This design comes from an exercise in tuning for small area and a short achievable clock period on the open sky130 flow, not from production work.
Where RTL was checked, it was by simulation tests only, not by an equivalence proof against the original.
The series may have gaps, and a smaller design here may also do less where the tests do not look.
Only the layout flow was run in runs 3 to 5 and 23 to 29; the RTL was not checked for function there.
No activity file was given, so power comes from the tool's default toggle rates.

run_1/layer_met1.png
Bar = 50 µm. Supply wires on this layer in gray.
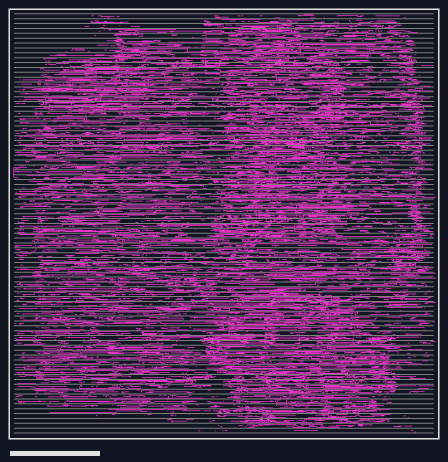
run_1/worst_path.png
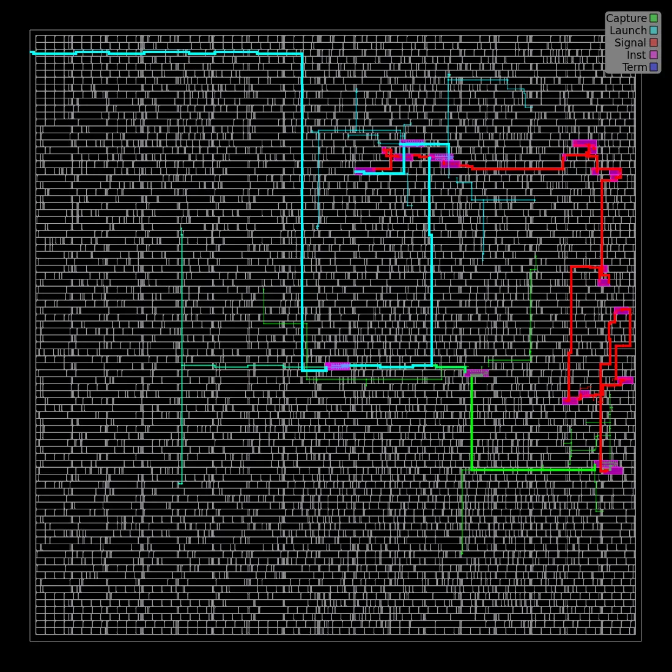
run_1/flops_by_reg.png
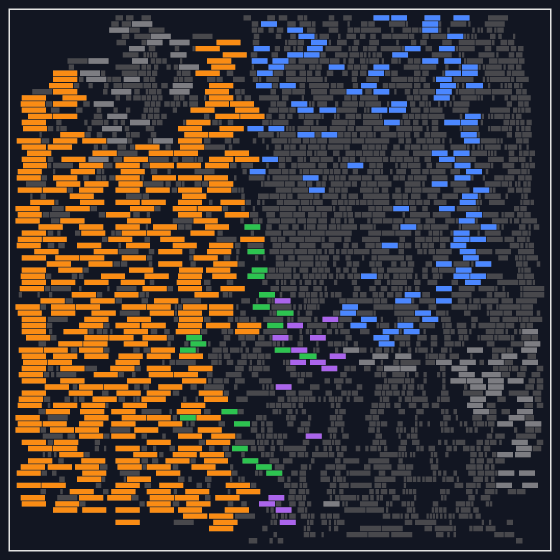
$ cat design/flow/run.sh
#!/bin/bash
# synth_recipe.tcl (not shown) runs the flow's synth.tcl, then flattens the netlist and writes it again
# the make line also repeats each setting of config.mk as NAME=value (left out here)
make -C /OpenROAD-flow-scripts/flow DESIGN_CONFIG=/design/flow/config.mk WORK_HOME=/design/flow/orfs CLKGATE_MAP_FILE= SYNTH_SCRIPT=/design/flow/synth_recipe.tcl finish
$ cat design/flow/config.mk
export PLATFORM = sky130hd
export DESIGN_NAME = alu
export DESIGN_NICKNAME = alu
export VERILOG_FILES = /design/flow/design.v
export SDC_FILE = /design/flow/constraint.sdc
export NUM_CORES = 4
export LEC_CHECK = 0
export ABC_CLOCK_PERIOD_IN_PS = 3500
export CAP_MARGIN = 20
export CORE_MARGIN = 2
export CORE_UTILIZATION = 50
export SETUP_SLACK_MARGIN = 5
export SLEW_MARGIN = 20
$ cat design/flow/constraint.sdc
create_clock -name core_clock -period 8.5 [get_ports {i_clk}]
set_input_delay 1.7000 -clock core_clock [delete_from_list [all_inputs] [get_ports {i_clk}]]
set_output_delay 1.7000 -clock core_clock [all_outputs]
set_load 0.01 [all_outputs]
$ cat design/flow/design.v
module alu #(
    parameter INST_W = 4,
    parameter INT_W  = 6,
    parameter FRAC_W = 10,
    parameter DATA_W = INT_W + FRAC_W
)(
    input                      i_clk,
    input                      i_rst_n,
    input                      i_in_valid,
    output                     o_busy,
    input         [INST_W-1:0] i_inst,
    input  signed [DATA_W-1:0] i_data_a,
    input  signed [DATA_W-1:0] i_data_b,
    output                     o_out_valid,
    output        [DATA_W-1:0] o_data
);
    reg busy_r;      
    reg ovalid_r;
    always @(posedge i_clk or negedge i_rst_n) begin
        if (!i_rst_n) begin
            busy_r   <= 1'b0;
            ovalid_r <= 1'b0;
        end else begin
            busy_r   <= i_in_valid;
            ovalid_r <= busy_r;
        end
    end
    assign o_busy      = busy_r;
    assign o_out_valid = ovalid_r;
    wire [3:0]  op = i_inst;
    wire [15:0] a  = i_data_a;
    wire [15:0] b  = i_data_b;
    wire op_add = (op == 4'd0);
    wire op_sub = (op == 4'd1);
    wire op_mul = (op == 4'd2);
    wire op_acc = (op == 4'd3);
    wire op_sp  = (op == 4'd4);
    wire op_xor = (op == 4'd5);
    wire op_rs  = (op == 4'd6);
    wire op_lr  = (op == 4'd7);
    wire op_clz = (op == 4'd8);
    wire op_rm  = (op == 4'd9);
    wire a_neg   = a[15];
    wire a_hi    = ~a_neg & (|a[14:11]);           
    wire a_p0    = ~a_neg & ~(|a[14:11]);          
    wire a_m1    = a_neg & (&a[14:10]);            
    wire a_m2    = a_neg & (&a[14:11]) & ~a[10];   
    wire a_m3    = a_neg & (&a[14:12]) & ~a[11] & a[10];   
    wire sp_mid = a_p0 | a_m1 | a_m2 | a_m3;
    wire [16:0] ye = {b, 1'b0};
    wire [7:0]  b_one, b_two, b_neg;
    wire [7:0]  m_one, m_two, m_neg;
    wire [16:0] xe = {a[15], a};
    wire [16:0] xs = {a, 1'b0};
    genvar gi;
    generate for (gi = 0; gi < 8; gi = gi + 1) begin : g_benc
        assign b_one[gi] = ye[2*gi+1] ^ ye[2*gi];
        assign b_two[gi] = (ye[2*gi+2] & ~ye[2*gi+1] & ~ye[2*gi]) | (~ye[2*gi+2] & ye[2*gi+1] & ye[2*gi]);
        assign b_neg[gi] = ye[2*gi+2];
    end endgenerate
    wire [7:0] sp_one = {(a[15] ? (a[11] ? (a[10] ? 1'b1 : 1'b1) : 1'b0) : 1'b0), (a[15] ? (a[11] ? (a[10] ? 1'b1 : 1'b0) : 1'b0) : 1'b0), (a[15] ? (a[11] ? (a[10] ? 1'b1 : 1'b0) : 1'b1) : 1'b0), (a[15] ? (a[11] ? (a[10] ? 1'b1 : 1'b1) : 1'b0) : 1'b0), (a[15] ? (a[11] ? (a[10] ? 1'b1 : 1'b0) : 1'b0) : 1'b0), (a[15] ? (a[11] ? (a[10] ? 1'b1 : 1'b0) : 1'b1) : 1'b0), (a[15] ? (a[11] ? (a[10] ? 1'b1 : 1'b1) : 1'b0) : 1'b0), (a[15] ? (a[11] ? (a[10] ? 1'b1 : 1'b0) : 1'b1) : 1'b0)};
    wire [7:0] sp_two = {(a[15] ? (a[11] ? (a[10] ? 1'b0 : 1'b0) : 1'b0) : 1'b1), (a[15] ? (a[11] ? (a[10] ? 1'b0 : 1'b0) : 1'b1) : 1'b1), (a[15] ? (a[11] ? (a[10] ? 1'b0 : 1'b1) : 1'b0) : 1'b1), (a[15] ? (a[11] ? (a[10] ? 1'b0 : 1'b0) : 1'b0) : 1'b1), (a[15] ? (a[11] ? (a[10] ? 1'b0 : 1'b0) : 1'b1) : 1'b1), (a[15] ? (a[11] ? (a[10] ? 1'b0 : 1'b1) : 1'b0) : 1'b1), (a[15] ? (a[11] ? (a[10] ? 1'b0 : 1'b0) : 1'b0) : 1'b1), (a[15] ? (a[11] ? (a[10] ? 1'b0 : 1'b1) : 1'b0) : 1'b1)};
    wire [7:0] sp_neg = {(a[15] ? (a[11] ? (a[10] ? 1'b0 : 1'b0) : 1'b0) : 1'b0), (a[15] ? (a[11] ? (a[10] ? 1'b0 : 1'b0) : 1'b0) : 1'b0), (a[15] ? (a[11] ? (a[10] ? 1'b0 : 1'b1) : 1'b1) : 1'b0), (a[15] ? (a[11] ? (a[10] ? 1'b0 : 1'b0) : 1'b0) : 1'b0), (a[15] ? (a[11] ? (a[10] ? 1'b0 : 1'b0) : 1'b0) : 1'b0), (a[15] ? (a[11] ? (a[10] ? 1'b0 : 1'b1) : 1'b1) : 1'b0), (a[15] ? (a[11] ? (a[10] ? 1'b0 : 1'b0) : 1'b0) : 1'b0), (a[15] ? (a[11] ? (a[10] ? 1'b0 : 1'b1) : 1'b0) : 1'b0)};
    wire use_sp = op[2];
    assign m_one = use_sp ? sp_one : b_one;
    assign m_two = use_sp ? sp_two : b_two;
    assign m_neg = use_sp ? sp_neg : b_neg;
    wire [16:0] pp0 = ({17{m_one[0]}} & xe | {17{m_two[0]}} & xs) ^ {17{m_neg[0]}};
    wire [16:0] pp1 = ({17{m_one[1]}} & xe | {17{m_two[1]}} & xs) ^ {17{m_neg[1]}};
    wire [16:0] pp2 = ({17{m_one[2]}} & xe | {17{m_two[2]}} & xs) ^ {17{m_neg[2]}};
    wire [16:0] pp3 = ({17{m_one[3]}} & xe | {17{m_two[3]}} & xs) ^ {17{m_neg[3]}};
    wire [16:0] pp4 = ({17{m_one[4]}} & xe | {17{m_two[4]}} & xs) ^ {17{m_neg[4]}};
    wire [16:0] pp5 = ({17{m_one[5]}} & xe | {17{m_two[5]}} & xs) ^ {17{m_neg[5]}};
    wire [16:0] pp6 = ({17{m_one[6]}} & xe | {17{m_two[6]}} & xs) ^ {17{m_neg[6]}};
    wire [16:0] pp7 = ({17{m_one[7]}} & xe | {17{m_two[7]}} & xs) ^ {17{m_neg[7]}};
    wire fs1;
    wire fc2;
    wire fs3;
    wire fc4;
    wire fs5;
    wire fc6;
    wire fs7;
    wire fc8;
    wire fs9;
    wire fc10;
    wire fs11;
    wire fc12;
    wire hs13;
    wire hc14;
    wire fs15;
    wire fc16;
    wire fs17;
    wire fc18;
    wire fs19;
    wire fc20;
    wire fs21;
    wire fc22;
    wire fs23;
    wire fc24;
    wire fs25;
    wire fc26;
    wire fs27;
    wire fc28;
    wire fs29;
    wire fc30;
    wire fs31;
    wire fc32;
    wire fs33;
    wire fc34;
    wire fs35;
    wire fc36;
    wire hs37;
    wire hc38;
    wire fs39;
    wire fc40;
    wire fs41;
    wire fc42;
    wire hs43;
    wire hc44;
    wire fs45;
    wire fc46;
    wire fs47;
    wire fc48;
    wire fs49;
    wire fc50;
    wire hs51;
    wire hc52;
    wire fs53;
    wire fc54;
    wire hs55;
    wire hc56;
    wire hs57;
    wire hc58;
    wire hs59;
    wire hc60;
    wire fs61;
    wire fc62;
    wire hs63;
    wire hc64;
    wire fs65;
    wire fc66;
    wire fs67;
    wire fc68;
    wire fs69;
    wire fc70;
    wire fs71;
    wire fc72;
    wire fs73;
    wire fc74;
    wire fs75;
    wire fc76;
    wire fs77;
    wire fc78;
    wire fs79;
    wire fc80;
    wire fs81;
    wire fc82;
    wire fs83;
    wire fc84;
    wire fs85;
    wire fc86;
    wire fs87;
    wire fc88;
    wire fs89;
    wire fc90;
    wire fs91;
    wire fc92;
    wire fs93;
    wire fc94;
    wire fs95;
    wire fc96;
    wire fs97;
    wire fc98;
    wire fs99;
    wire fc100;
    wire fs101;
    wire fc102;
    wire fs103;
    wire fc104;
    wire fs105;
    wire fc106;
    wire fs107;
    wire fc108;
    wire fs109;
    wire fc110;
    wire fs111;
    wire fc112;
    wire fs113;
    wire fc114;
    wire fs115;
    wire fc116;
    wire fs117;
    wire fc118;
    wire fs119;
    wire fc120;
    wire fs121;
    wire fc122;
    wire fs123;
    wire fc124;
    wire fs125;
    wire fc126;
    wire hs127;
    wire hc128;
    wire fs129;
    wire fc130;
    wire hs131;
    wire hc132;
    wire hs133;
    wire hc134;
    wire hs135;
    wire hc136;
    wire fs137;
    wire fc138;
    wire fs139;
    wire fc140;
    wire fs141;
    wire fc142;
    wire fs143;
    wire fc144;
    wire fs145;
    wire fc146;
    wire fs147;
    wire fc148;
    wire fs149;
    wire fc150;
    wire fs151;
    wire fc152;
    wire fs153;
    wire fc154;
    wire fs155;
    wire fc156;
    wire fs157;
    wire fc158;
    wire fs159;
    wire fc160;
    wire fs161;
    wire fc162;
    wire fs163;
    wire fc164;
    wire fs165;
    wire fc166;
    wire fs167;
    wire fc168;
    wire fs169;
    wire fc170;
    wire fs171;
    wire fc172;
    wire fs173;
    wire fc174;
    wire fs175;
    wire fc176;
    wire fs177;
    wire fc178;
    wire fs179;
    wire fc180;
    wire hs181;
    wire hc182;
    wire hs183;
    wire hc184;
    wire fs185;
    wire fc186;
    wire fs187;
    wire fc188;
    wire fs189;
    wire fc190;
    wire fs191;
    wire fc192;
    wire fs193;
    wire fc194;
    wire fs195;
    wire fc196;
    wire fs197;
    wire fc198;
    wire fs199;
    wire fc200;
    wire fs201;
    wire fc202;
    wire fs203;
    wire fc204;
    wire fs205;
    wire fc206;
    wire fs207;
    wire fc208;
    wire fs209;
    wire fc210;
    wire fs211;
    wire fc212;
    wire fs213;
    wire fc214;
    wire fs215;
    wire fc216;
    wire fs217;
    wire fc218;
    wire fs219;
    wire fc220;
    wire fs221;
    wire fc222;
    wire fs223;
    wire fc224;
    wire fs225;
    wire fc226;
    wire fs227;
    wire fc228;
    wire fs229;
    wire fc230;
    wire fs231;
    wire fc232;
    wire fs233;
    wire fc234;
    wire hs235;
    wire hc236;
    wire kc9_0 = use_sp ? (a[15] ? (a[11] ? (a[10] ? 1'b0 : 1'b0) : 1'b0) : 1'b0) : 1'b1;
    wire kc10_0 = use_sp ? (a[15] ? (a[11] ? (a[10] ? 1'b0 : 1'b1) : 1'b1) : 1'b0) : 1'b0;
    wire kc11_0 = use_sp ? (a[15] ? (a[11] ? (a[10] ? 1'b1 : 1'b0) : 1'b1) : 1'b1) : 1'b0;
    wire kc12_0 = use_sp ? (a[15] ? (a[11] ? (a[10] ? 1'b0 : 1'b1) : 1'b0) : 1'b0) : 1'b0;
    wire kc13_0 = use_sp ? (a[15] ? (a[11] ? (a[10] ? 1'b1 : 1'b1) : 1'b1) : 1'b1) : 1'b0;
    wire kc13_1 = use_sp ? (a[15] ? (a[11] ? (a[10] ? 1'b0 : 1'b1) : 1'b1) : 1'b0) : 1'b0;
    wire kc15_0 = use_sp ? (a[15] ? (a[11] ? (a[10] ? 1'b0 : 1'b0) : 1'b1) : 1'b0) : 1'b0;
    wire kc16_0 = use_sp ? (a[15] ? (a[11] ? (a[10] ? 1'b0 : 1'b0) : 1'b0) : 1'b0) : 1'b1;
    wire kc17_0 = use_sp ? (a[15] ? (a[11] ? (a[10] ? 1'b1 : 1'b0) : 1'b0) : 1'b1) : 1'b1;
    wire kc18_0 = use_sp ? (a[15] ? (a[11] ? (a[10] ? 1'b1 : 1'b1) : 1'b0) : 1'b1) : 1'b0;
    wire kc19_0 = use_sp ? (a[15] ? (a[11] ? (a[10] ? 1'b0 : 1'b0) : 1'b0) : 1'b0) : 1'b1;
    wire kc20_0 = use_sp ? (a[15] ? (a[11] ? (a[10] ? 1'b1 : 1'b0) : 1'b0) : 1'b1) : 1'b0;
    wire kc21_0 = use_sp ? (a[15] ? (a[11] ? (a[10] ? 1'b0 : 1'b1) : 1'b0) : 1'b0) : 1'b1;
    wire kc22_0 = use_sp ? (a[15] ? (a[11] ? (a[10] ? 1'b1 : 1'b1) : 1'b0) : 1'b1) : 1'b0;
    wire kc23_0 = use_sp ? (a[15] ? (a[11] ? (a[10] ? 1'b0 : 1'b1) : 1'b0) : 1'b0) : 1'b1;
    wire kc24_0 = use_sp ? (a[15] ? (a[11] ? (a[10] ? 1'b1 : 1'b0) : 1'b0) : 1'b1) : 1'b0;
    wire kc25_0 = use_sp ? (a[15] ? (a[11] ? (a[10] ? 1'b0 : 1'b0) : 1'b0) : 1'b0) : 1'b1;
    wire kc26_0 = use_sp ? (a[15] ? (a[11] ? (a[10] ? 1'b1 : 1'b1) : 1'b1) : 1'b1) : 1'b0;
    assign fs1 = m_neg[5] ^ kc10_0 ^ pp0[10];
    assign fc2 = (m_neg[5] & kc10_0) | (m_neg[5] & pp0[10]) | (kc10_0 & pp0[10]);
    assign fs3 = kc11_0 ^ pp0[11] ^ pp1[9];
    assign fc4 = (kc11_0 & pp0[11]) | (kc11_0 & pp1[9]) | (pp0[11] & pp1[9]);
    assign fs5 = m_neg[6] ^ kc12_0 ^ pp0[12];
    assign fc6 = (m_neg[6] & kc12_0) | (m_neg[6] & pp0[12]) | (kc12_0 & pp0[12]);
    assign fs7 = pp1[10] ^ pp2[8] ^ pp3[6];
    assign fc8 = (pp1[10] & pp2[8]) | (pp1[10] & pp3[6]) | (pp2[8] & pp3[6]);
    assign fs9 = kc13_0 ^ kc13_1 ^ pp0[13];
    assign fc10 = (kc13_0 & kc13_1) | (kc13_0 & pp0[13]) | (kc13_1 & pp0[13]);
    assign fs11 = pp1[11] ^ pp2[9] ^ pp3[7];
    assign fc12 = (pp1[11] & pp2[9]) | (pp1[11] & pp3[7]) | (pp2[9] & pp3[7]);
    assign hs13 = pp4[5] ^ pp5[3];
    assign hc14 = pp4[5] & pp5[3];
    assign fs15 = m_neg[7] ^ pp0[14] ^ pp1[12];
    assign fc16 = (m_neg[7] & pp0[14]) | (m_neg[7] & pp1[12]) | (pp0[14] & pp1[12]);
    assign fs17 = pp2[10] ^ pp3[8] ^ pp4[6];
    assign fc18 = (pp2[10] & pp3[8]) | (pp2[10] & pp4[6]) | (pp3[8] & pp4[6]);
    assign fs19 = pp5[4] ^ pp6[2] ^ pp7[0];
    assign fc20 = (pp5[4] & pp6[2]) | (pp5[4] & pp7[0]) | (pp6[2] & pp7[0]);
    assign fs21 = kc15_0 ^ pp0[15] ^ pp1[13];
    assign fc22 = (kc15_0 & pp0[15]) | (kc15_0 & pp1[13]) | (pp0[15] & pp1[13]);
    assign fs23 = pp2[11] ^ pp3[9] ^ pp4[7];
    assign fc24 = (pp2[11] & pp3[9]) | (pp2[11] & pp4[7]) | (pp3[9] & pp4[7]);
    assign fs25 = pp5[5] ^ pp6[3] ^ pp7[1];
    assign fc26 = (pp5[5] & pp6[3]) | (pp5[5] & pp7[1]) | (pp6[3] & pp7[1]);
    assign fs27 = kc16_0 ^ pp1[14] ^ pp2[12];
    assign fc28 = (kc16_0 & pp1[14]) | (kc16_0 & pp2[12]) | (pp1[14] & pp2[12]);
    assign fs29 = pp3[10] ^ pp4[8] ^ pp5[6];
    assign fc30 = (pp3[10] & pp4[8]) | (pp3[10] & pp5[6]) | (pp4[8] & pp5[6]);
    assign fs31 = pp6[4] ^ pp7[2] ^ ~pp0[16];
    assign fc32 = (pp6[4] & pp7[2]) | (pp6[4] & ~pp0[16]) | (pp7[2] & ~pp0[16]);
    assign fs33 = kc17_0 ^ pp1[15] ^ pp2[13];
    assign fc34 = (kc17_0 & pp1[15]) | (kc17_0 & pp2[13]) | (pp1[15] & pp2[13]);
    assign fs35 = pp3[11] ^ pp4[9] ^ pp5[7];
    assign fc36 = (pp3[11] & pp4[9]) | (pp3[11] & pp5[7]) | (pp4[9] & pp5[7]);
    assign hs37 = pp6[5] ^ pp7[3];
    assign hc38 = pp6[5] & pp7[3];
    assign fs39 = kc18_0 ^ pp2[14] ^ pp3[12];
    assign fc40 = (kc18_0 & pp2[14]) | (kc18_0 & pp3[12]) | (pp2[14] & pp3[12]);
    assign fs41 = pp4[10] ^ pp5[8] ^ pp6[6];
    assign fc42 = (pp4[10] & pp5[8]) | (pp4[10] & pp6[6]) | (pp5[8] & pp6[6]);
    assign hs43 = pp7[4] ^ ~pp1[16];
    assign hc44 = pp7[4] & ~pp1[16];
    assign fs45 = kc19_0 ^ pp2[15] ^ pp3[13];
    assign fc46 = (kc19_0 & pp2[15]) | (kc19_0 & pp3[13]) | (pp2[15] & pp3[13]);
    assign fs47 = pp4[11] ^ pp5[9] ^ pp6[7];
    assign fc48 = (pp4[11] & pp5[9]) | (pp4[11] & pp6[7]) | (pp5[9] & pp6[7]);
    assign fs49 = kc20_0 ^ pp3[14] ^ pp4[12];
    assign fc50 = (kc20_0 & pp3[14]) | (kc20_0 & pp4[12]) | (pp3[14] & pp4[12]);
    assign hs51 = pp5[10] ^ pp6[8];
    assign hc52 = pp5[10] & pp6[8];
    assign fs53 = kc21_0 ^ pp3[15] ^ pp4[13];
    assign fc54 = (kc21_0 & pp3[15]) | (kc21_0 & pp4[13]) | (pp3[15] & pp4[13]);
    assign hs55 = kc22_0 ^ pp4[14];
    assign hc56 = kc22_0 & pp4[14];
    assign hs57 = m_neg[3] ^ pp0[6];
    assign hc58 = m_neg[3] & pp0[6];
    assign hs59 = pp0[7] ^ pp1[5];
    assign hc60 = pp0[7] & pp1[5];
    assign fs61 = m_neg[4] ^ pp0[8] ^ pp1[6];
    assign fc62 = (m_neg[4] & pp0[8]) | (m_neg[4] & pp1[6]) | (pp0[8] & pp1[6]);
    assign hs63 = pp2[4] ^ pp3[2];
    assign hc64 = pp2[4] & pp3[2];
    assign fs65 = kc9_0 ^ pp0[9] ^ pp1[7];
    assign fc66 = (kc9_0 & pp0[9]) | (kc9_0 & pp1[7]) | (pp0[9] & pp1[7]);
    assign fs67 = pp2[5] ^ pp3[3] ^ pp4[1];
    assign fc68 = (pp2[5] & pp3[3]) | (pp2[5] & pp4[1]) | (pp3[3] & pp4[1]);
    assign fs69 = pp1[8] ^ pp2[6] ^ pp3[4];
    assign fc70 = (pp1[8] & pp2[6]) | (pp1[8] & pp3[4]) | (pp2[6] & pp3[4]);
    assign fs71 = pp4[2] ^ pp5[0] ^ fs1;
    assign fc72 = (pp4[2] & pp5[0]) | (pp4[2] & fs1) | (pp5[0] & fs1);
    assign fs73 = pp2[7] ^ pp3[5] ^ pp4[3];
    assign fc74 = (pp2[7] & pp3[5]) | (pp2[7] & pp4[3]) | (pp3[5] & pp4[3]);
    assign fs75 = pp5[1] ^ fc2 ^ fs3;
    assign fc76 = (pp5[1] & fc2) | (pp5[1] & fs3) | (fc2 & fs3);
    assign fs77 = pp4[4] ^ pp5[2] ^ pp6[0];
    assign fc78 = (pp4[4] & pp5[2]) | (pp4[4] & pp6[0]) | (pp5[2] & pp6[0]);
    assign fs79 = fc4 ^ fs5 ^ fs7;
    assign fc80 = (fc4 & fs5) | (fc4 & fs7) | (fs5 & fs7);
    assign fs81 = pp6[1] ^ hs13 ^ fc6;
    assign fc82 = (pp6[1] & hs13) | (pp6[1] & fc6) | (hs13 & fc6);
    assign fs83 = fc8 ^ fs9 ^ fs11;
    assign fc84 = (fc8 & fs9) | (fc8 & fs11) | (fs9 & fs11);
    assign fs85 = hc14 ^ fc10 ^ fc12;
    assign fc86 = (hc14 & fc10) | (hc14 & fc12) | (fc10 & fc12);
    assign fs87 = fs15 ^ fs17 ^ fs19;
    assign fc88 = (fs15 & fs17) | (fs15 & fs19) | (fs17 & fs19);
    assign fs89 = fc16 ^ fc18 ^ fc20;
    assign fc90 = (fc16 & fc18) | (fc16 & fc20) | (fc18 & fc20);
    assign fs91 = fs21 ^ fs23 ^ fs25;
    assign fc92 = (fs21 & fs23) | (fs21 & fs25) | (fs23 & fs25);
    assign fs93 = fc22 ^ fc24 ^ fc26;
    assign fc94 = (fc22 & fc24) | (fc22 & fc26) | (fc24 & fc26);
    assign fs95 = fs27 ^ fs29 ^ fs31;
    assign fc96 = (fs27 & fs29) | (fs27 & fs31) | (fs29 & fs31);
    assign fs97 = hs37 ^ fc28 ^ fc30;
    assign fc98 = (hs37 & fc28) | (hs37 & fc30) | (fc28 & fc30);
    assign fs99 = fc32 ^ fs33 ^ fs35;
    assign fc100 = (fc32 & fs33) | (fc32 & fs35) | (fs33 & fs35);
    assign fs101 = hc38 ^ hs43 ^ fc34;
    assign fc102 = (hc38 & hs43) | (hc38 & fc34) | (hs43 & fc34);
    assign fs103 = fc36 ^ fs39 ^ fs41;
    assign fc104 = (fc36 & fs39) | (fc36 & fs41) | (fs39 & fs41);
    assign fs105 = pp7[5] ^ hc44 ^ fc40;
    assign fc106 = (pp7[5] & hc44) | (pp7[5] & fc40) | (hc44 & fc40);
    assign fs107 = fc42 ^ fs45 ^ fs47;
    assign fc108 = (fc42 & fs45) | (fc42 & fs47) | (fs45 & fs47);
    assign fs109 = pp7[6] ^ ~pp2[16] ^ hs51;
    assign fc110 = (pp7[6] & ~pp2[16]) | (pp7[6] & hs51) | (~pp2[16] & hs51);
    assign fs111 = fc46 ^ fc48 ^ fs49;
    assign fc112 = (fc46 & fc48) | (fc46 & fs49) | (fc48 & fs49);
    assign fs113 = pp5[11] ^ pp6[9] ^ pp7[7];
    assign fc114 = (pp5[11] & pp6[9]) | (pp5[11] & pp7[7]) | (pp6[9] & pp7[7]);
    assign fs115 = hc52 ^ fc50 ^ fs53;
    assign fc116 = (hc52 & fc50) | (hc52 & fs53) | (fc50 & fs53);
    assign fs117 = pp5[12] ^ pp6[10] ^ pp7[8];
    assign fc118 = (pp5[12] & pp6[10]) | (pp5[12] & pp7[8]) | (pp6[10] & pp7[8]);
    assign fs119 = ~pp3[16] ^ hs55 ^ fc54;
    assign fc120 = (~pp3[16] & hs55) | (~pp3[16] & fc54) | (hs55 & fc54);
    assign fs121 = kc23_0 ^ pp4[15] ^ pp5[13];
    assign fc122 = (kc23_0 & pp4[15]) | (kc23_0 & pp5[13]) | (pp4[15] & pp5[13]);
    assign fs123 = pp6[11] ^ pp7[9] ^ hc56;
    assign fc124 = (pp6[11] & pp7[9]) | (pp6[11] & hc56) | (pp7[9] & hc56);
    assign fs125 = kc24_0 ^ pp5[14] ^ pp6[12];
    assign fc126 = (kc24_0 & pp5[14]) | (kc24_0 & pp6[12]) | (pp5[14] & pp6[12]);
    assign hs127 = pp7[10] ^ ~pp4[16];
    assign hc128 = pp7[10] & ~pp4[16];
    assign fs129 = kc25_0 ^ pp5[15] ^ pp6[13];
    assign fc130 = (kc25_0 & pp5[15]) | (kc25_0 & pp6[13]) | (pp5[15] & pp6[13]);
    assign hs131 = kc26_0 ^ pp6[14];
    assign hc132 = kc26_0 & pp6[14];
    reg  [19:0] acc [0:15];
    reg  [15:0] acc_v;
    wire [15:0] a_dec = 16'd1 << a[3:0];
    reg  [19:0] acc_rd;
    integer k;
    always @(*) begin
        acc_rd = 20'd0;
        for (k = 0; k < 16; k = k + 1)
            acc_rd = acc_rd | ({20{a_dec[k] & acc_v[k]}} & acc[k]);
    end
    wire [19:0] x_d = op_acc ? acc_rd : {{4{a[15]}}, a};
    wire [15:0] y_d = op_sub ? ~b :
                      op_lr  ? {b[15:4], 4'd0 - b[3:0]} :
                      op_sp  ? 16'd0 :
                      b;
    reg [19:0] x_r;
    reg [15:0] y_r;
    reg [3:0]  idx_r;
    reg [105:0] mr;
    reg s_acc_r, s_sum_r, s_cin_r, s_mul_r, s_sp_r, s_xor_r;
    reg s_rs_r, s_lr_r, s_clz_r, s_rm_r;
    always @(posedge i_clk) begin
        x_r        <= x_d;
        y_r        <= y_d;
        idx_r      <= a[3:0];
        mr         <= {~pp7[16], pp7[15], ~pp6[16], pp7[14], hc132, pp7[13], pp6[15], fc130, hs131, ~pp5[16], pp7[12], hc128, fc126, fs129, pp7[11], fc124, fc122, fs125, hs127, fc120, fc118, fs123, fs121, fc116, fc114, fs119, fs117, fc112, fc110, fs115, fs113, fc108, fc106, fs111, fs109, fc104, fc102, fs107, fs105, fc100, fc98, fs103, fs101, fc96, fc94, fs99, fs97, fc92, fc90, fs95, fs93, fc88, fc86, fs91, fs89, fc84, fc82, fs87, fs85, fc80, fc78, fs83, fs81, fc76, fc74, fs79, fs77, fc72, fc70, fs75, fs73, fc68, fc66, fs71, fs69, hc64, fc62, fs67, fs65, hc60, fs61, hs63, pp4[0], hc58, hs59, pp3[1], pp2[3], hs57, pp3[0], pp2[2], pp1[4], pp2[1], pp1[3], pp0[5], pp2[0], pp1[2], pp0[4], m_neg[2], pp1[1], pp0[3], pp1[0], pp0[2], m_neg[1], pp0[1], pp0[0], m_neg[0]};
        s_acc_r    <= op_acc;
        s_sum_r    <= op_add | op_sub | op_acc;
        s_cin_r    <= op_sub;
        s_mul_r    <= op_mul;
        s_sp_r     <= op_sp & sp_mid;
        s_xor_r    <= op_xor | (op_sp & a_hi);
        s_rs_r     <= op_rs;
        s_lr_r     <= op_lr;
        s_clz_r    <= op_clz;
        s_rm_r     <= op_rm;
    end
    wire [15:0] xa = x_r[15:0];
    wire [15:0] idx_dec = 16'd1 << idx_r;
    wire [15:0] slo = {1'b0, x_r[14:0]} + {1'b0, y_r[14:0]} + {15'd0, s_cin_r};
    wire        c15 = slo[15];
    wire [4:0]  shi = x_r[19:15] + {5{y_r[15]}};
    wire [4:0]  shi1 = shi + 5'd1;
    wire [19:0] sum = {c15 ? shi1 : shi, slo[14:0]};
    wire        sok0 = (shi == 5'd0)  | (shi == 5'd31);
    wire        sok1 = (shi == 5'd31) | (shi == 5'd30);
    wire        sum_ok = c15 ? sok1 : sok0;
    wire [15:0] sum_sat = sum_ok ? sum[15:0] : {sum[19], {15{~sum[19]}}};
    wire acc_we = busy_r & s_acc_r;
    always @(posedge i_clk or negedge i_rst_n) begin
        if (!i_rst_n)
            acc_v <= 16'd0;
        else if (acc_we)
            acc_v <= acc_v | idx_dec;
    end
    always @(posedge i_clk) begin
        for (k = 0; k < 16; k = k + 1)
            if (acc_we & idx_dec[k])
                acc[k] <= sum;
    end
    assign hs133 = mr[8] ^ mr[9];
    assign hc134 = mr[8] & mr[9];
    assign hs135 = mr[12] ^ mr[13];
    assign hc136 = mr[12] & mr[13];
    assign fs137 = mr[15] ^ mr[16] ^ mr[17];
    assign fc138 = (mr[15] & mr[16]) | (mr[15] & mr[17]) | (mr[16] & mr[17]);
    assign fs139 = mr[19] ^ mr[20] ^ mr[21];
    assign fc140 = (mr[19] & mr[20]) | (mr[19] & mr[21]) | (mr[20] & mr[21]);
    assign fs141 = mr[23] ^ mr[24] ^ mr[25];
    assign fc142 = (mr[23] & mr[24]) | (mr[23] & mr[25]) | (mr[24] & mr[25]);
    assign fs143 = mr[27] ^ mr[28] ^ mr[29];
    assign fc144 = (mr[27] & mr[28]) | (mr[27] & mr[29]) | (mr[28] & mr[29]);
    assign fs145 = mr[31] ^ mr[32] ^ mr[33];
    assign fc146 = (mr[31] & mr[32]) | (mr[31] & mr[33]) | (mr[32] & mr[33]);
    assign fs147 = mr[35] ^ mr[36] ^ mr[37];
    assign fc148 = (mr[35] & mr[36]) | (mr[35] & mr[37]) | (mr[36] & mr[37]);
    assign fs149 = mr[39] ^ mr[40] ^ mr[41];
    assign fc150 = (mr[39] & mr[40]) | (mr[39] & mr[41]) | (mr[40] & mr[41]);
    assign fs151 = mr[43] ^ mr[44] ^ mr[45];
    assign fc152 = (mr[43] & mr[44]) | (mr[43] & mr[45]) | (mr[44] & mr[45]);
    assign fs153 = mr[47] ^ mr[48] ^ mr[49];
    assign fc154 = (mr[47] & mr[48]) | (mr[47] & mr[49]) | (mr[48] & mr[49]);
    assign fs155 = mr[51] ^ mr[52] ^ mr[53];
    assign fc156 = (mr[51] & mr[52]) | (mr[51] & mr[53]) | (mr[52] & mr[53]);
    assign fs157 = mr[55] ^ mr[56] ^ mr[57];
    assign fc158 = (mr[55] & mr[56]) | (mr[55] & mr[57]) | (mr[56] & mr[57]);
    assign fs159 = mr[59] ^ mr[60] ^ mr[61];
    assign fc160 = (mr[59] & mr[60]) | (mr[59] & mr[61]) | (mr[60] & mr[61]);
    assign fs161 = mr[63] ^ mr[64] ^ mr[65];
    assign fc162 = (mr[63] & mr[64]) | (mr[63] & mr[65]) | (mr[64] & mr[65]);
    assign fs163 = mr[67] ^ mr[68] ^ mr[69];
    assign fc164 = (mr[67] & mr[68]) | (mr[67] & mr[69]) | (mr[68] & mr[69]);
    assign fs165 = mr[71] ^ mr[72] ^ mr[73];
    assign fc166 = (mr[71] & mr[72]) | (mr[71] & mr[73]) | (mr[72] & mr[73]);
    assign fs167 = mr[75] ^ mr[76] ^ mr[77];
    assign fc168 = (mr[75] & mr[76]) | (mr[75] & mr[77]) | (mr[76] & mr[77]);
    assign fs169 = mr[79] ^ mr[80] ^ mr[81];
    assign fc170 = (mr[79] & mr[80]) | (mr[79] & mr[81]) | (mr[80] & mr[81]);
    assign fs171 = mr[83] ^ mr[84] ^ mr[85];
    assign fc172 = (mr[83] & mr[84]) | (mr[83] & mr[85]) | (mr[84] & mr[85]);
    assign fs173 = mr[87] ^ mr[88] ^ mr[89];
    assign fc174 = (mr[87] & mr[88]) | (mr[87] & mr[89]) | (mr[88] & mr[89]);
    assign fs175 = mr[91] ^ mr[92] ^ mr[93];
    assign fc176 = (mr[91] & mr[92]) | (mr[91] & mr[93]) | (mr[92] & mr[93]);
    assign fs177 = mr[95] ^ mr[96] ^ mr[97];
    assign fc178 = (mr[95] & mr[96]) | (mr[95] & mr[97]) | (mr[96] & mr[97]);
    assign fs179 = 1'b1 ^ mr[99] ^ mr[100];
    assign fc180 = (1'b1 & mr[99]) | (1'b1 & mr[100]) | (mr[99] & mr[100]);
    assign hs181 = mr[3] ^ mr[4];
    assign hc182 = mr[3] & mr[4];
    assign hs183 = mr[6] ^ mr[7];
    assign hc184 = mr[6] & mr[7];
    assign fs185 = mr[10] ^ mr[11] ^ hs133;
    assign fc186 = (mr[10] & mr[11]) | (mr[10] & hs133) | (mr[11] & hs133);
    assign fs187 = mr[14] ^ hc134 ^ hs135;
    assign fc188 = (mr[14] & hc134) | (mr[14] & hs135) | (hc134 & hs135);
    assign fs189 = mr[18] ^ hc136 ^ fs137;
    assign fc190 = (mr[18] & hc136) | (mr[18] & fs137) | (hc136 & fs137);
    assign fs191 = mr[22] ^ fc138 ^ fs139;
    assign fc192 = (mr[22] & fc138) | (mr[22] & fs139) | (fc138 & fs139);
    assign fs193 = mr[26] ^ fc140 ^ fs141;
    assign fc194 = (mr[26] & fc140) | (mr[26] & fs141) | (fc140 & fs141);
    assign fs195 = mr[30] ^ fc142 ^ fs143;
    assign fc196 = (mr[30] & fc142) | (mr[30] & fs143) | (fc142 & fs143);
    assign fs197 = mr[34] ^ fc144 ^ fs145;
    assign fc198 = (mr[34] & fc144) | (mr[34] & fs145) | (fc144 & fs145);
    assign fs199 = mr[38] ^ fc146 ^ fs147;
    assign fc200 = (mr[38] & fc146) | (mr[38] & fs147) | (fc146 & fs147);
    assign fs201 = mr[42] ^ fc148 ^ fs149;
    assign fc202 = (mr[42] & fc148) | (mr[42] & fs149) | (fc148 & fs149);
    assign fs203 = mr[46] ^ fc150 ^ fs151;
    assign fc204 = (mr[46] & fc150) | (mr[46] & fs151) | (fc150 & fs151);
    assign fs205 = mr[50] ^ fc152 ^ fs153;
    assign fc206 = (mr[50] & fc152) | (mr[50] & fs153) | (fc152 & fs153);
    assign fs207 = mr[54] ^ fc154 ^ fs155;
    assign fc208 = (mr[54] & fc154) | (mr[54] & fs155) | (fc154 & fs155);
    assign fs209 = mr[58] ^ fc156 ^ fs157;
    assign fc210 = (mr[58] & fc156) | (mr[58] & fs157) | (fc156 & fs157);
    assign fs211 = mr[62] ^ fc158 ^ fs159;
    assign fc212 = (mr[62] & fc158) | (mr[62] & fs159) | (fc158 & fs159);
    assign fs213 = mr[66] ^ fc160 ^ fs161;
    assign fc214 = (mr[66] & fc160) | (mr[66] & fs161) | (fc160 & fs161);
    assign fs215 = mr[70] ^ fc162 ^ fs163;
    assign fc216 = (mr[70] & fc162) | (mr[70] & fs163) | (fc162 & fs163);
    assign fs217 = mr[74] ^ fc164 ^ fs165;
    assign fc218 = (mr[74] & fc164) | (mr[74] & fs165) | (fc164 & fs165);
    assign fs219 = mr[78] ^ fc166 ^ fs167;
    assign fc220 = (mr[78] & fc166) | (mr[78] & fs167) | (fc166 & fs167);
    assign fs221 = mr[82] ^ fc168 ^ fs169;
    assign fc222 = (mr[82] & fc168) | (mr[82] & fs169) | (fc168 & fs169);
    assign fs223 = mr[86] ^ fc170 ^ fs171;
    assign fc224 = (mr[86] & fc170) | (mr[86] & fs171) | (fc170 & fs171);
    assign fs225 = mr[90] ^ fc172 ^ fs173;
    assign fc226 = (mr[90] & fc172) | (mr[90] & fs173) | (fc172 & fs173);
    assign fs227 = mr[94] ^ fc174 ^ fs175;
    assign fc228 = (mr[94] & fc174) | (mr[94] & fs175) | (fc174 & fs175);
    assign fs229 = mr[98] ^ fc176 ^ fs177;
    assign fc230 = (mr[98] & fc176) | (mr[98] & fs177) | (fc176 & fs177);
    assign fs231 = mr[101] ^ fc178 ^ fs179;
    assign fc232 = (mr[101] & fc178) | (mr[101] & fs179) | (fc178 & fs179);
    assign fs233 = mr[102] ^ mr[103] ^ fc180;
    assign fc234 = (mr[102] & mr[103]) | (mr[102] & fc180) | (mr[103] & fc180);
    assign hs235 = 1'b1 ^ mr[104];
    assign hc236 = 1'b1 & mr[104];
    wire [31:0] pr_a = {1'b1, mr[105], hs235, fs233, fs231, fs229, fs227, fs225, fs223, fs221, fs219, fs217, fs215, fs213, fs211, fs209, fs207, fs205, fs203, fs201, fs199, fs197, fs195, fs193, fs191, fs189, fs187, fs185, hs183, mr[5], mr[2], mr[0]};
    wire [31:0] pr_b = {1'b0, hc236, fc234, fc232, fc230, fc228, fc226, fc224, fc222, fc220, fc218, fc216, fc214, fc212, fc210, fc208, fc206, fc204, fc202, fc200, fc198, fc196, fc194, fc192, fc190, fc188, fc186, hc184, hc182, hs181, 1'b0, mr[1]};
    wire [25:0] lo  = {1'b0, pr_a[24:0]} + {1'b0, pr_b[24:0]};
    wire        c25 = lo[25];
    wire [6:0]  ha_ = pr_a[31:25], hb_ = pr_b[31:25];
    wire [6:0]  hx  = ha_ ^ hb_;
    wire        z0  = &(hx[6:1] ~^ (ha_[5:0] | hb_[5:0]));    
    wire        z1  = &(~hx[6:1] ~^ (ha_[5:0] & hb_[5:0]));   
    wire        ok0 = (z0 & ~hx[0]) | (z1 & hx[0]);           
    wire        ok1 = (z0 & hx[0]) | (z1 & ~hx[0]);           
    wire        mul_ok = c25 ? ok1 : ok0;
    wire        p25 = hx[0] ^ c25;
    wire        p26 = hx[1] ^ ((ha_[0] & hb_[0]) | (hx[0] & c25));
    wire        mul_sgn = xa[15] ^ y_r[15];    
    wire [15:0] mul_res = mul_ok ? {p25, lo[24:10]} : {mul_sgn, {15{~mul_sgn}}};
    wire [15:0] sp_res  = {5'd0, p26, p25, lo[24:16]};    
    wire [31:0] rot2 = {xa, xa} >> y_r[3:0];
    wire [15:0] rot  = rot2[15:0];
    reg  [15:0] rs_res;
    integer j;
    always @(*) begin
        for (j = 0; j < 16; j = j + 1)
            rs_res[j] = (y_r[4] | (j + y_r[3:0] > 15)) ? xa[15] : rot[j];
    end
    reg [4:0] zcnt;
    always @(*) begin
        zcnt = 5'd0;
        for (j = 0; j < 16; j = j + 1)
            if (xa[j]) zcnt = 15 - j;
    end
    reg [12:0] match4;
    always @(*) begin
        for (j = 0; j < 13; j = j + 1)
            match4[j] = (xa[j+:4] == y_r[(15-j)-:4]);
    end
    wire [15:0] res_m = s_sp_r ? sp_res : mul_res;
    wire [15:0] res_o = ({16{s_sum_r}} & sum_sat)
                      | ({16{s_xor_r}} & (xa ^ y_r))
                      | ({16{s_rs_r }} & rs_res)
                      | ({16{s_lr_r }} & rot)
                      | ({16{s_clz_r}} & {11'd0, zcnt})
                      | ({16{s_rm_r }} & {3'd0, match4});
    reg [15:0] odata_m, odata_o;
    reg        osel_m;
    always @(posedge i_clk) begin
        odata_m <= res_m;
        odata_o <= res_o;
        osel_m  <= s_mul_r | s_sp_r;
    end
    assign o_data = osel_m ? odata_m : odata_o;
endmodule
==> flow_summary.yaml, run 1 <==
power_and_ir_drop:
  p_clk_share_pct: 19.6
  powerDensity_nw_per_um2: 348
  p_sw_share_pct: 41.8
  internal_power_w: 0.00680
clocking:
  cts_tree: "done"
  cts_hold_buf: 0
yosys:
  synth_nets: 2602
  synth.most_common_cell: "edfxtp_1"
  synth-async-reset-ratio_pct: 3.42
  synth_top_cell_by_area: "edfxtp_1"
  synth_edf_count: 320
  yosys.area_share.xor_xnor_pct: 7.56
  muxShareOfSynthArea_pct: 2.74
  synth_compound_area_share_pct: 15.4
floorplanning:
  core.rowCount: 86
sta:
  fin_skew_ns: 0.0516
  max-slew-margin-rel_pct: 40.0
  hold_ws_ns: 0.427
route:
  met3RoutedLength_um: 7730
  met2_length_um: 42600
min_path:
  hold_path_depth: 1
critical_path:
  crit_buf_inv: 4
  slowest_delay_ns: 0.62
  path_max_fanout: 6
cells_and_area:
  largestRegisters: "acc: 320 flops, mr: 106 flops, x_r: 20 flops"
  layout_common_cells: "edfxtp_1, dfxtp_1, a22oi_1"
  n_all_inverters: 195
status:
  status: "finished clean"
Back to the opening pictures, layer_met1.png:
main direction: horizontal
nets with wire on the layer: 2601
share of all routed wire: 41%
longest straight run: 82.8 µm
met1 usage: 42.6%
routed wire length: 91200 µm

Back to the opening pictures, worst_path.png:
crit path time final: 3.71 ns
final std cells w/o fill: 3268
final setup margin: 4.79 ns
total negative slack: 0 ns

Back to the opening pictures, flops_by_reg.png:
| netlist name | color | sequential cells |
|---|---|---|
| mr | blue | 106 |
| acc | orange | 320 |
| x_r | green | 20 |
| y_r | purple | 16 |
not colored: 65
Layout Utilization: 61.3%
proportion of cell area occupied by registers: 41.3%
Sequential cell area: 13900 µm²

run_1/power_grid.png
Bar = 50 µm. Pins as bars on the die edge.
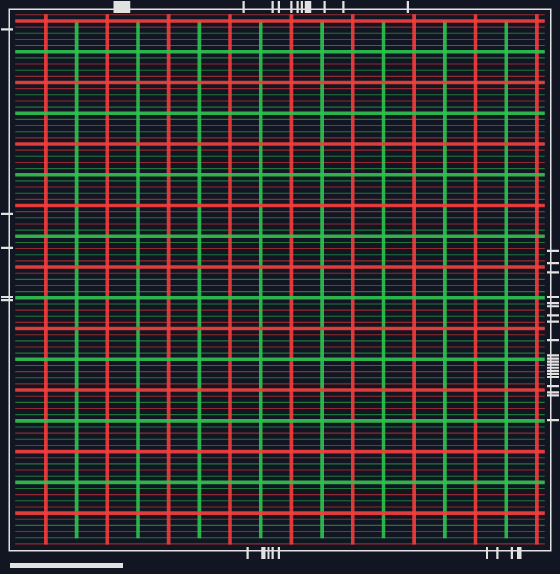

==> run 2, diff against run 1 <==
--- a/design/flow/config.mk
+++ b/design/flow/config.mk
@@ -10,4 +10,6 @@
 export CORE_MARGIN = 2
-export CORE_UTILIZATION = 50
+export CORE_UTILIZATION = 55
+export CTS_BUF_LIST = sky130_fd_sc_hd__clkbuf_4 sky130_fd_sc_hd__clkbuf_8
 export SETUP_SLACK_MARGIN = 5
 export SLEW_MARGIN = 20
+export TNS_END_PERCENT = 10
run_2/power_grid.png
Bar = 50 µm. Pins as bars on the die edge.
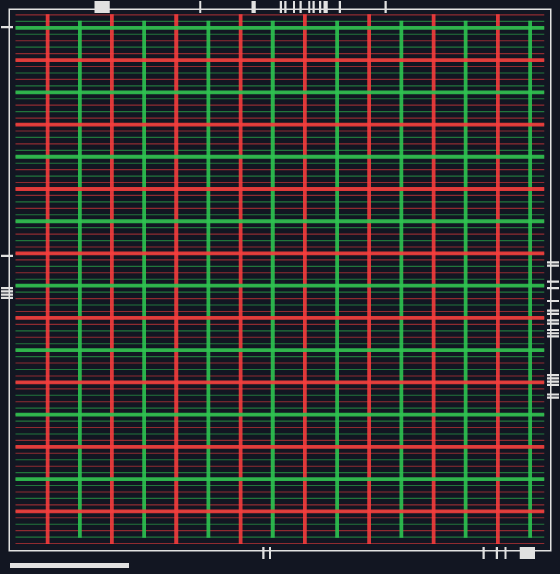
| net | color |
|---|---|
| VDD | green |
| VSS | red |
signal pins: 57
met1 rails: 83
rows: 82

run_2/placement_by_type.png
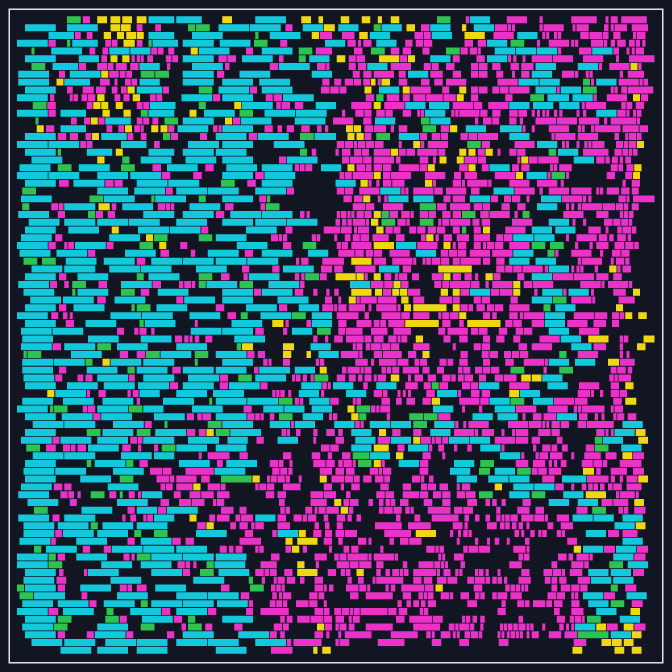
| class | color | cells | share of their area |
|---|---|---|---|
| combinational and other logic | magenta | 1692 | 45% |
| clock drivers and dummy loads | green | 160 | 5.7% |
| sequential cells | cyan | 527 | 44% |
| remaining buffers and delay cells | yellow | 192 | 5.7% |

==> run 2 against run 1 <==
Fmax fell by 3.8%. Clock-buffer cell count up 59. Global-route usage up 2.5 points. Clock power about the same. Hold slack worse by 0.010 ns. Total power decreased by 3.7%. Die area decreased by 8.9%. Sequential share of layout area grew 1.5 points.
==> flow_summary.yaml, run 2 <==
cells_and_area:
  multi_input_area_um2: 13300
  layout_common_cells: "edfxtp_1, a22oi_1, dfxtp_1"
  n_all_inverters: 195
  nClkBuffers: 130
  seq_area_share_pct: 42.8
  largestRegisters: "acc: 320 flops, mr: 106 flops, x_r: 20 flops"
  seq_area_um2: 13900
  largest_class: "registers"
yosys:
  synth_compound_area_share_pct: 15.4
  synth_flop_cell: "edfxtp_1"
  ys_ff_latch: 527
  yosys.area_share.xor_xnor_pct: 7.56
  synth_nets: 2602
  synth-async-reset-ratio_pct: 3.42
  synth_edf_count: 320
  muxShareOfSynthArea_pct: 2.74
  synth_top_cell_by_area: "edfxtp_1"
  synth.most_common_cell: "edfxtp_1"
min_path:
  hold_path_depth: 1
status:
  status: "finished clean"
clocking:
  cts_tree: "done"
  path_clk_slew_ns: 0.05
power_and_ir_drop:
  p_sw_share_pct: 41.5
  p_clk_share_pct: 20.2
  power_w: 0.0112
  comb_power_w: 0.00576
  internal_power_w: 0.00657
  powerDensity_nw_per_um2: 348
global_routing:
  busiest_layer: "met2"
  grt_use_met1_pct: 45.3
  grtUsageTotal_pct: 34.0
route:
  top_layer_used: "met5"
  met2_length_um: 41300
  drtIter0Drc: 2286
  met3RoutedLength_um: 8000
  wl_um: 88100
  drt_pass1_iterations: 6
sta:
  tns_ns: 0
  max-slew-margin-rel_pct: 28.1
  timing_hold_violations_final: 0
  post-route-min-period_ns: 3.86
  fin_skew_ns: 0.0456
  hold_ws_ns: 0.416
critical_path:
  slowest_delay_ns: 0.50
  cp_top_family: "buffers and inverters"
  path_max_fanout: 22
  crit_buf_inv: 3
floorplanning:
  die_h_um: 228
  core.rowCount: 82
run_2/worst_path.png
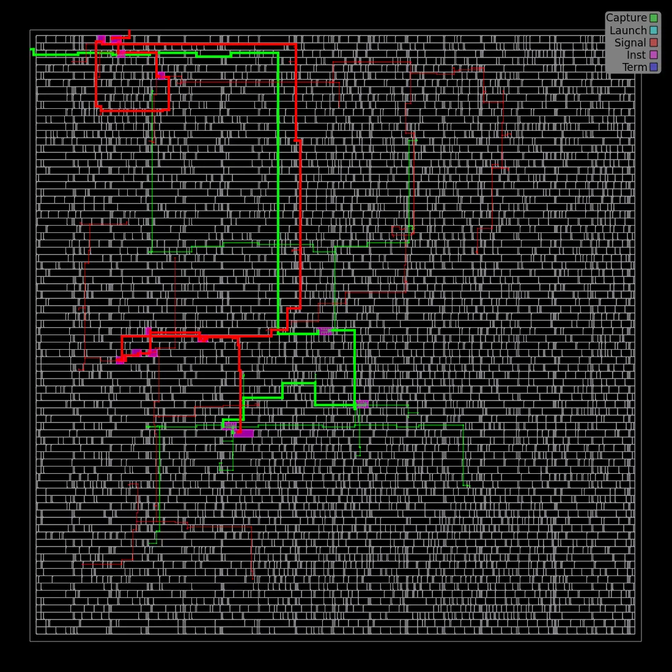
final std cells w/o fill: 3246
Layout Utilization: 65.0%
final setup margin: 4.64 ns

run_2/layer_met1.png
Bar = 50 µm. Supply wires on this layer in gray.
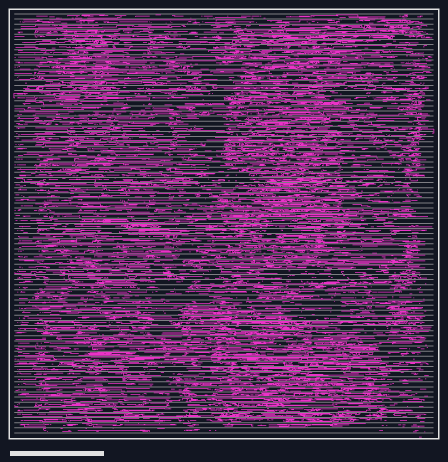

==> run 3, diff against run 2 <==
--- a/design/flow/design.v
+++ b/design/flow/design.v
@@ -639,3 +639,2 @@
     wire        mul_sgn = xa[15] ^ y_r[15];    
-    wire [15:0] mul_res = mul_ok ? {p25, lo[24:10]} : {mul_sgn, {15{~mul_sgn}}};
     wire [15:0] sp_res  = {5'd0, p26, p25, lo[24:16]};    
@@ -660,4 +659,5 @@
     end
-    wire [15:0] res_m = s_sp_r ? sp_res : mul_res;
+    wire [15:0] res_m = s_sp_r ? sp_res : {p25, lo[24:10]};
     wire [15:0] res_o = ({16{s_sum_r}} & sum_sat)
+                      | ({16{s_mul_r}} & {mul_sgn, {15{~mul_sgn}}})
                       | ({16{s_xor_r}} & (xa ^ y_r))
@@ -672,3 +672,3 @@
         odata_o <= res_o;
-        osel_m  <= s_mul_r | s_sp_r;
+        osel_m  <= s_sp_r | (s_mul_r & mul_ok);
     end
--- a/design/flow/config.mk
+++ b/design/flow/config.mk
@@ -10,6 +10,4 @@
 export CORE_MARGIN = 2
-export CORE_UTILIZATION = 55
-export CTS_BUF_LIST = sky130_fd_sc_hd__clkbuf_4 sky130_fd_sc_hd__clkbuf_8
+export CORE_UTILIZATION = 50
 export SETUP_SLACK_MARGIN = 5
 export SLEW_MARGIN = 20
-export TNS_END_PERCENT = 10
run_3/layer_met1.png
Bar = 50 µm. Supply wires on this layer in gray.
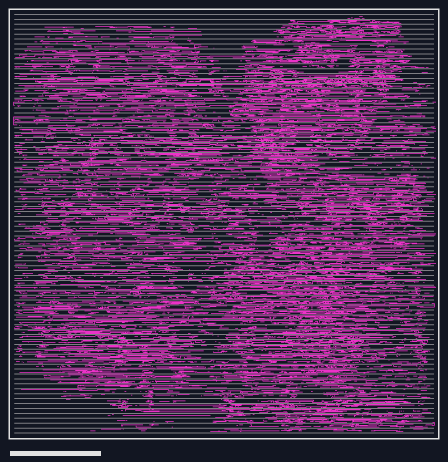
nets with wire on the layer: 2538
longest straight run: 81.4 µm
main direction: horizontal
wire length on this layer: 35.0 mm
vias: 20000
met1 usage: 40.9%
routed wire length: 86800 µm

run_3/worst_path.png
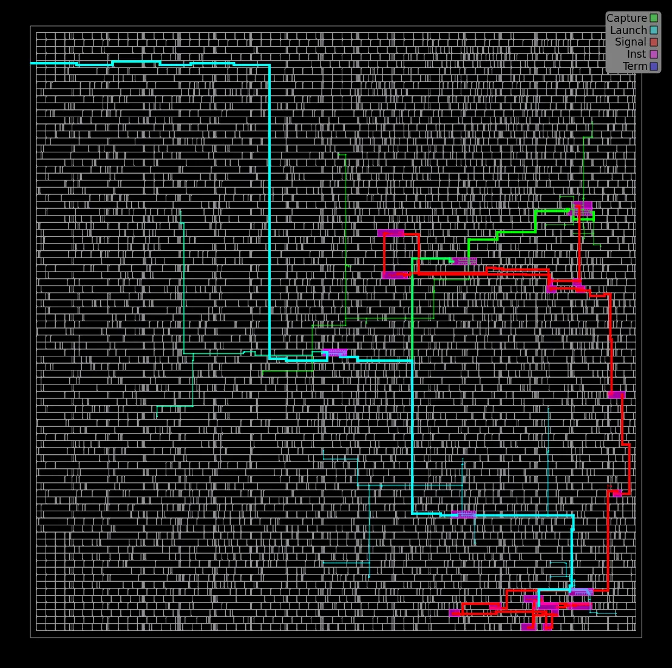
final setup margin: 4.28 ns
Layout Utilization: 61.3%
crit path time final: 4.22 ns
final std cells w/o fill: 3210

run_3/power_grid.png
Bar = 50 µm. Pins as bars on the die edge.
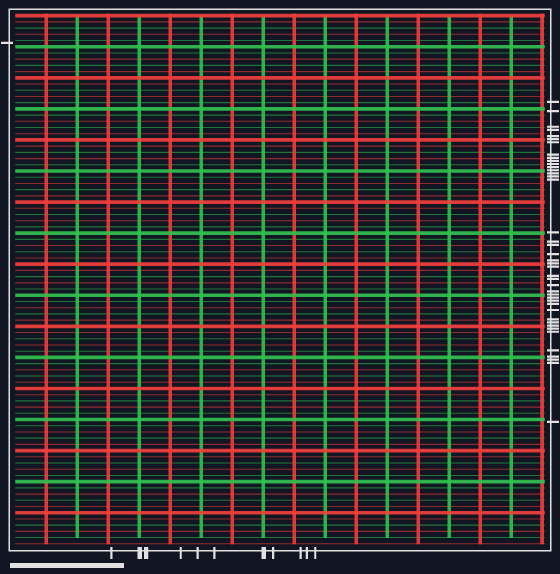
| net | color |
|---|---|
| VDD | green |
| VSS | red |
met5 straps: 17
rows: 85
signal pins: 57
Die H: 236 µm
die width: 236 µm
core footprint: 53600 µm²

==> run 3 against run 2 <==
Still clean. Sequential share of layout area shrank 0.69 points. Sequential cell count is the same. Final cell count is 1.1% lower. Clock skew decreased by 0.0032 ns. First-iteration DRC count fell by 13%. Final area increased by 1.7%. Via count down 1.1%. Critical path type is now reg2reg.
==> flow_summary.yaml, run 3 <==
cells_and_area:
  n_all_inverters: 185
  largest_class: "registers"
  seq_area_share_pct: 42.1
  layout_common_cells: "edfxtp_1, dfxtp_1, a22oi_1"
  largestRegisters: "acc: 320 flops, mr: 106 flops, x_r: 20 flops"
  nClkBuffers: 76
  drive_gt1_share_pct: 23.5
  seq_area_um2: 13900
critical_path:
  startpoint_type: "flip-flop"
  cp_top_family: "adder cells"
  r2r_start: "mr[29]$_DFF_P_"
  crit_slowest_cell: "fa_1"
  rr_worst_depth: 18
  slowest_delay_ns: 0.55
  path_max_fanout: 2
  crit_buf_inv: 3
power_and_ir_drop:
  internal_power_w: 0.00716
  vdd_drop_max_mv: 0.414
  power_w: 0.0116
  combPwrFrac_pct: 50.7
  powerDensity_nw_per_um2: 352
  p_sw_share_pct: 38.2
  p_clk_share_pct: 21.0
  comb_power_w: 0.00588
yosys:
  synth_edf_count: 320
  ys_ff_latch: 527
  synth_top_cell_by_area: "edfxtp_1"
  synth_simple_gate_area_share_pct: 7.84
  synth.most_common_cell: "edfxtp_1"
  muxShareOfSynthArea_pct: 2.20
  synth-async-reset-ratio_pct: 3.42
  synth_nets: 2557
  synth_flop_cell: "edfxtp_1"
  yosys.area_share.xor_xnor_pct: 7.75
  synth_compound_area_share_pct: 14.3
  synth_seq_area_share_pct: 51.3
status:
  status: "finished clean"
sta:
  tns_ns: 0
  finalCritPeriodShare_pct: 49.6
  timing_hold_violations_final: 0
  fin_skew_ns: 0.0424
  max-slew-margin-rel_pct: 34.6
  hold_ws_ns: 0.458
clocking:
  clk_latency_ns: 0.63
  cts_tree: "done"
  ctsResizeCount: 226
  cts_hold_buf: 0
route:
  top_layer_used: "met5"
  drtIter0Drc: 1992
  drt_pass1_iterations: 6
  vias_per_cell: 6.22
  met2_length_um: 41300
min_path:
  hold_path_depth: 0
global_routing:
  grtUsageTotal_pct: 30.5
  met2_usage_pct: 51.0
  busiest_layer: "met2"
  grt_max_degree: 38
  grtUsageMet3_pct: 4.44
floorplanning:
  core.rowCount: 85
run_3/flops_by_reg.png
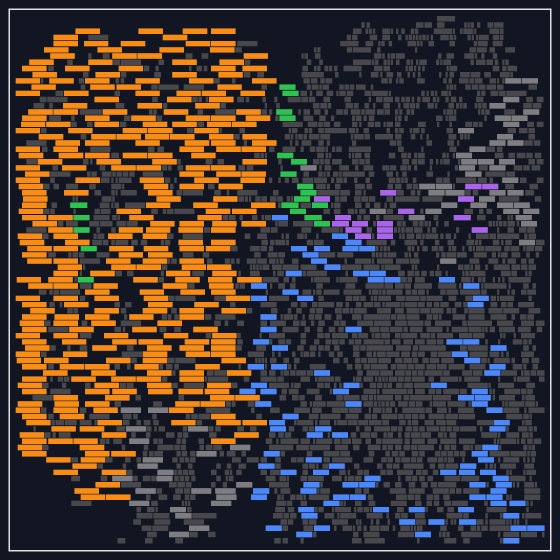

==> run 4, diff against run 3 <==
--- a/design/flow/design.v
+++ b/design/flow/design.v
@@ -629,12 +629,10 @@
     wire        c25 = lo[25];
-    wire [6:0]  ha_ = pr_a[31:25], hb_ = pr_b[31:25];
-    wire [6:0]  hx  = ha_ ^ hb_;
-    wire        z0  = &(hx[6:1] ~^ (ha_[5:0] | hb_[5:0]));    
-    wire        z1  = &(~hx[6:1] ~^ (ha_[5:0] & hb_[5:0]));   
-    wire        ok0 = (z0 & ~hx[0]) | (z1 & hx[0]);           
-    wire        ok1 = (z0 & hx[0]) | (z1 & ~hx[0]);           
+    wire [6:0]  hi  = pr_a[31:25] + pr_b[31:25];
+    wire        ok0 = (hi == 7'd0)   | (hi == 7'd127);    
+    wire        ok1 = (hi == 7'd127) | (hi == 7'd126);
     wire        mul_ok = c25 ? ok1 : ok0;
-    wire        p25 = hx[0] ^ c25;
-    wire        p26 = hx[1] ^ ((ha_[0] & hb_[0]) | (hx[0] & c25));
+    wire        p25 = hi[0] ^ c25;
+    wire        p26 = hi[1] ^ (hi[0] & c25);
     wire        mul_sgn = xa[15] ^ y_r[15];    
+    wire [15:0] mul_res = mul_ok ? {p25, lo[24:10]} : {mul_sgn, {15{~mul_sgn}}};
     wire [15:0] sp_res  = {5'd0, p26, p25, lo[24:16]};    
@@ -659,5 +657,4 @@
     end
-    wire [15:0] res_m = s_sp_r ? sp_res : {p25, lo[24:10]};
+    wire [15:0] res_m = s_sp_r ? sp_res : mul_res;
     wire [15:0] res_o = ({16{s_sum_r}} & sum_sat)
-                      | ({16{s_mul_r}} & {mul_sgn, {15{~mul_sgn}}})
                       | ({16{s_xor_r}} & (xa ^ y_r))
@@ -672,3 +669,3 @@
         odata_o <= res_o;
-        osel_m  <= s_sp_r | (s_mul_r & mul_ok);
+        osel_m  <= s_mul_r | s_sp_r;
     end
run_4/flops_by_reg.png
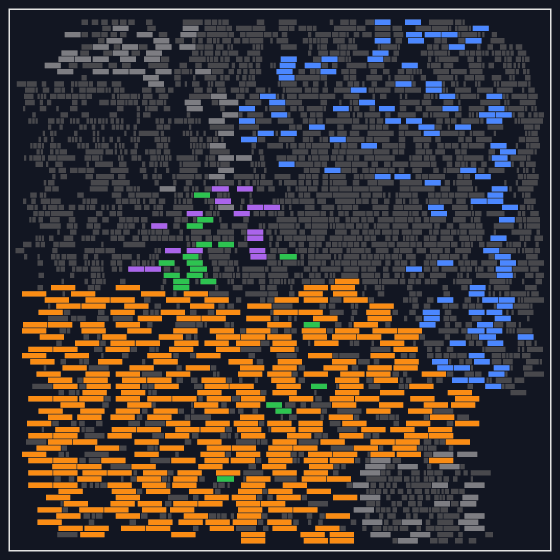
| netlist name | color | sequential cells |
|---|---|---|
| mr | blue | 106 |
| y_r | purple | 16 |
| acc | orange | 320 |
| x_r | green | 20 |
not colored: 65
Layout Utilization: 61.8%
proportion of cell area occupied by registers: 41.6%
Sequential cell area: 13900 µm²
sequential power: 0.00321 W

run_4/layer_met1.png
Bar = 50 µm. Supply wires on this layer in gray.
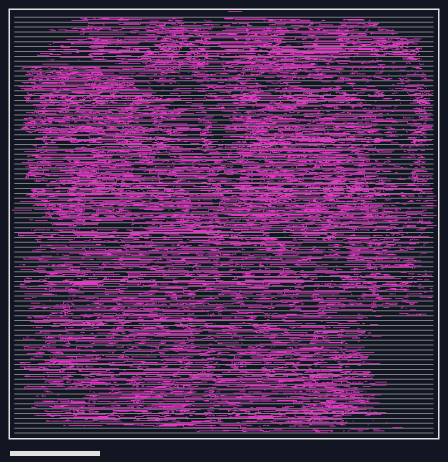
share of all routed wire: 41%
wire length on this layer: 37.2 mm
routed wire length: 90900 µm
vias: 20700
met1 usage: 44.5%

run_4/placement_by_type.png
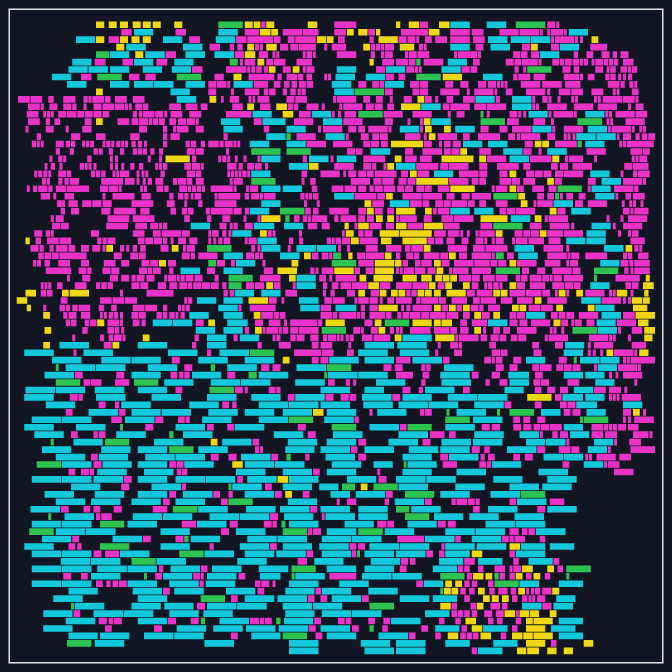
| class | color | cells | share of their area |
|---|---|---|---|
| remaining buffers and delay cells | yellow | 240 | 7.6% |
| clock drivers and dummy loads | green | 102 | 5.5% |
| sequential cells | cyan | 527 | 43% |
| combinational and other logic | magenta | 1692 | 44% |
# rows: 85
core footprint: 53900 µm²

==> run 4 against run 3 <==
Critical path depth fell by 6. Sequential share of layout area fell by 0.58 points. Total power rose by 4.3%. Fmax rose by 7.6%. Highest routed layer is now met4. Critical path type unchanged. Global-route usage rose by 0.94 points.
==> flow_summary.yaml, run 4 <==
critical_path:
  crit_slowest_cell: "fa_1"
  crit_buf_inv: 0
  rr_worst_depth: 12
  path_max_fanout: 6
  r2r_start: "mr[93]$_DFF_P_"
  startpoint_type: "flip-flop"
  slowest_delay_ns: 0.62
  cp_top_family: "adder cells"
yosys:
  ys_ff_latch: 527
  synth_simple_gate_area_share_pct: 7.96
  synth_top_cell_by_area: "edfxtp_1"
  synth_compound_area_share_pct: 15.4
  synth-async-reset-ratio_pct: 3.42
  synth_flop_cell: "edfxtp_1"
  synth_seq_area_share_pct: 50.6
  yosys.area_share.xor_xnor_pct: 7.36
  muxShareOfSynthArea_pct: 2.45
  synth_edf_count: 320
  synth_nets: 2596
  synth.most_common_cell: "edfxtp_1"
global_routing:
  grtUsageMet3_pct: 7.29
  met2_usage_pct: 48.2
  busiest_layer: "met2"
  grt_max_degree: 36
route:
  drt_pass1_iterations: 6
  drtIter0Drc: 2544
  met3RoutedLength_um: 9800
  vias_per_cell: 6.35
  met2_length_um: 40700
power_and_ir_drop:
  internal_power_w: 0.00668
  combPwrFrac_pct: 54.0
  vdd_drop_max_mv: 0.608
  comb_power_w: 0.00652
  p_clk_share_pct: 19.5
  power_w: 0.0121
clocking:
  cts_tree: "done"
  cts_hold_buf: 0
  ctsResizeCount: 248
  clk_latency_ns: 0.66
  path_clk_slew_ns: 0.06
sta:
  timing_hold_violations_final: 0
  fin_skew_ns: 0.0631
  post-route-min-period_ns: 3.92
  tns_ns: 0
  hold_ws_ns: 0.417
  finalCritPeriodShare_pct: 46.1
floorplanning:
  die_h_um: 238
  dieWidth_um: 238
cells_and_area:
  layout_common_cells: "edfxtp_1, dfxtp_1, a22oi_1"
  finalNonFillerCells: 3258
  largest_class: "registers"
  drive_gt1_share_pct: 22.9
  nClkBuffers: 67
  n_all_inverters: 189
status:
  status: "finished clean"
min_path:
  hold_path_depth: 1
run_4/worst_path.png
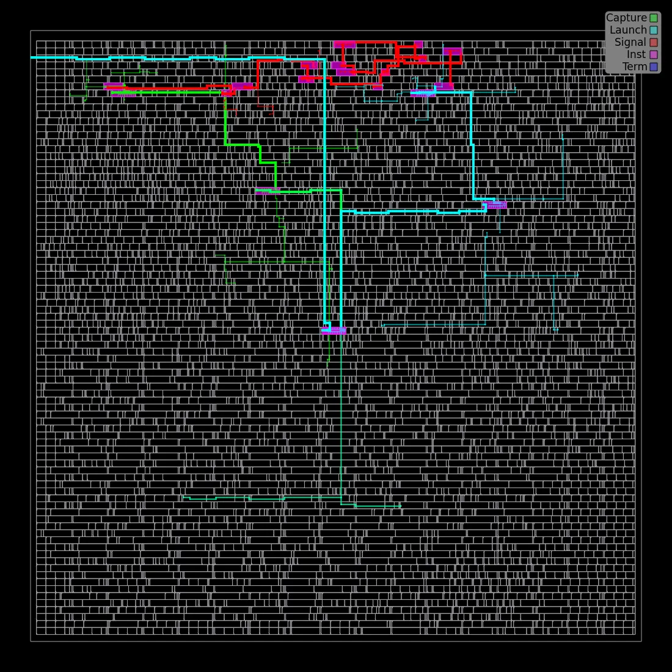

==> run 5, diff against run 4 <==
==> design/flow/flow/run.sh (new file) <==
#!/bin/bash
# Standard layout, except: synthesis leaves full/half adders to ABC's
# timing-driven mapping (no adder cell extraction), and the port buffers are
# buf_2 cells (the standard port buffering picks a slow delay cell).
set -euo pipefail
bash standard.sh ADDER_MAP_FILE= BUFFER_PORTS_ARGS="-buffer_cell sky130_fd_sc_hd__buf_2" finish > flow_standard.log 2>&1
==> design/flow/standard.sh (new file) <==
#!/bin/bash
# synth_recipe.tcl (not shown) runs the flow's synth.tcl, then flattens the netlist and writes it again
# the make line also repeats each setting of config.mk as NAME=value (left out here)
make -C /OpenROAD-flow-scripts/flow DESIGN_CONFIG=/design/flow/config.mk WORK_HOME=/design/flow/orfs CLKGATE_MAP_FILE= SYNTH_SCRIPT=/design/flow/synth_recipe.tcl "${@:-finish}"
removed: design/flow/run.sh
run_5/worst_path.png
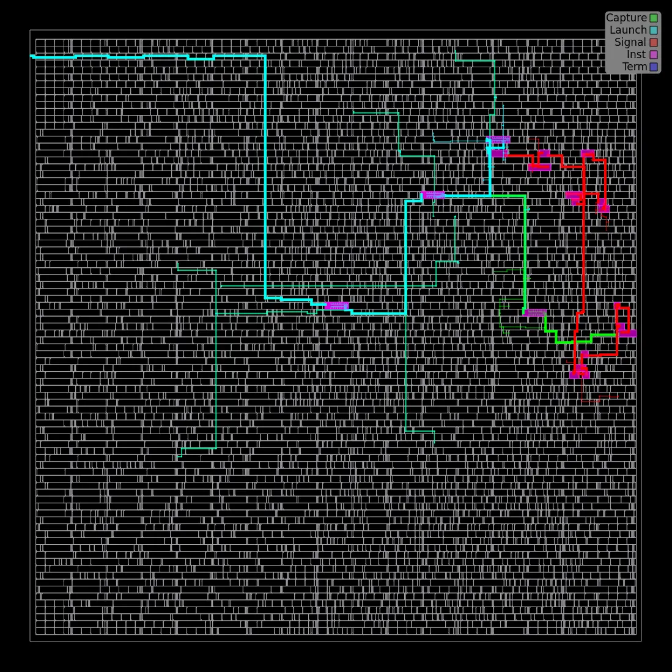
Layout Utilization: 61.3%
crit path time final: 3.93 ns

run_5/power_grid.png
Bar = 50 µm. Pins as bars on the die edge.
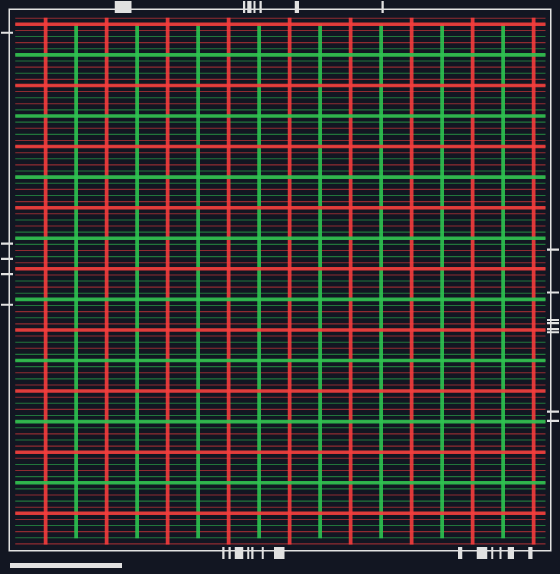
| net | color |
|---|---|
| VSS | red |
| VDD | green |
met5 straps: 17
signal pins: 57
met1 rails: 87
Die H: 240 µm
core footprint: 55200 µm²
die width: 240 µm

run_5/layer_met1.png
Bar = 50 µm. Supply wires on this layer in gray.
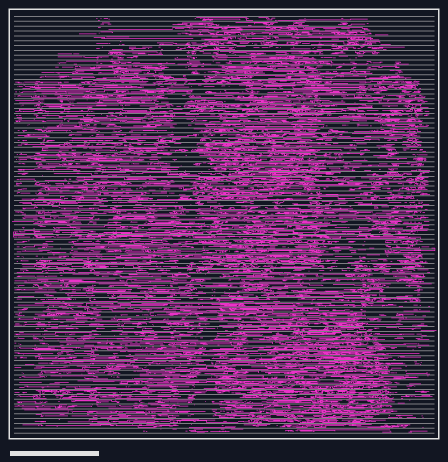
nets with wire on the layer: 2646
share of all routed wire: 41%
main direction: horizontal
longest straight run: 84.9 µm
vias: 22000
routed wire length: 93300 µm

==> run 5 against run 4 <==
Still clean. Wire length up 2.7%. Clock-buffer cell count up 1. Non-clock buffer count increased by 21. Utilization fell by 0.47 points. Global-route usage rose by 0.18 points. Critical path depth is 1 higher. Critical endpoint is now odata_m[2]$_DFF_P_. Largest power group unchanged. Highest routed layer is now met5.
==> flow_summary.yaml, run 5 <==
route:
  met2_length_um: 43300
  drtIter0Drc: 2267
  met3RoutedLength_um: 7750
  vias_per_cell: 6.23
  drt_pass1_iterations: 6
  top_layer_used: "met5"
sta:
  finalCritPeriodShare_pct: 46.3
  layout_setup_ws_ns: 4.57
  hold_ws_ns: 0.408
global_routing:
  met2_usage_pct: 50.6
  grt_max_degree: 48
  grt_use_met1_pct: 42.8
  busiest_layer: "met2"
  grtUsageMet3_pct: 4.91
yosys:
  synth-async-reset-ratio_pct: 3.42
  synth_simple_gate_area_share_pct: 10.1
  synth_nets: 2624
  ys_ff_latch: 527
  synth_flop_cell: "edfxtp_1"
  synth_seq_area_share_pct: 49.6
cells_and_area:
  finalNonFillerCells: 3530
  drive_gt1_share_pct: 22.9
  largest_class: "multi-input combinational cells"
  multi_input_area_um2: 14600
power_and_ir_drop:
  p_clk_share_pct: 21.1
  comb_power_w: 0.00607
  vdd_drop_max_mv: 0.593
  pg_seq_w: 0.00333
  powerDensity_nw_per_um2: 352
  p_sw_share_pct: 40.6
  power_w: 0.0119
min_path:
  hold_path_depth: 1
critical_path:
  path_max_fanout: 6
  r2r_start: "mr[48]$_DFF_P_"
  crit_slowest_cell: "or4b_4"
  cp_top_family: "simple AND/OR/NAND/NOR gates"
  rr_worst_depth: 13
clocking:
  cts_hold_buf: 0
status:
  status: "finished clean"
run_5/placement_by_type.png
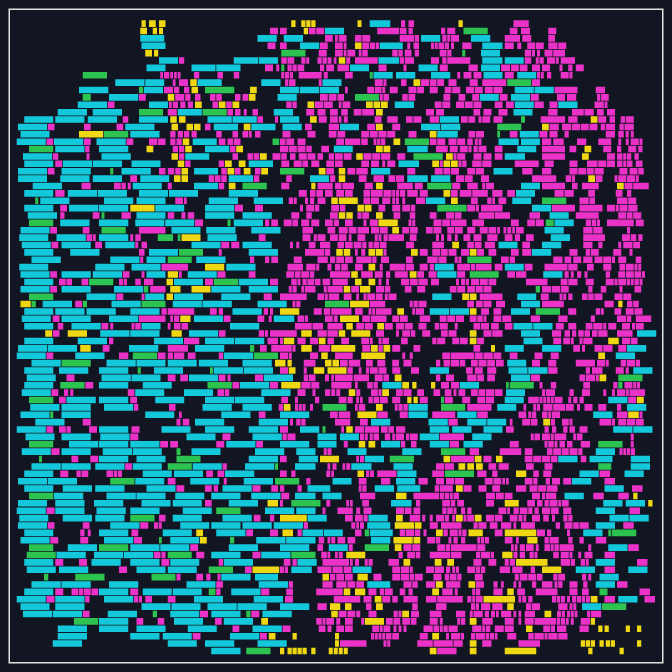

==> run 6, diff against run 5 <==
--- a/design/flow/design.v
+++ b/design/flow/design.v
@@ -627,12 +627,42 @@
     wire [31:0] pr_b = {1'b0, hc236, fc234, fc232, fc230, fc228, fc226, fc224, fc222, fc220, fc218, fc216, fc214, fc212, fc210, fc208, fc206, fc204, fc202, fc200, fc198, fc196, fc194, fc192, fc190, fc188, fc186, hc184, hc182, hs181, 1'b0, mr[1]};
-    wire [25:0] lo  = {1'b0, pr_a[24:0]} + {1'b0, pr_b[24:0]};
+    wire [24:0] kg0 = pr_a[24:0] & pr_b[24:0];
+    wire [24:0] kp0 = pr_a[24:0] ^ pr_b[24:0];
+    wire [24:0] kg1, kp1;
+    assign kg1[0:0] = kg0[0:0];
+    assign kp1[0:0] = kp0[0:0];
+    assign kg1[24:1] = kg0[24:1] | (kp0[24:1] & kg0[23:0]);
+    assign kp1[24:1] = kp0[24:1] & kp0[23:0];
+    wire [24:0] kg2, kp2;
+    assign kg2[1:0] = kg1[1:0];
+    assign kp2[1:0] = kp1[1:0];
+    assign kg2[24:2] = kg1[24:2] | (kp1[24:2] & kg1[22:0]);
+    assign kp2[24:2] = kp1[24:2] & kp1[22:0];
+    wire [24:0] kg3, kp3;
+    assign kg3[3:0] = kg2[3:0];
+    assign kp3[3:0] = kp2[3:0];
+    assign kg3[24:4] = kg2[24:4] | (kp2[24:4] & kg2[20:0]);
+    assign kp3[24:4] = kp2[24:4] & kp2[20:0];
+    wire [24:0] kg4, kp4;
+    assign kg4[7:0] = kg3[7:0];
+    assign kp4[7:0] = kp3[7:0];
+    assign kg4[24:8] = kg3[24:8] | (kp3[24:8] & kg3[16:0]);
+    assign kp4[24:8] = kp3[24:8] & kp3[16:0];
+    wire [24:0] kg5, kp5;
+    assign kg5[15:0] = kg4[15:0];
+    assign kp5[15:0] = kp4[15:0];
+    assign kg5[24:16] = kg4[24:16] | (kp4[24:16] & kg4[8:0]);
+    assign kp5[24:16] = kp4[24:16] & kp4[8:0];
+    wire [25:0] kc  = {kg5, 1'b0};             
+    wire [25:0] lo  = {kc[25], kp0 ^ kc[24:0]};
     wire        c25 = lo[25];
-    wire [6:0]  hi  = pr_a[31:25] + pr_b[31:25];
-    wire        ok0 = (hi == 7'd0)   | (hi == 7'd127);    
-    wire        ok1 = (hi == 7'd127) | (hi == 7'd126);
+    wire [6:0]  ha_ = pr_a[31:25], hb_ = pr_b[31:25];
+    wire [6:0]  hx  = ha_ ^ hb_;
+    wire        z0  = &(hx[6:1] ~^ (ha_[5:0] | hb_[5:0]));    
+    wire        z1  = &(~hx[6:1] ~^ (ha_[5:0] & hb_[5:0]));   
+    wire        ok0 = (z0 & ~hx[0]) | (z1 & hx[0]);           
+    wire        ok1 = (z0 & hx[0]) | (z1 & ~hx[0]);           
     wire        mul_ok = c25 ? ok1 : ok0;
-    wire        p25 = hi[0] ^ c25;
-    wire        p26 = hi[1] ^ (hi[0] & c25);
+    wire        p25 = hx[0] ^ c25;
+    wire        p26 = hx[1] ^ ((ha_[0] & hb_[0]) | (hx[0] & c25));
     wire        mul_sgn = xa[15] ^ y_r[15];    
-    wire [15:0] mul_res = mul_ok ? {p25, lo[24:10]} : {mul_sgn, {15{~mul_sgn}}};
     wire [15:0] sp_res  = {5'd0, p26, p25, lo[24:16]};    
@@ -657,4 +687,5 @@
     end
-    wire [15:0] res_m = s_sp_r ? sp_res : mul_res;
+    wire [15:0] res_m = s_sp_r ? sp_res : {p25, lo[24:10]};
     wire [15:0] res_o = ({16{s_sum_r}} & sum_sat)
+                      | ({16{s_mul_r}} & {mul_sgn, {15{~mul_sgn}}})
                       | ({16{s_xor_r}} & (xa ^ y_r))
@@ -669,3 +700,3 @@
         odata_o <= res_o;
-        osel_m  <= s_mul_r | s_sp_r;
+        osel_m  <= s_sp_r | (s_mul_r & mul_ok);
     end
==> design/flow/run.sh (new file) <==
#!/bin/bash
# synth_recipe.tcl (not shown) runs the flow's synth.tcl, then flattens the netlist and writes it again
# the make line also repeats each setting of config.mk as NAME=value (left out here)
make -C /OpenROAD-flow-scripts/flow DESIGN_CONFIG=/design/flow/config.mk WORK_HOME=/design/flow/orfs CLKGATE_MAP_FILE= SYNTH_SCRIPT=/design/flow/synth_recipe.tcl finish
removed: design/flow/flow/run.sh
removed: design/flow/standard.sh
run_6/placement_by_type.png
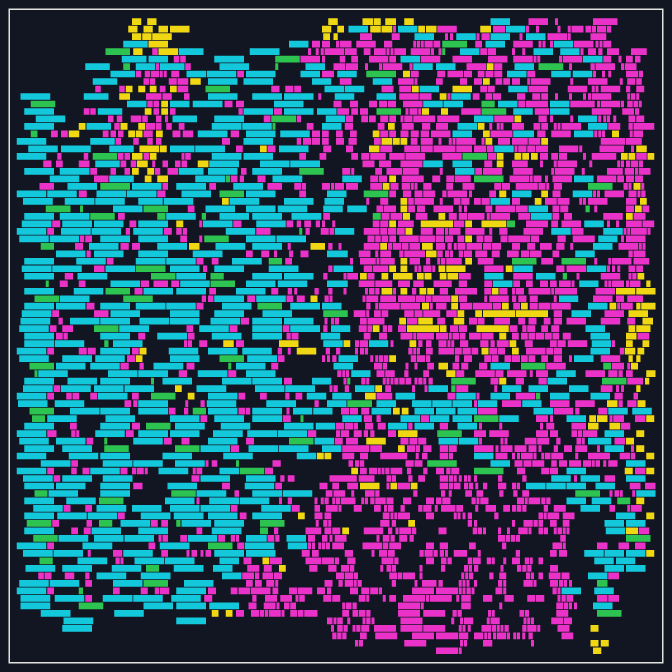
| class | color | cells | share of their area |
|---|---|---|---|
| combinational and other logic | magenta | 1654 | 44% |
| clock drivers and dummy loads | green | 102 | 5.9% |
| remaining buffers and delay cells | yellow | 224 | 7.0% |
| sequential cells | cyan | 527 | 44% |

run_6/power_grid.png
Bar = 50 µm. Pins as bars on the die edge.
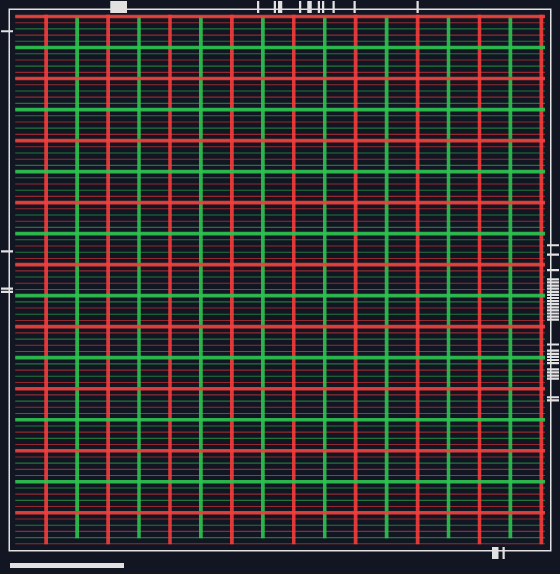
| net | color |
|---|---|
| VSS | red |
| VDD | green |
met1 rails: 86
rows: 85

==> run 6 against run 5 <==
Still clean on timing, DRC and antenna. Clock skew decreased by 0.0019 ns. Total power decreased by 2.3%. Area after synthesis decreased by 3.0%. Sequential power decreased by 2%. Worst setup slack improved by 0.19 ns. Combinational power decreased by 2%. First-iteration DRC count decreased by 9.9%. Clock-buffer cell count increased by 9. Wire length decreased by 7.9%. Die area decreased by 2.9%. Final cell count decreased by 9.3%. Register-to-register slack improved by 0.19 ns. Critical path type unchanged. Largest cell class is now registers. Highest routed layer unchanged.
==> flow_summary.yaml, run 6 <==
min_path:
  hold_path_depth: 1
critical_path:
  path_max_fanout: 4
  rr_worst_depth: 14
  startpoint_type: "flip-flop"
  cp_top_family: "adder cells"
  crit_slowest_cell: "fa_1"
global_routing:
  grtUsageTotal_pct: 30.4
  met2_usage_pct: 50.0
  grt_use_met1_pct: 40.3
route:
  met3RoutedLength_um: 7170
  met2_length_um: 40800
  vias_per_cell: 6.13
  top_layer_used: "met5"
  drt_pass1_iterations: 6
power_and_ir_drop:
  pg_seq_w: 0.00328
  comb_power_w: 0.00592
  internal_power_w: 0.00710
  power_w: 0.0117
  powerDensity_nw_per_um2: 357
  combPwrFrac_pct: 50.8
sta:
  fin_skew_ns: 0.0359
  finalCritPeriodShare_pct: 44.0
yosys:
  synth_top_cell_by_area: "edfxtp_1"
  synth_simple_gate_area_share_pct: 7.51
  synth_nets: 2556
  synth.most_common_cell: "edfxtp_1"
  synth_seq_area_share_pct: 51.1
  muxShareOfSynthArea_pct: 2.91
  synth_edf_count: 320
  yosys.area_share.xor_xnor_pct: 7.66
floorplanning:
  core_um2: 53700
  die_h_um: 237
  dieWidth_um: 237
cells_and_area:
  seq_area_share_pct: 42.4
  drive_gt1_share_pct: 22.5
  nClkBuffers: 77
  largestRegisters: "acc: 320 flops, mr: 106 flops, x_r: 20 flops"
  finalNonFillerCells: 3203
clocking:
  path_clk_slew_ns: 0.06
  cts_hold_buf: 0
  cts_tree: "done"
status:
  status: "finished clean"
run_6/worst_path.png
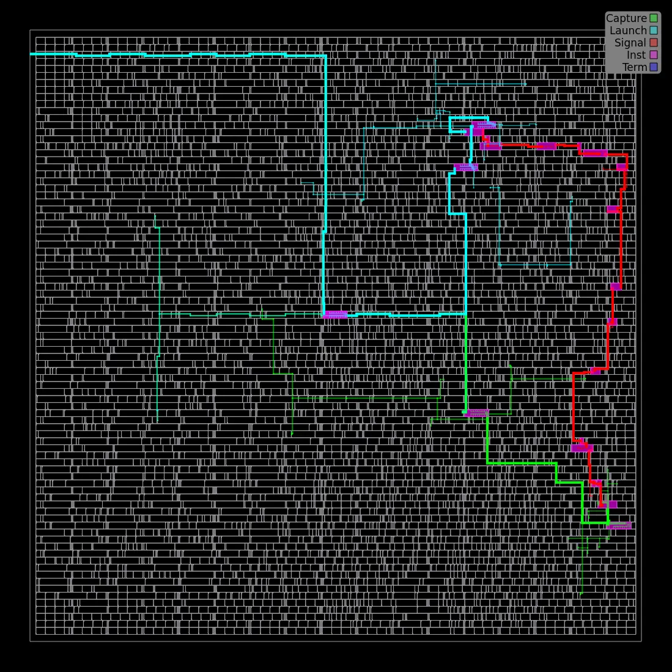
crit path time final: 3.74 ns
final setup margin: 4.76 ns

run_6/layer_met1.png
Bar = 50 µm. Supply wires on this layer in gray.
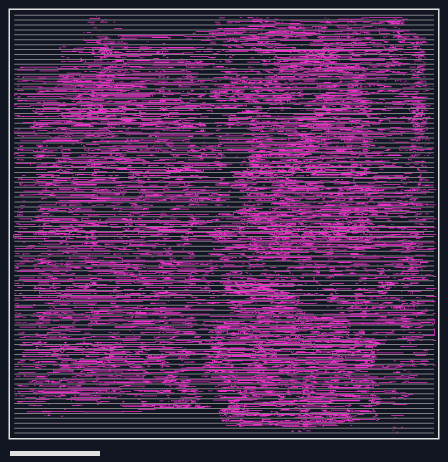

==> run 7, diff against run 6 <==
--- a/design/flow/config.mk
+++ b/design/flow/config.mk
@@ -11,2 +11,3 @@
 export CORE_UTILIZATION = 50
+export CTS_BUF_LIST = sky130_fd_sc_hd__clkbuf_8
 export SETUP_SLACK_MARGIN = 5
run_7/layer_met1.png
Bar = 50 µm. Supply wires on this layer in gray.
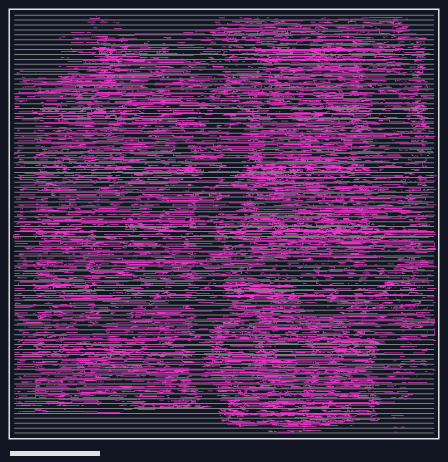
share of all routed wire: 40%
longest straight run: 93.8 µm
main direction: horizontal
wire length on this layer: 34.8 mm
met1 usage: 39.9%
vias: 19800

run_7/placement_by_type.png
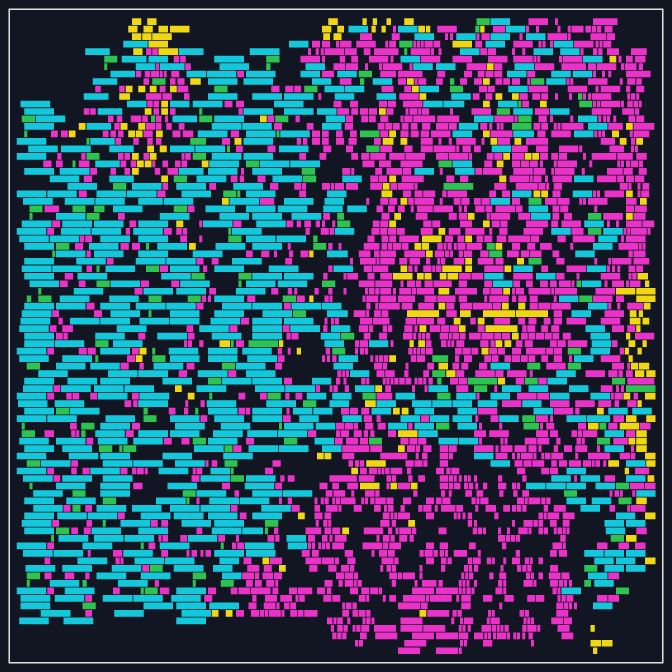
| class | color | cells | share of their area |
|---|---|---|---|
| sequential cells | cyan | 527 | 44% |
| remaining buffers and delay cells | yellow | 214 | 6.3% |
| clock drivers and dummy loads | green | 166 | 5.9% |
| combinational and other logic | magenta | 1654 | 44% |
Layout Utilization: 60.1%
proportion of cell area occupied by registers: 42.9%
core footprint: 53700 µm²
final instance area: 32300 µm²

==> run 7 against run 6 <==
Still clean. Synthesized cell count stayed put. Hold slack worse by 0.0026 ns. Critical path depth stayed put. Critical path type unchanged. Critical endpoint unchanged.
==> flow_summary.yaml, run 7 <==
cells_and_area:
  drive_gt1_share_pct: 23.2
  layout_common_cells: "edfxtp_1, inv_1, dfxtp_1"
  seq_area_um2: 13900
  n_all_inverters: 186
clocking:
  ctsResizeCount: 219
  clk_latency_ns: 0.72
global_routing:
  grt_max_degree: 40
  grtUsageMet3_pct: 6.03
route:
  vias_per_cell: 6.09
  met2_length_um: 41400
critical_path:
  path_max_fanout: 2
  cp_top_family: "adder cells"
  rr_worst_depth: 14
  r2r_start: "mr[57]$_DFF_P_"
  slowest_delay_ns: 0.53
  crit_slowest_cell: "fa_2"
  startpoint_type: "flip-flop"
power_and_ir_drop:
  combPwrFrac_pct: 52.0
  p_clk_share_pct: 19.9
yosys:
  synth_top_cell_by_area: "edfxtp_1"
  synth_compound_area_share_pct: 14.4
  synth_flop_cell: "edfxtp_1"
  synth.most_common_cell: "edfxtp_1"
floorplanning:
  core.rowCount: 85
sta:
  hold_ws_ns: 0.455
  timing_hold_violations_final: 0
status:
  status: "finished clean"
run_7/worst_path.png
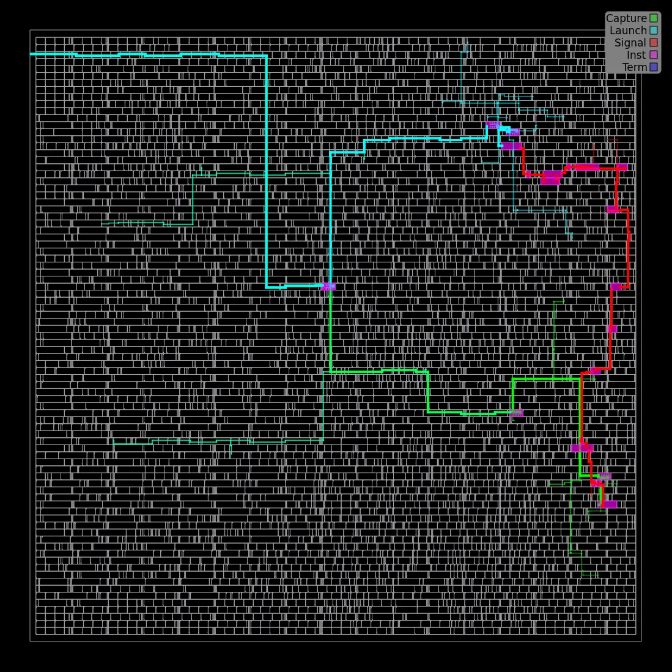
crit path time final: 3.72 ns
final std cells w/o fill: 3257

run_7/flops_by_reg.png
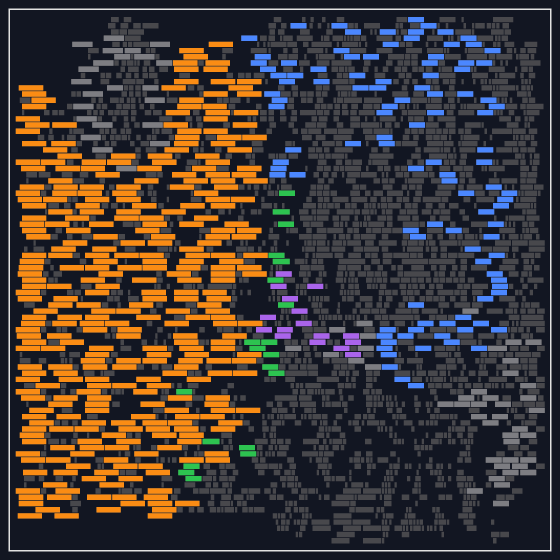

==> run 8, diff against run 7 <==
--- a/design/flow/config.mk
+++ b/design/flow/config.mk
@@ -7,3 +7,3 @@
 export LEC_CHECK = 0
-export ABC_CLOCK_PERIOD_IN_PS = 3500
+export ABC_AREA = 1
 export CAP_MARGIN = 20
run_8/flops_by_reg.png
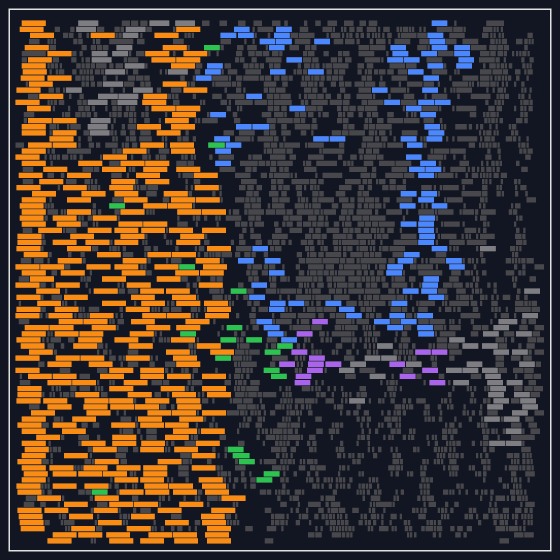
| netlist name | color | sequential cells |
|---|---|---|
| y_r | purple | 16 |
| acc | orange | 320 |
| mr | blue | 106 |
| x_r | green | 20 |
not colored: 65
proportion of cell area occupied by registers: 41.5%
Layout Utilization: 60.3%

run_8/power_grid.png
Bar = 50 µm. Pins as bars on the die edge.
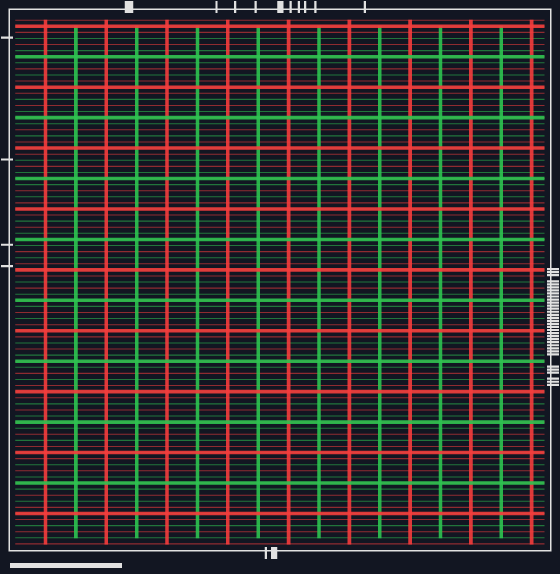
| net | color |
|---|---|
| VDD | green |
| VSS | red |
met1 rails: 87
met5 straps: 17
met4 straps: 17

==> run 8 against run 7 <==
Combinational power rose by 8.2%. Final area rose by 3.3%. Wire length rose by 12%. Still clean on timing, DRC and antenna. Final cell count rose by 19%. Sequential power barely moved. Total power rose by 4.9%. Critical path depth fell by 3. Register-to-register slack improved by 0.17 ns. Largest cell class unchanged.
==> flow_summary.yaml, run 8 <==
yosys:
  synth_compound_area_share_pct: 12.5
  synth_top_cell_by_area: "edfxtp_1"
  yosys.area_share.xor_xnor_pct: 5.42
  synth_simple_gate_area_share_pct: 14.0
  synth_seq_area_share_pct: 49.2
  synth_nets: 3096
  ys_ff_latch: 527
  synth.most_common_cell: "nand2_1"
critical_path:
  crit_buf_inv: 4
  rr_worst_depth: 13
  path_max_fanout: 7
  r2r_start: "mr[52]$_DFF_P_"
  slowest_delay_ns: 0.53
  cp_top_family: "adder cells"
route:
  drtIter0Drc: 2255
  num_vias: 22600
  top_layer_used: "met5"
floorplanning:
  dieWidth_um: 241
  die_h_um: 241
  core.rowCount: 86
  core_um2: 55300
power_and_ir_drop:
  combPwrFrac_pct: 53.6
  power_w: 0.0122
  powerDensity_nw_per_um2: 367
clocking:
  cts_tree: "done"
  ctsResizeCount: 198
cells_and_area:
  largestRegisters: "acc: 320 flops, mr: 106 flops, x_r: 20 flops"
  largest_class: "registers"
  fin_area_um2: 33400
global_routing:
  grtUsageMet3_pct: 6.07
  met2_usage_pct: 54.6
  grtUsageTotal_pct: 33.5
  grt_max_degree: 41
sta:
  hold_ws_ns: 0.456
  timing_hold_violations_final: 0
  max-slew-margin-rel_pct: 27.4
  tns_ns: 0
status:
  status: "finished clean"
run_8/worst_path.png
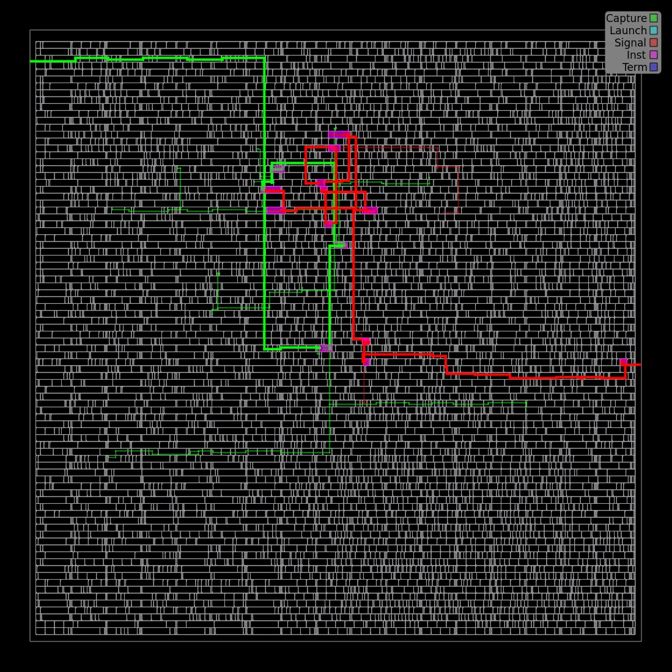
crit path time final: 3.59 ns
final setup margin: 4.91 ns
final std cells w/o fill: 3887

run_8/placement_by_type.png
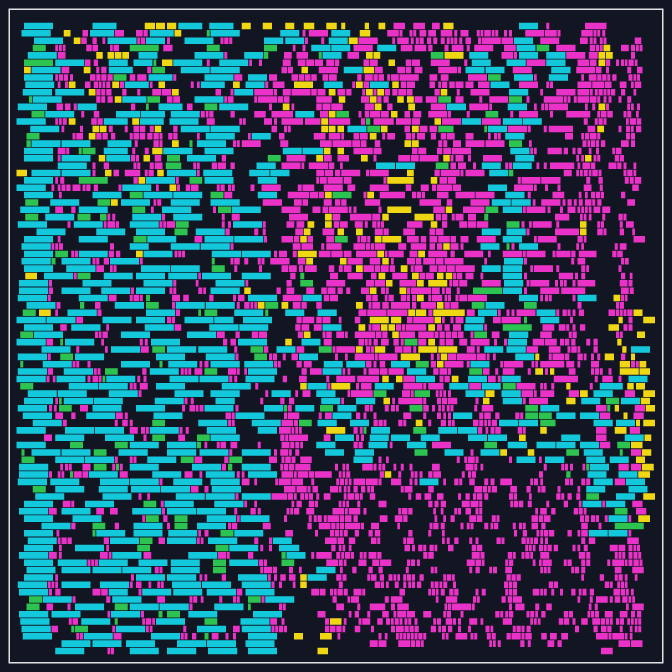

==> run 9, diff against run 8 <==
--- a/design/flow/config.mk
+++ b/design/flow/config.mk
@@ -10,3 +10,3 @@
 export CORE_MARGIN = 2
-export CORE_UTILIZATION = 50
+export CORE_UTILIZATION = 58
 export CTS_BUF_LIST = sky130_fd_sc_hd__clkbuf_8
run_9/placement_by_type.png
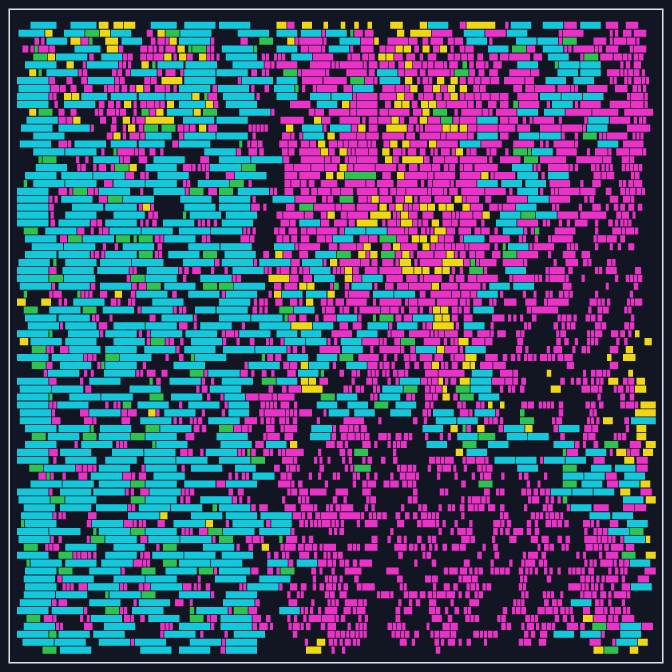
| class | color | cells | share of their area |
|---|---|---|---|
| remaining buffers and delay cells | yellow | 209 | 5.8% |
| combinational and other logic | magenta | 2229 | 46% |
| clock drivers and dummy loads | green | 160 | 5.4% |
| sequential cells | cyan | 527 | 43% |

run_9/worst_path.png
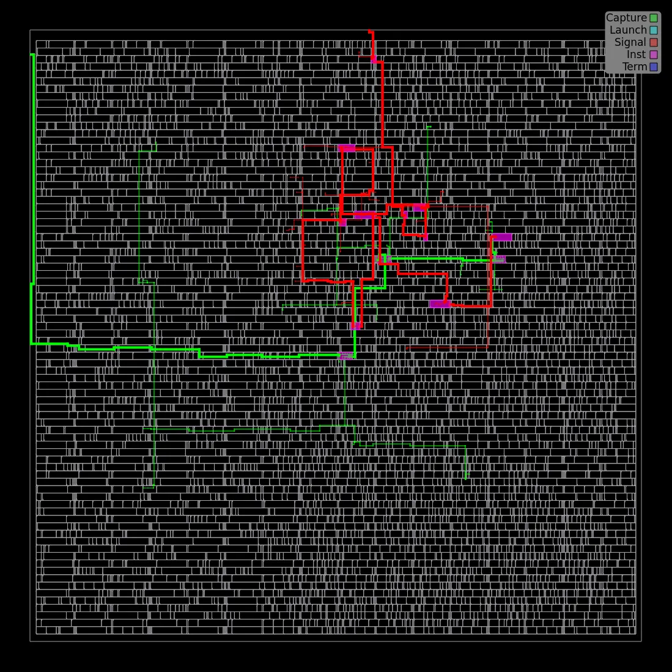
Layout Utilization: 68.7%
final std cells w/o fill: 3743
final setup margin: 4.79 ns
crit path time final: 3.71 ns

run_9/layer_met1.png
Bar = 50 µm. Supply wires on this layer in gray.
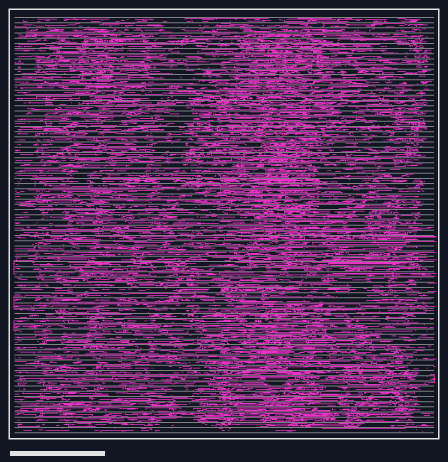
share of all routed wire: 38%
longest straight run: 67.2 µm
nets with wire on the layer: 3104
wire length on this layer: 35.6 mm
routed wire length: 94700 µm
met1 usage: 48.1%

==> run 9 against run 8 <==
Sequential share of layout area grew 0.66 points. Die area down 14%. Final area is 1.6% lower. Fmax is 3.2% lower. Synthesized cell count unchanged. Clock skew down 0.012 ns. Still clean. Critical endpoint is now mr[40]$_DFF_P_. Clock power down 9.6%. Highest routed layer unchanged. Wire length shrank 2.2%.
==> flow_summary.yaml, run 9 <==
status:
  status: "finished clean"
critical_path:
  cp_top_family: "adder cells"
  crit_slowest_cell: "fa_1"
  slowest_delay_ns: 0.54
  rr_worst_depth: 13
  crit_buf_inv: 3
clocking:
  cts_tree: "done"
  clk_latency_ns: 0.69
  path_clk_slew_ns: 0.06
  cts_hold_buf: 0
  ctsResizeCount: 201
floorplanning:
  die_h_um: 224
  dieWidth_um: 224
  core.rowCount: 80
sta:
  tns_ns: 0
  fin_skew_ns: 0.0335
  max-slew-margin-rel_pct: 34.5
  fmax_ghz: 0.269
  timing_hold_violations_final: 0
  hold_ws_ns: 0.433
  finalCritPeriodShare_pct: 43.7
cells_and_area:
  largestRegisters: "acc: 320 flops, mr: 106 flops, x_r: 20 flops"
  seq_area_um2: 13800
  multi_input_area_um2: 13200
  largest_class: "registers"
  layout_common_cells: "nand2_1, inv_1, edfxtp_1"
  seq_area_share_pct: 42.2
  nClkBuffers: 102
route:
  drt_pass1_iterations: 8
  vias_per_cell: 6.15
  num_vias: 23000
  drtIter0Drc: 2932
  met3RoutedLength_um: 10300
  met2_length_um: 43400
  top_layer_used: "met5"
power_and_ir_drop:
  power_w: 0.0117
  combPwrFrac_pct: 53.6
  vdd_drop_max_mv: 0.371
  p_leak_nw: 13.7
  internal_power_w: 0.00653
  comb_power_w: 0.00629
  powerDensity_nw_per_um2: 357
  p_sw_share_pct: 44.4
yosys:
  yosys.area_share.xor_xnor_pct: 5.42
  synth_seq_area_share_pct: 49.2
  synth_top_cell_by_area: "edfxtp_1"
  synth_flop_cell: "edfxtp_1"
  synth-async-reset-ratio_pct: 3.42
  synth_nets: 3096
  synth_compound_area_share_pct: 12.5
  ys_ff_latch: 527
min_path:
  hold_path_depth: 0
global_routing:
  met2_usage_pct: 58.6
  grt_max_degree: 41
  grtUsageTotal_pct: 36.7
  grtUsageMet3_pct: 7.03
  busiest_layer: "met2"
run_9/flops_by_reg.png
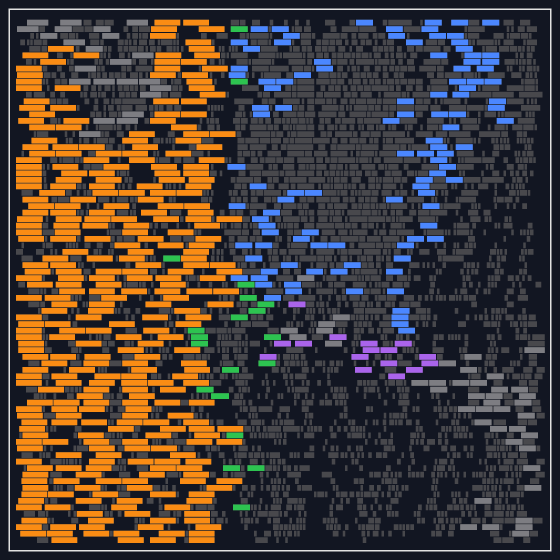

==> run 10, diff against run 9 <==
--- a/design/flow/config.mk
+++ b/design/flow/config.mk
@@ -7,3 +7,3 @@
 export LEC_CHECK = 0
-export ABC_AREA = 1
+export ABC_CLOCK_PERIOD_IN_PS = 3500
 export CAP_MARGIN = 20
run_10/flops_by_reg.png
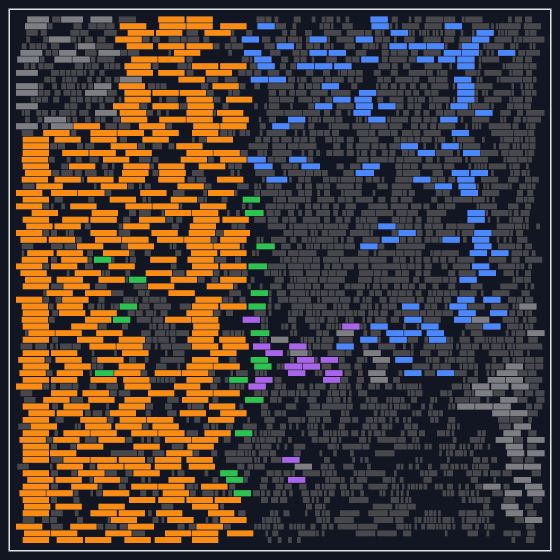
| netlist name | color | sequential cells |
|---|---|---|
| y_r | purple | 16 |
| mr | blue | 106 |
| acc | orange | 320 |
| x_r | green | 20 |
not colored: 65
Layout Utilization: 69.0%
sequential power: 0.00329 W

run_10/worst_path.png
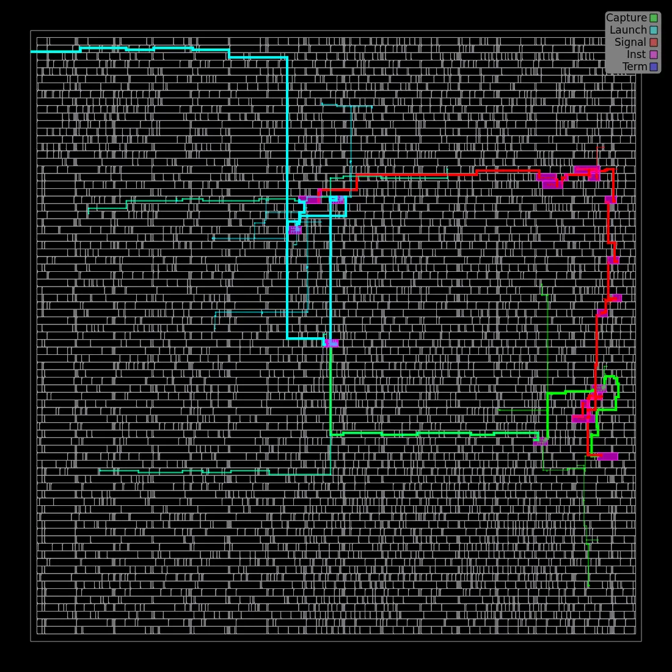
final std cells w/o fill: 3157
crit path time final: 3.75 ns
final setup margin: 4.75 ns

==> run 10 against run 9 <==
Still clean on timing, DRC and antenna. Final area decreased by 2.6%. Utilization increased by 0.39 points. Global-route usage decreased by 1.4 points. Die area decreased by 3.6%. Clock-buffer cell count decreased by 5. Largest cell class unchanged. Register-to-register slack got worse by 0.35 ns. Final cell count decreased by 16%. Hold slack improved by 0.022 ns. Clock skew increased by 0.0090 ns. Critical path depth increased by 6.
==> flow_summary.yaml, run 10 <==
status:
  status: "finished clean"
yosys:
  synth_simple_gate_area_share_pct: 7.51
  muxShareOfSynthArea_pct: 2.91
  synth_top_cell_by_area: "edfxtp_1"
  synth.most_common_cell: "edfxtp_1"
route:
  num_vias: 19900
  wl_um: 84700
  top_layer_used: "met5"
cells_and_area:
  layout_common_cells: "edfxtp_1, inv_1, a22oi_1"
  largest_class: "registers"
  fin_area_um2: 32000
global_routing:
  grtUsageTotal_pct: 35.3
  grtUsageMet3_pct: 7.01
  grt_use_met1_pct: 47.5
  busiest_layer: "met2"
sta:
  max-slew-margin-rel_pct: 30.2
  fin_skew_ns: 0.0425
  tns_ns: 0
  fmax_ghz: 0.267
  finalCritPeriodShare_pct: 44.1
  timing_hold_violations_final: 0
power_and_ir_drop:
  p_sw_share_pct: 40.2
  power_w: 0.0114
  p_leak_nw: 12.5
  powerDensity_nw_per_um2: 355
clocking:
  cts_hold_buf: 0
  ctsResizeCount: 209
critical_path:
  crit_slowest_cell: "fa_1"
  crit_buf_inv: 3
  path_max_fanout: 2
floorplanning:
  core.rowCount: 79
min_path:
  hold_path_depth: 1
run_10/layer_met1.png
Bar = 50 µm. Supply wires on this layer in gray.
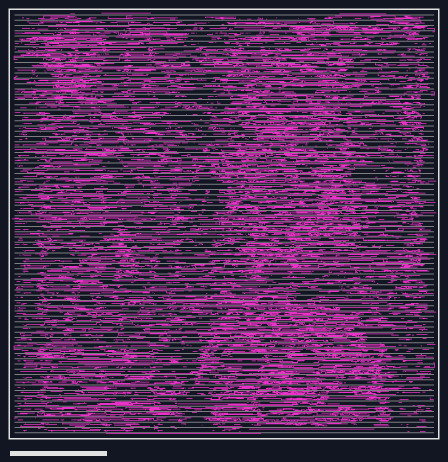
wire length on this layer: 33.2 mm
nets with wire on the layer: 2556

run_10/power_grid.png
Bar = 50 µm. Pins as bars on the die edge.
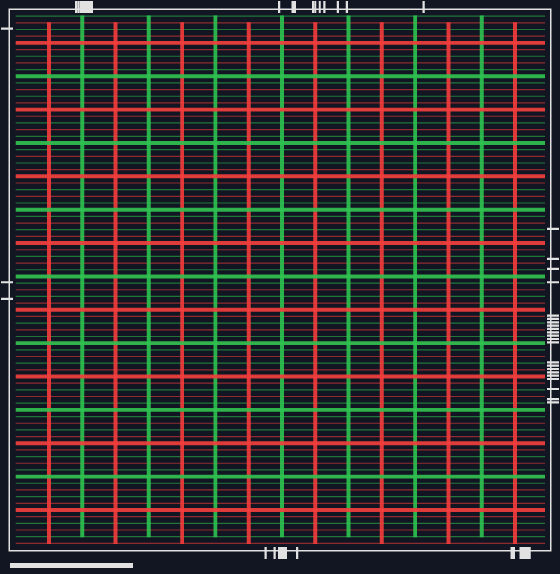

==> run 11, diff against run 10 <==
--- a/design/flow/config.mk
+++ b/design/flow/config.mk
@@ -10,5 +10,5 @@
 export CORE_MARGIN = 2
-export CORE_UTILIZATION = 58
+export CORE_UTILIZATION = 50
 export CTS_BUF_LIST = sky130_fd_sc_hd__clkbuf_8
-export SETUP_SLACK_MARGIN = 5
+export SETUP_SLACK_MARGIN = 4.8
 export SLEW_MARGIN = 20
run_11/power_grid.png
Bar = 50 µm. Pins as bars on the die edge.
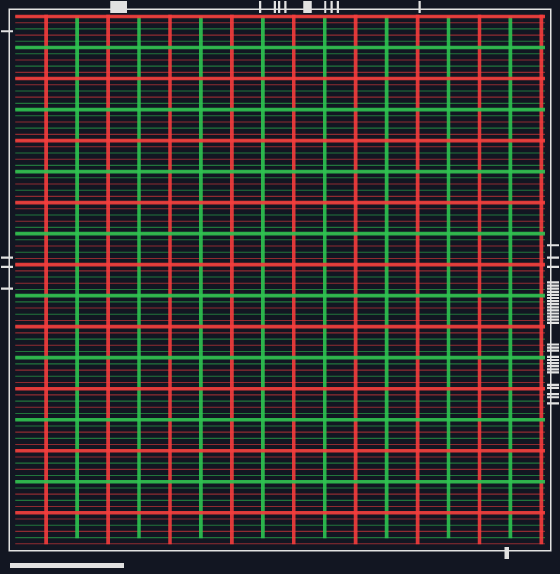
| net | color |
|---|---|
| VDD | green |
| VSS | red |
met5 straps: 17
met1 rails: 86
met4 straps: 17
rows: 85
signal pins: 57

run_11/worst_path.png
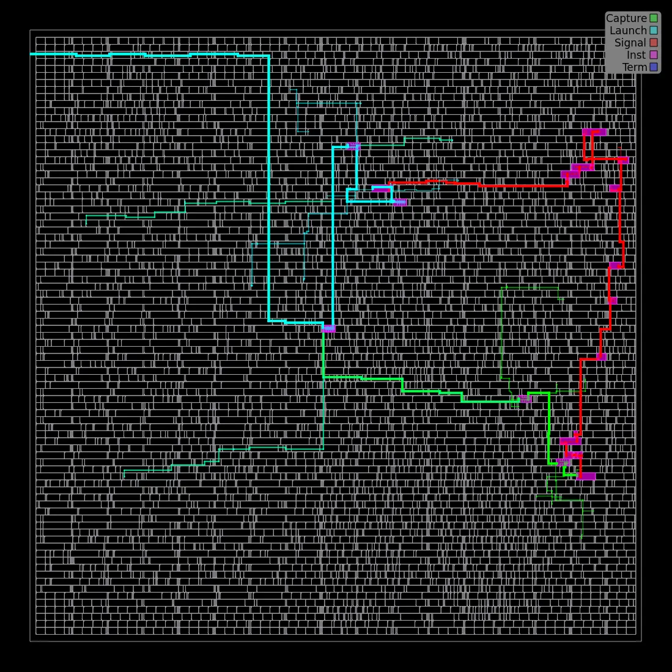
final setup margin: 4.68 ns
final std cells w/o fill: 3208
crit path time final: 3.82 ns

==> run 11 against run 10 <==
Clock skew decreased by 0.0033 ns. Via count is 1.4% lower. Sequential share of layout area rose by 0.69 points. Hold slack lost 0.0029 ns. Sequential cell count unchanged. Non-clock buffer count down 36. Sequential power barely moved. Register-to-register slack worse by 0.07 ns. Clock power fell by 7%. Largest cell class unchanged. Largest power group unchanged.
==> flow_summary.yaml, run 11 <==
sta:
  tns_ns: 0
  hold_ws_ns: 0.452
  max-slew-margin-rel_pct: 23.7
  fmax_ghz: 0.262
  fin_skew_ns: 0.0392
  finalCritPeriodShare_pct: 44.9
yosys:
  muxShareOfSynthArea_pct: 2.91
  synth_edf_count: 320
  synth-async-reset-ratio_pct: 3.42
  yosys.area_share.xor_xnor_pct: 7.66
  ys_ff_latch: 527
  synth_seq_area_share_pct: 51.1
  synth_nets: 2556
  synth_simple_gate_area_share_pct: 7.51
  synth_flop_cell: "edfxtp_1"
power_and_ir_drop:
  powerDensity_nw_per_um2: 337
  power_w: 0.0106
  p_clk_share_pct: 19.7
  combPwrFrac_pct: 49.4
  pg_seq_w: 0.00328
  p_sw_share_pct: 40.7
  p_leak_nw: 12.4
  vdd_drop_max_mv: 0.472
critical_path:
  crit_slowest_cell: "fa_1"
  path_max_fanout: 3
  crit_buf_inv: 3
  r2r_start: "mr[55]$_DFF_P_"
  cp_top_family: "adder cells"
  startpoint_type: "flip-flop"
cells_and_area:
  largest_class: "registers"
  seq_area_um2: 13800
  largestRegisters: "acc: 320 flops, mr: 106 flops, x_r: 20 flops"
  n_all_inverters: 186
  multi_input_area_um2: 12700
  fin_area_um2: 31500
  layout_common_cells: "edfxtp_1, inv_1, a22oi_1"
  drive_gt1_share_pct: 18.0
  final_util_pct: 58.6
route:
  drtIter0Drc: 1976
  wl_um: 85500
  drt_pass1_iterations: 5
  met3RoutedLength_um: 7130
  vias_per_cell: 6.11
  num_vias: 19600
  met2_length_um: 40700
global_routing:
  grtUsageTotal_pct: 30.4
  met2_usage_pct: 49.9
  grt_max_degree: 40
  busiest_layer: "met2"
  grtUsageMet3_pct: 5.88
clocking:
  path_clk_slew_ns: 0.06
  ctsResizeCount: 104
  cts_hold_buf: 0
  clk_latency_ns: 0.68
floorplanning:
  core_um2: 53700
  die_h_um: 237
  dieWidth_um: 237
min_path:
  hold_path_depth: 0
status:
  status: "finished clean"
run_11/layer_met1.png
Bar = 50 µm. Supply wires on this layer in gray.
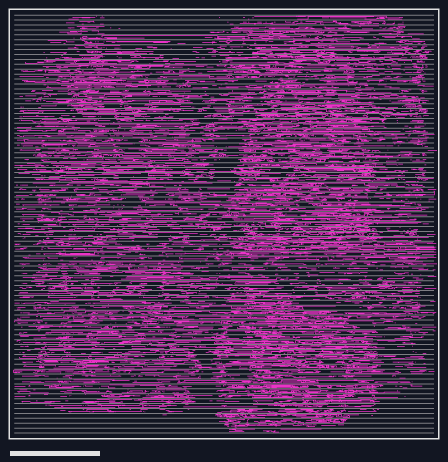
share of all routed wire: 40%
wire length on this layer: 34.4 mm
nets with wire on the layer: 2506
longest straight run: 82.3 µm

run_11/flops_by_reg.png
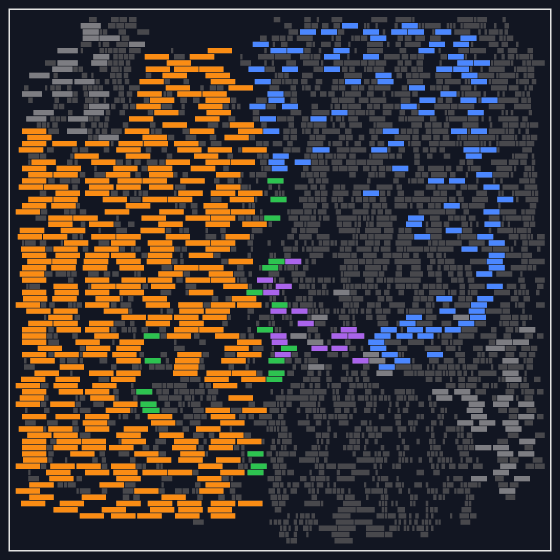

==> run 12, diff against run 11 <==
--- a/design/flow/config.mk
+++ b/design/flow/config.mk
@@ -11,3 +11,2 @@
 export CORE_UTILIZATION = 50
-export CTS_BUF_LIST = sky130_fd_sc_hd__clkbuf_8
 export SETUP_SLACK_MARGIN = 4.8
run_12/flops_by_reg.png
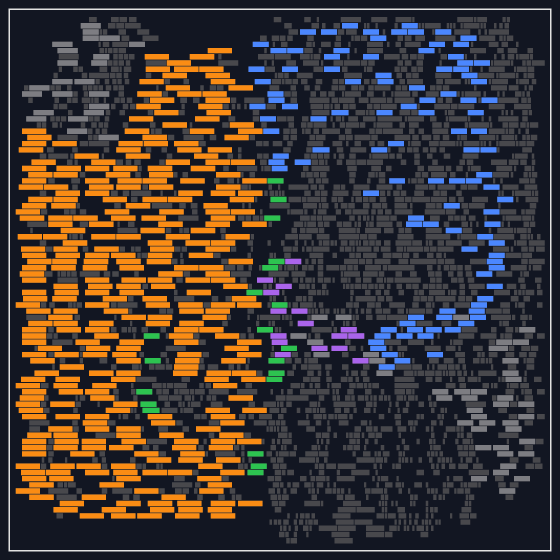
| netlist name | color | sequential cells |
|---|---|---|
| x_r | green | 20 |
| mr | blue | 106 |
| acc | orange | 320 |
| y_r | purple | 16 |
not colored: 65

run_12/placement_by_type.png
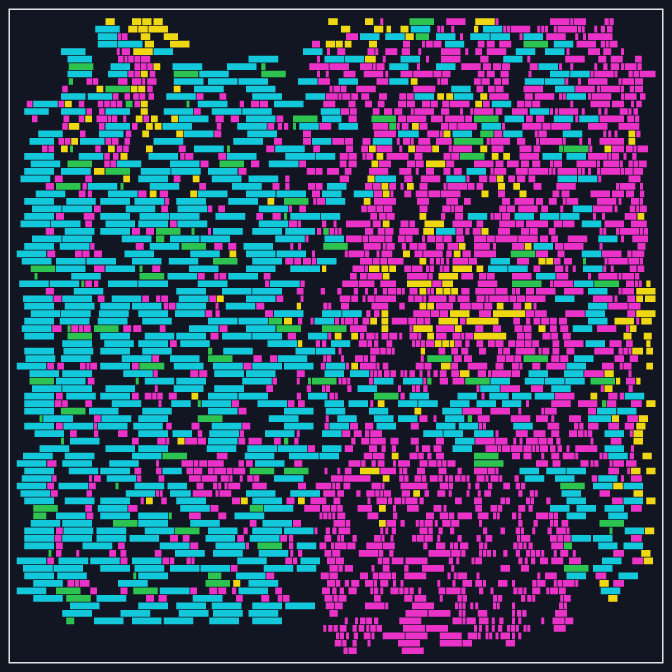
| class | color | cells | share of their area |
|---|---|---|---|
| combinational and other logic | magenta | 1651 | 44% |
| remaining buffers and delay cells | yellow | 192 | 5.9% |
| clock drivers and dummy loads | green | 99 | 5.5% |
| sequential cells | cyan | 527 | 45% |

==> run 12 against run 11 <==
Final cell count decreased by 1.3%. Still clean on timing, DRC and antenna. Utilization grew 0.42 points. Total power is 2.4% higher. Register-to-register slack barely moved. Critical path depth did not move. Die area unchanged. Global-route usage is 0.16 points lower. Non-clock buffer count grew 18. Clock power rose by 9%. Fmax decreased by 0.29%. Clock skew decreased by 0.0011 ns.
==> flow_summary.yaml, run 12 <==
status:
  status: "finished clean"
clocking:
  ctsResizeCount: 120
  clk_latency_ns: 0.64
  cts_tree: "done"
yosys:
  synth-async-reset-ratio_pct: 3.42
  ys_ff_latch: 527
  yosys.area_share.xor_xnor_pct: 7.66
  synth_flop_cell: "edfxtp_1"
  synth_simple_gate_area_share_pct: 7.51
  synth_top_cell_by_area: "edfxtp_1"
  synth_edf_count: 320
  synth_compound_area_share_pct: 14.4
  synth.most_common_cell: "edfxtp_1"
min_path:
  hold_path_depth: 0
cells_and_area:
  fin_area_um2: 31700
  largest_class: "registers"
  largestRegisters: "acc: 320 flops, mr: 106 flops, x_r: 20 flops"
  seq_area_share_pct: 43.7
  multi_input_area_um2: 12700
  seq_area_um2: 13900
sta:
  timing_hold_violations_final: 0
  fin_skew_ns: 0.0381
  finalCritPeriodShare_pct: 45.1
  tns_ns: 0
  fmax_ghz: 0.261
  max-slew-margin-rel_pct: 22.6
route:
  met3RoutedLength_um: 6940
  wl_um: 85200
  met2_length_um: 40800
  top_layer_used: "met5"
  drt_pass1_iterations: 6
global_routing:
  busiest_layer: "met2"
  grtUsageMet3_pct: 5.05
  grt_max_degree: 40
  met2_usage_pct: 50.1
  grtUsageTotal_pct: 30.3
critical_path:
  crit_buf_inv: 3
  slowest_delay_ns: 0.53
  rr_worst_depth: 15
  r2r_start: "mr[55]$_DFF_P_"
  path_max_fanout: 3
floorplanning:
  core.rowCount: 85
  dieWidth_um: 237
  die_h_um: 237
power_and_ir_drop:
  powerDensity_nw_per_um2: 343
  p_sw_share_pct: 39.8
  combPwrFrac_pct: 48.8
  p_leak_nw: 12.2
  pg_seq_w: 0.00328
  p_clk_share_pct: 21.0
  vdd_drop_max_mv: 0.440
run_12/worst_path.png
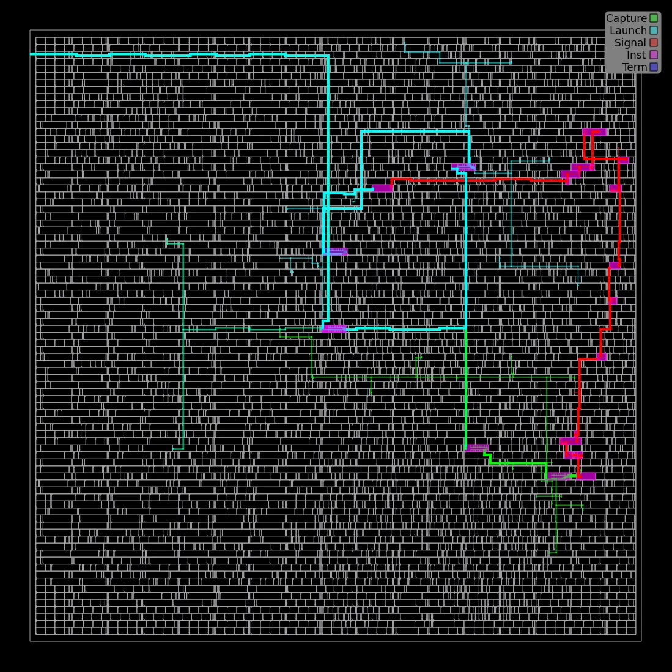
crit path time final: 3.83 ns
Layout Utilization: 59.0%
final setup margin: 4.67 ns
final std cells w/o fill: 3167

run_12/layer_met1.png
Bar = 50 µm. Supply wires on this layer in gray.
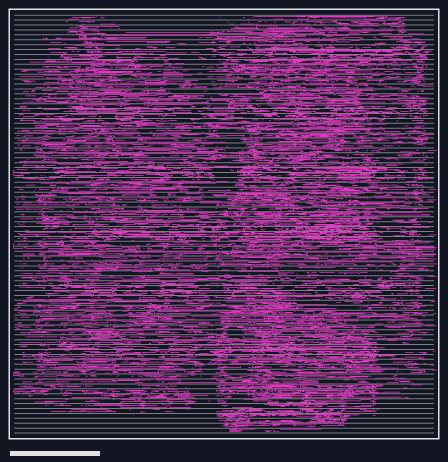

==> run 13, diff against run 12 <==
--- a/design/flow/config.mk
+++ b/design/flow/config.mk
@@ -7,3 +7,3 @@
 export LEC_CHECK = 0
-export ABC_CLOCK_PERIOD_IN_PS = 3500
+export ABC_AREA = 1
 export CAP_MARGIN = 20
@@ -11,2 +11,3 @@
 export CORE_UTILIZATION = 50
+export CTS_BUF_LIST = sky130_fd_sc_hd__clkbuf_8
 export SETUP_SLACK_MARGIN = 4.8
run_13/layer_met1.png
Bar = 50 µm. Supply wires on this layer in gray.
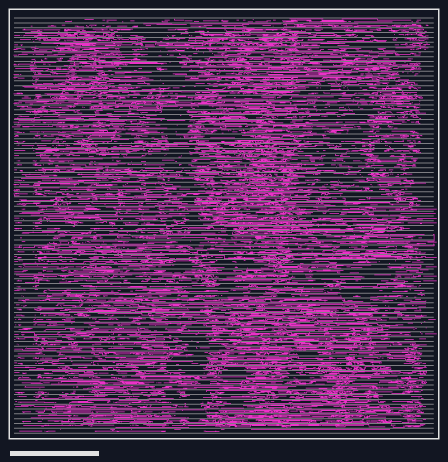
longest straight run: 98.2 µm
share of all routed wire: 40%
main direction: horizontal
wire length on this layer: 38.5 mm

run_13/flops_by_reg.png
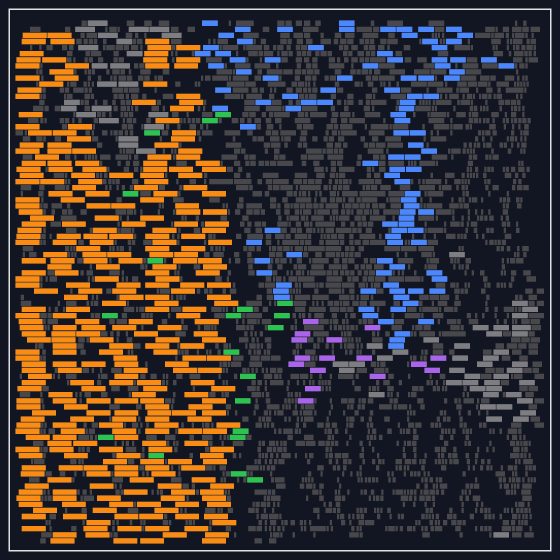
| netlist name | color | sequential cells |
|---|---|---|
| x_r | green | 20 |
| acc | orange | 320 |
| y_r | purple | 16 |
| mr | blue | 106 |
Layout Utilization: 58.9%
Sequential cell area: 13800 µm²
sequential power: 0.00327 W
proportion of cell area occupied by registers: 42.5%

run_13/worst_path.png
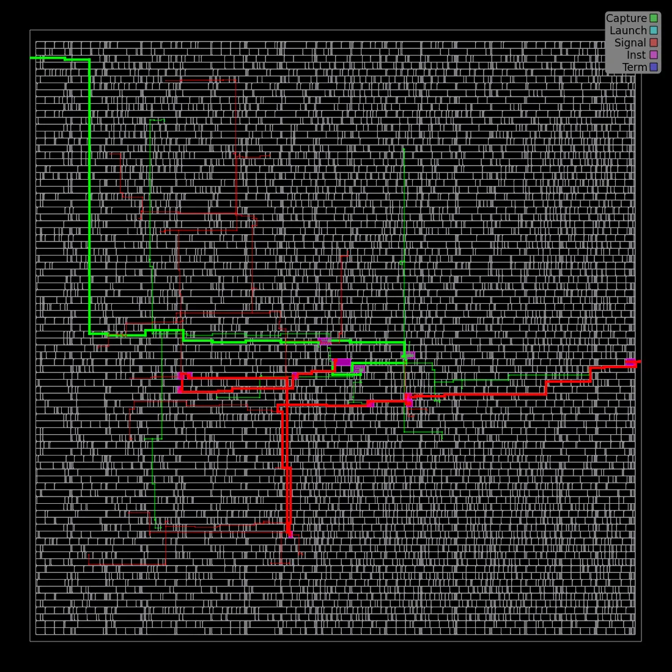
final setup margin: 4.79 ns
crit path time final: 3.71 ns
final std cells w/o fill: 3855

==> run 13 against run 12 <==
Still clean. Sequential cell count is the same. Clock skew shrank 0.011 ns. First-iteration DRC count grew 18%. Wire length grew 13%.
==> flow_summary.yaml, run 13 <==
floorplanning:
  die_h_um: 241
  dieWidth_um: 241
  core_um2: 55300
power_and_ir_drop:
  vdd_drop_max_mv: 0.462
  internal_power_w: 0.00633
  power_w: 0.0114
  p_leak_nw: 13.8
  combPwrFrac_pct: 51.7
  p_sw_share_pct: 44.3
clocking:
  cts_tree: "done"
  ctsResizeCount: 89
  cts_hold_buf: 0
yosys:
  synth_edf_count: 320
  muxShareOfSynthArea_pct: 0.854
  synth.most_common_cell: "nand2_1"
  yosys.area_share.xor_xnor_pct: 5.42
  synth_compound_area_share_pct: 12.5
  synth_seq_area_share_pct: 49.2
  synth-async-reset-ratio_pct: 3.42
cells_and_area:
  fin_area_um2: 32600
  largestRegisters: "acc: 320 flops, mr: 106 flops, x_r: 20 flops"
  n_all_inverters: 355
  multi_input_area_um2: 12900
status:
  status: "finished clean"
global_routing:
  busiest_layer: "met2"
  grtUsageTotal_pct: 33.1
  grt_use_met1_pct: 43.2
  grt_max_degree: 41
  grtUsageMet3_pct: 5.76
critical_path:
  cp_top_family: "buffers and inverters"
  r2r_start: "mr[39]$_DFF_P_"
  path_max_fanout: 25
  crit_buf_inv: 4
route:
  drtIter0Drc: 2458
  vias_per_cell: 5.82
  top_layer_used: "met5"
  num_vias: 22400
  met2_length_um: 45600
sta:
  hold_ws_ns: 0.442
  tns_ns: 0
  finalCritPeriodShare_pct: 43.6
run_13/placement_by_type.png
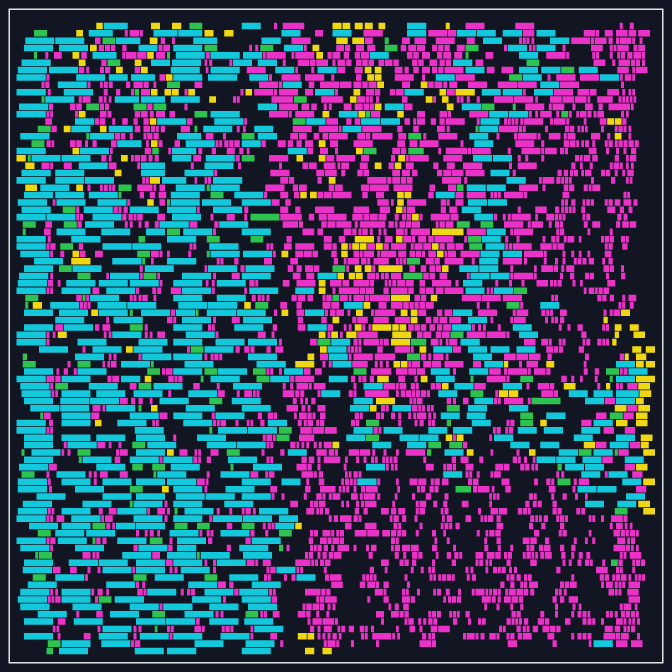

==> run 14, diff against run 13 <==
==> design/flow/flow/run.sh (new file) <==
#!/bin/bash
# The standard layout (standard.sh, all ORFS steps to finish), with one
# change: the port buffers are made as buf_2 cells instead of the slow delay
# buffer ORFS's port buffering picks by default. The tools' full output goes
# to flow_standard.log.
set -euo pipefail
bash standard.sh BUFFER_PORTS_ARGS="-buffer_cell sky130_fd_sc_hd__buf_2" finish > flow_standard.log 2>&1
==> design/flow/standard.sh (new file) <==
#!/bin/bash
# synth_recipe.tcl (not shown) runs the flow's synth.tcl, then flattens the netlist and writes it again
# the make line also repeats each setting of config.mk as NAME=value (left out here)
make -C /OpenROAD-flow-scripts/flow DESIGN_CONFIG=/design/flow/config.mk WORK_HOME=/design/flow/orfs CLKGATE_MAP_FILE= SYNTH_SCRIPT=/design/flow/synth_recipe.tcl "${@:-finish}"
--- a/design/flow/config.mk
+++ b/design/flow/config.mk
@@ -14 +14,2 @@
 export SLEW_MARGIN = 20
+export TNS_END_PERCENT = 20
removed: design/flow/run.sh
run_14/placement_by_type.png
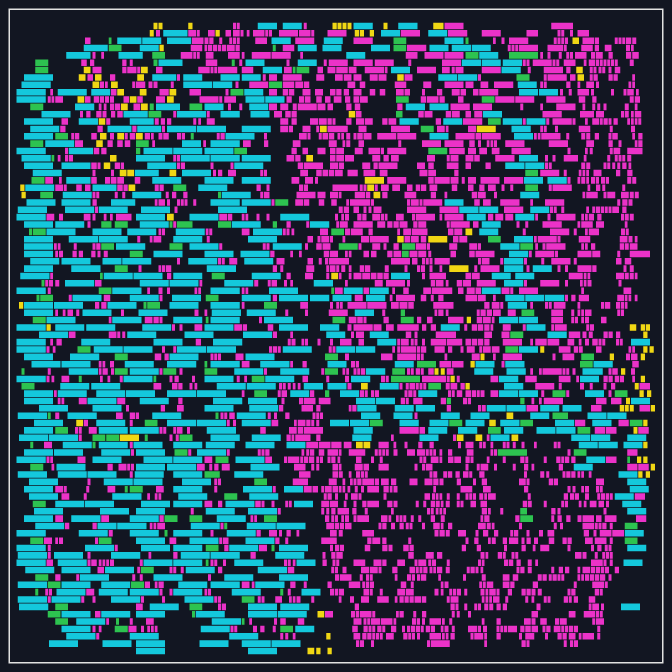
| class | color | cells | share of their area |
|---|---|---|---|
| clock drivers and dummy loads | green | 163 | 6.1% |
| sequential cells | cyan | 527 | 45% |
| combinational and other logic | magenta | 2227 | 46% |
| remaining buffers and delay cells | yellow | 111 | 2.5% |

run_14/layer_met1.png
Bar = 50 µm. Supply wires on this layer in gray.
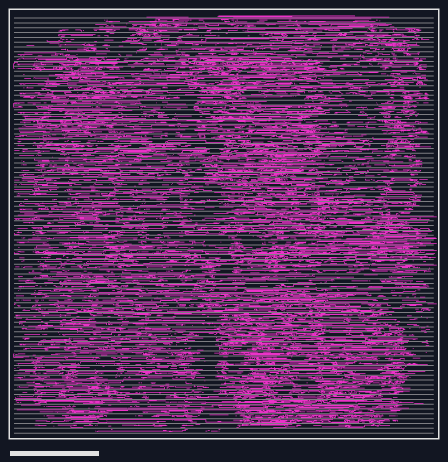
main direction: horizontal
longest straight run: 121 µm
wire length on this layer: 38.8 mm
share of all routed wire: 41%

run_14/flops_by_reg.png
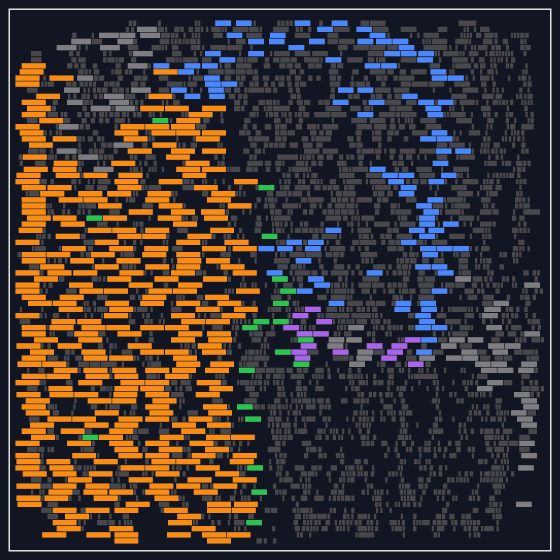
| netlist name | color | sequential cells |
|---|---|---|
| x_r | green | 20 |
| y_r | purple | 16 |
| mr | blue | 106 |
| acc | orange | 320 |
not colored: 65
proportion of cell area occupied by registers: 43.9%
Sequential cell area: 13800 µm²
Layout Utilization: 57.0%

==> run 14 against run 13 <==
Still clean. Final area fell by 3.2%. Non-clock buffer count fell by 77. Hold slack improved by 0.0038 ns. Wire length fell by 2.8%. Total power rose by 3.1%. Sequential cell count did not move. Final cell count fell by 2.0%. Clock-buffer cell count rose by 6. Critical path type unchanged. Critical endpoint is now x_r[6]$_DFF_P_. Largest cell class unchanged. Largest power group unchanged.
==> flow_summary.yaml, run 14 <==
clocking:
  cts_tree: "done"
  path_clk_slew_ns: 0.06
  ctsResizeCount: 26
  cts_hold_buf: 0
status:
  status: "finished clean"
cells_and_area:
  multi_input_area_um2: 12800
  drive_gt1_share_pct: 13.1
  nClkBuffers: 106
  finalNonFillerCells: 3778
  largest_class: "registers"
sta:
  fmax_ghz: 0.253
  timing_hold_violations_final: 0
  fin_skew_ns: 0.0549
  finalCritPeriodShare_pct: 46.5
  post-route-min-period_ns: 3.95
  max-slew-margin-rel_pct: 25.5
  layout_setup_ws_ns: 4.55
critical_path:
  rr_worst_depth: 12
  crit_buf_inv: 3
  r2r_start: "x_r[15]$_DFF_P_"
  startpoint_type: "input pin"
  slowest_delay_ns: 0.81
  path_max_fanout: 10
power_and_ir_drop:
  powerDensity_nw_per_um2: 371
  p_sw_share_pct: 45.5
  power_w: 0.0117
  p_leak_nw: 13.2
  vdd_drop_max_mv: 0.392
  pg_seq_w: 0.00327
route:
  wl_um: 93900
  num_vias: 21800
  drtIter0Drc: 1922
  vias_per_cell: 5.78
  met3RoutedLength_um: 7390
  drt_pass1_iterations: 7
  met2_length_um: 43700
floorplanning:
  die_h_um: 241
  core.rowCount: 86
  dieWidth_um: 241
yosys:
  synth_edf_count: 320
  yosys.area_share.xor_xnor_pct: 5.42
  synth_compound_area_share_pct: 12.5
  synth.most_common_cell: "nand2_1"
  synth_seq_area_share_pct: 49.2
  synth_flop_cell: "edfxtp_1"
  synth_top_cell_by_area: "edfxtp_1"
  synth_nets: 3096
  ys_ff_latch: 527
global_routing:
  met2_usage_pct: 52.1
  grtUsageTotal_pct: 32.4
  grt_use_met1_pct: 42.4
  busiest_layer: "met2"
min_path:
  hold_path_depth: 0
run_14/worst_path.png
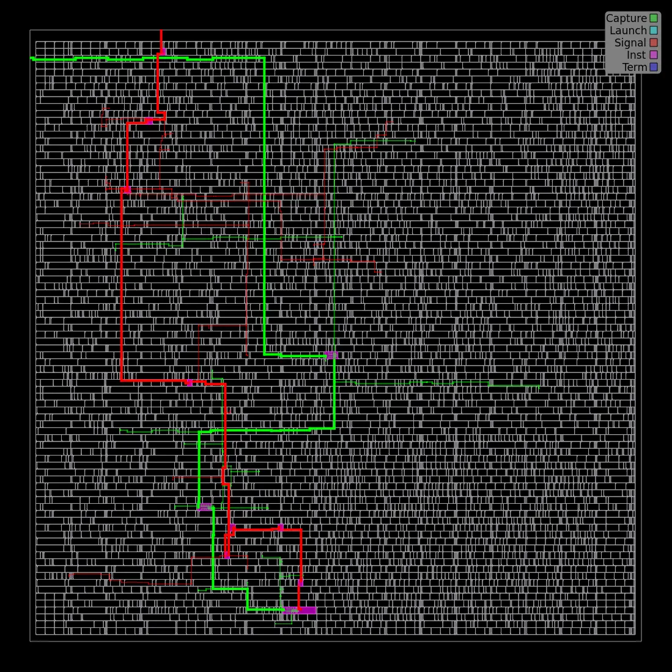

==> run 15, diff against run 14 <==
--- a/design/flow/config.mk
+++ b/design/flow/config.mk
@@ -7,3 +7,3 @@
 export LEC_CHECK = 0
-export ABC_AREA = 1
+export ABC_CLOCK_PERIOD_IN_PS = 3500
 export CAP_MARGIN = 20
run_15/worst_path.png
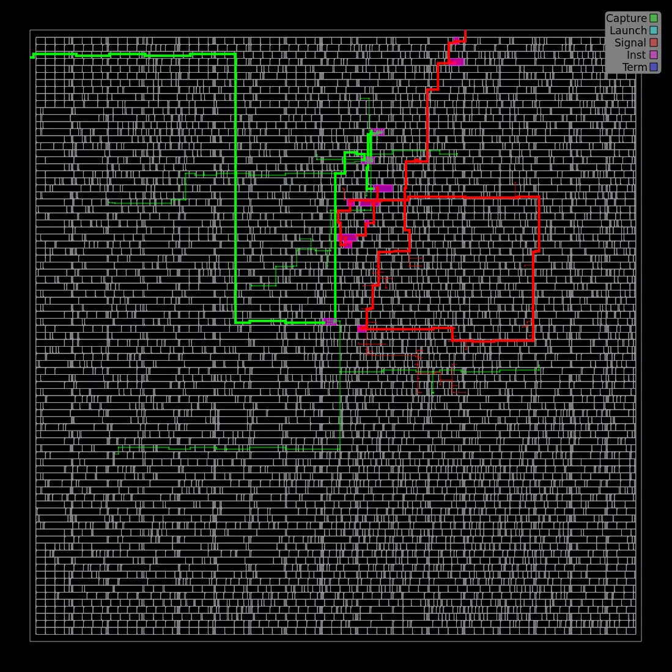
final std cells w/o fill: 3150
Layout Utilization: 56.5%

run_15/flops_by_reg.png
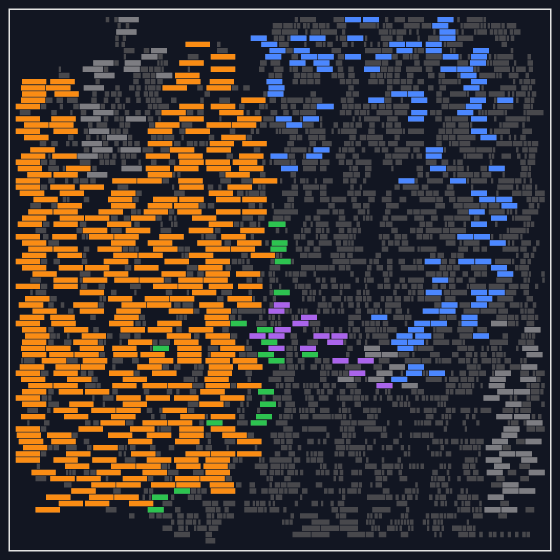
| netlist name | color | sequential cells |
|---|---|---|
| mr | blue | 106 |
| x_r | green | 20 |
| y_r | purple | 16 |
| acc | orange | 320 |
Sequential cell area: 13800 µm²
proportion of cell area occupied by registers: 45.7%

run_15/layer_met1.png
Bar = 50 µm. Supply wires on this layer in gray.
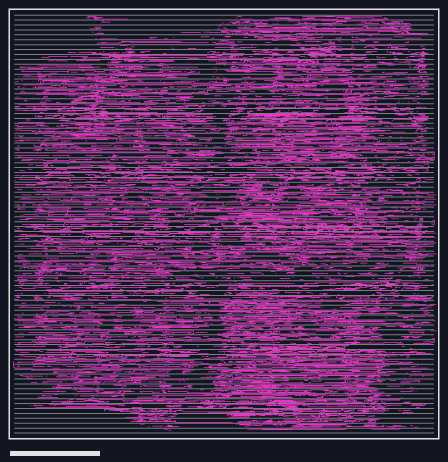
main direction: horizontal
share of all routed wire: 42%

==> run 15 against run 14 <==
First-iteration DRC count about the same. Non-clock buffer count up 12. Final cell count fell by 17%. Clock-buffer cell count down 10. Critical path depth is the same. Area after synthesis is 3.7% lower. Sequential share of layout area is 1.8 points higher. Largest cell class unchanged. Critical path type unchanged.
==> flow_summary.yaml, run 15 <==
route:
  top_layer_used: "met5"
  wl_um: 82500
  drt_pass1_iterations: 6
  num_vias: 18900
  drtIter0Drc: 1921
critical_path:
  path_max_fanout: 37
  rr_worst_depth: 15
  slowest_delay_ns: 0.78
  crit_slowest_cell: "o31a_1"
  startpoint_type: "input pin"
  r2r_start: "mr[57]$_DFF_P_"
  cp_top_family: "compound AO/OA/AOI/OAI gates"
global_routing:
  grt_use_met1_pct: 39.8
  grtUsageTotal_pct: 29.7
  busiest_layer: "met2"
  grtUsageMet3_pct: 5.96
power_and_ir_drop:
  comb_power_w: 0.00490
  powerDensity_nw_per_um2: 340
  pg_seq_w: 0.00328
  power_w: 0.0103
  p_clk_share_pct: 20.7
  internal_power_w: 0.00613
  combPwrFrac_pct: 47.5
  vdd_drop_max_mv: 0.418
  p_leak_nw: 11.7
  p_sw_share_pct: 40.6
floorplanning:
  core_um2: 53700
  dieWidth_um: 237
cells_and_area:
  multi_input_area_um2: 12400
  fin_area_um2: 30300
  nClkBuffers: 96
  n_all_inverters: 186
  layout_common_cells: "edfxtp_1, inv_1, a22oi_1"
  largest_class: "registers"
  drive_gt1_share_pct: 16.6
  largestRegisters: "acc: 320 flops, mr: 106 flops, x_r: 20 flops"
sta:
  finalCritPeriodShare_pct: 45.1
  hold_ws_ns: 0.459
  fin_skew_ns: 0.0486
  timing_hold_violations_final: 0
  max-slew-margin-rel_pct: 26.2
  post-route-min-period_ns: 3.84
  fmax_ghz: 0.261
  tns_ns: 0
  layout_setup_ws_ns: 4.66
yosys:
  synth_flop_cell: "edfxtp_1"
  ys_ff_latch: 527
  synth_compound_area_share_pct: 14.4
  synth-async-reset-ratio_pct: 3.42
  synth_nets: 2556
  synth_simple_gate_area_share_pct: 7.51
  yosys.area_share.xor_xnor_pct: 7.66
status:
  status: "finished clean"
clocking:
  ctsResizeCount: 44
  cts_tree: "done"
  cts_hold_buf: 0
  path_clk_slew_ns: 0.06
run_15/placement_by_type.png
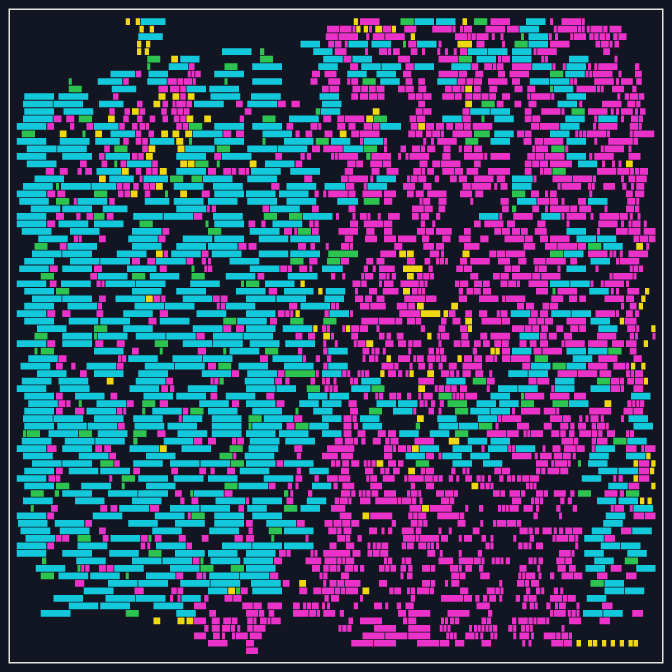

==> run 16, diff against run 15 <==
--- a/design/flow/config.mk
+++ b/design/flow/config.mk
@@ -14,2 +14 @@
 export SLEW_MARGIN = 20
-export TNS_END_PERCENT = 20
run_16/placement_by_type.png
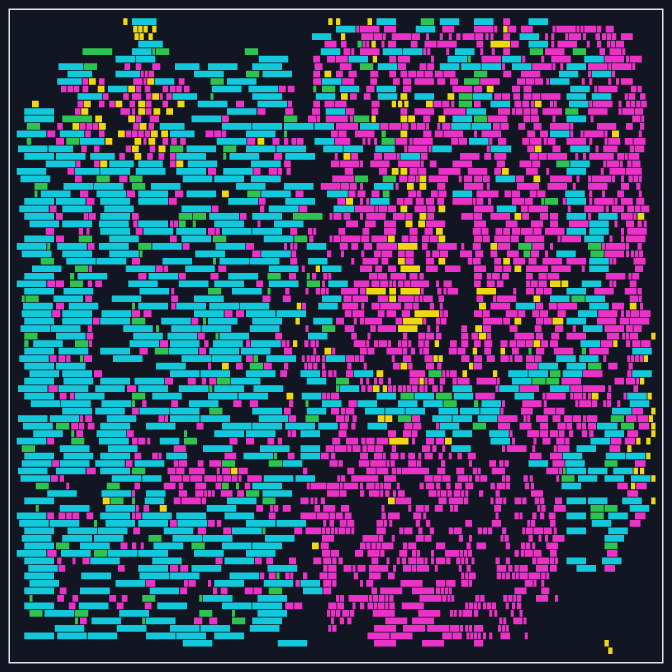
| class | color | cells | share of their area |
|---|---|---|---|
| remaining buffers and delay cells | yellow | 159 | 4.0% |
| clock drivers and dummy loads | green | 155 | 5.6% |
| sequential cells | cyan | 527 | 46% |
| combinational and other logic | magenta | 1650 | 44% |

run_16/layer_met1.png
Bar = 50 µm. Supply wires on this layer in gray.
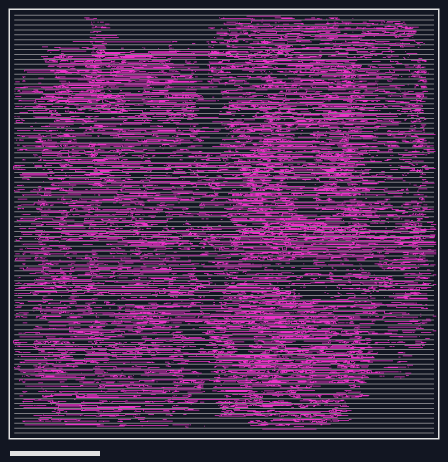
wire length on this layer: 34.3 mm
nets with wire on the layer: 2514
main direction: horizontal
share of all routed wire: 41%
longest straight run: 76.4 µm

run_16/flops_by_reg.png
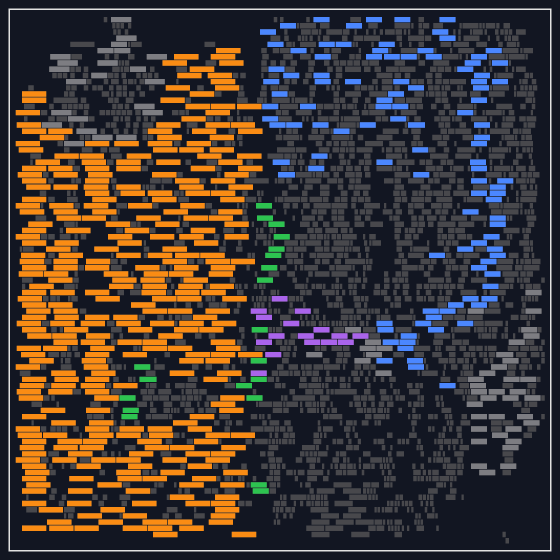
| netlist name | color | sequential cells |
|---|---|---|
| acc | orange | 320 |
| x_r | green | 20 |
| mr | blue | 106 |
| y_r | purple | 16 |
not colored: 65
proportion of cell area occupied by registers: 44.9%
Layout Utilization: 57.5%
sequential power: 0.00328 W

==> run 16 against run 15 <==
Total power rose by 0.53%. Area after synthesis stayed put. Sequential power is essentially flat. Final cell count grew 1.2%. Combinational power barely moved. Sequential cell count is the same. Synthesized cell count did not move. Largest cell class unchanged.
==> flow_summary.yaml, run 16 <==
status:
  status: "finished clean"
yosys:
  synth_seq_area_share_pct: 51.1
  synth_compound_area_share_pct: 14.4
  synth-async-reset-ratio_pct: 3.42
  muxShareOfSynthArea_pct: 2.91
power_and_ir_drop:
  internal_power_w: 0.00623
  p_clk_share_pct: 20.8
  powerDensity_nw_per_um2: 336
  p_leak_nw: 12.0
route:
  drtIter0Drc: 1887
  met2_length_um: 39200
  top_layer_used: "met5"
  vias_per_cell: 6.07
  wl_um: 83200
global_routing:
  busiest_layer: "met2"
  grtUsageTotal_pct: 29.7
  grtUsageMet3_pct: 5.64
  met2_usage_pct: 48.2
critical_path:
  rr_worst_depth: 15
  cp_top_family: "adder cells"
cells_and_area:
  finalNonFillerCells: 3189
  fin_area_um2: 30900
  largestRegisters: "acc: 320 flops, mr: 106 flops, x_r: 20 flops"
  layout_common_cells: "edfxtp_1, inv_1, a22oi_1"
min_path:
  hold_path_depth: 0
floorplanning:
  dieWidth_um: 237
  die_h_um: 237
sta:
  layout_setup_ws_ns: 4.65
  post-route-min-period_ns: 3.85
  fmax_ghz: 0.260
  hold_ws_ns: 0.455
run_16/worst_path.png
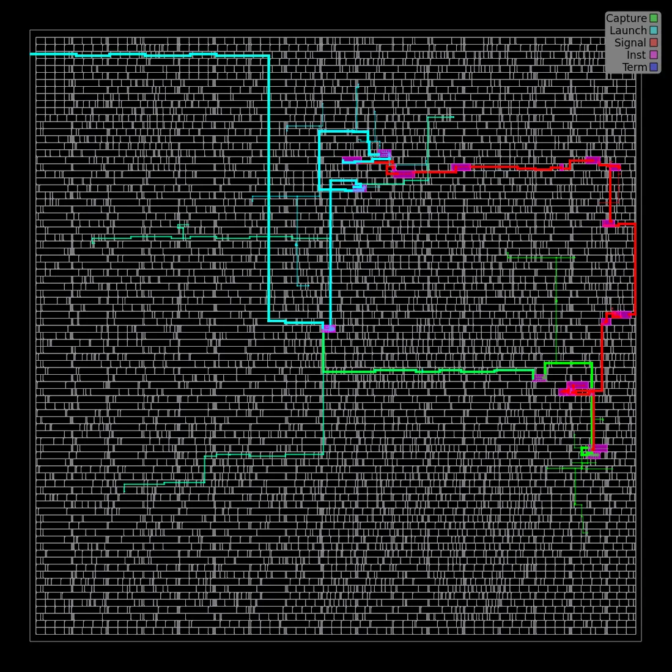

==> run 17, diff against run 16 <==
--- a/design/flow/config.mk
+++ b/design/flow/config.mk
@@ -10,3 +10,3 @@
 export CORE_MARGIN = 2
-export CORE_UTILIZATION = 50
+export CORE_UTILIZATION = 58
 export CTS_BUF_LIST = sky130_fd_sc_hd__clkbuf_8
run_17/worst_path.png
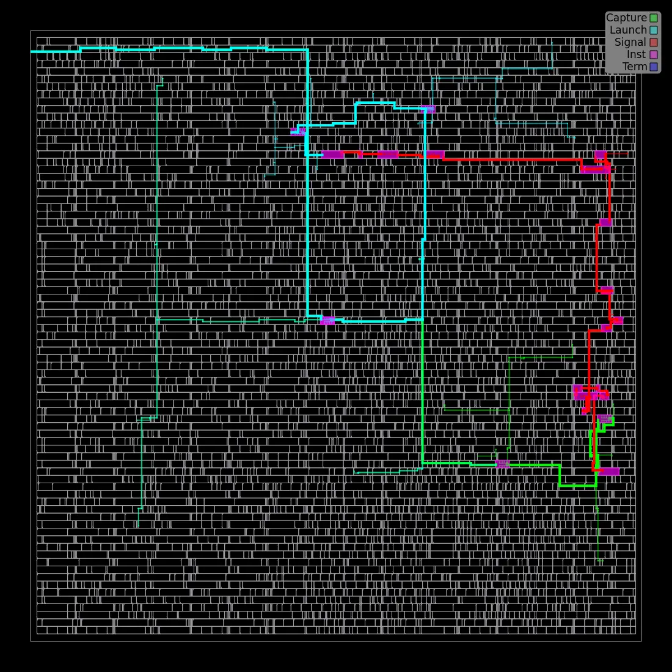
Layout Utilization: 66.1%
crit path time final: 3.85 ns

run_17/flops_by_reg.png
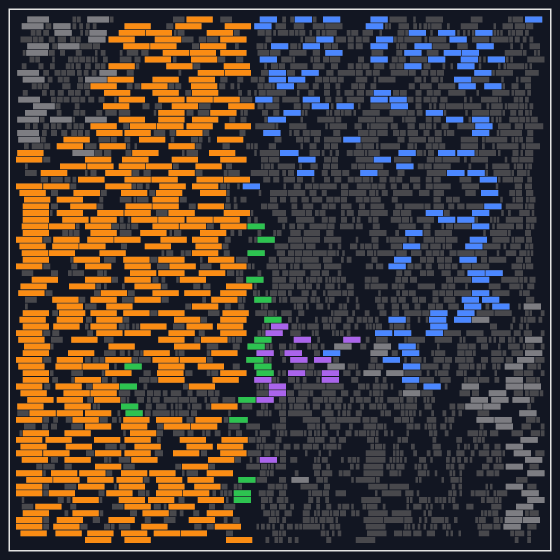
| netlist name | color | sequential cells |
|---|---|---|
| y_r | purple | 16 |
| mr | blue | 106 |
| acc | orange | 320 |
| x_r | green | 20 |
proportion of cell area occupied by registers: 45.2%
Sequential cell area: 13800 µm²

run_17/power_grid.png
Bar = 50 µm. Pins as bars on the die edge.
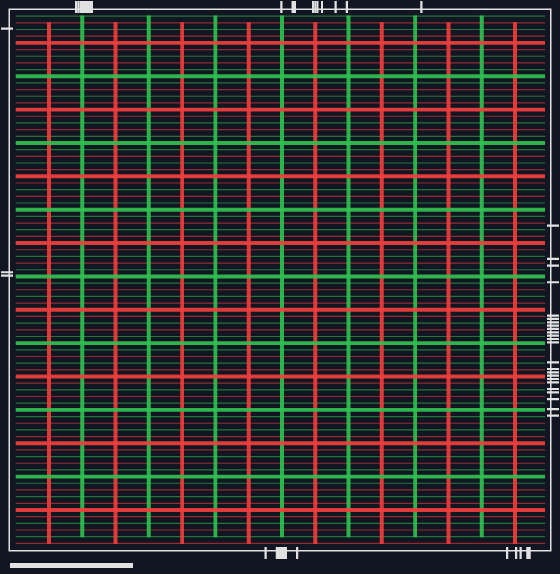
| net | color |
|---|---|
| VSS | red |
| VDD | green |
rows: 79
met4 straps: 15
met1 rails: 80
met5 straps: 15
signal pins: 57
core footprint: 46400 µm²
Peak VDD IR: 0.878 mV
die width: 220 µm
Die H: 220 µm

==> run 17 against run 16 <==
Via count hardly changed. Critical path depth did not move. Fmax down 0.23%. Critical endpoint unchanged. Largest cell class unchanged. Highest routed layer unchanged.
==> flow_summary.yaml, run 17 <==
cells_and_area:
  largestRegisters: "acc: 320 flops, mr: 106 flops, x_r: 20 flops"
  multi_input_area_um2: 12600
  fin_area_um2: 30600
  nClkBuffers: 93
  largest_class: "registers"
  drive_gt1_share_pct: 18.5
  layout_common_cells: "edfxtp_1, inv_1, a22oi_1"
  n_all_inverters: 186
  finalNonFillerCells: 3089
yosys:
  synth_compound_area_share_pct: 14.4
  synth_simple_gate_area_share_pct: 7.51
  synth_seq_area_share_pct: 51.1
  synth_flop_cell: "edfxtp_1"
  muxShareOfSynthArea_pct: 2.91
  synth_edf_count: 320
  synth-async-reset-ratio_pct: 3.42
  synth_top_cell_by_area: "edfxtp_1"
  synth_nets: 2556
route:
  wl_um: 81400
  drtIter0Drc: 1858
  num_vias: 19300
  met3RoutedLength_um: 7000
  vias_per_cell: 6.26
  drt_pass1_iterations: 6
min_path:
  hold_path_depth: 0
clocking:
  cts_hold_buf: 0
  clk_latency_ns: 0.71
  path_clk_slew_ns: 0.06
  cts_tree: "done"
critical_path:
  cp_top_family: "adder cells"
  rr_worst_depth: 15
  startpoint_type: "flip-flop"
  crit_buf_inv: 3
  crit_slowest_cell: "fa_1"
floorplanning:
  core.rowCount: 79
status:
  status: "finished clean"
sta:
  fmax_ghz: 0.259
  timing_hold_violations_final: 0
  finalCritPeriodShare_pct: 45.3
  fin_skew_ns: 0.0431
power_and_ir_drop:
  power_w: 0.0106
  p_leak_nw: 11.9
  combPwrFrac_pct: 49.7
  internal_power_w: 0.00628
  pg_seq_w: 0.00328
global_routing:
  grtUsageMet3_pct: 6.50
  grtUsageTotal_pct: 34.0
  busiest_layer: "met2"
  grt_max_degree: 40
  met2_usage_pct: 55.3
run_17/layer_met1.png
Bar = 50 µm. Supply wires on this layer in gray.
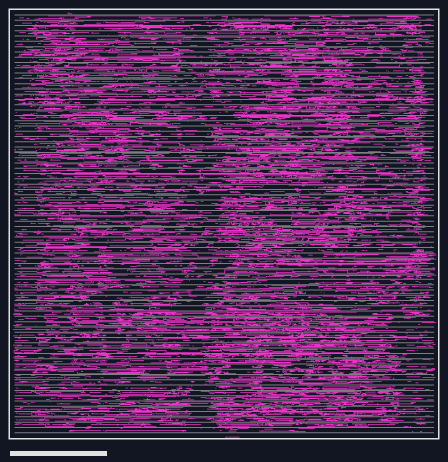

==> run 18, diff against run 17 <==
--- a/design/flow/config.mk
+++ b/design/flow/config.mk
@@ -14 +14,2 @@
 export SLEW_MARGIN = 20
+export TNS_END_PERCENT = 10
run_18/layer_met1.png
Bar = 50 µm. Supply wires on this layer in gray.
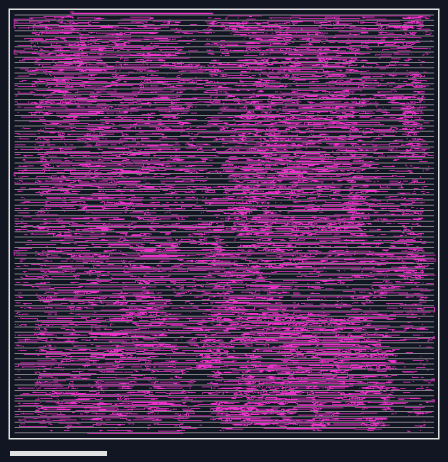
nets with wire on the layer: 2504
wire length on this layer: 32.8 mm
longest straight run: 73.6 µm
routed wire length: 81500 µm
vias: 19300
met1 usage: 45.2%

run_18/power_grid.png
Bar = 50 µm. Pins as bars on the die edge.
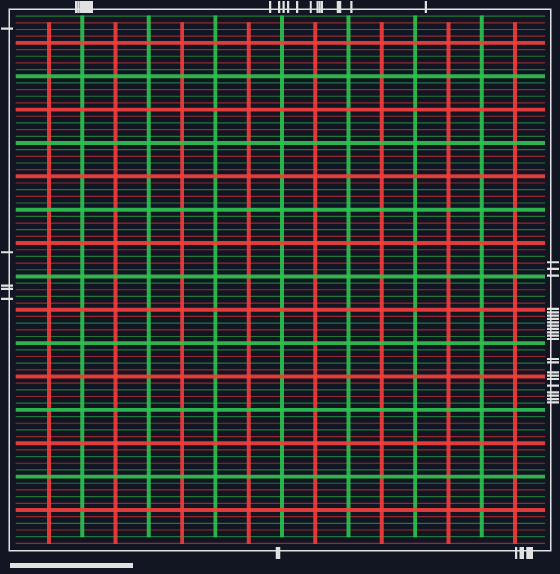
| net | color |
|---|---|
| VDD | green |
| VSS | red |
signal pins: 57
met5 straps: 15
met4 straps: 15
met1 rails: 80
rows: 79

==> run 18 against run 17 <==
Global-route usage down 0.43 points. Largest power group unchanged. Critical path depth is the same. Critical path type unchanged. Sequential share of layout area increased by 0.19 points.
==> flow_summary.yaml, run 18 <==
yosys:
  synth-async-reset-ratio_pct: 3.42
  synth_top_cell_by_area: "edfxtp_1"
  synth_simple_gate_area_share_pct: 7.51
  synth_compound_area_share_pct: 14.4
  synth_seq_area_share_pct: 51.1
  ys_ff_latch: 527
  synth.most_common_cell: "edfxtp_1"
  muxShareOfSynthArea_pct: 2.91
  yosys.area_share.xor_xnor_pct: 7.66
  synth_flop_cell: "edfxtp_1"
floorplanning:
  core_um2: 46400
  core.rowCount: 79
  dieWidth_um: 220
  die_h_um: 220
critical_path:
  cp_top_family: "adder cells"
  slowest_delay_ns: 0.60
  crit_buf_inv: 3
  crit_slowest_cell: "fa_1"
  r2r_start: "mr[56]$_DFF_P_"
  startpoint_type: "flip-flop"
  rr_worst_depth: 15
cells_and_area:
  nClkBuffers: 92
  drive_gt1_share_pct: 17.5
  seq_area_share_pct: 45.4
  seq_area_um2: 13800
  multi_input_area_um2: 12400
  layout_common_cells: "edfxtp_1, inv_1, a22oi_1"
  largest_class: "registers"
sta:
  finalCritPeriodShare_pct: 46.1
  hold_ws_ns: 0.455
  fmax_ghz: 0.255
  max-slew-margin-rel_pct: 23.3
  fin_skew_ns: 0.0455
  tns_ns: 0
power_and_ir_drop:
  p_leak_nw: 12.0
  combPwrFrac_pct: 49.3
  p_clk_share_pct: 19.5
  vdd_drop_max_mv: 1.04
  powerDensity_nw_per_um2: 345
  p_sw_share_pct: 40.7
  pg_seq_w: 0.00328
  comb_power_w: 0.00519
  power_w: 0.0105
route:
  top_layer_used: "met5"
  drt_pass1_iterations: 6
  drtIter0Drc: 2055
  met2_length_um: 38000
min_path:
  hold_path_depth: 1
clocking:
  cts_hold_buf: 0
  clk_latency_ns: 0.70
  ctsResizeCount: 31
status:
  status: "finished clean"
global_routing:
  grtUsageMet3_pct: 6.83
  grtUsageTotal_pct: 33.6
  met2_usage_pct: 53.8
run_18/worst_path.png
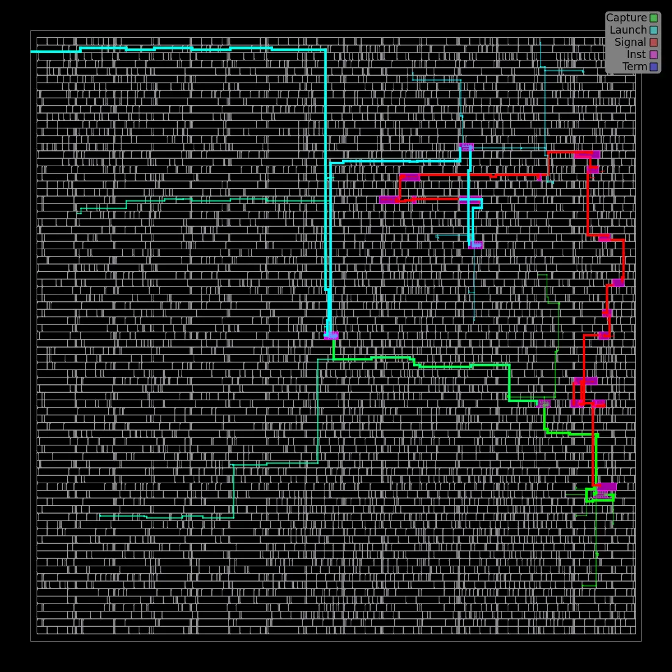
final std cells w/o fill: 3099
final setup margin: 4.58 ns
Layout Utilization: 65.8%
crit path time final: 3.92 ns

run_18/flops_by_reg.png
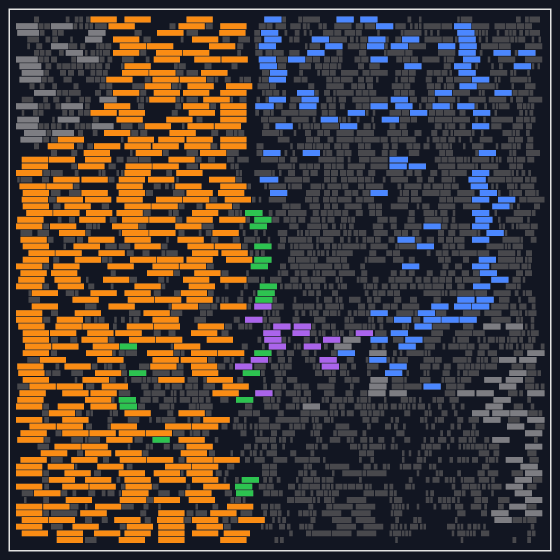

==> run 19, diff against run 18 <==
--- a/design/flow/config.mk
+++ b/design/flow/config.mk
@@ -10,6 +10,5 @@
 export CORE_MARGIN = 2
-export CORE_UTILIZATION = 58
+export CORE_UTILIZATION = 50
 export CTS_BUF_LIST = sky130_fd_sc_hd__clkbuf_8
-export SETUP_SLACK_MARGIN = 4.8
+export SETUP_SLACK_MARGIN = 5
 export SLEW_MARGIN = 20
-export TNS_END_PERCENT = 10
run_19/flops_by_reg.png
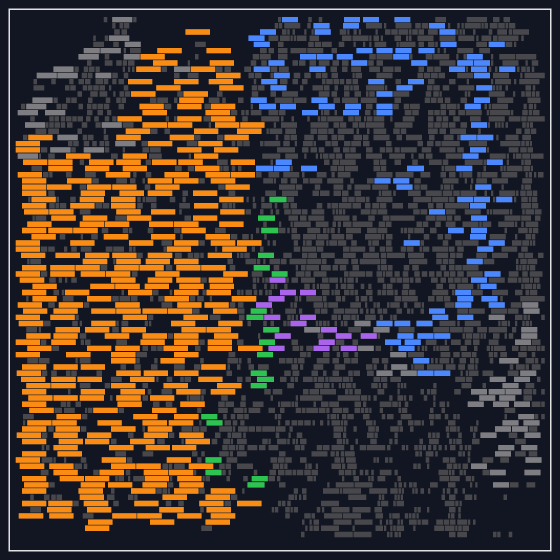
| netlist name | color | sequential cells |
|---|---|---|
| y_r | purple | 16 |
| mr | blue | 106 |
| acc | orange | 320 |
| x_r | green | 20 |
not colored: 65
proportion of cell area occupied by registers: 44.1%
Sequential cell area: 13900 µm²
Layout Utilization: 58.5%

run_19/layer_met1.png
Bar = 50 µm. Supply wires on this layer in gray.
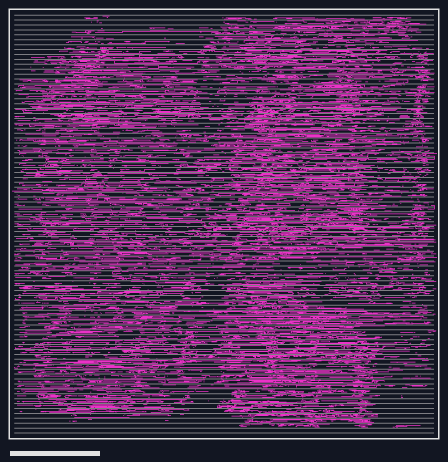
nets with wire on the layer: 2520
wire length on this layer: 34.9 mm
longest straight run: 83.7 µm
main direction: horizontal
vias: 19400
routed wire length: 84300 µm
met1 usage: 40.4%

run_19/worst_path.png
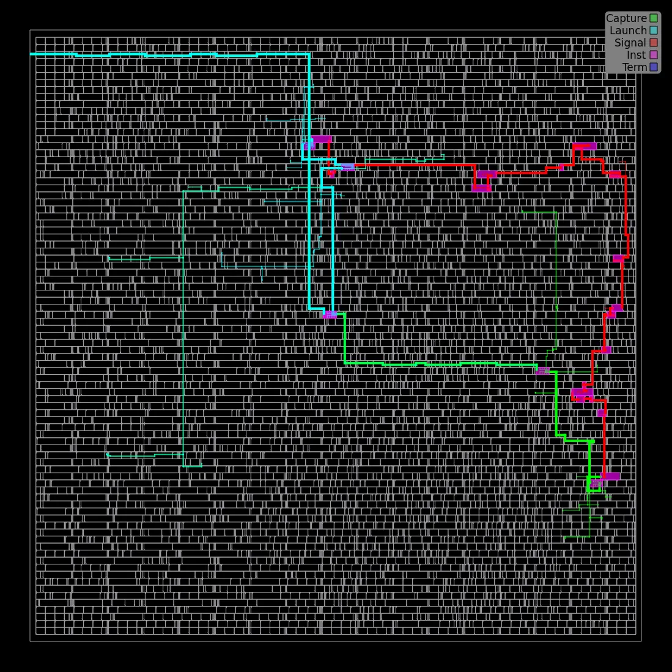
crit path time final: 3.83 ns
final std cells w/o fill: 3212
final setup margin: 4.67 ns

==> run 19 against run 18 <==
Critical endpoint unchanged. Synthesized cell count unchanged. Worst setup slack improved by 0.094 ns. Combinational power increased by 9.1%. Highest routed layer unchanged. Hold slack improved by 0.0015 ns.
==> flow_summary.yaml, run 19 <==
cells_and_area:
  nClkBuffers: 95
  n_all_inverters: 186
  multi_input_area_um2: 12800
  layout_common_cells: "edfxtp_1, inv_1, a22oi_1"
global_routing:
  met2_usage_pct: 48.2
  grt_max_degree: 40
status:
  status: "finished clean"
yosys:
  synth_edf_count: 320
  ys_ff_latch: 527
  synth-async-reset-ratio_pct: 3.42
  synth_flop_cell: "edfxtp_1"
  synth_top_cell_by_area: "edfxtp_1"
  synth_seq_area_share_pct: 51.1
  muxShareOfSynthArea_pct: 2.91
  yosys.area_share.xor_xnor_pct: 7.66
  synth_compound_area_share_pct: 14.4
  synth.most_common_cell: "edfxtp_1"
  synth_simple_gate_area_share_pct: 7.51
critical_path:
  crit_buf_inv: 3
  crit_slowest_cell: "fa_1"
  cp_top_family: "adder cells"
  path_max_fanout: 2
  slowest_delay_ns: 0.54
power_and_ir_drop:
  p_leak_nw: 12.2
  power_w: 0.0111
  p_clk_share_pct: 19.6
  comb_power_w: 0.00566
  pg_seq_w: 0.00328
sta:
  hold_ws_ns: 0.457
  fin_skew_ns: 0.0408
  fmax_ghz: 0.261
  max-slew-margin-rel_pct: 27.7
  tns_ns: 0
  timing_hold_violations_final: 0
clocking:
  cts_tree: "done"
  path_clk_slew_ns: 0.06
  ctsResizeCount: 66
route:
  vias_per_cell: 6.03
  met2_length_um: 39600
  top_layer_used: "met5"
  drtIter0Drc: 2059
floorplanning:
  core.rowCount: 85
  core_um2: 53700
min_path:
  hold_path_depth: 1
run_19/placement_by_type.png
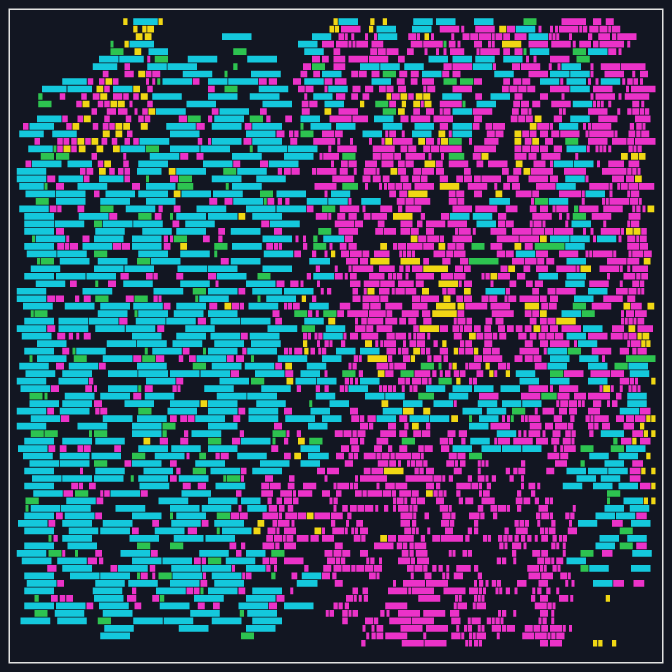

==> run 20, diff against run 19 <==
--- a/design/flow/config.mk
+++ b/design/flow/config.mk
@@ -7,3 +7,3 @@
 export LEC_CHECK = 0
-export ABC_CLOCK_PERIOD_IN_PS = 3500
+export ABC_AREA = 1
 export CAP_MARGIN = 20
run_20/placement_by_type.png
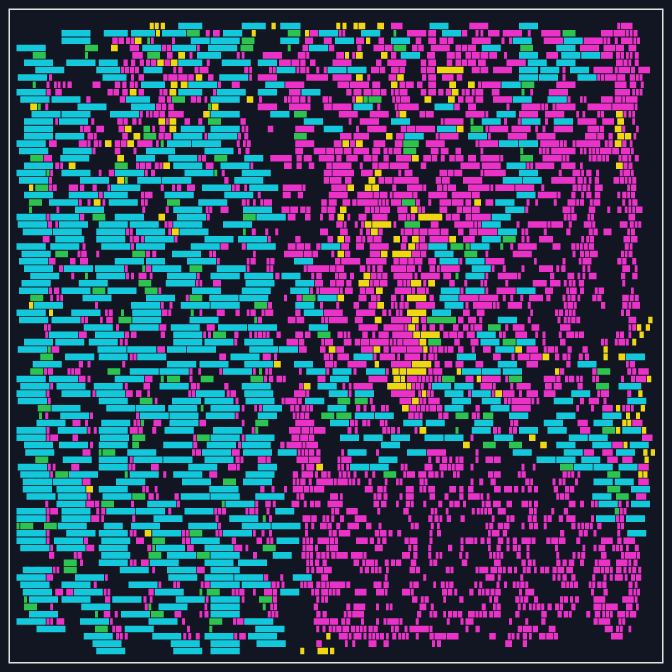
| class | color | cells | share of their area |
|---|---|---|---|
| remaining buffers and delay cells | yellow | 164 | 4.0% |
| sequential cells | cyan | 527 | 44% |
| clock drivers and dummy loads | green | 149 | 5.1% |
| combinational and other logic | magenta | 2230 | 46% |

run_20/worst_path.png
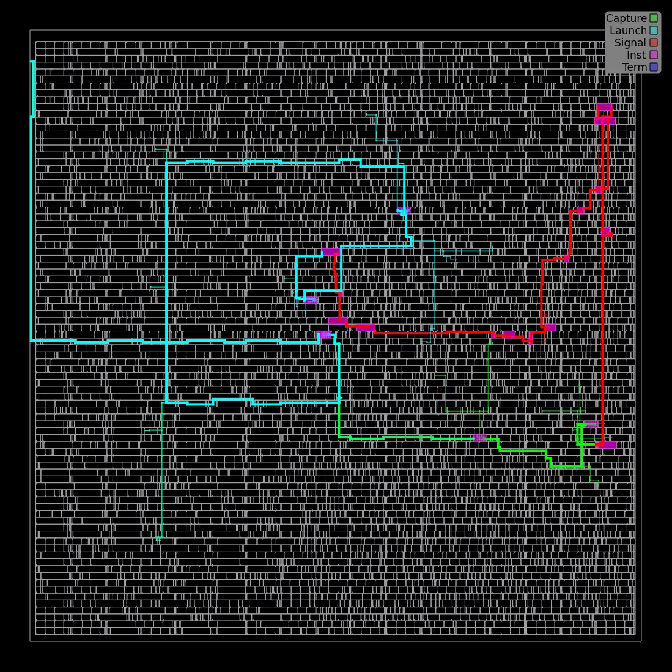
Layout Utilization: 58.0%
crit path time final: 3.53 ns
final setup margin: 4.97 ns

==> run 20 against run 19 <==
Sequential power about the same. Via count up 16%. Fmax up 8.5%. Largest cell class unchanged. Wire length up 13%. Still clean. Synthesized cell count up 23%.
==> flow_summary.yaml, run 20 <==
route:
  drt_pass1_iterations: 5
  vias_per_cell: 5.87
  num_vias: 22400
  met3RoutedLength_um: 8350
  top_layer_used: "met5"
  wl_um: 95700
power_and_ir_drop:
  pg_seq_w: 0.00328
  p_sw_share_pct: 44.4
  combPwrFrac_pct: 53.6
  internal_power_w: 0.00642
yosys:
  muxShareOfSynthArea_pct: 0.854
  synth_flop_cell: "edfxtp_1"
  synth_nets: 3096
  ys_ff_latch: 527
  synth_edf_count: 320
global_routing:
  grt_use_met1_pct: 43.6
  busiest_layer: "met2"
  grtUsageTotal_pct: 32.8
floorplanning:
  core.rowCount: 86
  dieWidth_um: 241
status:
  status: "finished clean"
cells_and_area:
  multi_input_area_um2: 13000
  largestRegisters: "acc: 320 flops, mr: 106 flops, x_r: 20 flops"
  fin_area_um2: 32100
  nClkBuffers: 96
  drive_gt1_share_pct: 15.6
  finalNonFillerCells: 3821
sta:
  max-slew-margin-rel_pct: 28.9
  tns_ns: 0
critical_path:
  rr_worst_depth: 14
  crit_buf_inv: 2
  crit_slowest_cell: "fa_1"
clocking:
  path_clk_slew_ns: 0.06
  cts_tree: "done"
  ctsResizeCount: 64
run_20/flops_by_reg.png
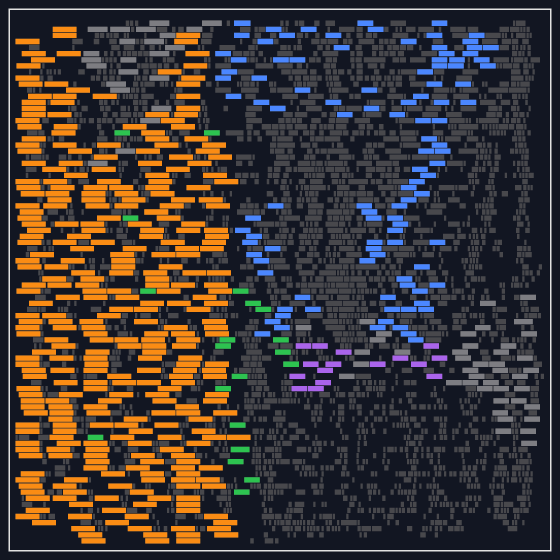
| netlist name | color | sequential cells |
|---|---|---|
| x_r | green | 20 |
| y_r | purple | 16 |
| acc | orange | 320 |
| mr | blue | 106 |
not colored: 65

run_20/layer_met1.png
Bar = 50 µm. Supply wires on this layer in gray.
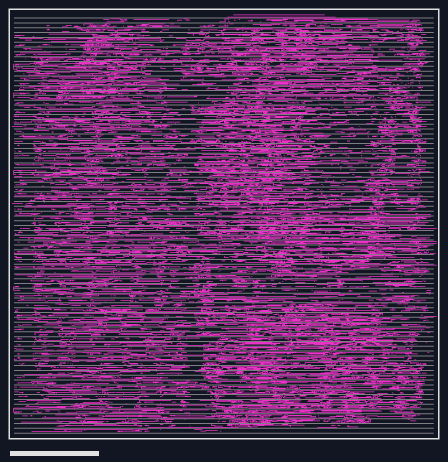

==> run 21, diff against run 20 <==
--- a/design/flow/config.mk
+++ b/design/flow/config.mk
@@ -14 +14,2 @@
 export SLEW_MARGIN = 20
+export TNS_END_PERCENT = 20
run_21/layer_met1.png
Bar = 50 µm. Supply wires on this layer in gray.
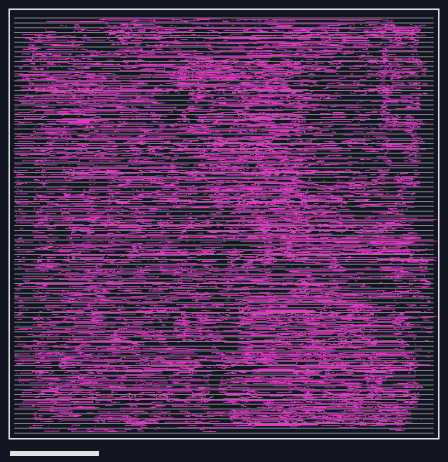
longest straight run: 99.8 µm
share of all routed wire: 41%
nets with wire on the layer: 3062
main direction: horizontal
wire length on this layer: 38.8 mm

run_21/flops_by_reg.png
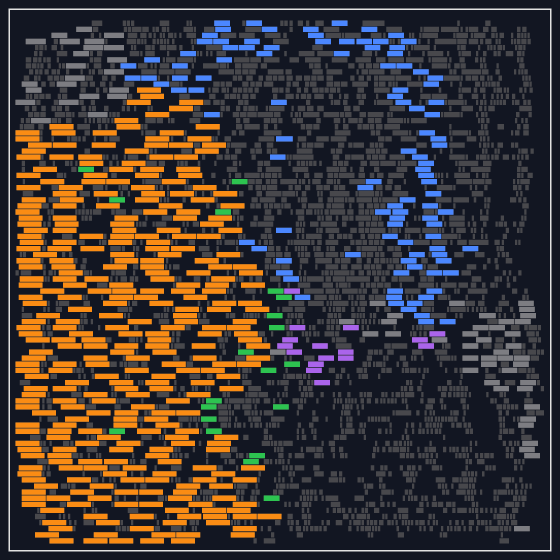
| netlist name | color | sequential cells |
|---|---|---|
| mr | blue | 106 |
| y_r | purple | 16 |
| acc | orange | 320 |
| x_r | green | 20 |
not colored: 65
Layout Utilization: 57.8%
proportion of cell area occupied by registers: 43.3%
Sequential cell area: 13800 µm²

run_21/worst_path.png
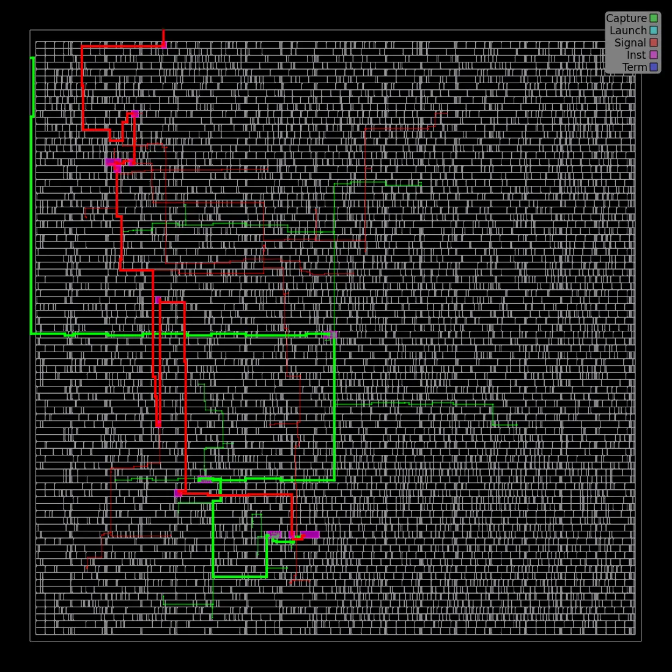
final std cells w/o fill: 3818
crit path time final: 3.51 ns
final setup margin: 4.99 ns

==> run 21 against run 20 <==
Sequential share of layout area grew 0.17 points. Area after synthesis is the same. Fmax grew 0.46%. Non-clock buffer count shrank 9. Largest power group unchanged. Total power grew 3.3%. Die area is the same. Sequential cell count is the same. Still clean on timing, DRC and antenna. Via count shrank 0.52%. Clock-buffer cell count is the same. Worst setup slack gained 0.016 ns. Highest routed layer unchanged.
==> flow_summary.yaml, run 21 <==
global_routing:
  busiest_layer: "met2"
  grt_use_met1_pct: 42.9
  grt_max_degree: 41
  met2_usage_pct: 53.1
cells_and_area:
  n_all_inverters: 353
  largestRegisters: "acc: 320 flops, mr: 106 flops, x_r: 20 flops"
  layout_common_cells: "nand2_1, inv_1, edfxtp_1"
  fin_area_um2: 32000
  multi_input_area_um2: 12900
sta:
  fin_skew_ns: 0.0626
  finalCritPeriodShare_pct: 41.3
  timing_hold_violations_final: 0
power_and_ir_drop:
  powerDensity_nw_per_um2: 373
  vdd_drop_max_mv: 0.681
  power_w: 0.0119
  p_sw_share_pct: 46.1
route:
  top_layer_used: "met5"
  met3RoutedLength_um: 7330
  num_vias: 22300
  drt_pass1_iterations: 6
yosys:
  synth_simple_gate_area_share_pct: 14.0
  synth_compound_area_share_pct: 12.5
  synth_edf_count: 320
  muxShareOfSynthArea_pct: 0.854
  ys_ff_latch: 527
critical_path:
  r2r_start: "x_r[0]$_DFF_P_"
  startpoint_type: "input pin"
  crit_slowest_cell: "a211oi_1"
status:
  status: "finished clean"
clocking:
  cts_tree: "done"
run_21/power_grid.png
Bar = 50 µm. Pins as bars on the die edge.
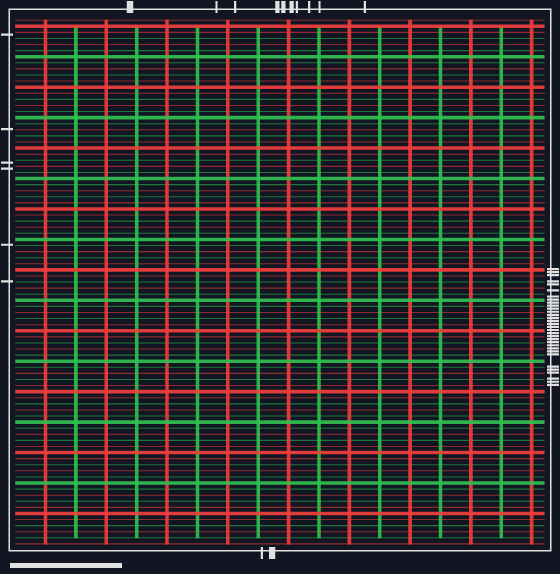

==> run 22, diff against run 21 <==
--- a/design/flow/config.mk
+++ b/design/flow/config.mk
@@ -10,3 +10,3 @@
 export CORE_MARGIN = 2
-export CORE_UTILIZATION = 50
+export CORE_UTILIZATION = 55
 export CTS_BUF_LIST = sky130_fd_sc_hd__clkbuf_8
@@ -14,2 +14 @@
 export SLEW_MARGIN = 20
-export TNS_END_PERCENT = 20
run_22/power_grid.png
Bar = 50 µm. Pins as bars on the die edge.
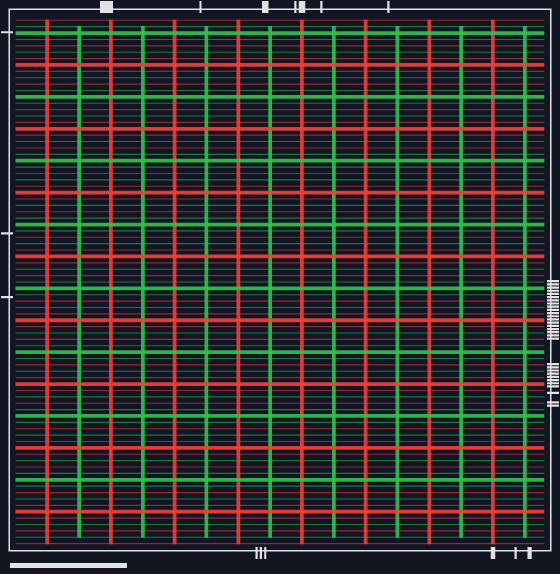
| net | color |
|---|---|
| VSS | red |
| VDD | green |
met4 straps: 16
met5 straps: 16
rows: 82
Peak VDD IR: 0.450 mV
Die H: 230 µm
die width: 230 µm

run_22/placement_by_type.png
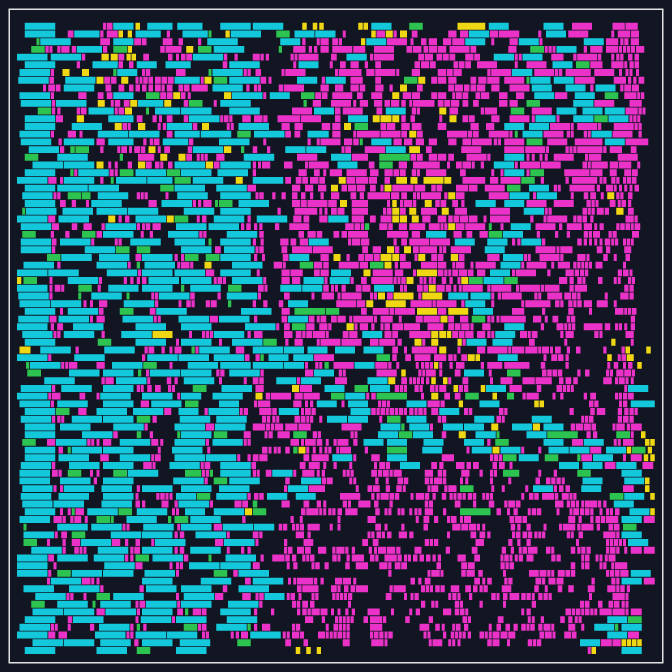
| class | color | cells | share of their area |
|---|---|---|---|
| clock drivers and dummy loads | green | 157 | 5.7% |
| remaining buffers and delay cells | yellow | 156 | 3.8% |
| combinational and other logic | magenta | 2225 | 46% |
| sequential cells | cyan | 527 | 44% |

==> run 22 against run 21 <==
Combinational power shrank 2%. Total power is 0.59% lower. Still clean. Critical path depth rose by 3. Die area fell by 8.9%. Clock skew shrank 0.0051 ns. Area after synthesis did not move. Critical path type unchanged. Sequential power about the same. Via count up 0.24%. Largest cell class unchanged. Worst setup slack lost 0.014 ns. Synthesized cell count did not move. Wire length shrank 2.6%.
==> flow_summary.yaml, run 22 <==
critical_path:
  crit_buf_inv: 6
  startpoint_type: "input pin"
  slowest_delay_ns: 0.55
clocking:
  ctsResizeCount: 60
  clk_latency_ns: 0.74
  cts_tree: "done"
  path_clk_slew_ns: 0.06
cells_and_area:
  seq_area_um2: 13800
  drive_gt1_share_pct: 15.2
  layout_common_cells: "nand2_1, inv_1, edfxtp_1"
  fin_area_um2: 32100
  nClkBuffers: 96
  largestRegisters: "acc: 320 flops, mr: 106 flops, x_r: 20 flops"
  multi_input_area_um2: 13000
  n_all_inverters: 352
yosys:
  synth_flop_cell: "edfxtp_1"
  synth_edf_count: 320
  synth-async-reset-ratio_pct: 3.42
  synth_simple_gate_area_share_pct: 14.0
  synth_nets: 3096
  ys_ff_latch: 527
  synth_seq_area_share_pct: 49.2
  muxShareOfSynthArea_pct: 0.854
  synth_top_cell_by_area: "edfxtp_1"
  synth.most_common_cell: "nand2_1"
  synth_compound_area_share_pct: 12.5
sta:
  hold_ws_ns: 0.447
  tns_ns: 0
  fmax_ghz: 0.284
  max-slew-margin-rel_pct: 24.3
power_and_ir_drop:
  power_w: 0.0119
  p_leak_nw: 13.4
  p_sw_share_pct: 44.4
  p_clk_share_pct: 18.9
  powerDensity_nw_per_um2: 370
  combPwrFrac_pct: 53.3
  internal_power_w: 0.00659
  pg_seq_w: 0.00329
  comb_power_w: 0.00632
route:
  top_layer_used: "met5"
  met3RoutedLength_um: 8590
  num_vias: 22400
  met2_length_um: 43100
  drt_pass1_iterations: 6
floorplanning:
  core.rowCount: 82
min_path:
  hold_path_depth: 0
status:
  status: "finished clean"
global_routing:
  grtUsageMet3_pct: 6.21
run_22/worst_path.png
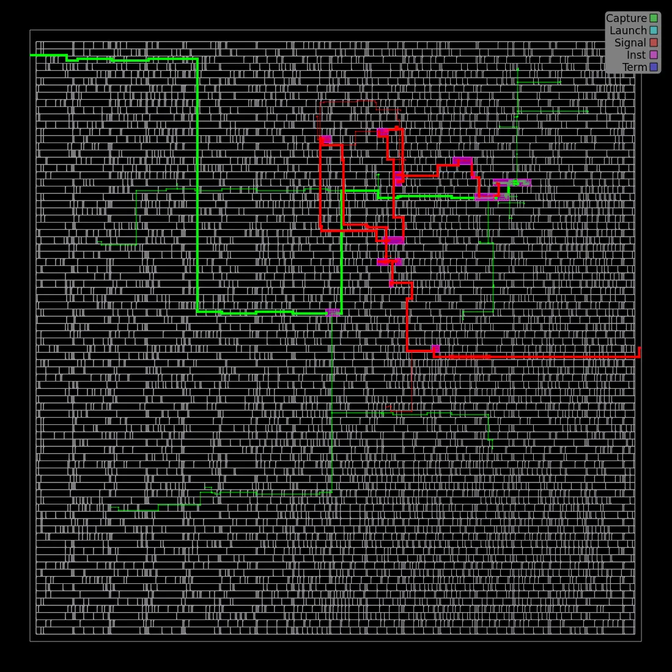
final std cells w/o fill: 3743
crit path time final: 3.53 ns

run_22/layer_met1.png
Bar = 50 µm. Supply wires on this layer in gray.
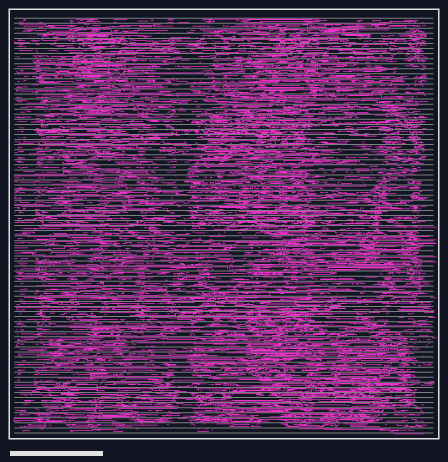

==> run 23, diff against run 22 <==
--- a/design/flow/design.v
+++ b/design/flow/design.v
@@ -655,3 +655,11 @@
     wire [25:0] kc  = {kg5, 1'b0};             
-    wire [25:0] lo  = {kc[25], kp0 ^ kc[24:0]};
+    wire [24:0] ksel1 = {kp0[24:1] ^ (kg0[23:0] | kp0[23:0]), kp0[0]};    
+    wire [24:0] ksel0 = {kp0[24:1] ^ kg0[23:0], kp0[0]};                 
+    wire [25:0] lo;
+    assign lo[25] = kc[25];
+    assign lo[0]  = kp0[0];
+    genvar gk;
+    generate for (gk = 1; gk < 25; gk = gk + 1) begin : g_sum
+        assign lo[gk] = kc[gk-1] ? ksel1[gk] : ksel0[gk];
+    end endgenerate
     wire        c25 = lo[25];
@@ -664,3 +672,3 @@
     wire        mul_ok = c25 ? ok1 : ok0;
-    wire        p25 = hx[0] ^ c25;
+    wire        p25 = kc[24] ? (hx[0] ^ (kg0[24] | kp0[24])) : (hx[0] ^ kg0[24]);
     wire        p26 = hx[1] ^ ((ha_[0] & hb_[0]) | (hx[0] & c25));
==> design/flow/run.sh (new file) <==
#!/bin/bash
# synth_recipe.tcl (not shown) runs the flow's synth.tcl, then flattens the netlist and writes it again
# the make line also repeats each setting of config.mk as NAME=value (left out here)
make -C /OpenROAD-flow-scripts/flow DESIGN_CONFIG=/design/flow/config.mk WORK_HOME=/design/flow/orfs CLKGATE_MAP_FILE= SYNTH_SCRIPT=/design/flow/synth_recipe.tcl finish
--- a/design/flow/config.mk
+++ b/design/flow/config.mk
@@ -7,7 +7,6 @@
 export LEC_CHECK = 0
-export ABC_AREA = 1
+export ABC_CLOCK_PERIOD_IN_PS = 3500
 export CAP_MARGIN = 20
 export CORE_MARGIN = 2
-export CORE_UTILIZATION = 55
-export CTS_BUF_LIST = sky130_fd_sc_hd__clkbuf_8
+export CORE_UTILIZATION = 50
 export SETUP_SLACK_MARGIN = 5
removed: design/flow/flow/run.sh
removed: design/flow/standard.sh
run_23/layer_met1.png
Bar = 50 µm. Supply wires on this layer in gray.
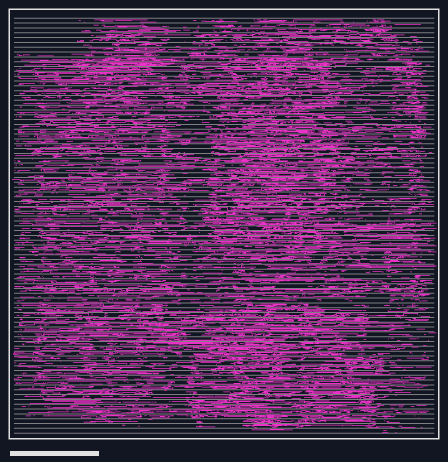
longest straight run: 65.8 µm
main direction: horizontal
share of all routed wire: 40%
wire length on this layer: 37.2 mm
vias: 20500
met1 usage: 40.3%

run_23/placement_by_type.png
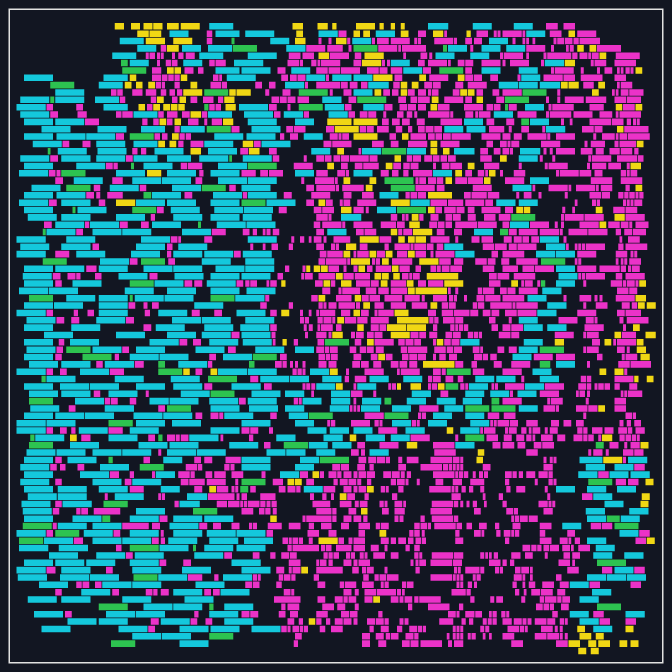
| class | color | cells | share of their area |
|---|---|---|---|
| clock drivers and dummy loads | green | 99 | 5.8% |
| combinational and other logic | magenta | 1738 | 45% |
| remaining buffers and delay cells | yellow | 235 | 7.2% |
| sequential cells | cyan | 527 | 42% |

run_23/flops_by_reg.png
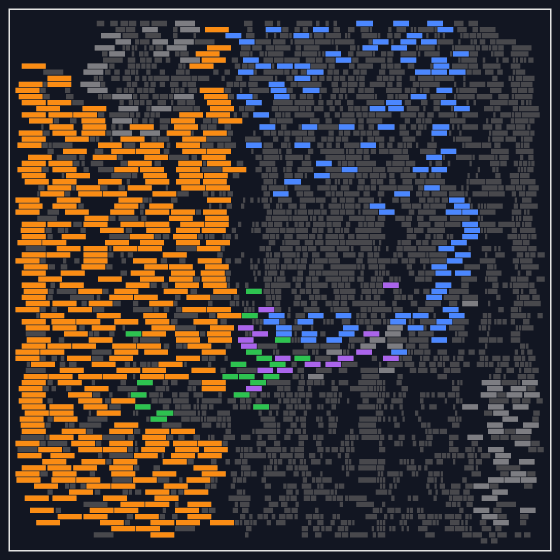
| netlist name | color | sequential cells |
|---|---|---|
| y_r | purple | 16 |
| x_r | green | 20 |
| acc | orange | 320 |
| mr | blue | 106 |
not colored: 65
Sequential cell area: 13900 µm²
proportion of cell area occupied by registers: 40.5%

==> run 23 against run 22 <==
Clock skew is 0.035 ns lower. Area after synthesis is 0.11% higher. Sequential cell count stayed put. Via count is 8.3% lower. First-iteration DRC count is 14% lower. Final area is 6.6% higher. Die area is 9.9% higher. Final cell count is 11% lower. Synthesized cell count is 16% lower. Fmax is 4.2% lower. Combinational power is 26% higher. Highest routed layer unchanged.
==> flow_summary.yaml, run 23 <==
power_and_ir_drop:
  vdd_drop_max_mv: 0.665
  combPwrFrac_pct: 57.8
  powerDensity_nw_per_um2: 403
  p_sw_share_pct: 41.3
  p_clk_share_pct: 18.5
floorplanning:
  dieWidth_um: 241
yosys:
  synth_nets: 2686
  synth_flop_cell: "edfxtp_1"
  synth-async-reset-ratio_pct: 3.42
  synth_seq_area_share_pct: 49.2
  synth_top_cell_by_area: "edfxtp_1"
route:
  vias_per_cell: 6.12
  met3RoutedLength_um: 7610
  drt_pass1_iterations: 8
  met2_length_um: 44100
  top_layer_used: "met5"
sta:
  timing_hold_violations_final: 0
  layout_setup_ws_ns: 4.82
  hold_ws_ns: 0.428
  finalCritPeriodShare_pct: 43.3
  fin_skew_ns: 0.0220
cells_and_area:
  largestRegisters: "acc: 320 flops, mr: 106 flops, x_r: 20 flops"
  n_all_inverters: 198
  final_util_pct: 61.7
  largest_class: "multi-input combinational cells"
  nClkBuffers: 59
  drive_gt1_share_pct: 23.9
  layout_common_cells: "edfxtp_1, a22oi_1, dfxtp_1"
global_routing:
  busiest_layer: "met2"
  met2_usage_pct: 52.2
  grtUsageTotal_pct: 31.4
  grt_max_degree: 36
  grtUsageMet3_pct: 6.57
status:
  status: "finished clean"
critical_path:
  startpoint_type: "flip-flop"
  slowest_delay_ns: 0.57
  crit_buf_inv: 3
  cp_top_family: "adder cells"
clocking:
  cts_hold_buf: 0
  clk_latency_ns: 0.63
  ctsResizeCount: 275
run_23/power_grid.png
Bar = 50 µm. Pins as bars on the die edge.
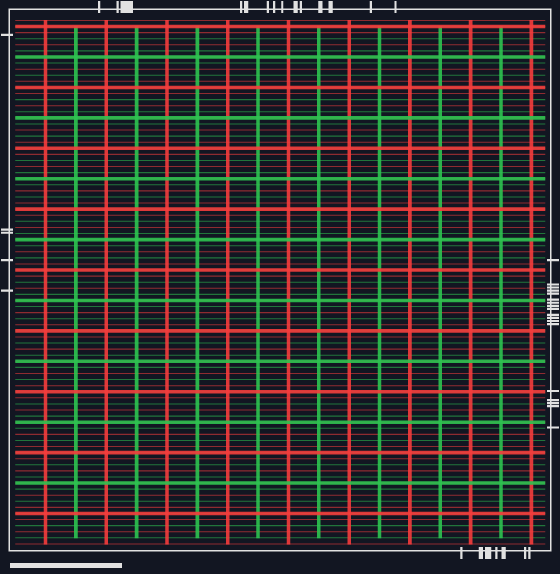

==> run 24, diff against run 23 <==
--- a/design/flow/config.mk
+++ b/design/flow/config.mk
@@ -11,3 +11,4 @@
 export CORE_UTILIZATION = 50
-export SETUP_SLACK_MARGIN = 5
+export CTS_BUF_LIST = sky130_fd_sc_hd__clkbuf_8
+export SETUP_SLACK_MARGIN = 4.8
 export SLEW_MARGIN = 20
run_24/power_grid.png
Bar = 50 µm. Pins as bars on the die edge.
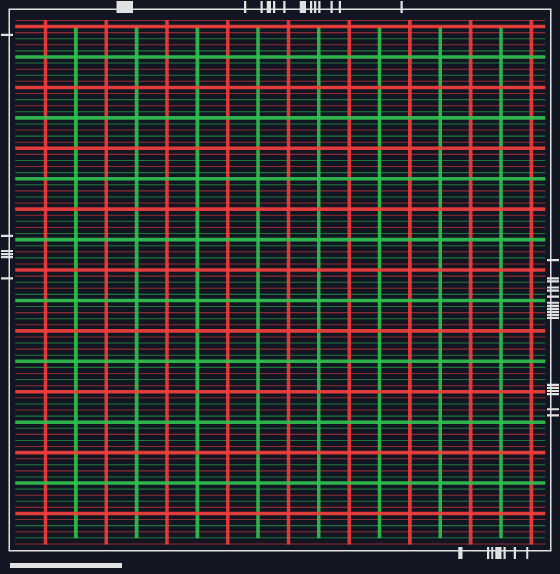
| net | color |
|---|---|
| VSS | red |
| VDD | green |
met1 rails: 87
met4 straps: 17
met5 straps: 17
rows: 86
signal pins: 57
Die H: 241 µm
Peak VDD IR: 0.665 mV
core footprint: 55400 µm²

run_24/placement_by_type.png
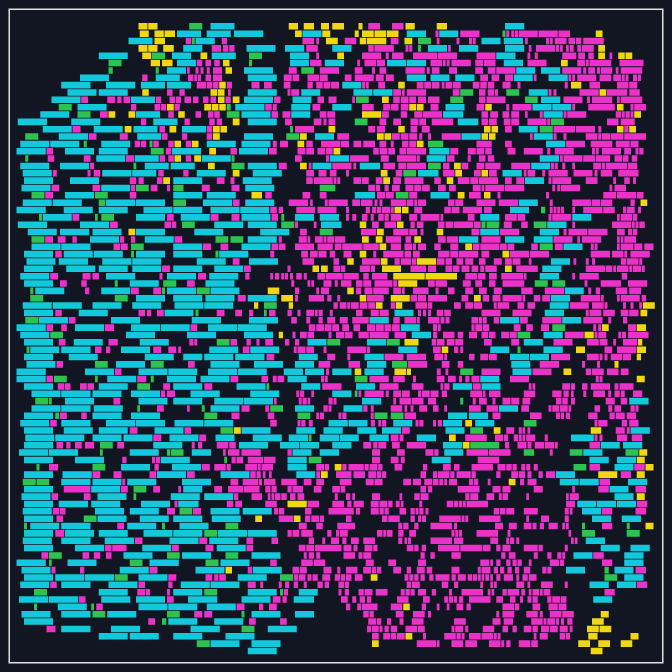
| class | color | cells | share of their area |
|---|---|---|---|
| sequential cells | cyan | 527 | 44% |
| remaining buffers and delay cells | yellow | 187 | 5.4% |
| combinational and other logic | magenta | 1736 | 46% |
| clock drivers and dummy loads | green | 158 | 5.3% |
Layout Utilization: 58.9%
final instance area: 32700 µm²

run_24/worst_path.png
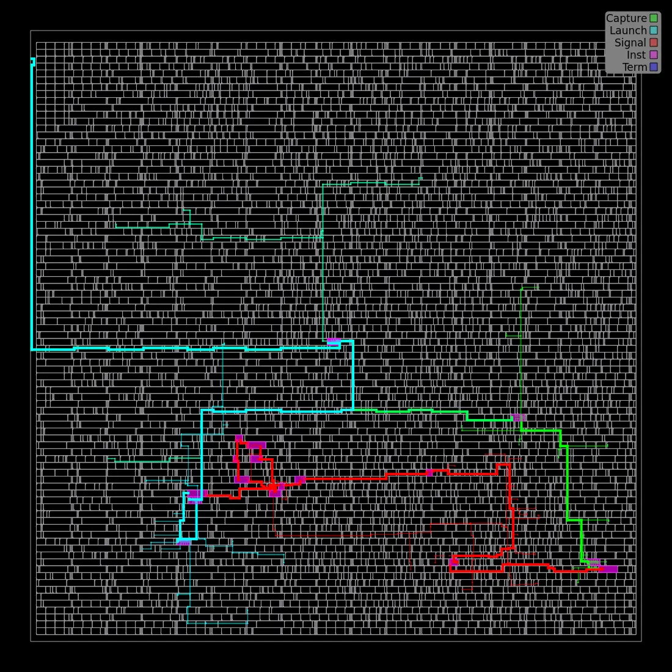
final std cells w/o fill: 3359
crit path time final: 3.70 ns
final setup margin: 4.80 ns

==> run 24 against run 23 <==
Register-to-register slack got worse by 0.02 ns. Sequential cell count unchanged. Critical path depth fell by 4. Wire length shrank 4.3%.
==> flow_summary.yaml, run 24 <==
status:
  status: "finished clean"
global_routing:
  busiest_layer: "met2"
  grtUsageTotal_pct: 30.9
yosys:
  yosys.area_share.xor_xnor_pct: 7.46
  synth_top_cell_by_area: "edfxtp_1"
  synth_flop_cell: "edfxtp_1"
  synth_nets: 2686
  synth_seq_area_share_pct: 49.2
  synth_edf_count: 320
  synth_simple_gate_area_share_pct: 7.47
  synth-async-reset-ratio_pct: 3.42
  ys_ff_latch: 527
  synth.most_common_cell: "edfxtp_1"
sta:
  fin_skew_ns: 0.0402
  max-slew-margin-rel_pct: 23.8
  finalCritPeriodShare_pct: 43.5
  fmax_ghz: 0.270
critical_path:
  r2r_start: "x_r[15]$_DFF_P_"
  crit_slowest_cell: "or3_1"
  path_max_fanout: 15
cells_and_area:
  largest_class: "registers"
  seq_area_share_pct: 42.4
  n_all_inverters: 198
  multi_input_area_um2: 13700
clocking:
  cts_tree: "done"
  cts_hold_buf: 0
  clk_latency_ns: 0.70
route:
  drtIter0Drc: 1916
  drt_pass1_iterations: 6
  wl_um: 88800
  met3RoutedLength_um: 8300
  num_vias: 20300
power_and_ir_drop:
  p_sw_share_pct: 42.6
  combPwrFrac_pct: 56.7
  pg_seq_w: 0.00328
  p_clk_share_pct: 16.9
floorplanning:
  dieWidth_um: 241
  core.rowCount: 86
min_path:
  hold_path_depth: 0
run_24/flops_by_reg.png
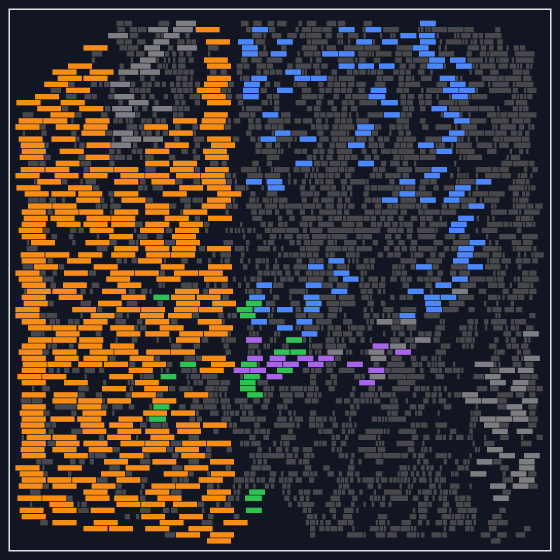

==> run 25, diff against run 24 <==
--- a/design/flow/config.mk
+++ b/design/flow/config.mk
@@ -10,5 +10,6 @@
 export CORE_MARGIN = 2
-export CORE_UTILIZATION = 50
-export CTS_BUF_LIST = sky130_fd_sc_hd__clkbuf_8
-export SETUP_SLACK_MARGIN = 4.8
+export CORE_UTILIZATION = 55
+export CTS_CLUSTER_DIAMETER = 60
+export CTS_CLUSTER_SIZE = 30
+export SETUP_SLACK_MARGIN = 5
 export SLEW_MARGIN = 20
run_25/flops_by_reg.png
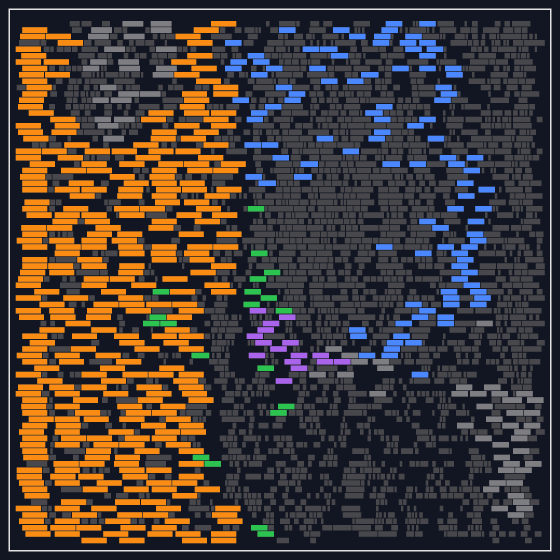
| netlist name | color | sequential cells |
|---|---|---|
| acc | orange | 320 |
| mr | blue | 106 |
| x_r | green | 20 |
| y_r | purple | 16 |
not colored: 65
Layout Utilization: 67.1%
sequential power: 0.00327 W

run_25/worst_path.png
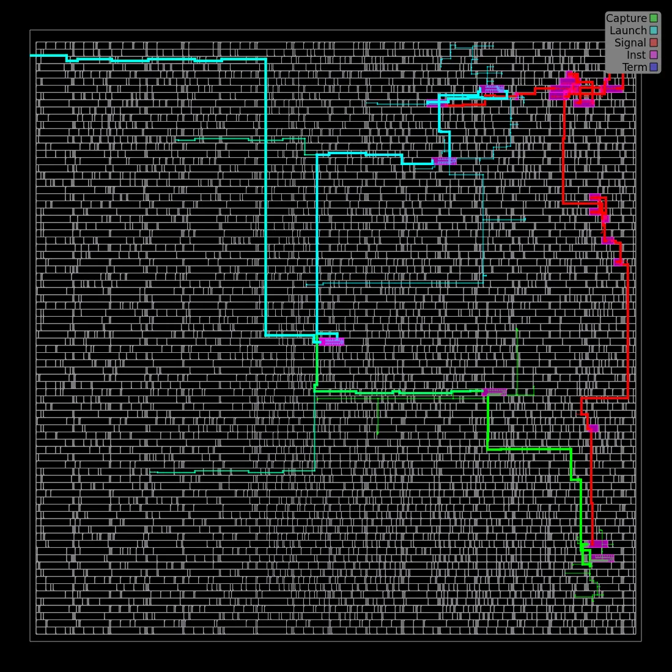
final setup margin: 4.73 ns
final std cells w/o fill: 3258
crit path time final: 3.77 ns

==> run 25 against run 24 <==
Sequential share of layout area fell by 1.4 points. Synthesized cell count did not move. Register-to-register slack got worse by 0.07 ns. Combinational power rose by about 20%. Non-clock buffer count rose by 64. Clock-buffer cell count fell by 59. Total power rose by 11%. Wire length rose by 3.1%. Sequential power barely moved. Die area fell by 8.9%. First-iteration DRC count rose by 23%. Area after synthesis did not move. Highest routed layer unchanged.
==> flow_summary.yaml, run 25 <==
route:
  num_vias: 20600
  vias_per_cell: 6.33
  top_layer_used: "met5"
sta:
  hold_ws_ns: 0.461
  fin_skew_ns: 0.0559
critical_path:
  crit_slowest_cell: "fa_1"
  crit_buf_inv: 6
  cp_top_family: "adder cells"
  path_max_fanout: 3
yosys:
  synth_nets: 2686
  synth_top_cell_by_area: "edfxtp_1"
  synth_flop_cell: "edfxtp_1"
  synth-async-reset-ratio_pct: 3.42
power_and_ir_drop:
  p_clk_share_pct: 14.8
  powerDensity_nw_per_um2: 407
  p_leak_nw: 13.0
  power_w: 0.0138
  p_sw_share_pct: 43.7
min_path:
  hold_path_depth: 0
clocking:
  path_clk_slew_ns: 0.10
  cts_tree: "done"
cells_and_area:
  n_all_inverters: 198
  layout_common_cells: "edfxtp_1, dfxtp_1, a22oi_1"
  multi_input_area_um2: 14300
  seq_area_share_pct: 41.0
  nClkBuffers: 39
global_routing:
  met2_usage_pct: 54.4
  grtUsageTotal_pct: 33.3
  grt_max_degree: 36
floorplanning:
  die_h_um: 230
  core_um2: 50400
status:
  status: "finished clean"
run_25/layer_met1.png
Bar = 50 µm. Supply wires on this layer in gray.
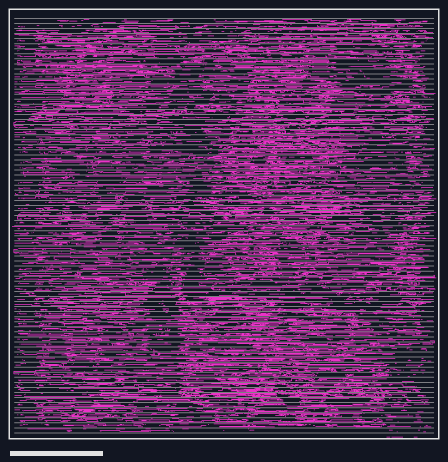
longest straight run: 69.2 µm
main direction: horizontal
wire length on this layer: 35.4 mm
nets with wire on the layer: 2636

run_25/power_grid.png
Bar = 50 µm. Pins as bars on the die edge.
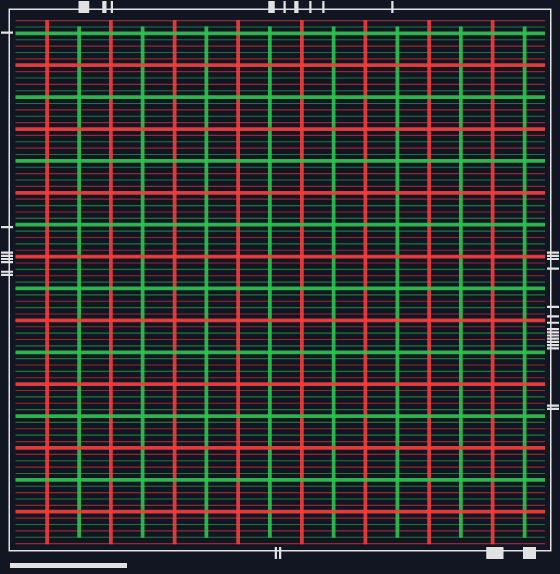

==> run 26, diff against run 25 <==
--- a/design/flow/design.v
+++ b/design/flow/design.v
@@ -461,13 +461,3 @@
     assign hc132 = kc26_0 & pp6[14];
-    reg  [19:0] acc [0:15];
-    reg  [15:0] acc_v;
-    wire [15:0] a_dec = 16'd1 << a[3:0];
-    reg  [19:0] acc_rd;
-    integer k;
-    always @(*) begin
-        acc_rd = 20'd0;
-        for (k = 0; k < 16; k = k + 1)
-            acc_rd = acc_rd | ({20{a_dec[k] & acc_v[k]}} & acc[k]);
-    end
-    wire [19:0] x_d = op_acc ? acc_rd : {{4{a[15]}}, a};
+    wire [15:0] x_d = a;
     wire [15:0] y_d = op_sub ? ~b :
@@ -476,3 +466,3 @@
                       b;
-    reg [19:0] x_r;
+    reg [15:0] x_r;
     reg [15:0] y_r;
@@ -498,7 +488,16 @@
     end
-    wire [15:0] xa = x_r[15:0];
+    wire [15:0] xa = x_r;
+    reg  [19:0] acc [0:15];
+    reg  [15:0] acc_v;
     wire [15:0] idx_dec = 16'd1 << idx_r;
-    wire [15:0] slo = {1'b0, x_r[14:0]} + {1'b0, y_r[14:0]} + {15'd0, s_cin_r};
+    reg  [19:0] op1;
+    integer k;
+    always @(*) begin
+        op1 = {20{~s_acc_r}} & {{4{x_r[15]}}, x_r};
+        for (k = 0; k < 16; k = k + 1)
+            op1 = op1 | ({20{s_acc_r & idx_dec[k] & acc_v[k]}} & acc[k]);
+    end
+    wire [15:0] slo = {1'b0, op1[14:0]} + {1'b0, y_r[14:0]} + {15'd0, s_cin_r};
     wire        c15 = slo[15];
-    wire [4:0]  shi = x_r[19:15] + {5{y_r[15]}};
+    wire [4:0]  shi = op1[19:15] + {5{y_r[15]}};
     wire [4:0]  shi1 = shi + 5'd1;
@@ -655,11 +654,3 @@
     wire [25:0] kc  = {kg5, 1'b0};             
-    wire [24:0] ksel1 = {kp0[24:1] ^ (kg0[23:0] | kp0[23:0]), kp0[0]};    
-    wire [24:0] ksel0 = {kp0[24:1] ^ kg0[23:0], kp0[0]};                 
-    wire [25:0] lo;
-    assign lo[25] = kc[25];
-    assign lo[0]  = kp0[0];
-    genvar gk;
-    generate for (gk = 1; gk < 25; gk = gk + 1) begin : g_sum
-        assign lo[gk] = kc[gk-1] ? ksel1[gk] : ksel0[gk];
-    end endgenerate
+    wire [25:0] lo  = {kc[25], kp0 ^ kc[24:0]};
     wire        c25 = lo[25];
@@ -672,3 +663,3 @@
     wire        mul_ok = c25 ? ok1 : ok0;
-    wire        p25 = kc[24] ? (hx[0] ^ (kg0[24] | kp0[24])) : (hx[0] ^ kg0[24]);
+    wire        p25 = hx[0] ^ c25;
     wire        p26 = hx[1] ^ ((ha_[0] & hb_[0]) | (hx[0] & c25));
--- a/design/flow/config.mk
+++ b/design/flow/config.mk
@@ -10,6 +10,5 @@
 export CORE_MARGIN = 2
-export CORE_UTILIZATION = 55
-export CTS_CLUSTER_DIAMETER = 60
-export CTS_CLUSTER_SIZE = 30
-export SETUP_SLACK_MARGIN = 5
+export CORE_UTILIZATION = 50
+export CTS_BUF_LIST = sky130_fd_sc_hd__clkbuf_8
+export SETUP_SLACK_MARGIN = 4.8
 export SLEW_MARGIN = 20
run_26/power_grid.png
Bar = 50 µm. Pins as bars on the die edge.
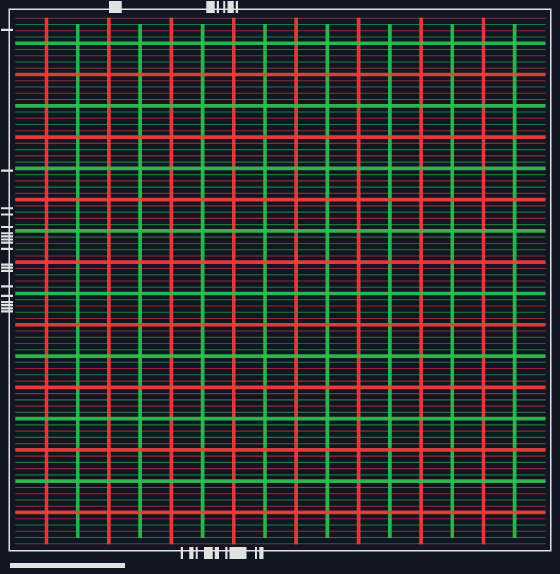
| net | color |
|---|---|
| VDD | green |
| VSS | red |
met4 straps: 16
met5 straps: 16
signal pins: 57
rows: 84
met1 rails: 85

run_26/flops_by_reg.png
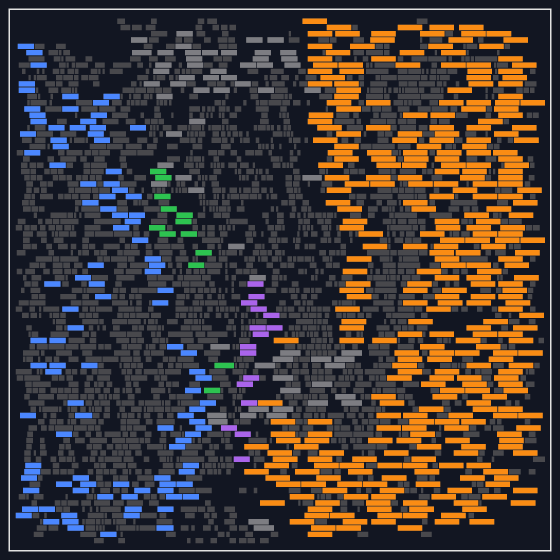
| netlist name | color | sequential cells |
|---|---|---|
| acc | orange | 320 |
| y_r | purple | 16 |
| x_r | green | 13 |
| mr | blue | 106 |
not colored: 64

==> run 26 against run 25 <==
Final cell count fell by 2.3%. Clock power is 6% higher. Clock skew fell by 0.0097 ns. First-iteration DRC count fell by 13%.
==> flow_summary.yaml, run 26 <==
route:
  drtIter0Drc: 2055
  wl_um: 90600
  met2_length_um: 44300
  top_layer_used: "met4"
  met3RoutedLength_um: 7530
floorplanning:
  dieWidth_um: 235
  core_um2: 52700
  core.rowCount: 84
cells_and_area:
  n_all_inverters: 104
  nClkBuffers: 99
  largestRegisters: "acc: 320 flops, mr: 106 flops"
  multi_input_area_um2: 13700
  drive_gt1_share_pct: 26.0
  layout_common_cells: "edfxtp_1, a22oi_1, dfxtp_1"
  final_util_pct: 62.5
yosys:
  synth_top_cell_by_area: "edfxtp_1"
  synth.most_common_cell: "edfxtp_1"
  synth_compound_area_share_pct: 14.8
  ys_ff_latch: 519
  synth_flop_cell: "edfxtp_1"
critical_path:
  rr_worst_depth: 17
  crit_buf_inv: 0
  r2r_start: "x_r[3]$_DFF_P_"
  crit_slowest_cell: "o311a_4"
  path_max_fanout: 7
  startpoint_type: "flip-flop"
  slowest_delay_ns: 0.42
power_and_ir_drop:
  p_leak_nw: 12.6
  powerDensity_nw_per_um2: 333
  combPwrFrac_pct: 50.6
  power_w: 0.0110
  comb_power_w: 0.00555
sta:
  fin_skew_ns: 0.0462
  hold_ws_ns: 0.464
  tns_ns: 0
  fmax_ghz: 0.228
  max-slew-margin-rel_pct: 19.3
  layout_setup_ws_ns: 4.10
  finalCritPeriodShare_pct: 51.7
clocking:
  cts_hold_buf: 0
  ctsResizeCount: 245
  path_clk_slew_ns: 0.06
global_routing:
  grt_max_degree: 35
  met2_usage_pct: 55.0
  grtUsageTotal_pct: 32.5
  grtUsageMet3_pct: 5.52
status:
  status: "finished clean"
min_path:
  hold_path_depth: 1
run_26/placement_by_type.png
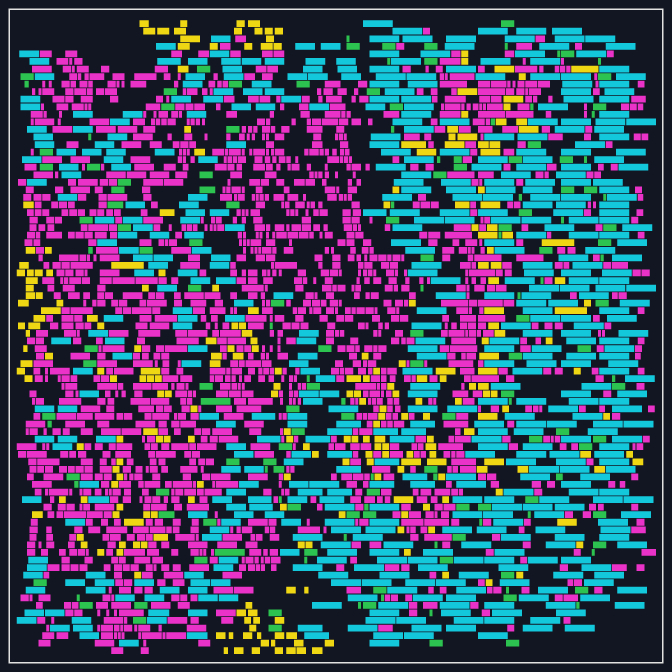
| class | color | cells | share of their area |
|---|---|---|---|
| combinational and other logic | magenta | 1566 | 44% |
| remaining buffers and delay cells | yellow | 254 | 8.1% |
| clock drivers and dummy loads | green | 154 | 5.3% |
| sequential cells | cyan | 519 | 43% |

run_26/layer_met1.png
Bar = 50 µm. Supply wires on this layer in gray.
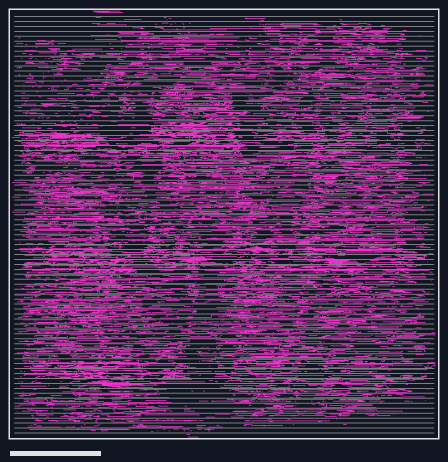

==> run 27, diff against run 26 <==
--- a/design/flow/design.v
+++ b/design/flow/design.v
@@ -63,6 +63,5 @@
     wire [7:0] sp_neg = {(a[15] ? (a[11] ? (a[10] ? 1'b0 : 1'b0) : 1'b0) : 1'b0), (a[15] ? (a[11] ? (a[10] ? 1'b0 : 1'b0) : 1'b0) : 1'b0), (a[15] ? (a[11] ? (a[10] ? 1'b0 : 1'b1) : 1'b1) : 1'b0), (a[15] ? (a[11] ? (a[10] ? 1'b0 : 1'b0) : 1'b0) : 1'b0), (a[15] ? (a[11] ? (a[10] ? 1'b0 : 1'b0) : 1'b0) : 1'b0), (a[15] ? (a[11] ? (a[10] ? 1'b0 : 1'b1) : 1'b1) : 1'b0), (a[15] ? (a[11] ? (a[10] ? 1'b0 : 1'b0) : 1'b0) : 1'b0), (a[15] ? (a[11] ? (a[10] ? 1'b0 : 1'b1) : 1'b0) : 1'b0)};
-    wire use_sp = op[2];
-    assign m_one = use_sp ? sp_one : b_one;
-    assign m_two = use_sp ? sp_two : b_two;
-    assign m_neg = use_sp ? sp_neg : b_neg;
+    assign m_one = op_sp ? sp_one : b_one;
+    assign m_two = op_sp ? sp_two : b_two;
+    assign m_neg = op_sp ? sp_neg : b_neg;
     wire [16:0] pp0 = ({17{m_one[0]}} & xe | {17{m_two[0]}} & xs) ^ {17{m_neg[0]}};
@@ -311,20 +310,20 @@
     wire hc236;
-    wire kc9_0 = use_sp ? (a[15] ? (a[11] ? (a[10] ? 1'b0 : 1'b0) : 1'b0) : 1'b0) : 1'b1;
-    wire kc10_0 = use_sp ? (a[15] ? (a[11] ? (a[10] ? 1'b0 : 1'b1) : 1'b1) : 1'b0) : 1'b0;
-    wire kc11_0 = use_sp ? (a[15] ? (a[11] ? (a[10] ? 1'b1 : 1'b0) : 1'b1) : 1'b1) : 1'b0;
-    wire kc12_0 = use_sp ? (a[15] ? (a[11] ? (a[10] ? 1'b0 : 1'b1) : 1'b0) : 1'b0) : 1'b0;
-    wire kc13_0 = use_sp ? (a[15] ? (a[11] ? (a[10] ? 1'b1 : 1'b1) : 1'b1) : 1'b1) : 1'b0;
-    wire kc13_1 = use_sp ? (a[15] ? (a[11] ? (a[10] ? 1'b0 : 1'b1) : 1'b1) : 1'b0) : 1'b0;
-    wire kc15_0 = use_sp ? (a[15] ? (a[11] ? (a[10] ? 1'b0 : 1'b0) : 1'b1) : 1'b0) : 1'b0;
-    wire kc16_0 = use_sp ? (a[15] ? (a[11] ? (a[10] ? 1'b0 : 1'b0) : 1'b0) : 1'b0) : 1'b1;
-    wire kc17_0 = use_sp ? (a[15] ? (a[11] ? (a[10] ? 1'b1 : 1'b0) : 1'b0) : 1'b1) : 1'b1;
-    wire kc18_0 = use_sp ? (a[15] ? (a[11] ? (a[10] ? 1'b1 : 1'b1) : 1'b0) : 1'b1) : 1'b0;
-    wire kc19_0 = use_sp ? (a[15] ? (a[11] ? (a[10] ? 1'b0 : 1'b0) : 1'b0) : 1'b0) : 1'b1;
-    wire kc20_0 = use_sp ? (a[15] ? (a[11] ? (a[10] ? 1'b1 : 1'b0) : 1'b0) : 1'b1) : 1'b0;
-    wire kc21_0 = use_sp ? (a[15] ? (a[11] ? (a[10] ? 1'b0 : 1'b1) : 1'b0) : 1'b0) : 1'b1;
-    wire kc22_0 = use_sp ? (a[15] ? (a[11] ? (a[10] ? 1'b1 : 1'b1) : 1'b0) : 1'b1) : 1'b0;
-    wire kc23_0 = use_sp ? (a[15] ? (a[11] ? (a[10] ? 1'b0 : 1'b1) : 1'b0) : 1'b0) : 1'b1;
-    wire kc24_0 = use_sp ? (a[15] ? (a[11] ? (a[10] ? 1'b1 : 1'b0) : 1'b0) : 1'b1) : 1'b0;
-    wire kc25_0 = use_sp ? (a[15] ? (a[11] ? (a[10] ? 1'b0 : 1'b0) : 1'b0) : 1'b0) : 1'b1;
-    wire kc26_0 = use_sp ? (a[15] ? (a[11] ? (a[10] ? 1'b1 : 1'b1) : 1'b1) : 1'b1) : 1'b0;
+    wire kc9_0 = op_sp ? (a[15] ? (a[11] ? (a[10] ? 1'b0 : 1'b0) : 1'b0) : 1'b0) : 1'b1;
+    wire kc10_0 = op_sp ? (a[15] ? (a[11] ? (a[10] ? 1'b0 : 1'b1) : 1'b1) : 1'b0) : 1'b0;
+    wire kc11_0 = op_sp ? (a[15] ? (a[11] ? (a[10] ? 1'b1 : 1'b0) : 1'b1) : 1'b1) : 1'b0;
+    wire kc12_0 = op_sp ? (a[15] ? (a[11] ? (a[10] ? 1'b0 : 1'b1) : 1'b0) : 1'b0) : 1'b0;
+    wire kc13_0 = op_sp ? (a[15] ? (a[11] ? (a[10] ? 1'b1 : 1'b1) : 1'b1) : 1'b1) : 1'b0;
+    wire kc13_1 = op_sp ? (a[15] ? (a[11] ? (a[10] ? 1'b0 : 1'b1) : 1'b1) : 1'b0) : 1'b0;
+    wire kc15_0 = op_sp ? (a[15] ? (a[11] ? (a[10] ? 1'b0 : 1'b0) : 1'b1) : 1'b0) : 1'b0;
+    wire kc16_0 = op_sp ? (a[15] ? (a[11] ? (a[10] ? 1'b0 : 1'b0) : 1'b0) : 1'b0) : 1'b1;
+    wire kc17_0 = op_sp ? (a[15] ? (a[11] ? (a[10] ? 1'b1 : 1'b0) : 1'b0) : 1'b1) : 1'b1;
+    wire kc18_0 = op_sp ? (a[15] ? (a[11] ? (a[10] ? 1'b1 : 1'b1) : 1'b0) : 1'b1) : 1'b0;
+    wire kc19_0 = op_sp ? (a[15] ? (a[11] ? (a[10] ? 1'b0 : 1'b0) : 1'b0) : 1'b0) : 1'b1;
+    wire kc20_0 = op_sp ? (a[15] ? (a[11] ? (a[10] ? 1'b1 : 1'b0) : 1'b0) : 1'b1) : 1'b0;
+    wire kc21_0 = op_sp ? (a[15] ? (a[11] ? (a[10] ? 1'b0 : 1'b1) : 1'b0) : 1'b0) : 1'b1;
+    wire kc22_0 = op_sp ? (a[15] ? (a[11] ? (a[10] ? 1'b1 : 1'b1) : 1'b0) : 1'b1) : 1'b0;
+    wire kc23_0 = op_sp ? (a[15] ? (a[11] ? (a[10] ? 1'b0 : 1'b1) : 1'b0) : 1'b0) : 1'b1;
+    wire kc24_0 = op_sp ? (a[15] ? (a[11] ? (a[10] ? 1'b1 : 1'b0) : 1'b0) : 1'b1) : 1'b0;
+    wire kc25_0 = op_sp ? (a[15] ? (a[11] ? (a[10] ? 1'b0 : 1'b0) : 1'b0) : 1'b0) : 1'b1;
+    wire kc26_0 = op_sp ? (a[15] ? (a[11] ? (a[10] ? 1'b1 : 1'b1) : 1'b1) : 1'b1) : 1'b0;
     assign fs1 = m_neg[5] ^ kc10_0 ^ pp0[10];
@@ -461,3 +460,13 @@
     assign hc132 = kc26_0 & pp6[14];
-    wire [15:0] x_d = a;
+    reg  [19:0] acc [0:15];
+    reg  [15:0] acc_v;
+    wire [15:0] a_dec = 16'd1 << a[3:0];
+    reg  [19:0] acc_rd;
+    integer k;
+    always @(*) begin
+        acc_rd = 20'd0;
+        for (k = 0; k < 16; k = k + 1)
+            acc_rd = acc_rd | ({20{a_dec[k] & acc_v[k]}} & acc[k]);
+    end
+    wire [19:0] x_d = op_acc ? acc_rd : {{4{a[15]}}, a};
     wire [15:0] y_d = op_sub ? ~b :
@@ -466,3 +475,3 @@
                       b;
-    reg [15:0] x_r;
+    reg [19:0] x_r;
     reg [15:0] y_r;
@@ -488,21 +497,5 @@
     end
-    wire [15:0] xa = x_r;
-    reg  [19:0] acc [0:15];
-    reg  [15:0] acc_v;
     wire [15:0] idx_dec = 16'd1 << idx_r;
-    reg  [19:0] op1;
-    integer k;
-    always @(*) begin
-        op1 = {20{~s_acc_r}} & {{4{x_r[15]}}, x_r};
-        for (k = 0; k < 16; k = k + 1)
-            op1 = op1 | ({20{s_acc_r & idx_dec[k] & acc_v[k]}} & acc[k]);
-    end
-    wire [15:0] slo = {1'b0, op1[14:0]} + {1'b0, y_r[14:0]} + {15'd0, s_cin_r};
-    wire        c15 = slo[15];
-    wire [4:0]  shi = op1[19:15] + {5{y_r[15]}};
-    wire [4:0]  shi1 = shi + 5'd1;
-    wire [19:0] sum = {c15 ? shi1 : shi, slo[14:0]};
-    wire        sok0 = (shi == 5'd0)  | (shi == 5'd31);
-    wire        sok1 = (shi == 5'd31) | (shi == 5'd30);
-    wire        sum_ok = c15 ? sok1 : sok0;
+    wire [19:0] sum = x_r + {{4{y_r[15]}}, y_r} + {19'd0, s_cin_r};
+    wire        sum_ok = (sum[19:15] == 5'b00000) | (sum[19:15] == 5'b11111);
     wire [15:0] sum_sat = sum_ok ? sum[15:0] : {sum[19], {15{~sum[19]}}};
@@ -626,43 +619,7 @@
     wire [31:0] pr_b = {1'b0, hc236, fc234, fc232, fc230, fc228, fc226, fc224, fc222, fc220, fc218, fc216, fc214, fc212, fc210, fc208, fc206, fc204, fc202, fc200, fc198, fc196, fc194, fc192, fc190, fc188, fc186, hc184, hc182, hs181, 1'b0, mr[1]};
-    wire [24:0] kg0 = pr_a[24:0] & pr_b[24:0];
-    wire [24:0] kp0 = pr_a[24:0] ^ pr_b[24:0];
-    wire [24:0] kg1, kp1;
-    assign kg1[0:0] = kg0[0:0];
-    assign kp1[0:0] = kp0[0:0];
-    assign kg1[24:1] = kg0[24:1] | (kp0[24:1] & kg0[23:0]);
-    assign kp1[24:1] = kp0[24:1] & kp0[23:0];
-    wire [24:0] kg2, kp2;
-    assign kg2[1:0] = kg1[1:0];
-    assign kp2[1:0] = kp1[1:0];
-    assign kg2[24:2] = kg1[24:2] | (kp1[24:2] & kg1[22:0]);
-    assign kp2[24:2] = kp1[24:2] & kp1[22:0];
-    wire [24:0] kg3, kp3;
-    assign kg3[3:0] = kg2[3:0];
-    assign kp3[3:0] = kp2[3:0];
-    assign kg3[24:4] = kg2[24:4] | (kp2[24:4] & kg2[20:0]);
-    assign kp3[24:4] = kp2[24:4] & kp2[20:0];
-    wire [24:0] kg4, kp4;
-    assign kg4[7:0] = kg3[7:0];
-    assign kp4[7:0] = kp3[7:0];
-    assign kg4[24:8] = kg3[24:8] | (kp3[24:8] & kg3[16:0]);
-    assign kp4[24:8] = kp3[24:8] & kp3[16:0];
-    wire [24:0] kg5, kp5;
-    assign kg5[15:0] = kg4[15:0];
-    assign kp5[15:0] = kp4[15:0];
-    assign kg5[24:16] = kg4[24:16] | (kp4[24:16] & kg4[8:0]);
-    assign kp5[24:16] = kp4[24:16] & kp4[8:0];
-    wire [25:0] kc  = {kg5, 1'b0};             
-    wire [25:0] lo  = {kc[25], kp0 ^ kc[24:0]};
-    wire        c25 = lo[25];
-    wire [6:0]  ha_ = pr_a[31:25], hb_ = pr_b[31:25];
-    wire [6:0]  hx  = ha_ ^ hb_;
-    wire        z0  = &(hx[6:1] ~^ (ha_[5:0] | hb_[5:0]));    
-    wire        z1  = &(~hx[6:1] ~^ (ha_[5:0] & hb_[5:0]));   
-    wire        ok0 = (z0 & ~hx[0]) | (z1 & hx[0]);           
-    wire        ok1 = (z0 & hx[0]) | (z1 & ~hx[0]);           
-    wire        mul_ok = c25 ? ok1 : ok0;
-    wire        p25 = hx[0] ^ c25;
-    wire        p26 = hx[1] ^ ((ha_[0] & hb_[0]) | (hx[0] & c25));
-    wire        mul_sgn = xa[15] ^ y_r[15];    
-    wire [15:0] sp_res  = {5'd0, p26, p25, lo[24:16]};    
+    wire [31:0] prod = pr_a + pr_b;    
+    wire        mul_ok = (prod[31:25] == 7'b0000000) | (prod[31:25] == 7'b1111111);
+    wire [15:0] mul_res = mul_ok ? prod[25:10] : {prod[31], {15{~prod[31]}}};
+    wire [15:0] sp_res  = prod[31:16];
+    wire [15:0] xa = x_r[15:0];
     wire [31:0] rot2 = {xa, xa} >> y_r[3:0];
@@ -686,18 +643,14 @@
     end
-    wire [15:0] res_m = s_sp_r ? sp_res : {p25, lo[24:10]};
-    wire [15:0] res_o = ({16{s_sum_r}} & sum_sat)
-                      | ({16{s_mul_r}} & {mul_sgn, {15{~mul_sgn}}})
-                      | ({16{s_xor_r}} & (xa ^ y_r))
-                      | ({16{s_rs_r }} & rs_res)
-                      | ({16{s_lr_r }} & rot)
-                      | ({16{s_clz_r}} & {11'd0, zcnt})
-                      | ({16{s_rm_r }} & {3'd0, match4});
-    reg [15:0] odata_m, odata_o;
-    reg        osel_m;
-    always @(posedge i_clk) begin
-        odata_m <= res_m;
-        odata_o <= res_o;
-        osel_m  <= s_sp_r | (s_mul_r & mul_ok);
-    end
-    assign o_data = osel_m ? odata_m : odata_o;
+    wire [15:0] res = ({16{s_sum_r}} & sum_sat)
+                    | ({16{s_mul_r}} & mul_res)
+                    | ({16{s_sp_r }} & sp_res)
+                    | ({16{s_xor_r}} & (xa ^ y_r))
+                    | ({16{s_rs_r }} & rs_res)
+                    | ({16{s_lr_r }} & rot)
+                    | ({16{s_clz_r}} & {11'd0, zcnt})
+                    | ({16{s_rm_r }} & {3'd0, match4});
+    reg [15:0] odata_r;
+    always @(posedge i_clk)
+        odata_r <= res;
+    assign o_data = odata_r;
 endmodule
--- a/design/flow/config.mk
+++ b/design/flow/config.mk
@@ -11,4 +11,3 @@
 export CORE_UTILIZATION = 50
-export CTS_BUF_LIST = sky130_fd_sc_hd__clkbuf_8
-export SETUP_SLACK_MARGIN = 4.8
+export SETUP_SLACK_MARGIN = 5
 export SLEW_MARGIN = 20
run_27/layer_met1.png
Bar = 50 µm. Supply wires on this layer in gray.
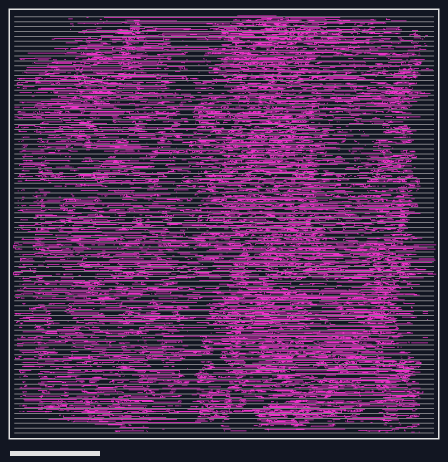
nets with wire on the layer: 2716
share of all routed wire: 39%
wire length on this layer: 37.5 mm

run_27/worst_path.png
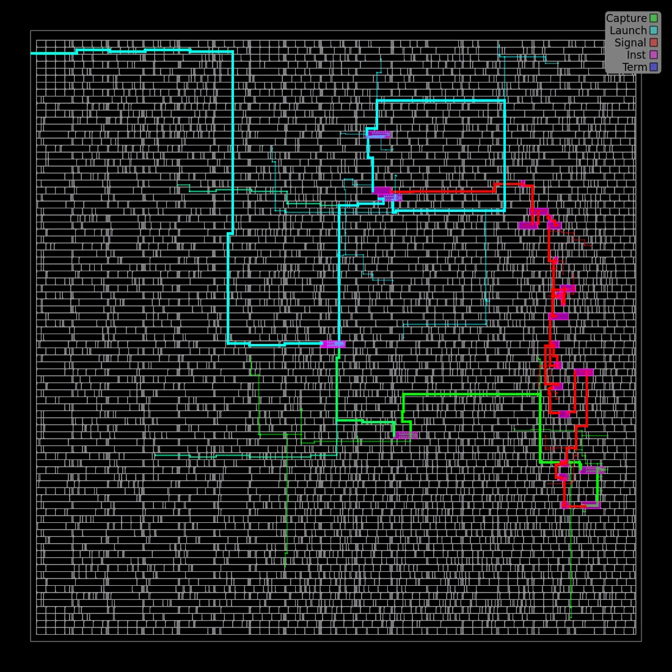
final std cells w/o fill: 3376
crit path time final: 4.44 ns
Layout Utilization: 62.9%
final setup margin: 4.06 ns

==> run 27 against run 26 <==
Sequential share of layout area down 1.8 points. Area after synthesis up 2.6%. Clock power up 8%. Final cell count up 6.1%. Wire length up 5.5%. Still clean on timing, DRC and antenna. Clock-buffer cell count down 32. Fmax down 0.96%. Total power up 19%.
==> flow_summary.yaml, run 27 <==
sta:
  tns_ns: 0
  fmax_ghz: 0.225
  timing_hold_violations_final: 0
  fin_skew_ns: 0.0275
  finalCritPeriodShare_pct: 52.2
  hold_ws_ns: 0.461
global_routing:
  grt_use_met1_pct: 44.0
  grtUsageMet3_pct: 6.46
  grt_max_degree: 33
clocking:
  ctsResizeCount: 340
route:
  drt_pass1_iterations: 5
  drtIter0Drc: 2567
  top_layer_used: "met5"
  met2_length_um: 43900
critical_path:
  r2r_start: "mr[61]$_DFF_P_"
  path_max_fanout: 7
  startpoint_type: "flip-flop"
cells_and_area:
  fin_area_um2: 33900
  nClkBuffers: 67
  drive_gt1_share_pct: 25.5
  n_all_inverters: 214
  largest_class: "multi-input combinational cells"
  seq_area_share_pct: 39.9
power_and_ir_drop:
  vdd_drop_max_mv: 0.465
  internal_power_w: 0.00734
  pg_seq_w: 0.00308
status:
  status: "finished clean"
yosys:
  synth_simple_gate_area_share_pct: 8.08
  yosys.area_share.xor_xnor_pct: 7.41
  synth_seq_area_share_pct: 49.4
  synth_nets: 2682
run_27/placement_by_type.png
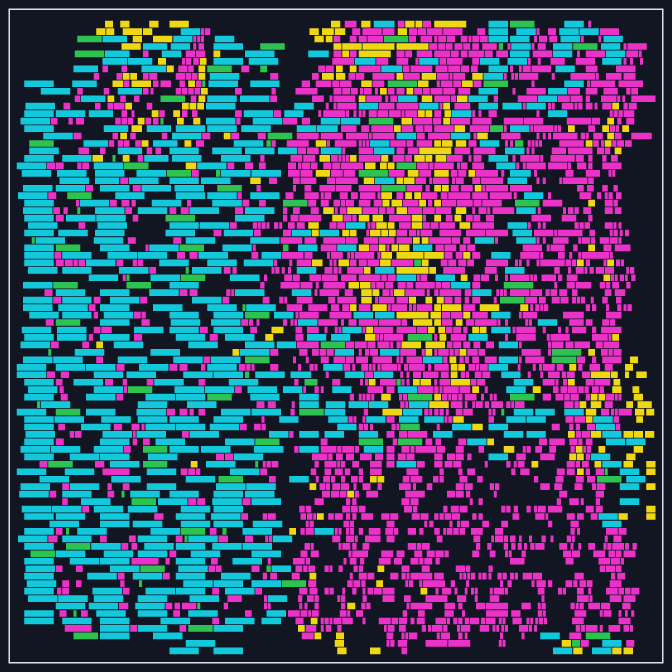
| class | color | cells | share of their area |
|---|---|---|---|
| remaining buffers and delay cells | yellow | 291 | 9.0% |
| clock drivers and dummy loads | green | 94 | 5.2% |
| sequential cells | cyan | 510 | 41% |
| combinational and other logic | magenta | 1784 | 45% |

run_27/flops_by_reg.png
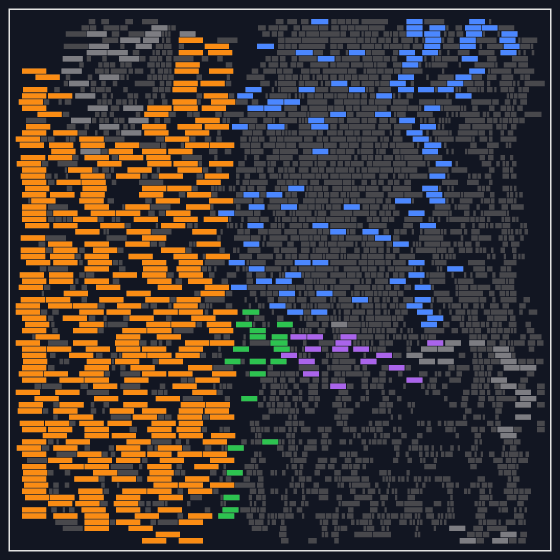

==> run 28, diff against run 27 <==
--- a/design/flow/design.v
+++ b/design/flow/design.v
@@ -497,5 +497,12 @@
     end
+    wire [15:0] xa = x_r[15:0];
     wire [15:0] idx_dec = 16'd1 << idx_r;
-    wire [19:0] sum = x_r + {{4{y_r[15]}}, y_r} + {19'd0, s_cin_r};
-    wire        sum_ok = (sum[19:15] == 5'b00000) | (sum[19:15] == 5'b11111);
+    wire [15:0] slo = {1'b0, x_r[14:0]} + {1'b0, y_r[14:0]} + {15'd0, s_cin_r};
+    wire        c15 = slo[15];
+    wire [4:0]  shi = x_r[19:15] + {5{y_r[15]}};
+    wire [4:0]  shi1 = shi + 5'd1;
+    wire [19:0] sum = {c15 ? shi1 : shi, slo[14:0]};
+    wire        sok0 = (shi == 5'd0)  | (shi == 5'd31);
+    wire        sok1 = (shi == 5'd31) | (shi == 5'd30);
+    wire        sum_ok = c15 ? sok1 : sok0;
     wire [15:0] sum_sat = sum_ok ? sum[15:0] : {sum[19], {15{~sum[19]}}};
@@ -619,7 +626,13 @@
     wire [31:0] pr_b = {1'b0, hc236, fc234, fc232, fc230, fc228, fc226, fc224, fc222, fc220, fc218, fc216, fc214, fc212, fc210, fc208, fc206, fc204, fc202, fc200, fc198, fc196, fc194, fc192, fc190, fc188, fc186, hc184, hc182, hs181, 1'b0, mr[1]};
-    wire [31:0] prod = pr_a + pr_b;    
-    wire        mul_ok = (prod[31:25] == 7'b0000000) | (prod[31:25] == 7'b1111111);
-    wire [15:0] mul_res = mul_ok ? prod[25:10] : {prod[31], {15{~prod[31]}}};
-    wire [15:0] sp_res  = prod[31:16];
-    wire [15:0] xa = x_r[15:0];
+    wire [25:0] lo  = {1'b0, pr_a[24:0]} + {1'b0, pr_b[24:0]};
+    wire        c25 = lo[25];
+    wire [6:0]  hi  = pr_a[31:25] + pr_b[31:25];
+    wire        ok0 = (hi == 7'd0)   | (hi == 7'd127);    
+    wire        ok1 = (hi == 7'd127) | (hi == 7'd126);
+    wire        mul_ok = c25 ? ok1 : ok0;
+    wire        p25 = hi[0] ^ c25;
+    wire        p26 = hi[1] ^ (hi[0] & c25);
+    wire        mul_sgn = xa[15] ^ y_r[15];    
+    wire [15:0] mul_res = mul_ok ? {p25, lo[24:10]} : {mul_sgn, {15{~mul_sgn}}};
+    wire [15:0] sp_res  = {5'd0, p26, p25, lo[24:16]};    
     wire [31:0] rot2 = {xa, xa} >> y_r[3:0];
run_28/flops_by_reg.png
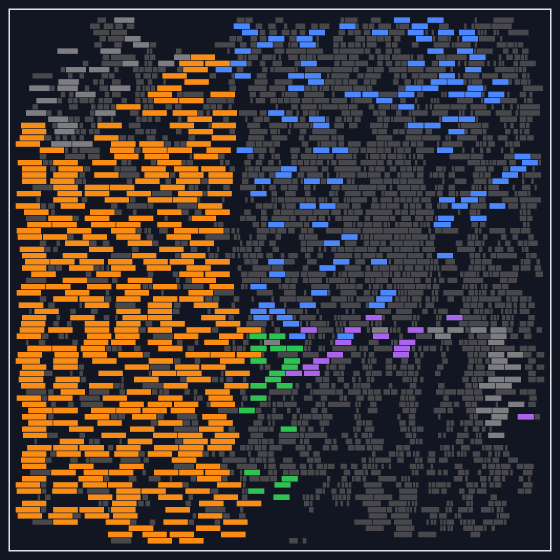
| netlist name | color | sequential cells |
|---|---|---|
| acc | orange | 320 |
| y_r | purple | 16 |
| mr | blue | 106 |
| x_r | green | 20 |
sequential power: 0.00307 W
Sequential cell area: 13500 µm²
proportion of cell area occupied by registers: 41.0%
Layout Utilization: 61.4%

run_28/worst_path.png
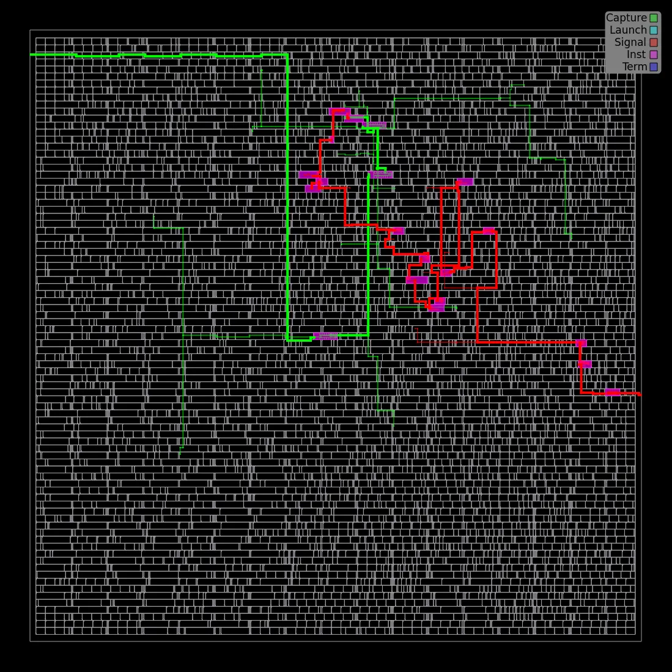
final setup margin: 4.34 ns
final std cells w/o fill: 3224
crit path time final: 4.16 ns

run_28/power_grid.png
Bar = 50 µm. Pins as bars on the die edge.
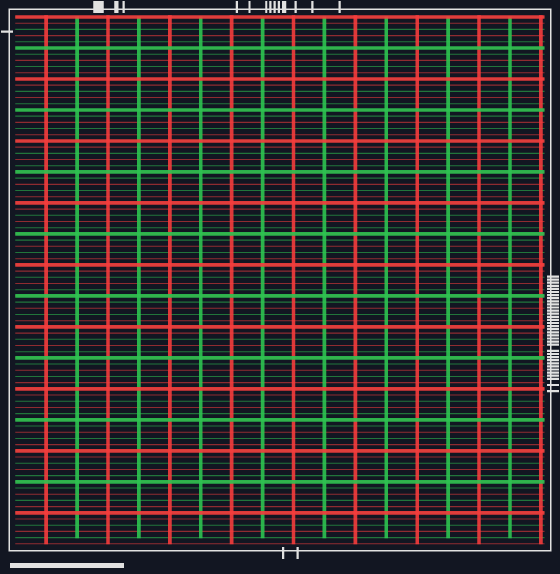
| net | color |
|---|---|
| VSS | red |
| VDD | green |
rows: 85
signal pins: 57
met5 straps: 17
met1 rails: 86

==> run 28 against run 27 <==
Still clean on timing, DRC and antenna. Sequential share of layout area rose by 1.1 points. Global-route usage is 1.9 points lower. Die area is 0.60% lower. First-iteration DRC count shrank 21%. Critical path type is now in2reg. Critical endpoint is now mr[52]$_DFF_P_. Largest cell class unchanged. Largest power group unchanged.
==> flow_summary.yaml, run 28 <==
critical_path:
  rr_worst_depth: 15
  path_max_fanout: 5
  slowest_delay_ns: 0.52
  crit_slowest_cell: "fa_1"
  r2r_start: "mr[55]$_DFF_P_"
  cp_top_family: "adder cells"
  startpoint_type: "input pin"
power_and_ir_drop:
  internal_power_w: 0.00698
  p_leak_nw: 12.6
  p_clk_share_pct: 19.5
  combPwrFrac_pct: 55.0
  p_sw_share_pct: 42.1
  vdd_drop_max_mv: 0.422
  power_w: 0.0120
route:
  top_layer_used: "met4"
  met2_length_um: 42400
  drtIter0Drc: 2027
  met3RoutedLength_um: 8190
  wl_um: 90100
  num_vias: 20300
global_routing:
  grtUsageMet3_pct: 4.71
  grt_use_met1_pct: 42.4
  met2_usage_pct: 51.7
clocking:
  ctsResizeCount: 235
  clk_latency_ns: 0.63
  cts_tree: "done"
sta:
  finalCritPeriodShare_pct: 48.9
  timing_hold_violations_final: 0
  fin_skew_ns: 0.0455
  tns_ns: 0
  fmax_ghz: 0.240
  hold_ws_ns: 0.462
  max-slew-margin-rel_pct: 12.0
floorplanning:
  die_h_um: 237
  core_um2: 53700
yosys:
  synth_simple_gate_area_share_pct: 7.57
  synth_seq_area_share_pct: 49.7
  synth_top_cell_by_area: "edfxtp_1"
  synth-async-reset-ratio_pct: 3.53
  synth_nets: 2577
  muxShareOfSynthArea_pct: 2.77
  yosys.area_share.xor_xnor_pct: 7.29
  synth.most_common_cell: "edfxtp_1"
status:
  status: "finished clean"
cells_and_area:
  drive_gt1_share_pct: 22.9
  largest_class: "multi-input combinational cells"
  layout_common_cells: "edfxtp_1, inv_1, a22oi_1"
  fin_area_um2: 33000
run_28/layer_met1.png
Bar = 50 µm. Supply wires on this layer in gray.
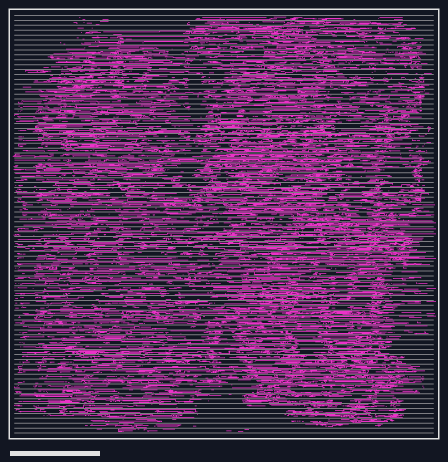

==> run 29, diff against run 28 <==
==> design/flow/flow/run.sh (new file) <==
#!/bin/bash
# Standard layout, with the port buffers made as buf_2 cells (the standard
# port buffering picks a slow delay cell).
set -euo pipefail
bash standard.sh BUFFER_PORTS_ARGS="-buffer_cell sky130_fd_sc_hd__buf_2" finish > flow_standard.log 2>&1
==> design/flow/standard.sh (new file) <==
#!/bin/bash
# synth_recipe.tcl (not shown) runs the flow's synth.tcl, then flattens the netlist and writes it again
# the make line also repeats each setting of config.mk as NAME=value (left out here)
make -C /OpenROAD-flow-scripts/flow DESIGN_CONFIG=/design/flow/config.mk WORK_HOME=/design/flow/orfs CLKGATE_MAP_FILE= SYNTH_SCRIPT=/design/flow/synth_recipe.tcl "${@:-finish}"
removed: design/flow/run.sh
run_29/layer_met1.png
Bar = 50 µm. Supply wires on this layer in gray.
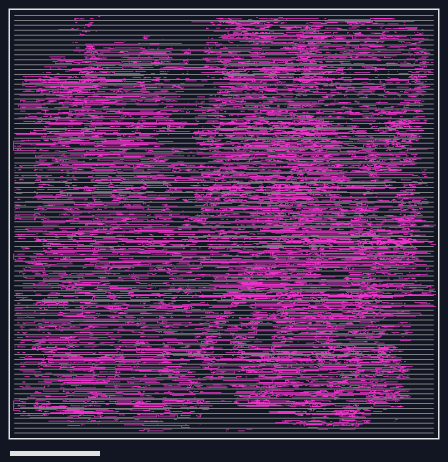
main direction: horizontal
share of all routed wire: 40%
wire length on this layer: 36.2 mm
nets with wire on the layer: 2592
longest straight run: 69.9 µm
routed wire length: 89500 µm
vias: 20300
met1 usage: 43.0%

run_29/flops_by_reg.png
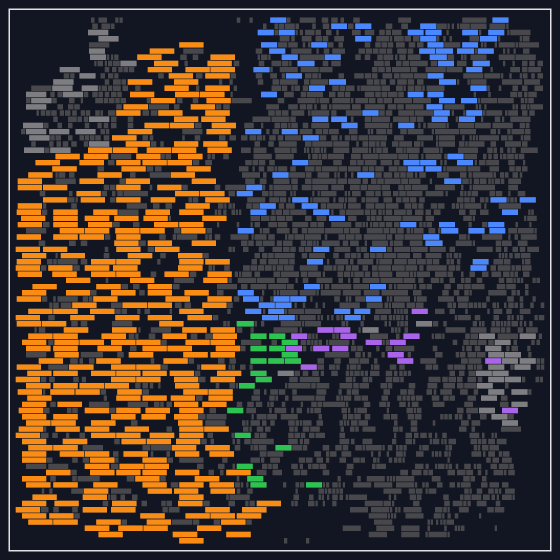
| netlist name | color | sequential cells |
|---|---|---|
| acc | orange | 320 |
| mr | blue | 106 |
| x_r | green | 20 |
| y_r | purple | 16 |
Layout Utilization: 61.3%
Sequential cell area: 13500 µm²
proportion of cell area occupied by registers: 41.0%

==> run 29 against run 28 <==
Still clean. Clock-buffer cell count is 6 lower. Total power grew 5.2%. Critical path depth is 1 lower. Hold slack lost 0.0029 ns. Global-route usage increased by 0.15 points. Utilization hardly changed. Final cell count increased by 0.81%. Clock power about the same. Die area stayed put. Register-to-register slack gained 0.08 ns. Wire length down 0.59%. Critical path type unchanged. Highest routed layer unchanged.
==> flow_summary.yaml, run 29 <==
status:
  status: "finished clean"
yosys:
  synth_flop_cell: "edfxtp_1"
  yosys.area_share.xor_xnor_pct: 7.29
  synth_simple_gate_area_share_pct: 7.57
  synth.most_common_cell: "edfxtp_1"
  ys_ff_latch: 510
cells_and_area:
  layout_common_cells: "edfxtp_1, inv_1, a22oi_1"
  finalNonFillerCells: 3250
  nClkBuffers: 65
  drive_gt1_share_pct: 26.7
critical_path:
  slowest_delay_ns: 0.53
  r2r_start: "mr[59]$_DFF_P_"
  startpoint_type: "input pin"
  path_max_fanout: 8
sta:
  finalCritPeriodShare_pct: 48.0
  timing_hold_violations_final: 0
  tns_ns: 0
  post-route-min-period_ns: 4.08
  layout_setup_ws_ns: 4.42
  max-slew-margin-rel_pct: 25.5
power_and_ir_drop:
  comb_power_w: 0.00725
  p_leak_nw: 12.7
route:
  drt_pass1_iterations: 7
  drtIter0Drc: 2126
floorplanning:
  core.rowCount: 85
  die_h_um: 237
  dieWidth_um: 237
global_routing:
  grtUsageMet3_pct: 5.12
clocking:
  cts_tree: "done"
run_29/placement_by_type.png
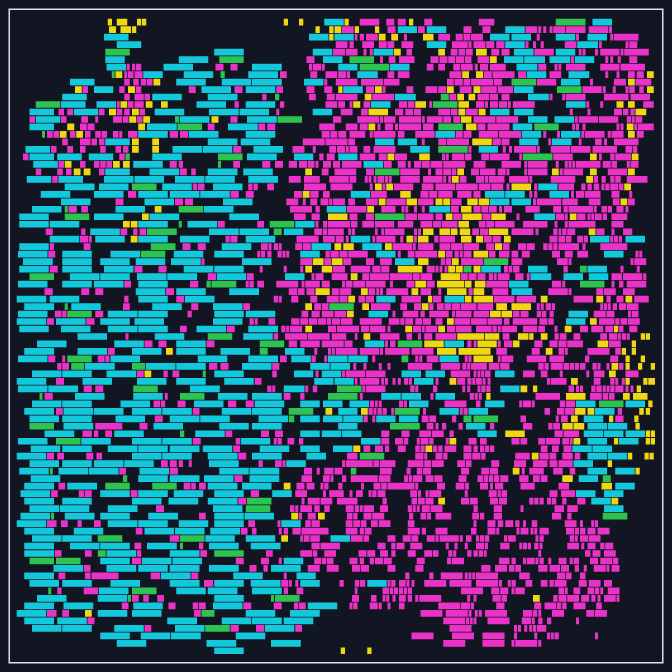
| class | color | cells | share of their area |
|---|---|---|---|
| clock drivers and dummy loads | green | 95 | 5.5% |
| sequential cells | cyan | 510 | 42% |
| remaining buffers and delay cells | yellow | 255 | 7.0% |
| combinational and other logic | magenta | 1694 | 45% |
core footprint: 53700 µm²
final instance area: 32900 µm²


==> layout pictures side by side <==
Cells colored by class.
Plate I
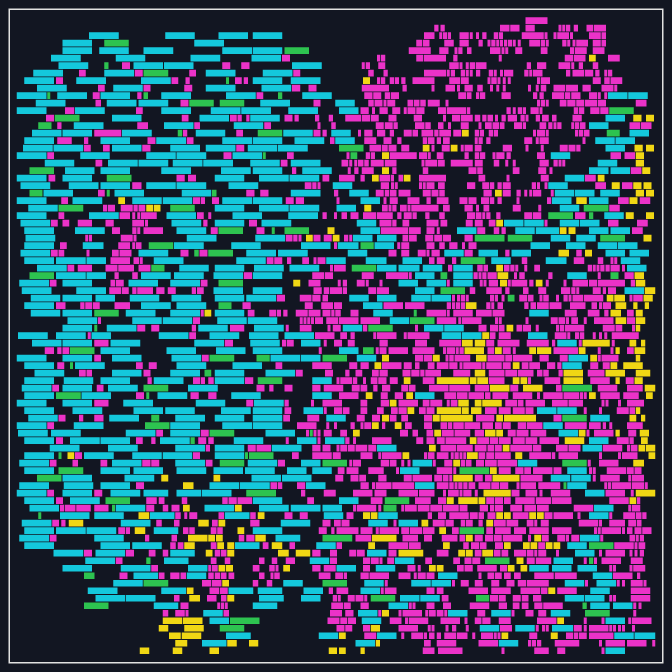
Plate II
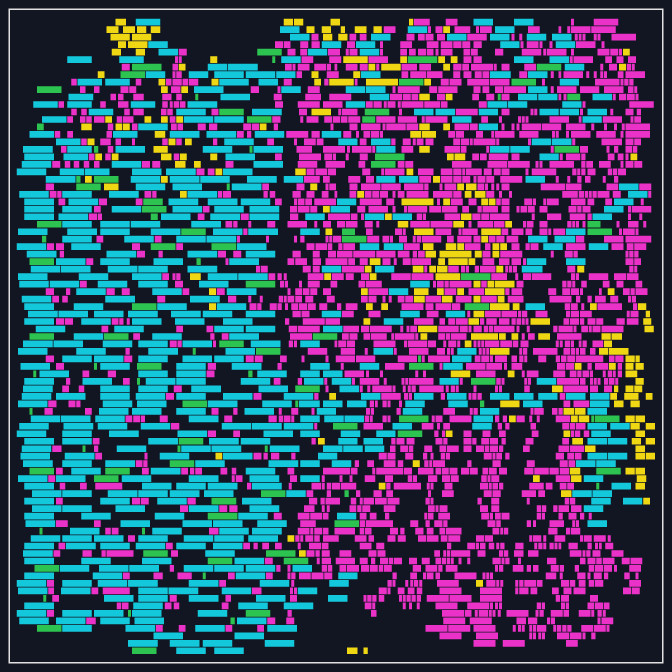
Plate III
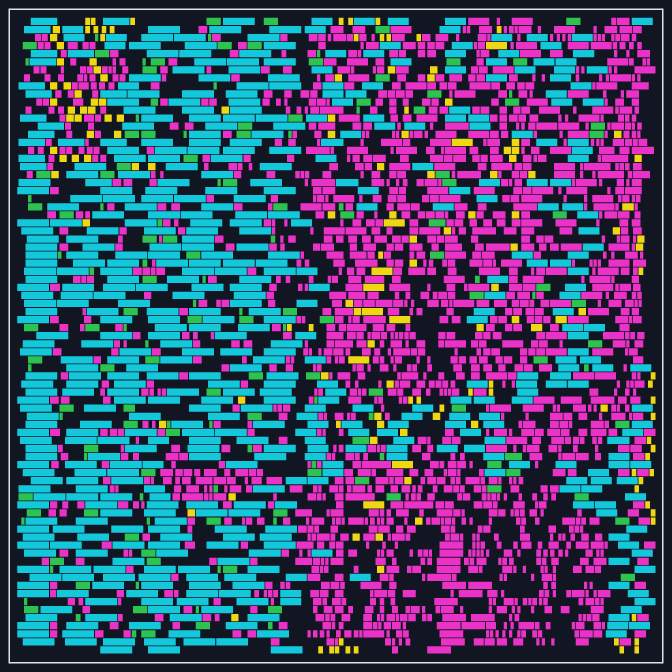
Plate IV
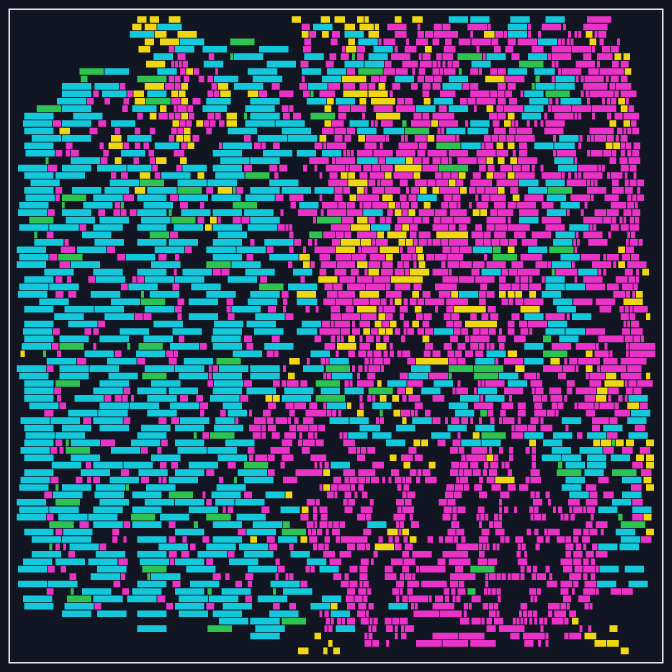
Plate III: run 17
Plate IV: run 1
Plate II: run 28
Plate I: run 3

Key to Plate IV:
| class | color | cells | share of their area |
|---|---|---|---|
| combinational and other logic | magenta | 1691 | 45% |
| clock drivers and dummy loads | green | 101 | 5.2% |
| sequential cells | cyan | 527 | 42% |
| remaining buffers and delay cells | yellow | 245 | 7.8% |


## Gallery

Sequential cells grouped by signal name.
panel A
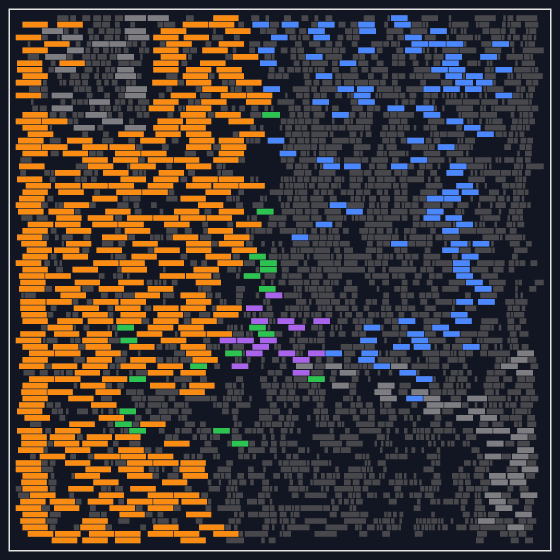
panel B
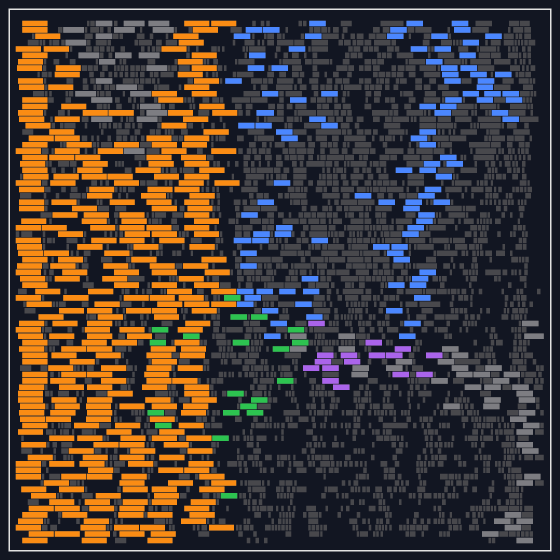
panel C
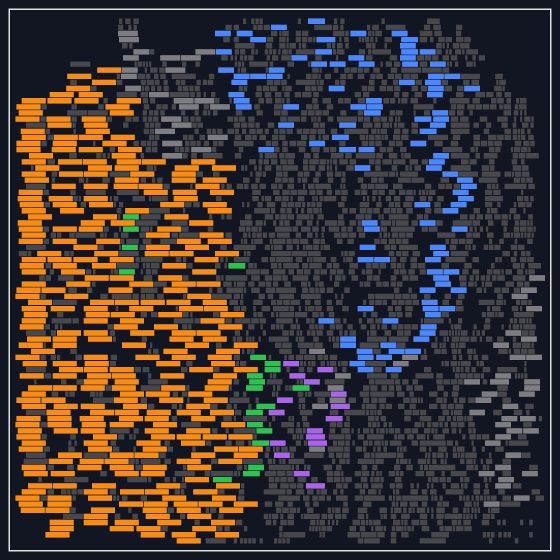
panel D
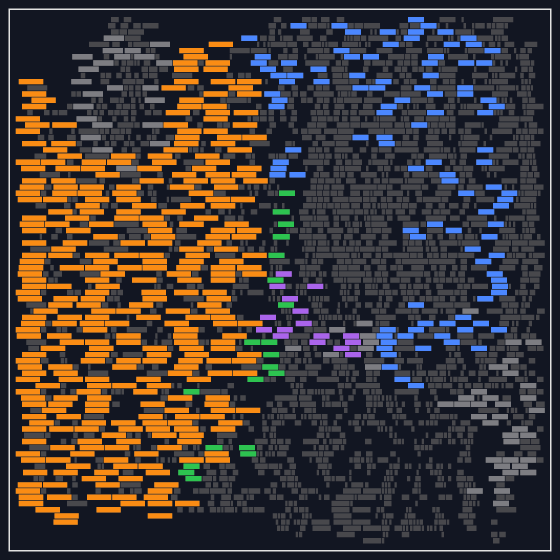
| from | picture |
|---|---|
| run 22 | panel B |
| run 5 | panel C |
| run 2 | panel A |
| run 6 | panel D |

Key to panel A:
| netlist name | color | sequential cells |
|---|---|---|
| mr | blue | 106 |
| x_r | green | 20 |
| acc | orange | 320 |
| y_r | purple | 16 |

==> re-timing with driven ports <==
Ports are ideal in the flow. The routed layouts listed here were re-timed in OpenROAD. Step 1 assumes that a clkbuf_16 drives the clock port and a buf_2 every other input. Step 2 moves the port delays by t, midway between the first and last clock arrival at a register: inputs arrive t later, outputs are due t later. That takes back most of the time a late clock gives input paths. Slacks: no drivers / after step 1 / after step 2; pairs: no drivers / after step 1.
run	shift t [ns]	setup slack, ns	worst hold slack (ns)	worst register clock-pin slew, ns	pins driven straight from the clock port
run 1	0.677	4.786 / 4.786 / 4.240	0.427 / 0.427 / 0.427	0.07 / 0.07	1
run 2	0.745	4.641 / 4.673 / 3.928	0.416 / 0.416 / 0.416	0.07 / 0.07	1
run 3	0.676	4.283 / 4.283 / 4.231	0.458 / 0.458 / 0.458	0.07 / 0.07	1
run 4	0.690	4.582 / 4.582 / 4.251	0.417 / 0.417 / 0.417	0.07 / 0.07	1
run 5	0.678	4.568 / 4.568 / 4.262	0.408 / 0.408 / 0.408	0.07 / 0.07	1
run 6	0.666	4.762 / 4.762 / 4.264	0.458 / 0.458 / 0.458	0.07 / 0.07	1
run 7	0.750	4.776 / 4.776 / 4.231	0.455 / 0.455 / 0.455	0.07 / 0.07	1
run 8	0.742	4.905 / 4.915 / 4.173	0.456 / 0.456 / 0.456	0.07 / 0.07	1
run 9	0.736	4.785 / 4.818 / 4.082	0.433 / 0.433 / 0.433	0.07 / 0.07	1
run 10	0.730	4.754 / 4.754 / 4.239	0.455 / 0.455 / 0.455	0.07 / 0.07	1
run 11	0.716	4.679 / 4.679 / 4.104	0.452 / 0.452 / 0.452	0.07 / 0.07	1
run 12	0.673	4.668 / 4.668 / 4.166	0.452 / 0.452 / 0.452	0.07 / 0.07	1
run 13	0.744	4.791 / 4.814 / 4.070	0.442 / 0.442 / 0.442	0.07 / 0.07	1
run 14	0.762	4.550 / 4.587 / 3.824	0.445 / 0.445 / 0.445	0.08 / 0.08	1
run 15	0.732	4.665 / 4.592 / 3.860	0.459 / 0.459 / 0.459	0.07 / 0.07	1
run 16	0.734	4.655 / 4.655 / 4.119	0.455 / 0.455 / 0.455	0.07 / 0.07	1
run 17	0.748	4.646 / 4.646 / 4.116	0.459 / 0.459 / 0.459	0.07 / 0.07	1
run 18	0.731	4.578 / 4.578 / 4.011	0.455 / 0.455 / 0.455	0.07 / 0.07	1
run 19	0.734	4.672 / 4.672 / 4.270	0.457 / 0.457 / 0.457	0.07 / 0.07	1
run 20	0.738	4.971 / 4.903 / 4.165	0.436 / 0.436 / 0.436	0.07 / 0.07	1
run 21	0.752	4.987 / 4.946 / 4.193	0.427 / 0.427 / 0.427	0.08 / 0.08	1
run 22	0.767	4.973 / 4.928 / 4.161	0.447 / 0.447 / 0.447	0.08 / 0.08	1
run 23	0.676	4.819 / 4.819 / 4.306	0.428 / 0.428 / 0.428	0.07 / 0.07	1
run 24	0.732	4.799 / 4.799 / 4.127	0.440 / 0.440 / 0.440	0.06 / 0.06	1
run 25	0.666	4.731 / 4.731 / 4.119	0.461 / 0.461 / 0.461	0.11 / 0.11	1
run 26	0.737	4.105 / 4.105 / 4.087	0.464 / 0.464 / 0.464	0.07 / 0.07	1
run 27	0.676	4.062 / 4.062 / 3.702	0.461 / 0.461 / 0.461	0.07 / 0.07	1
run 28	0.665	4.341 / 4.354 / 3.689	0.462 / 0.462 / 0.462	0.07 / 0.07	1
run 29	0.677	4.420 / 4.436 / 3.759	0.459 / 0.459 / 0.459	0.07 / 0.07	1
After both steps every run listed still meets setup and hold. For run 22, which loses most, drivers alone change the setup slack by -0.045 ns; drivers and shift together by -0.812 ns.
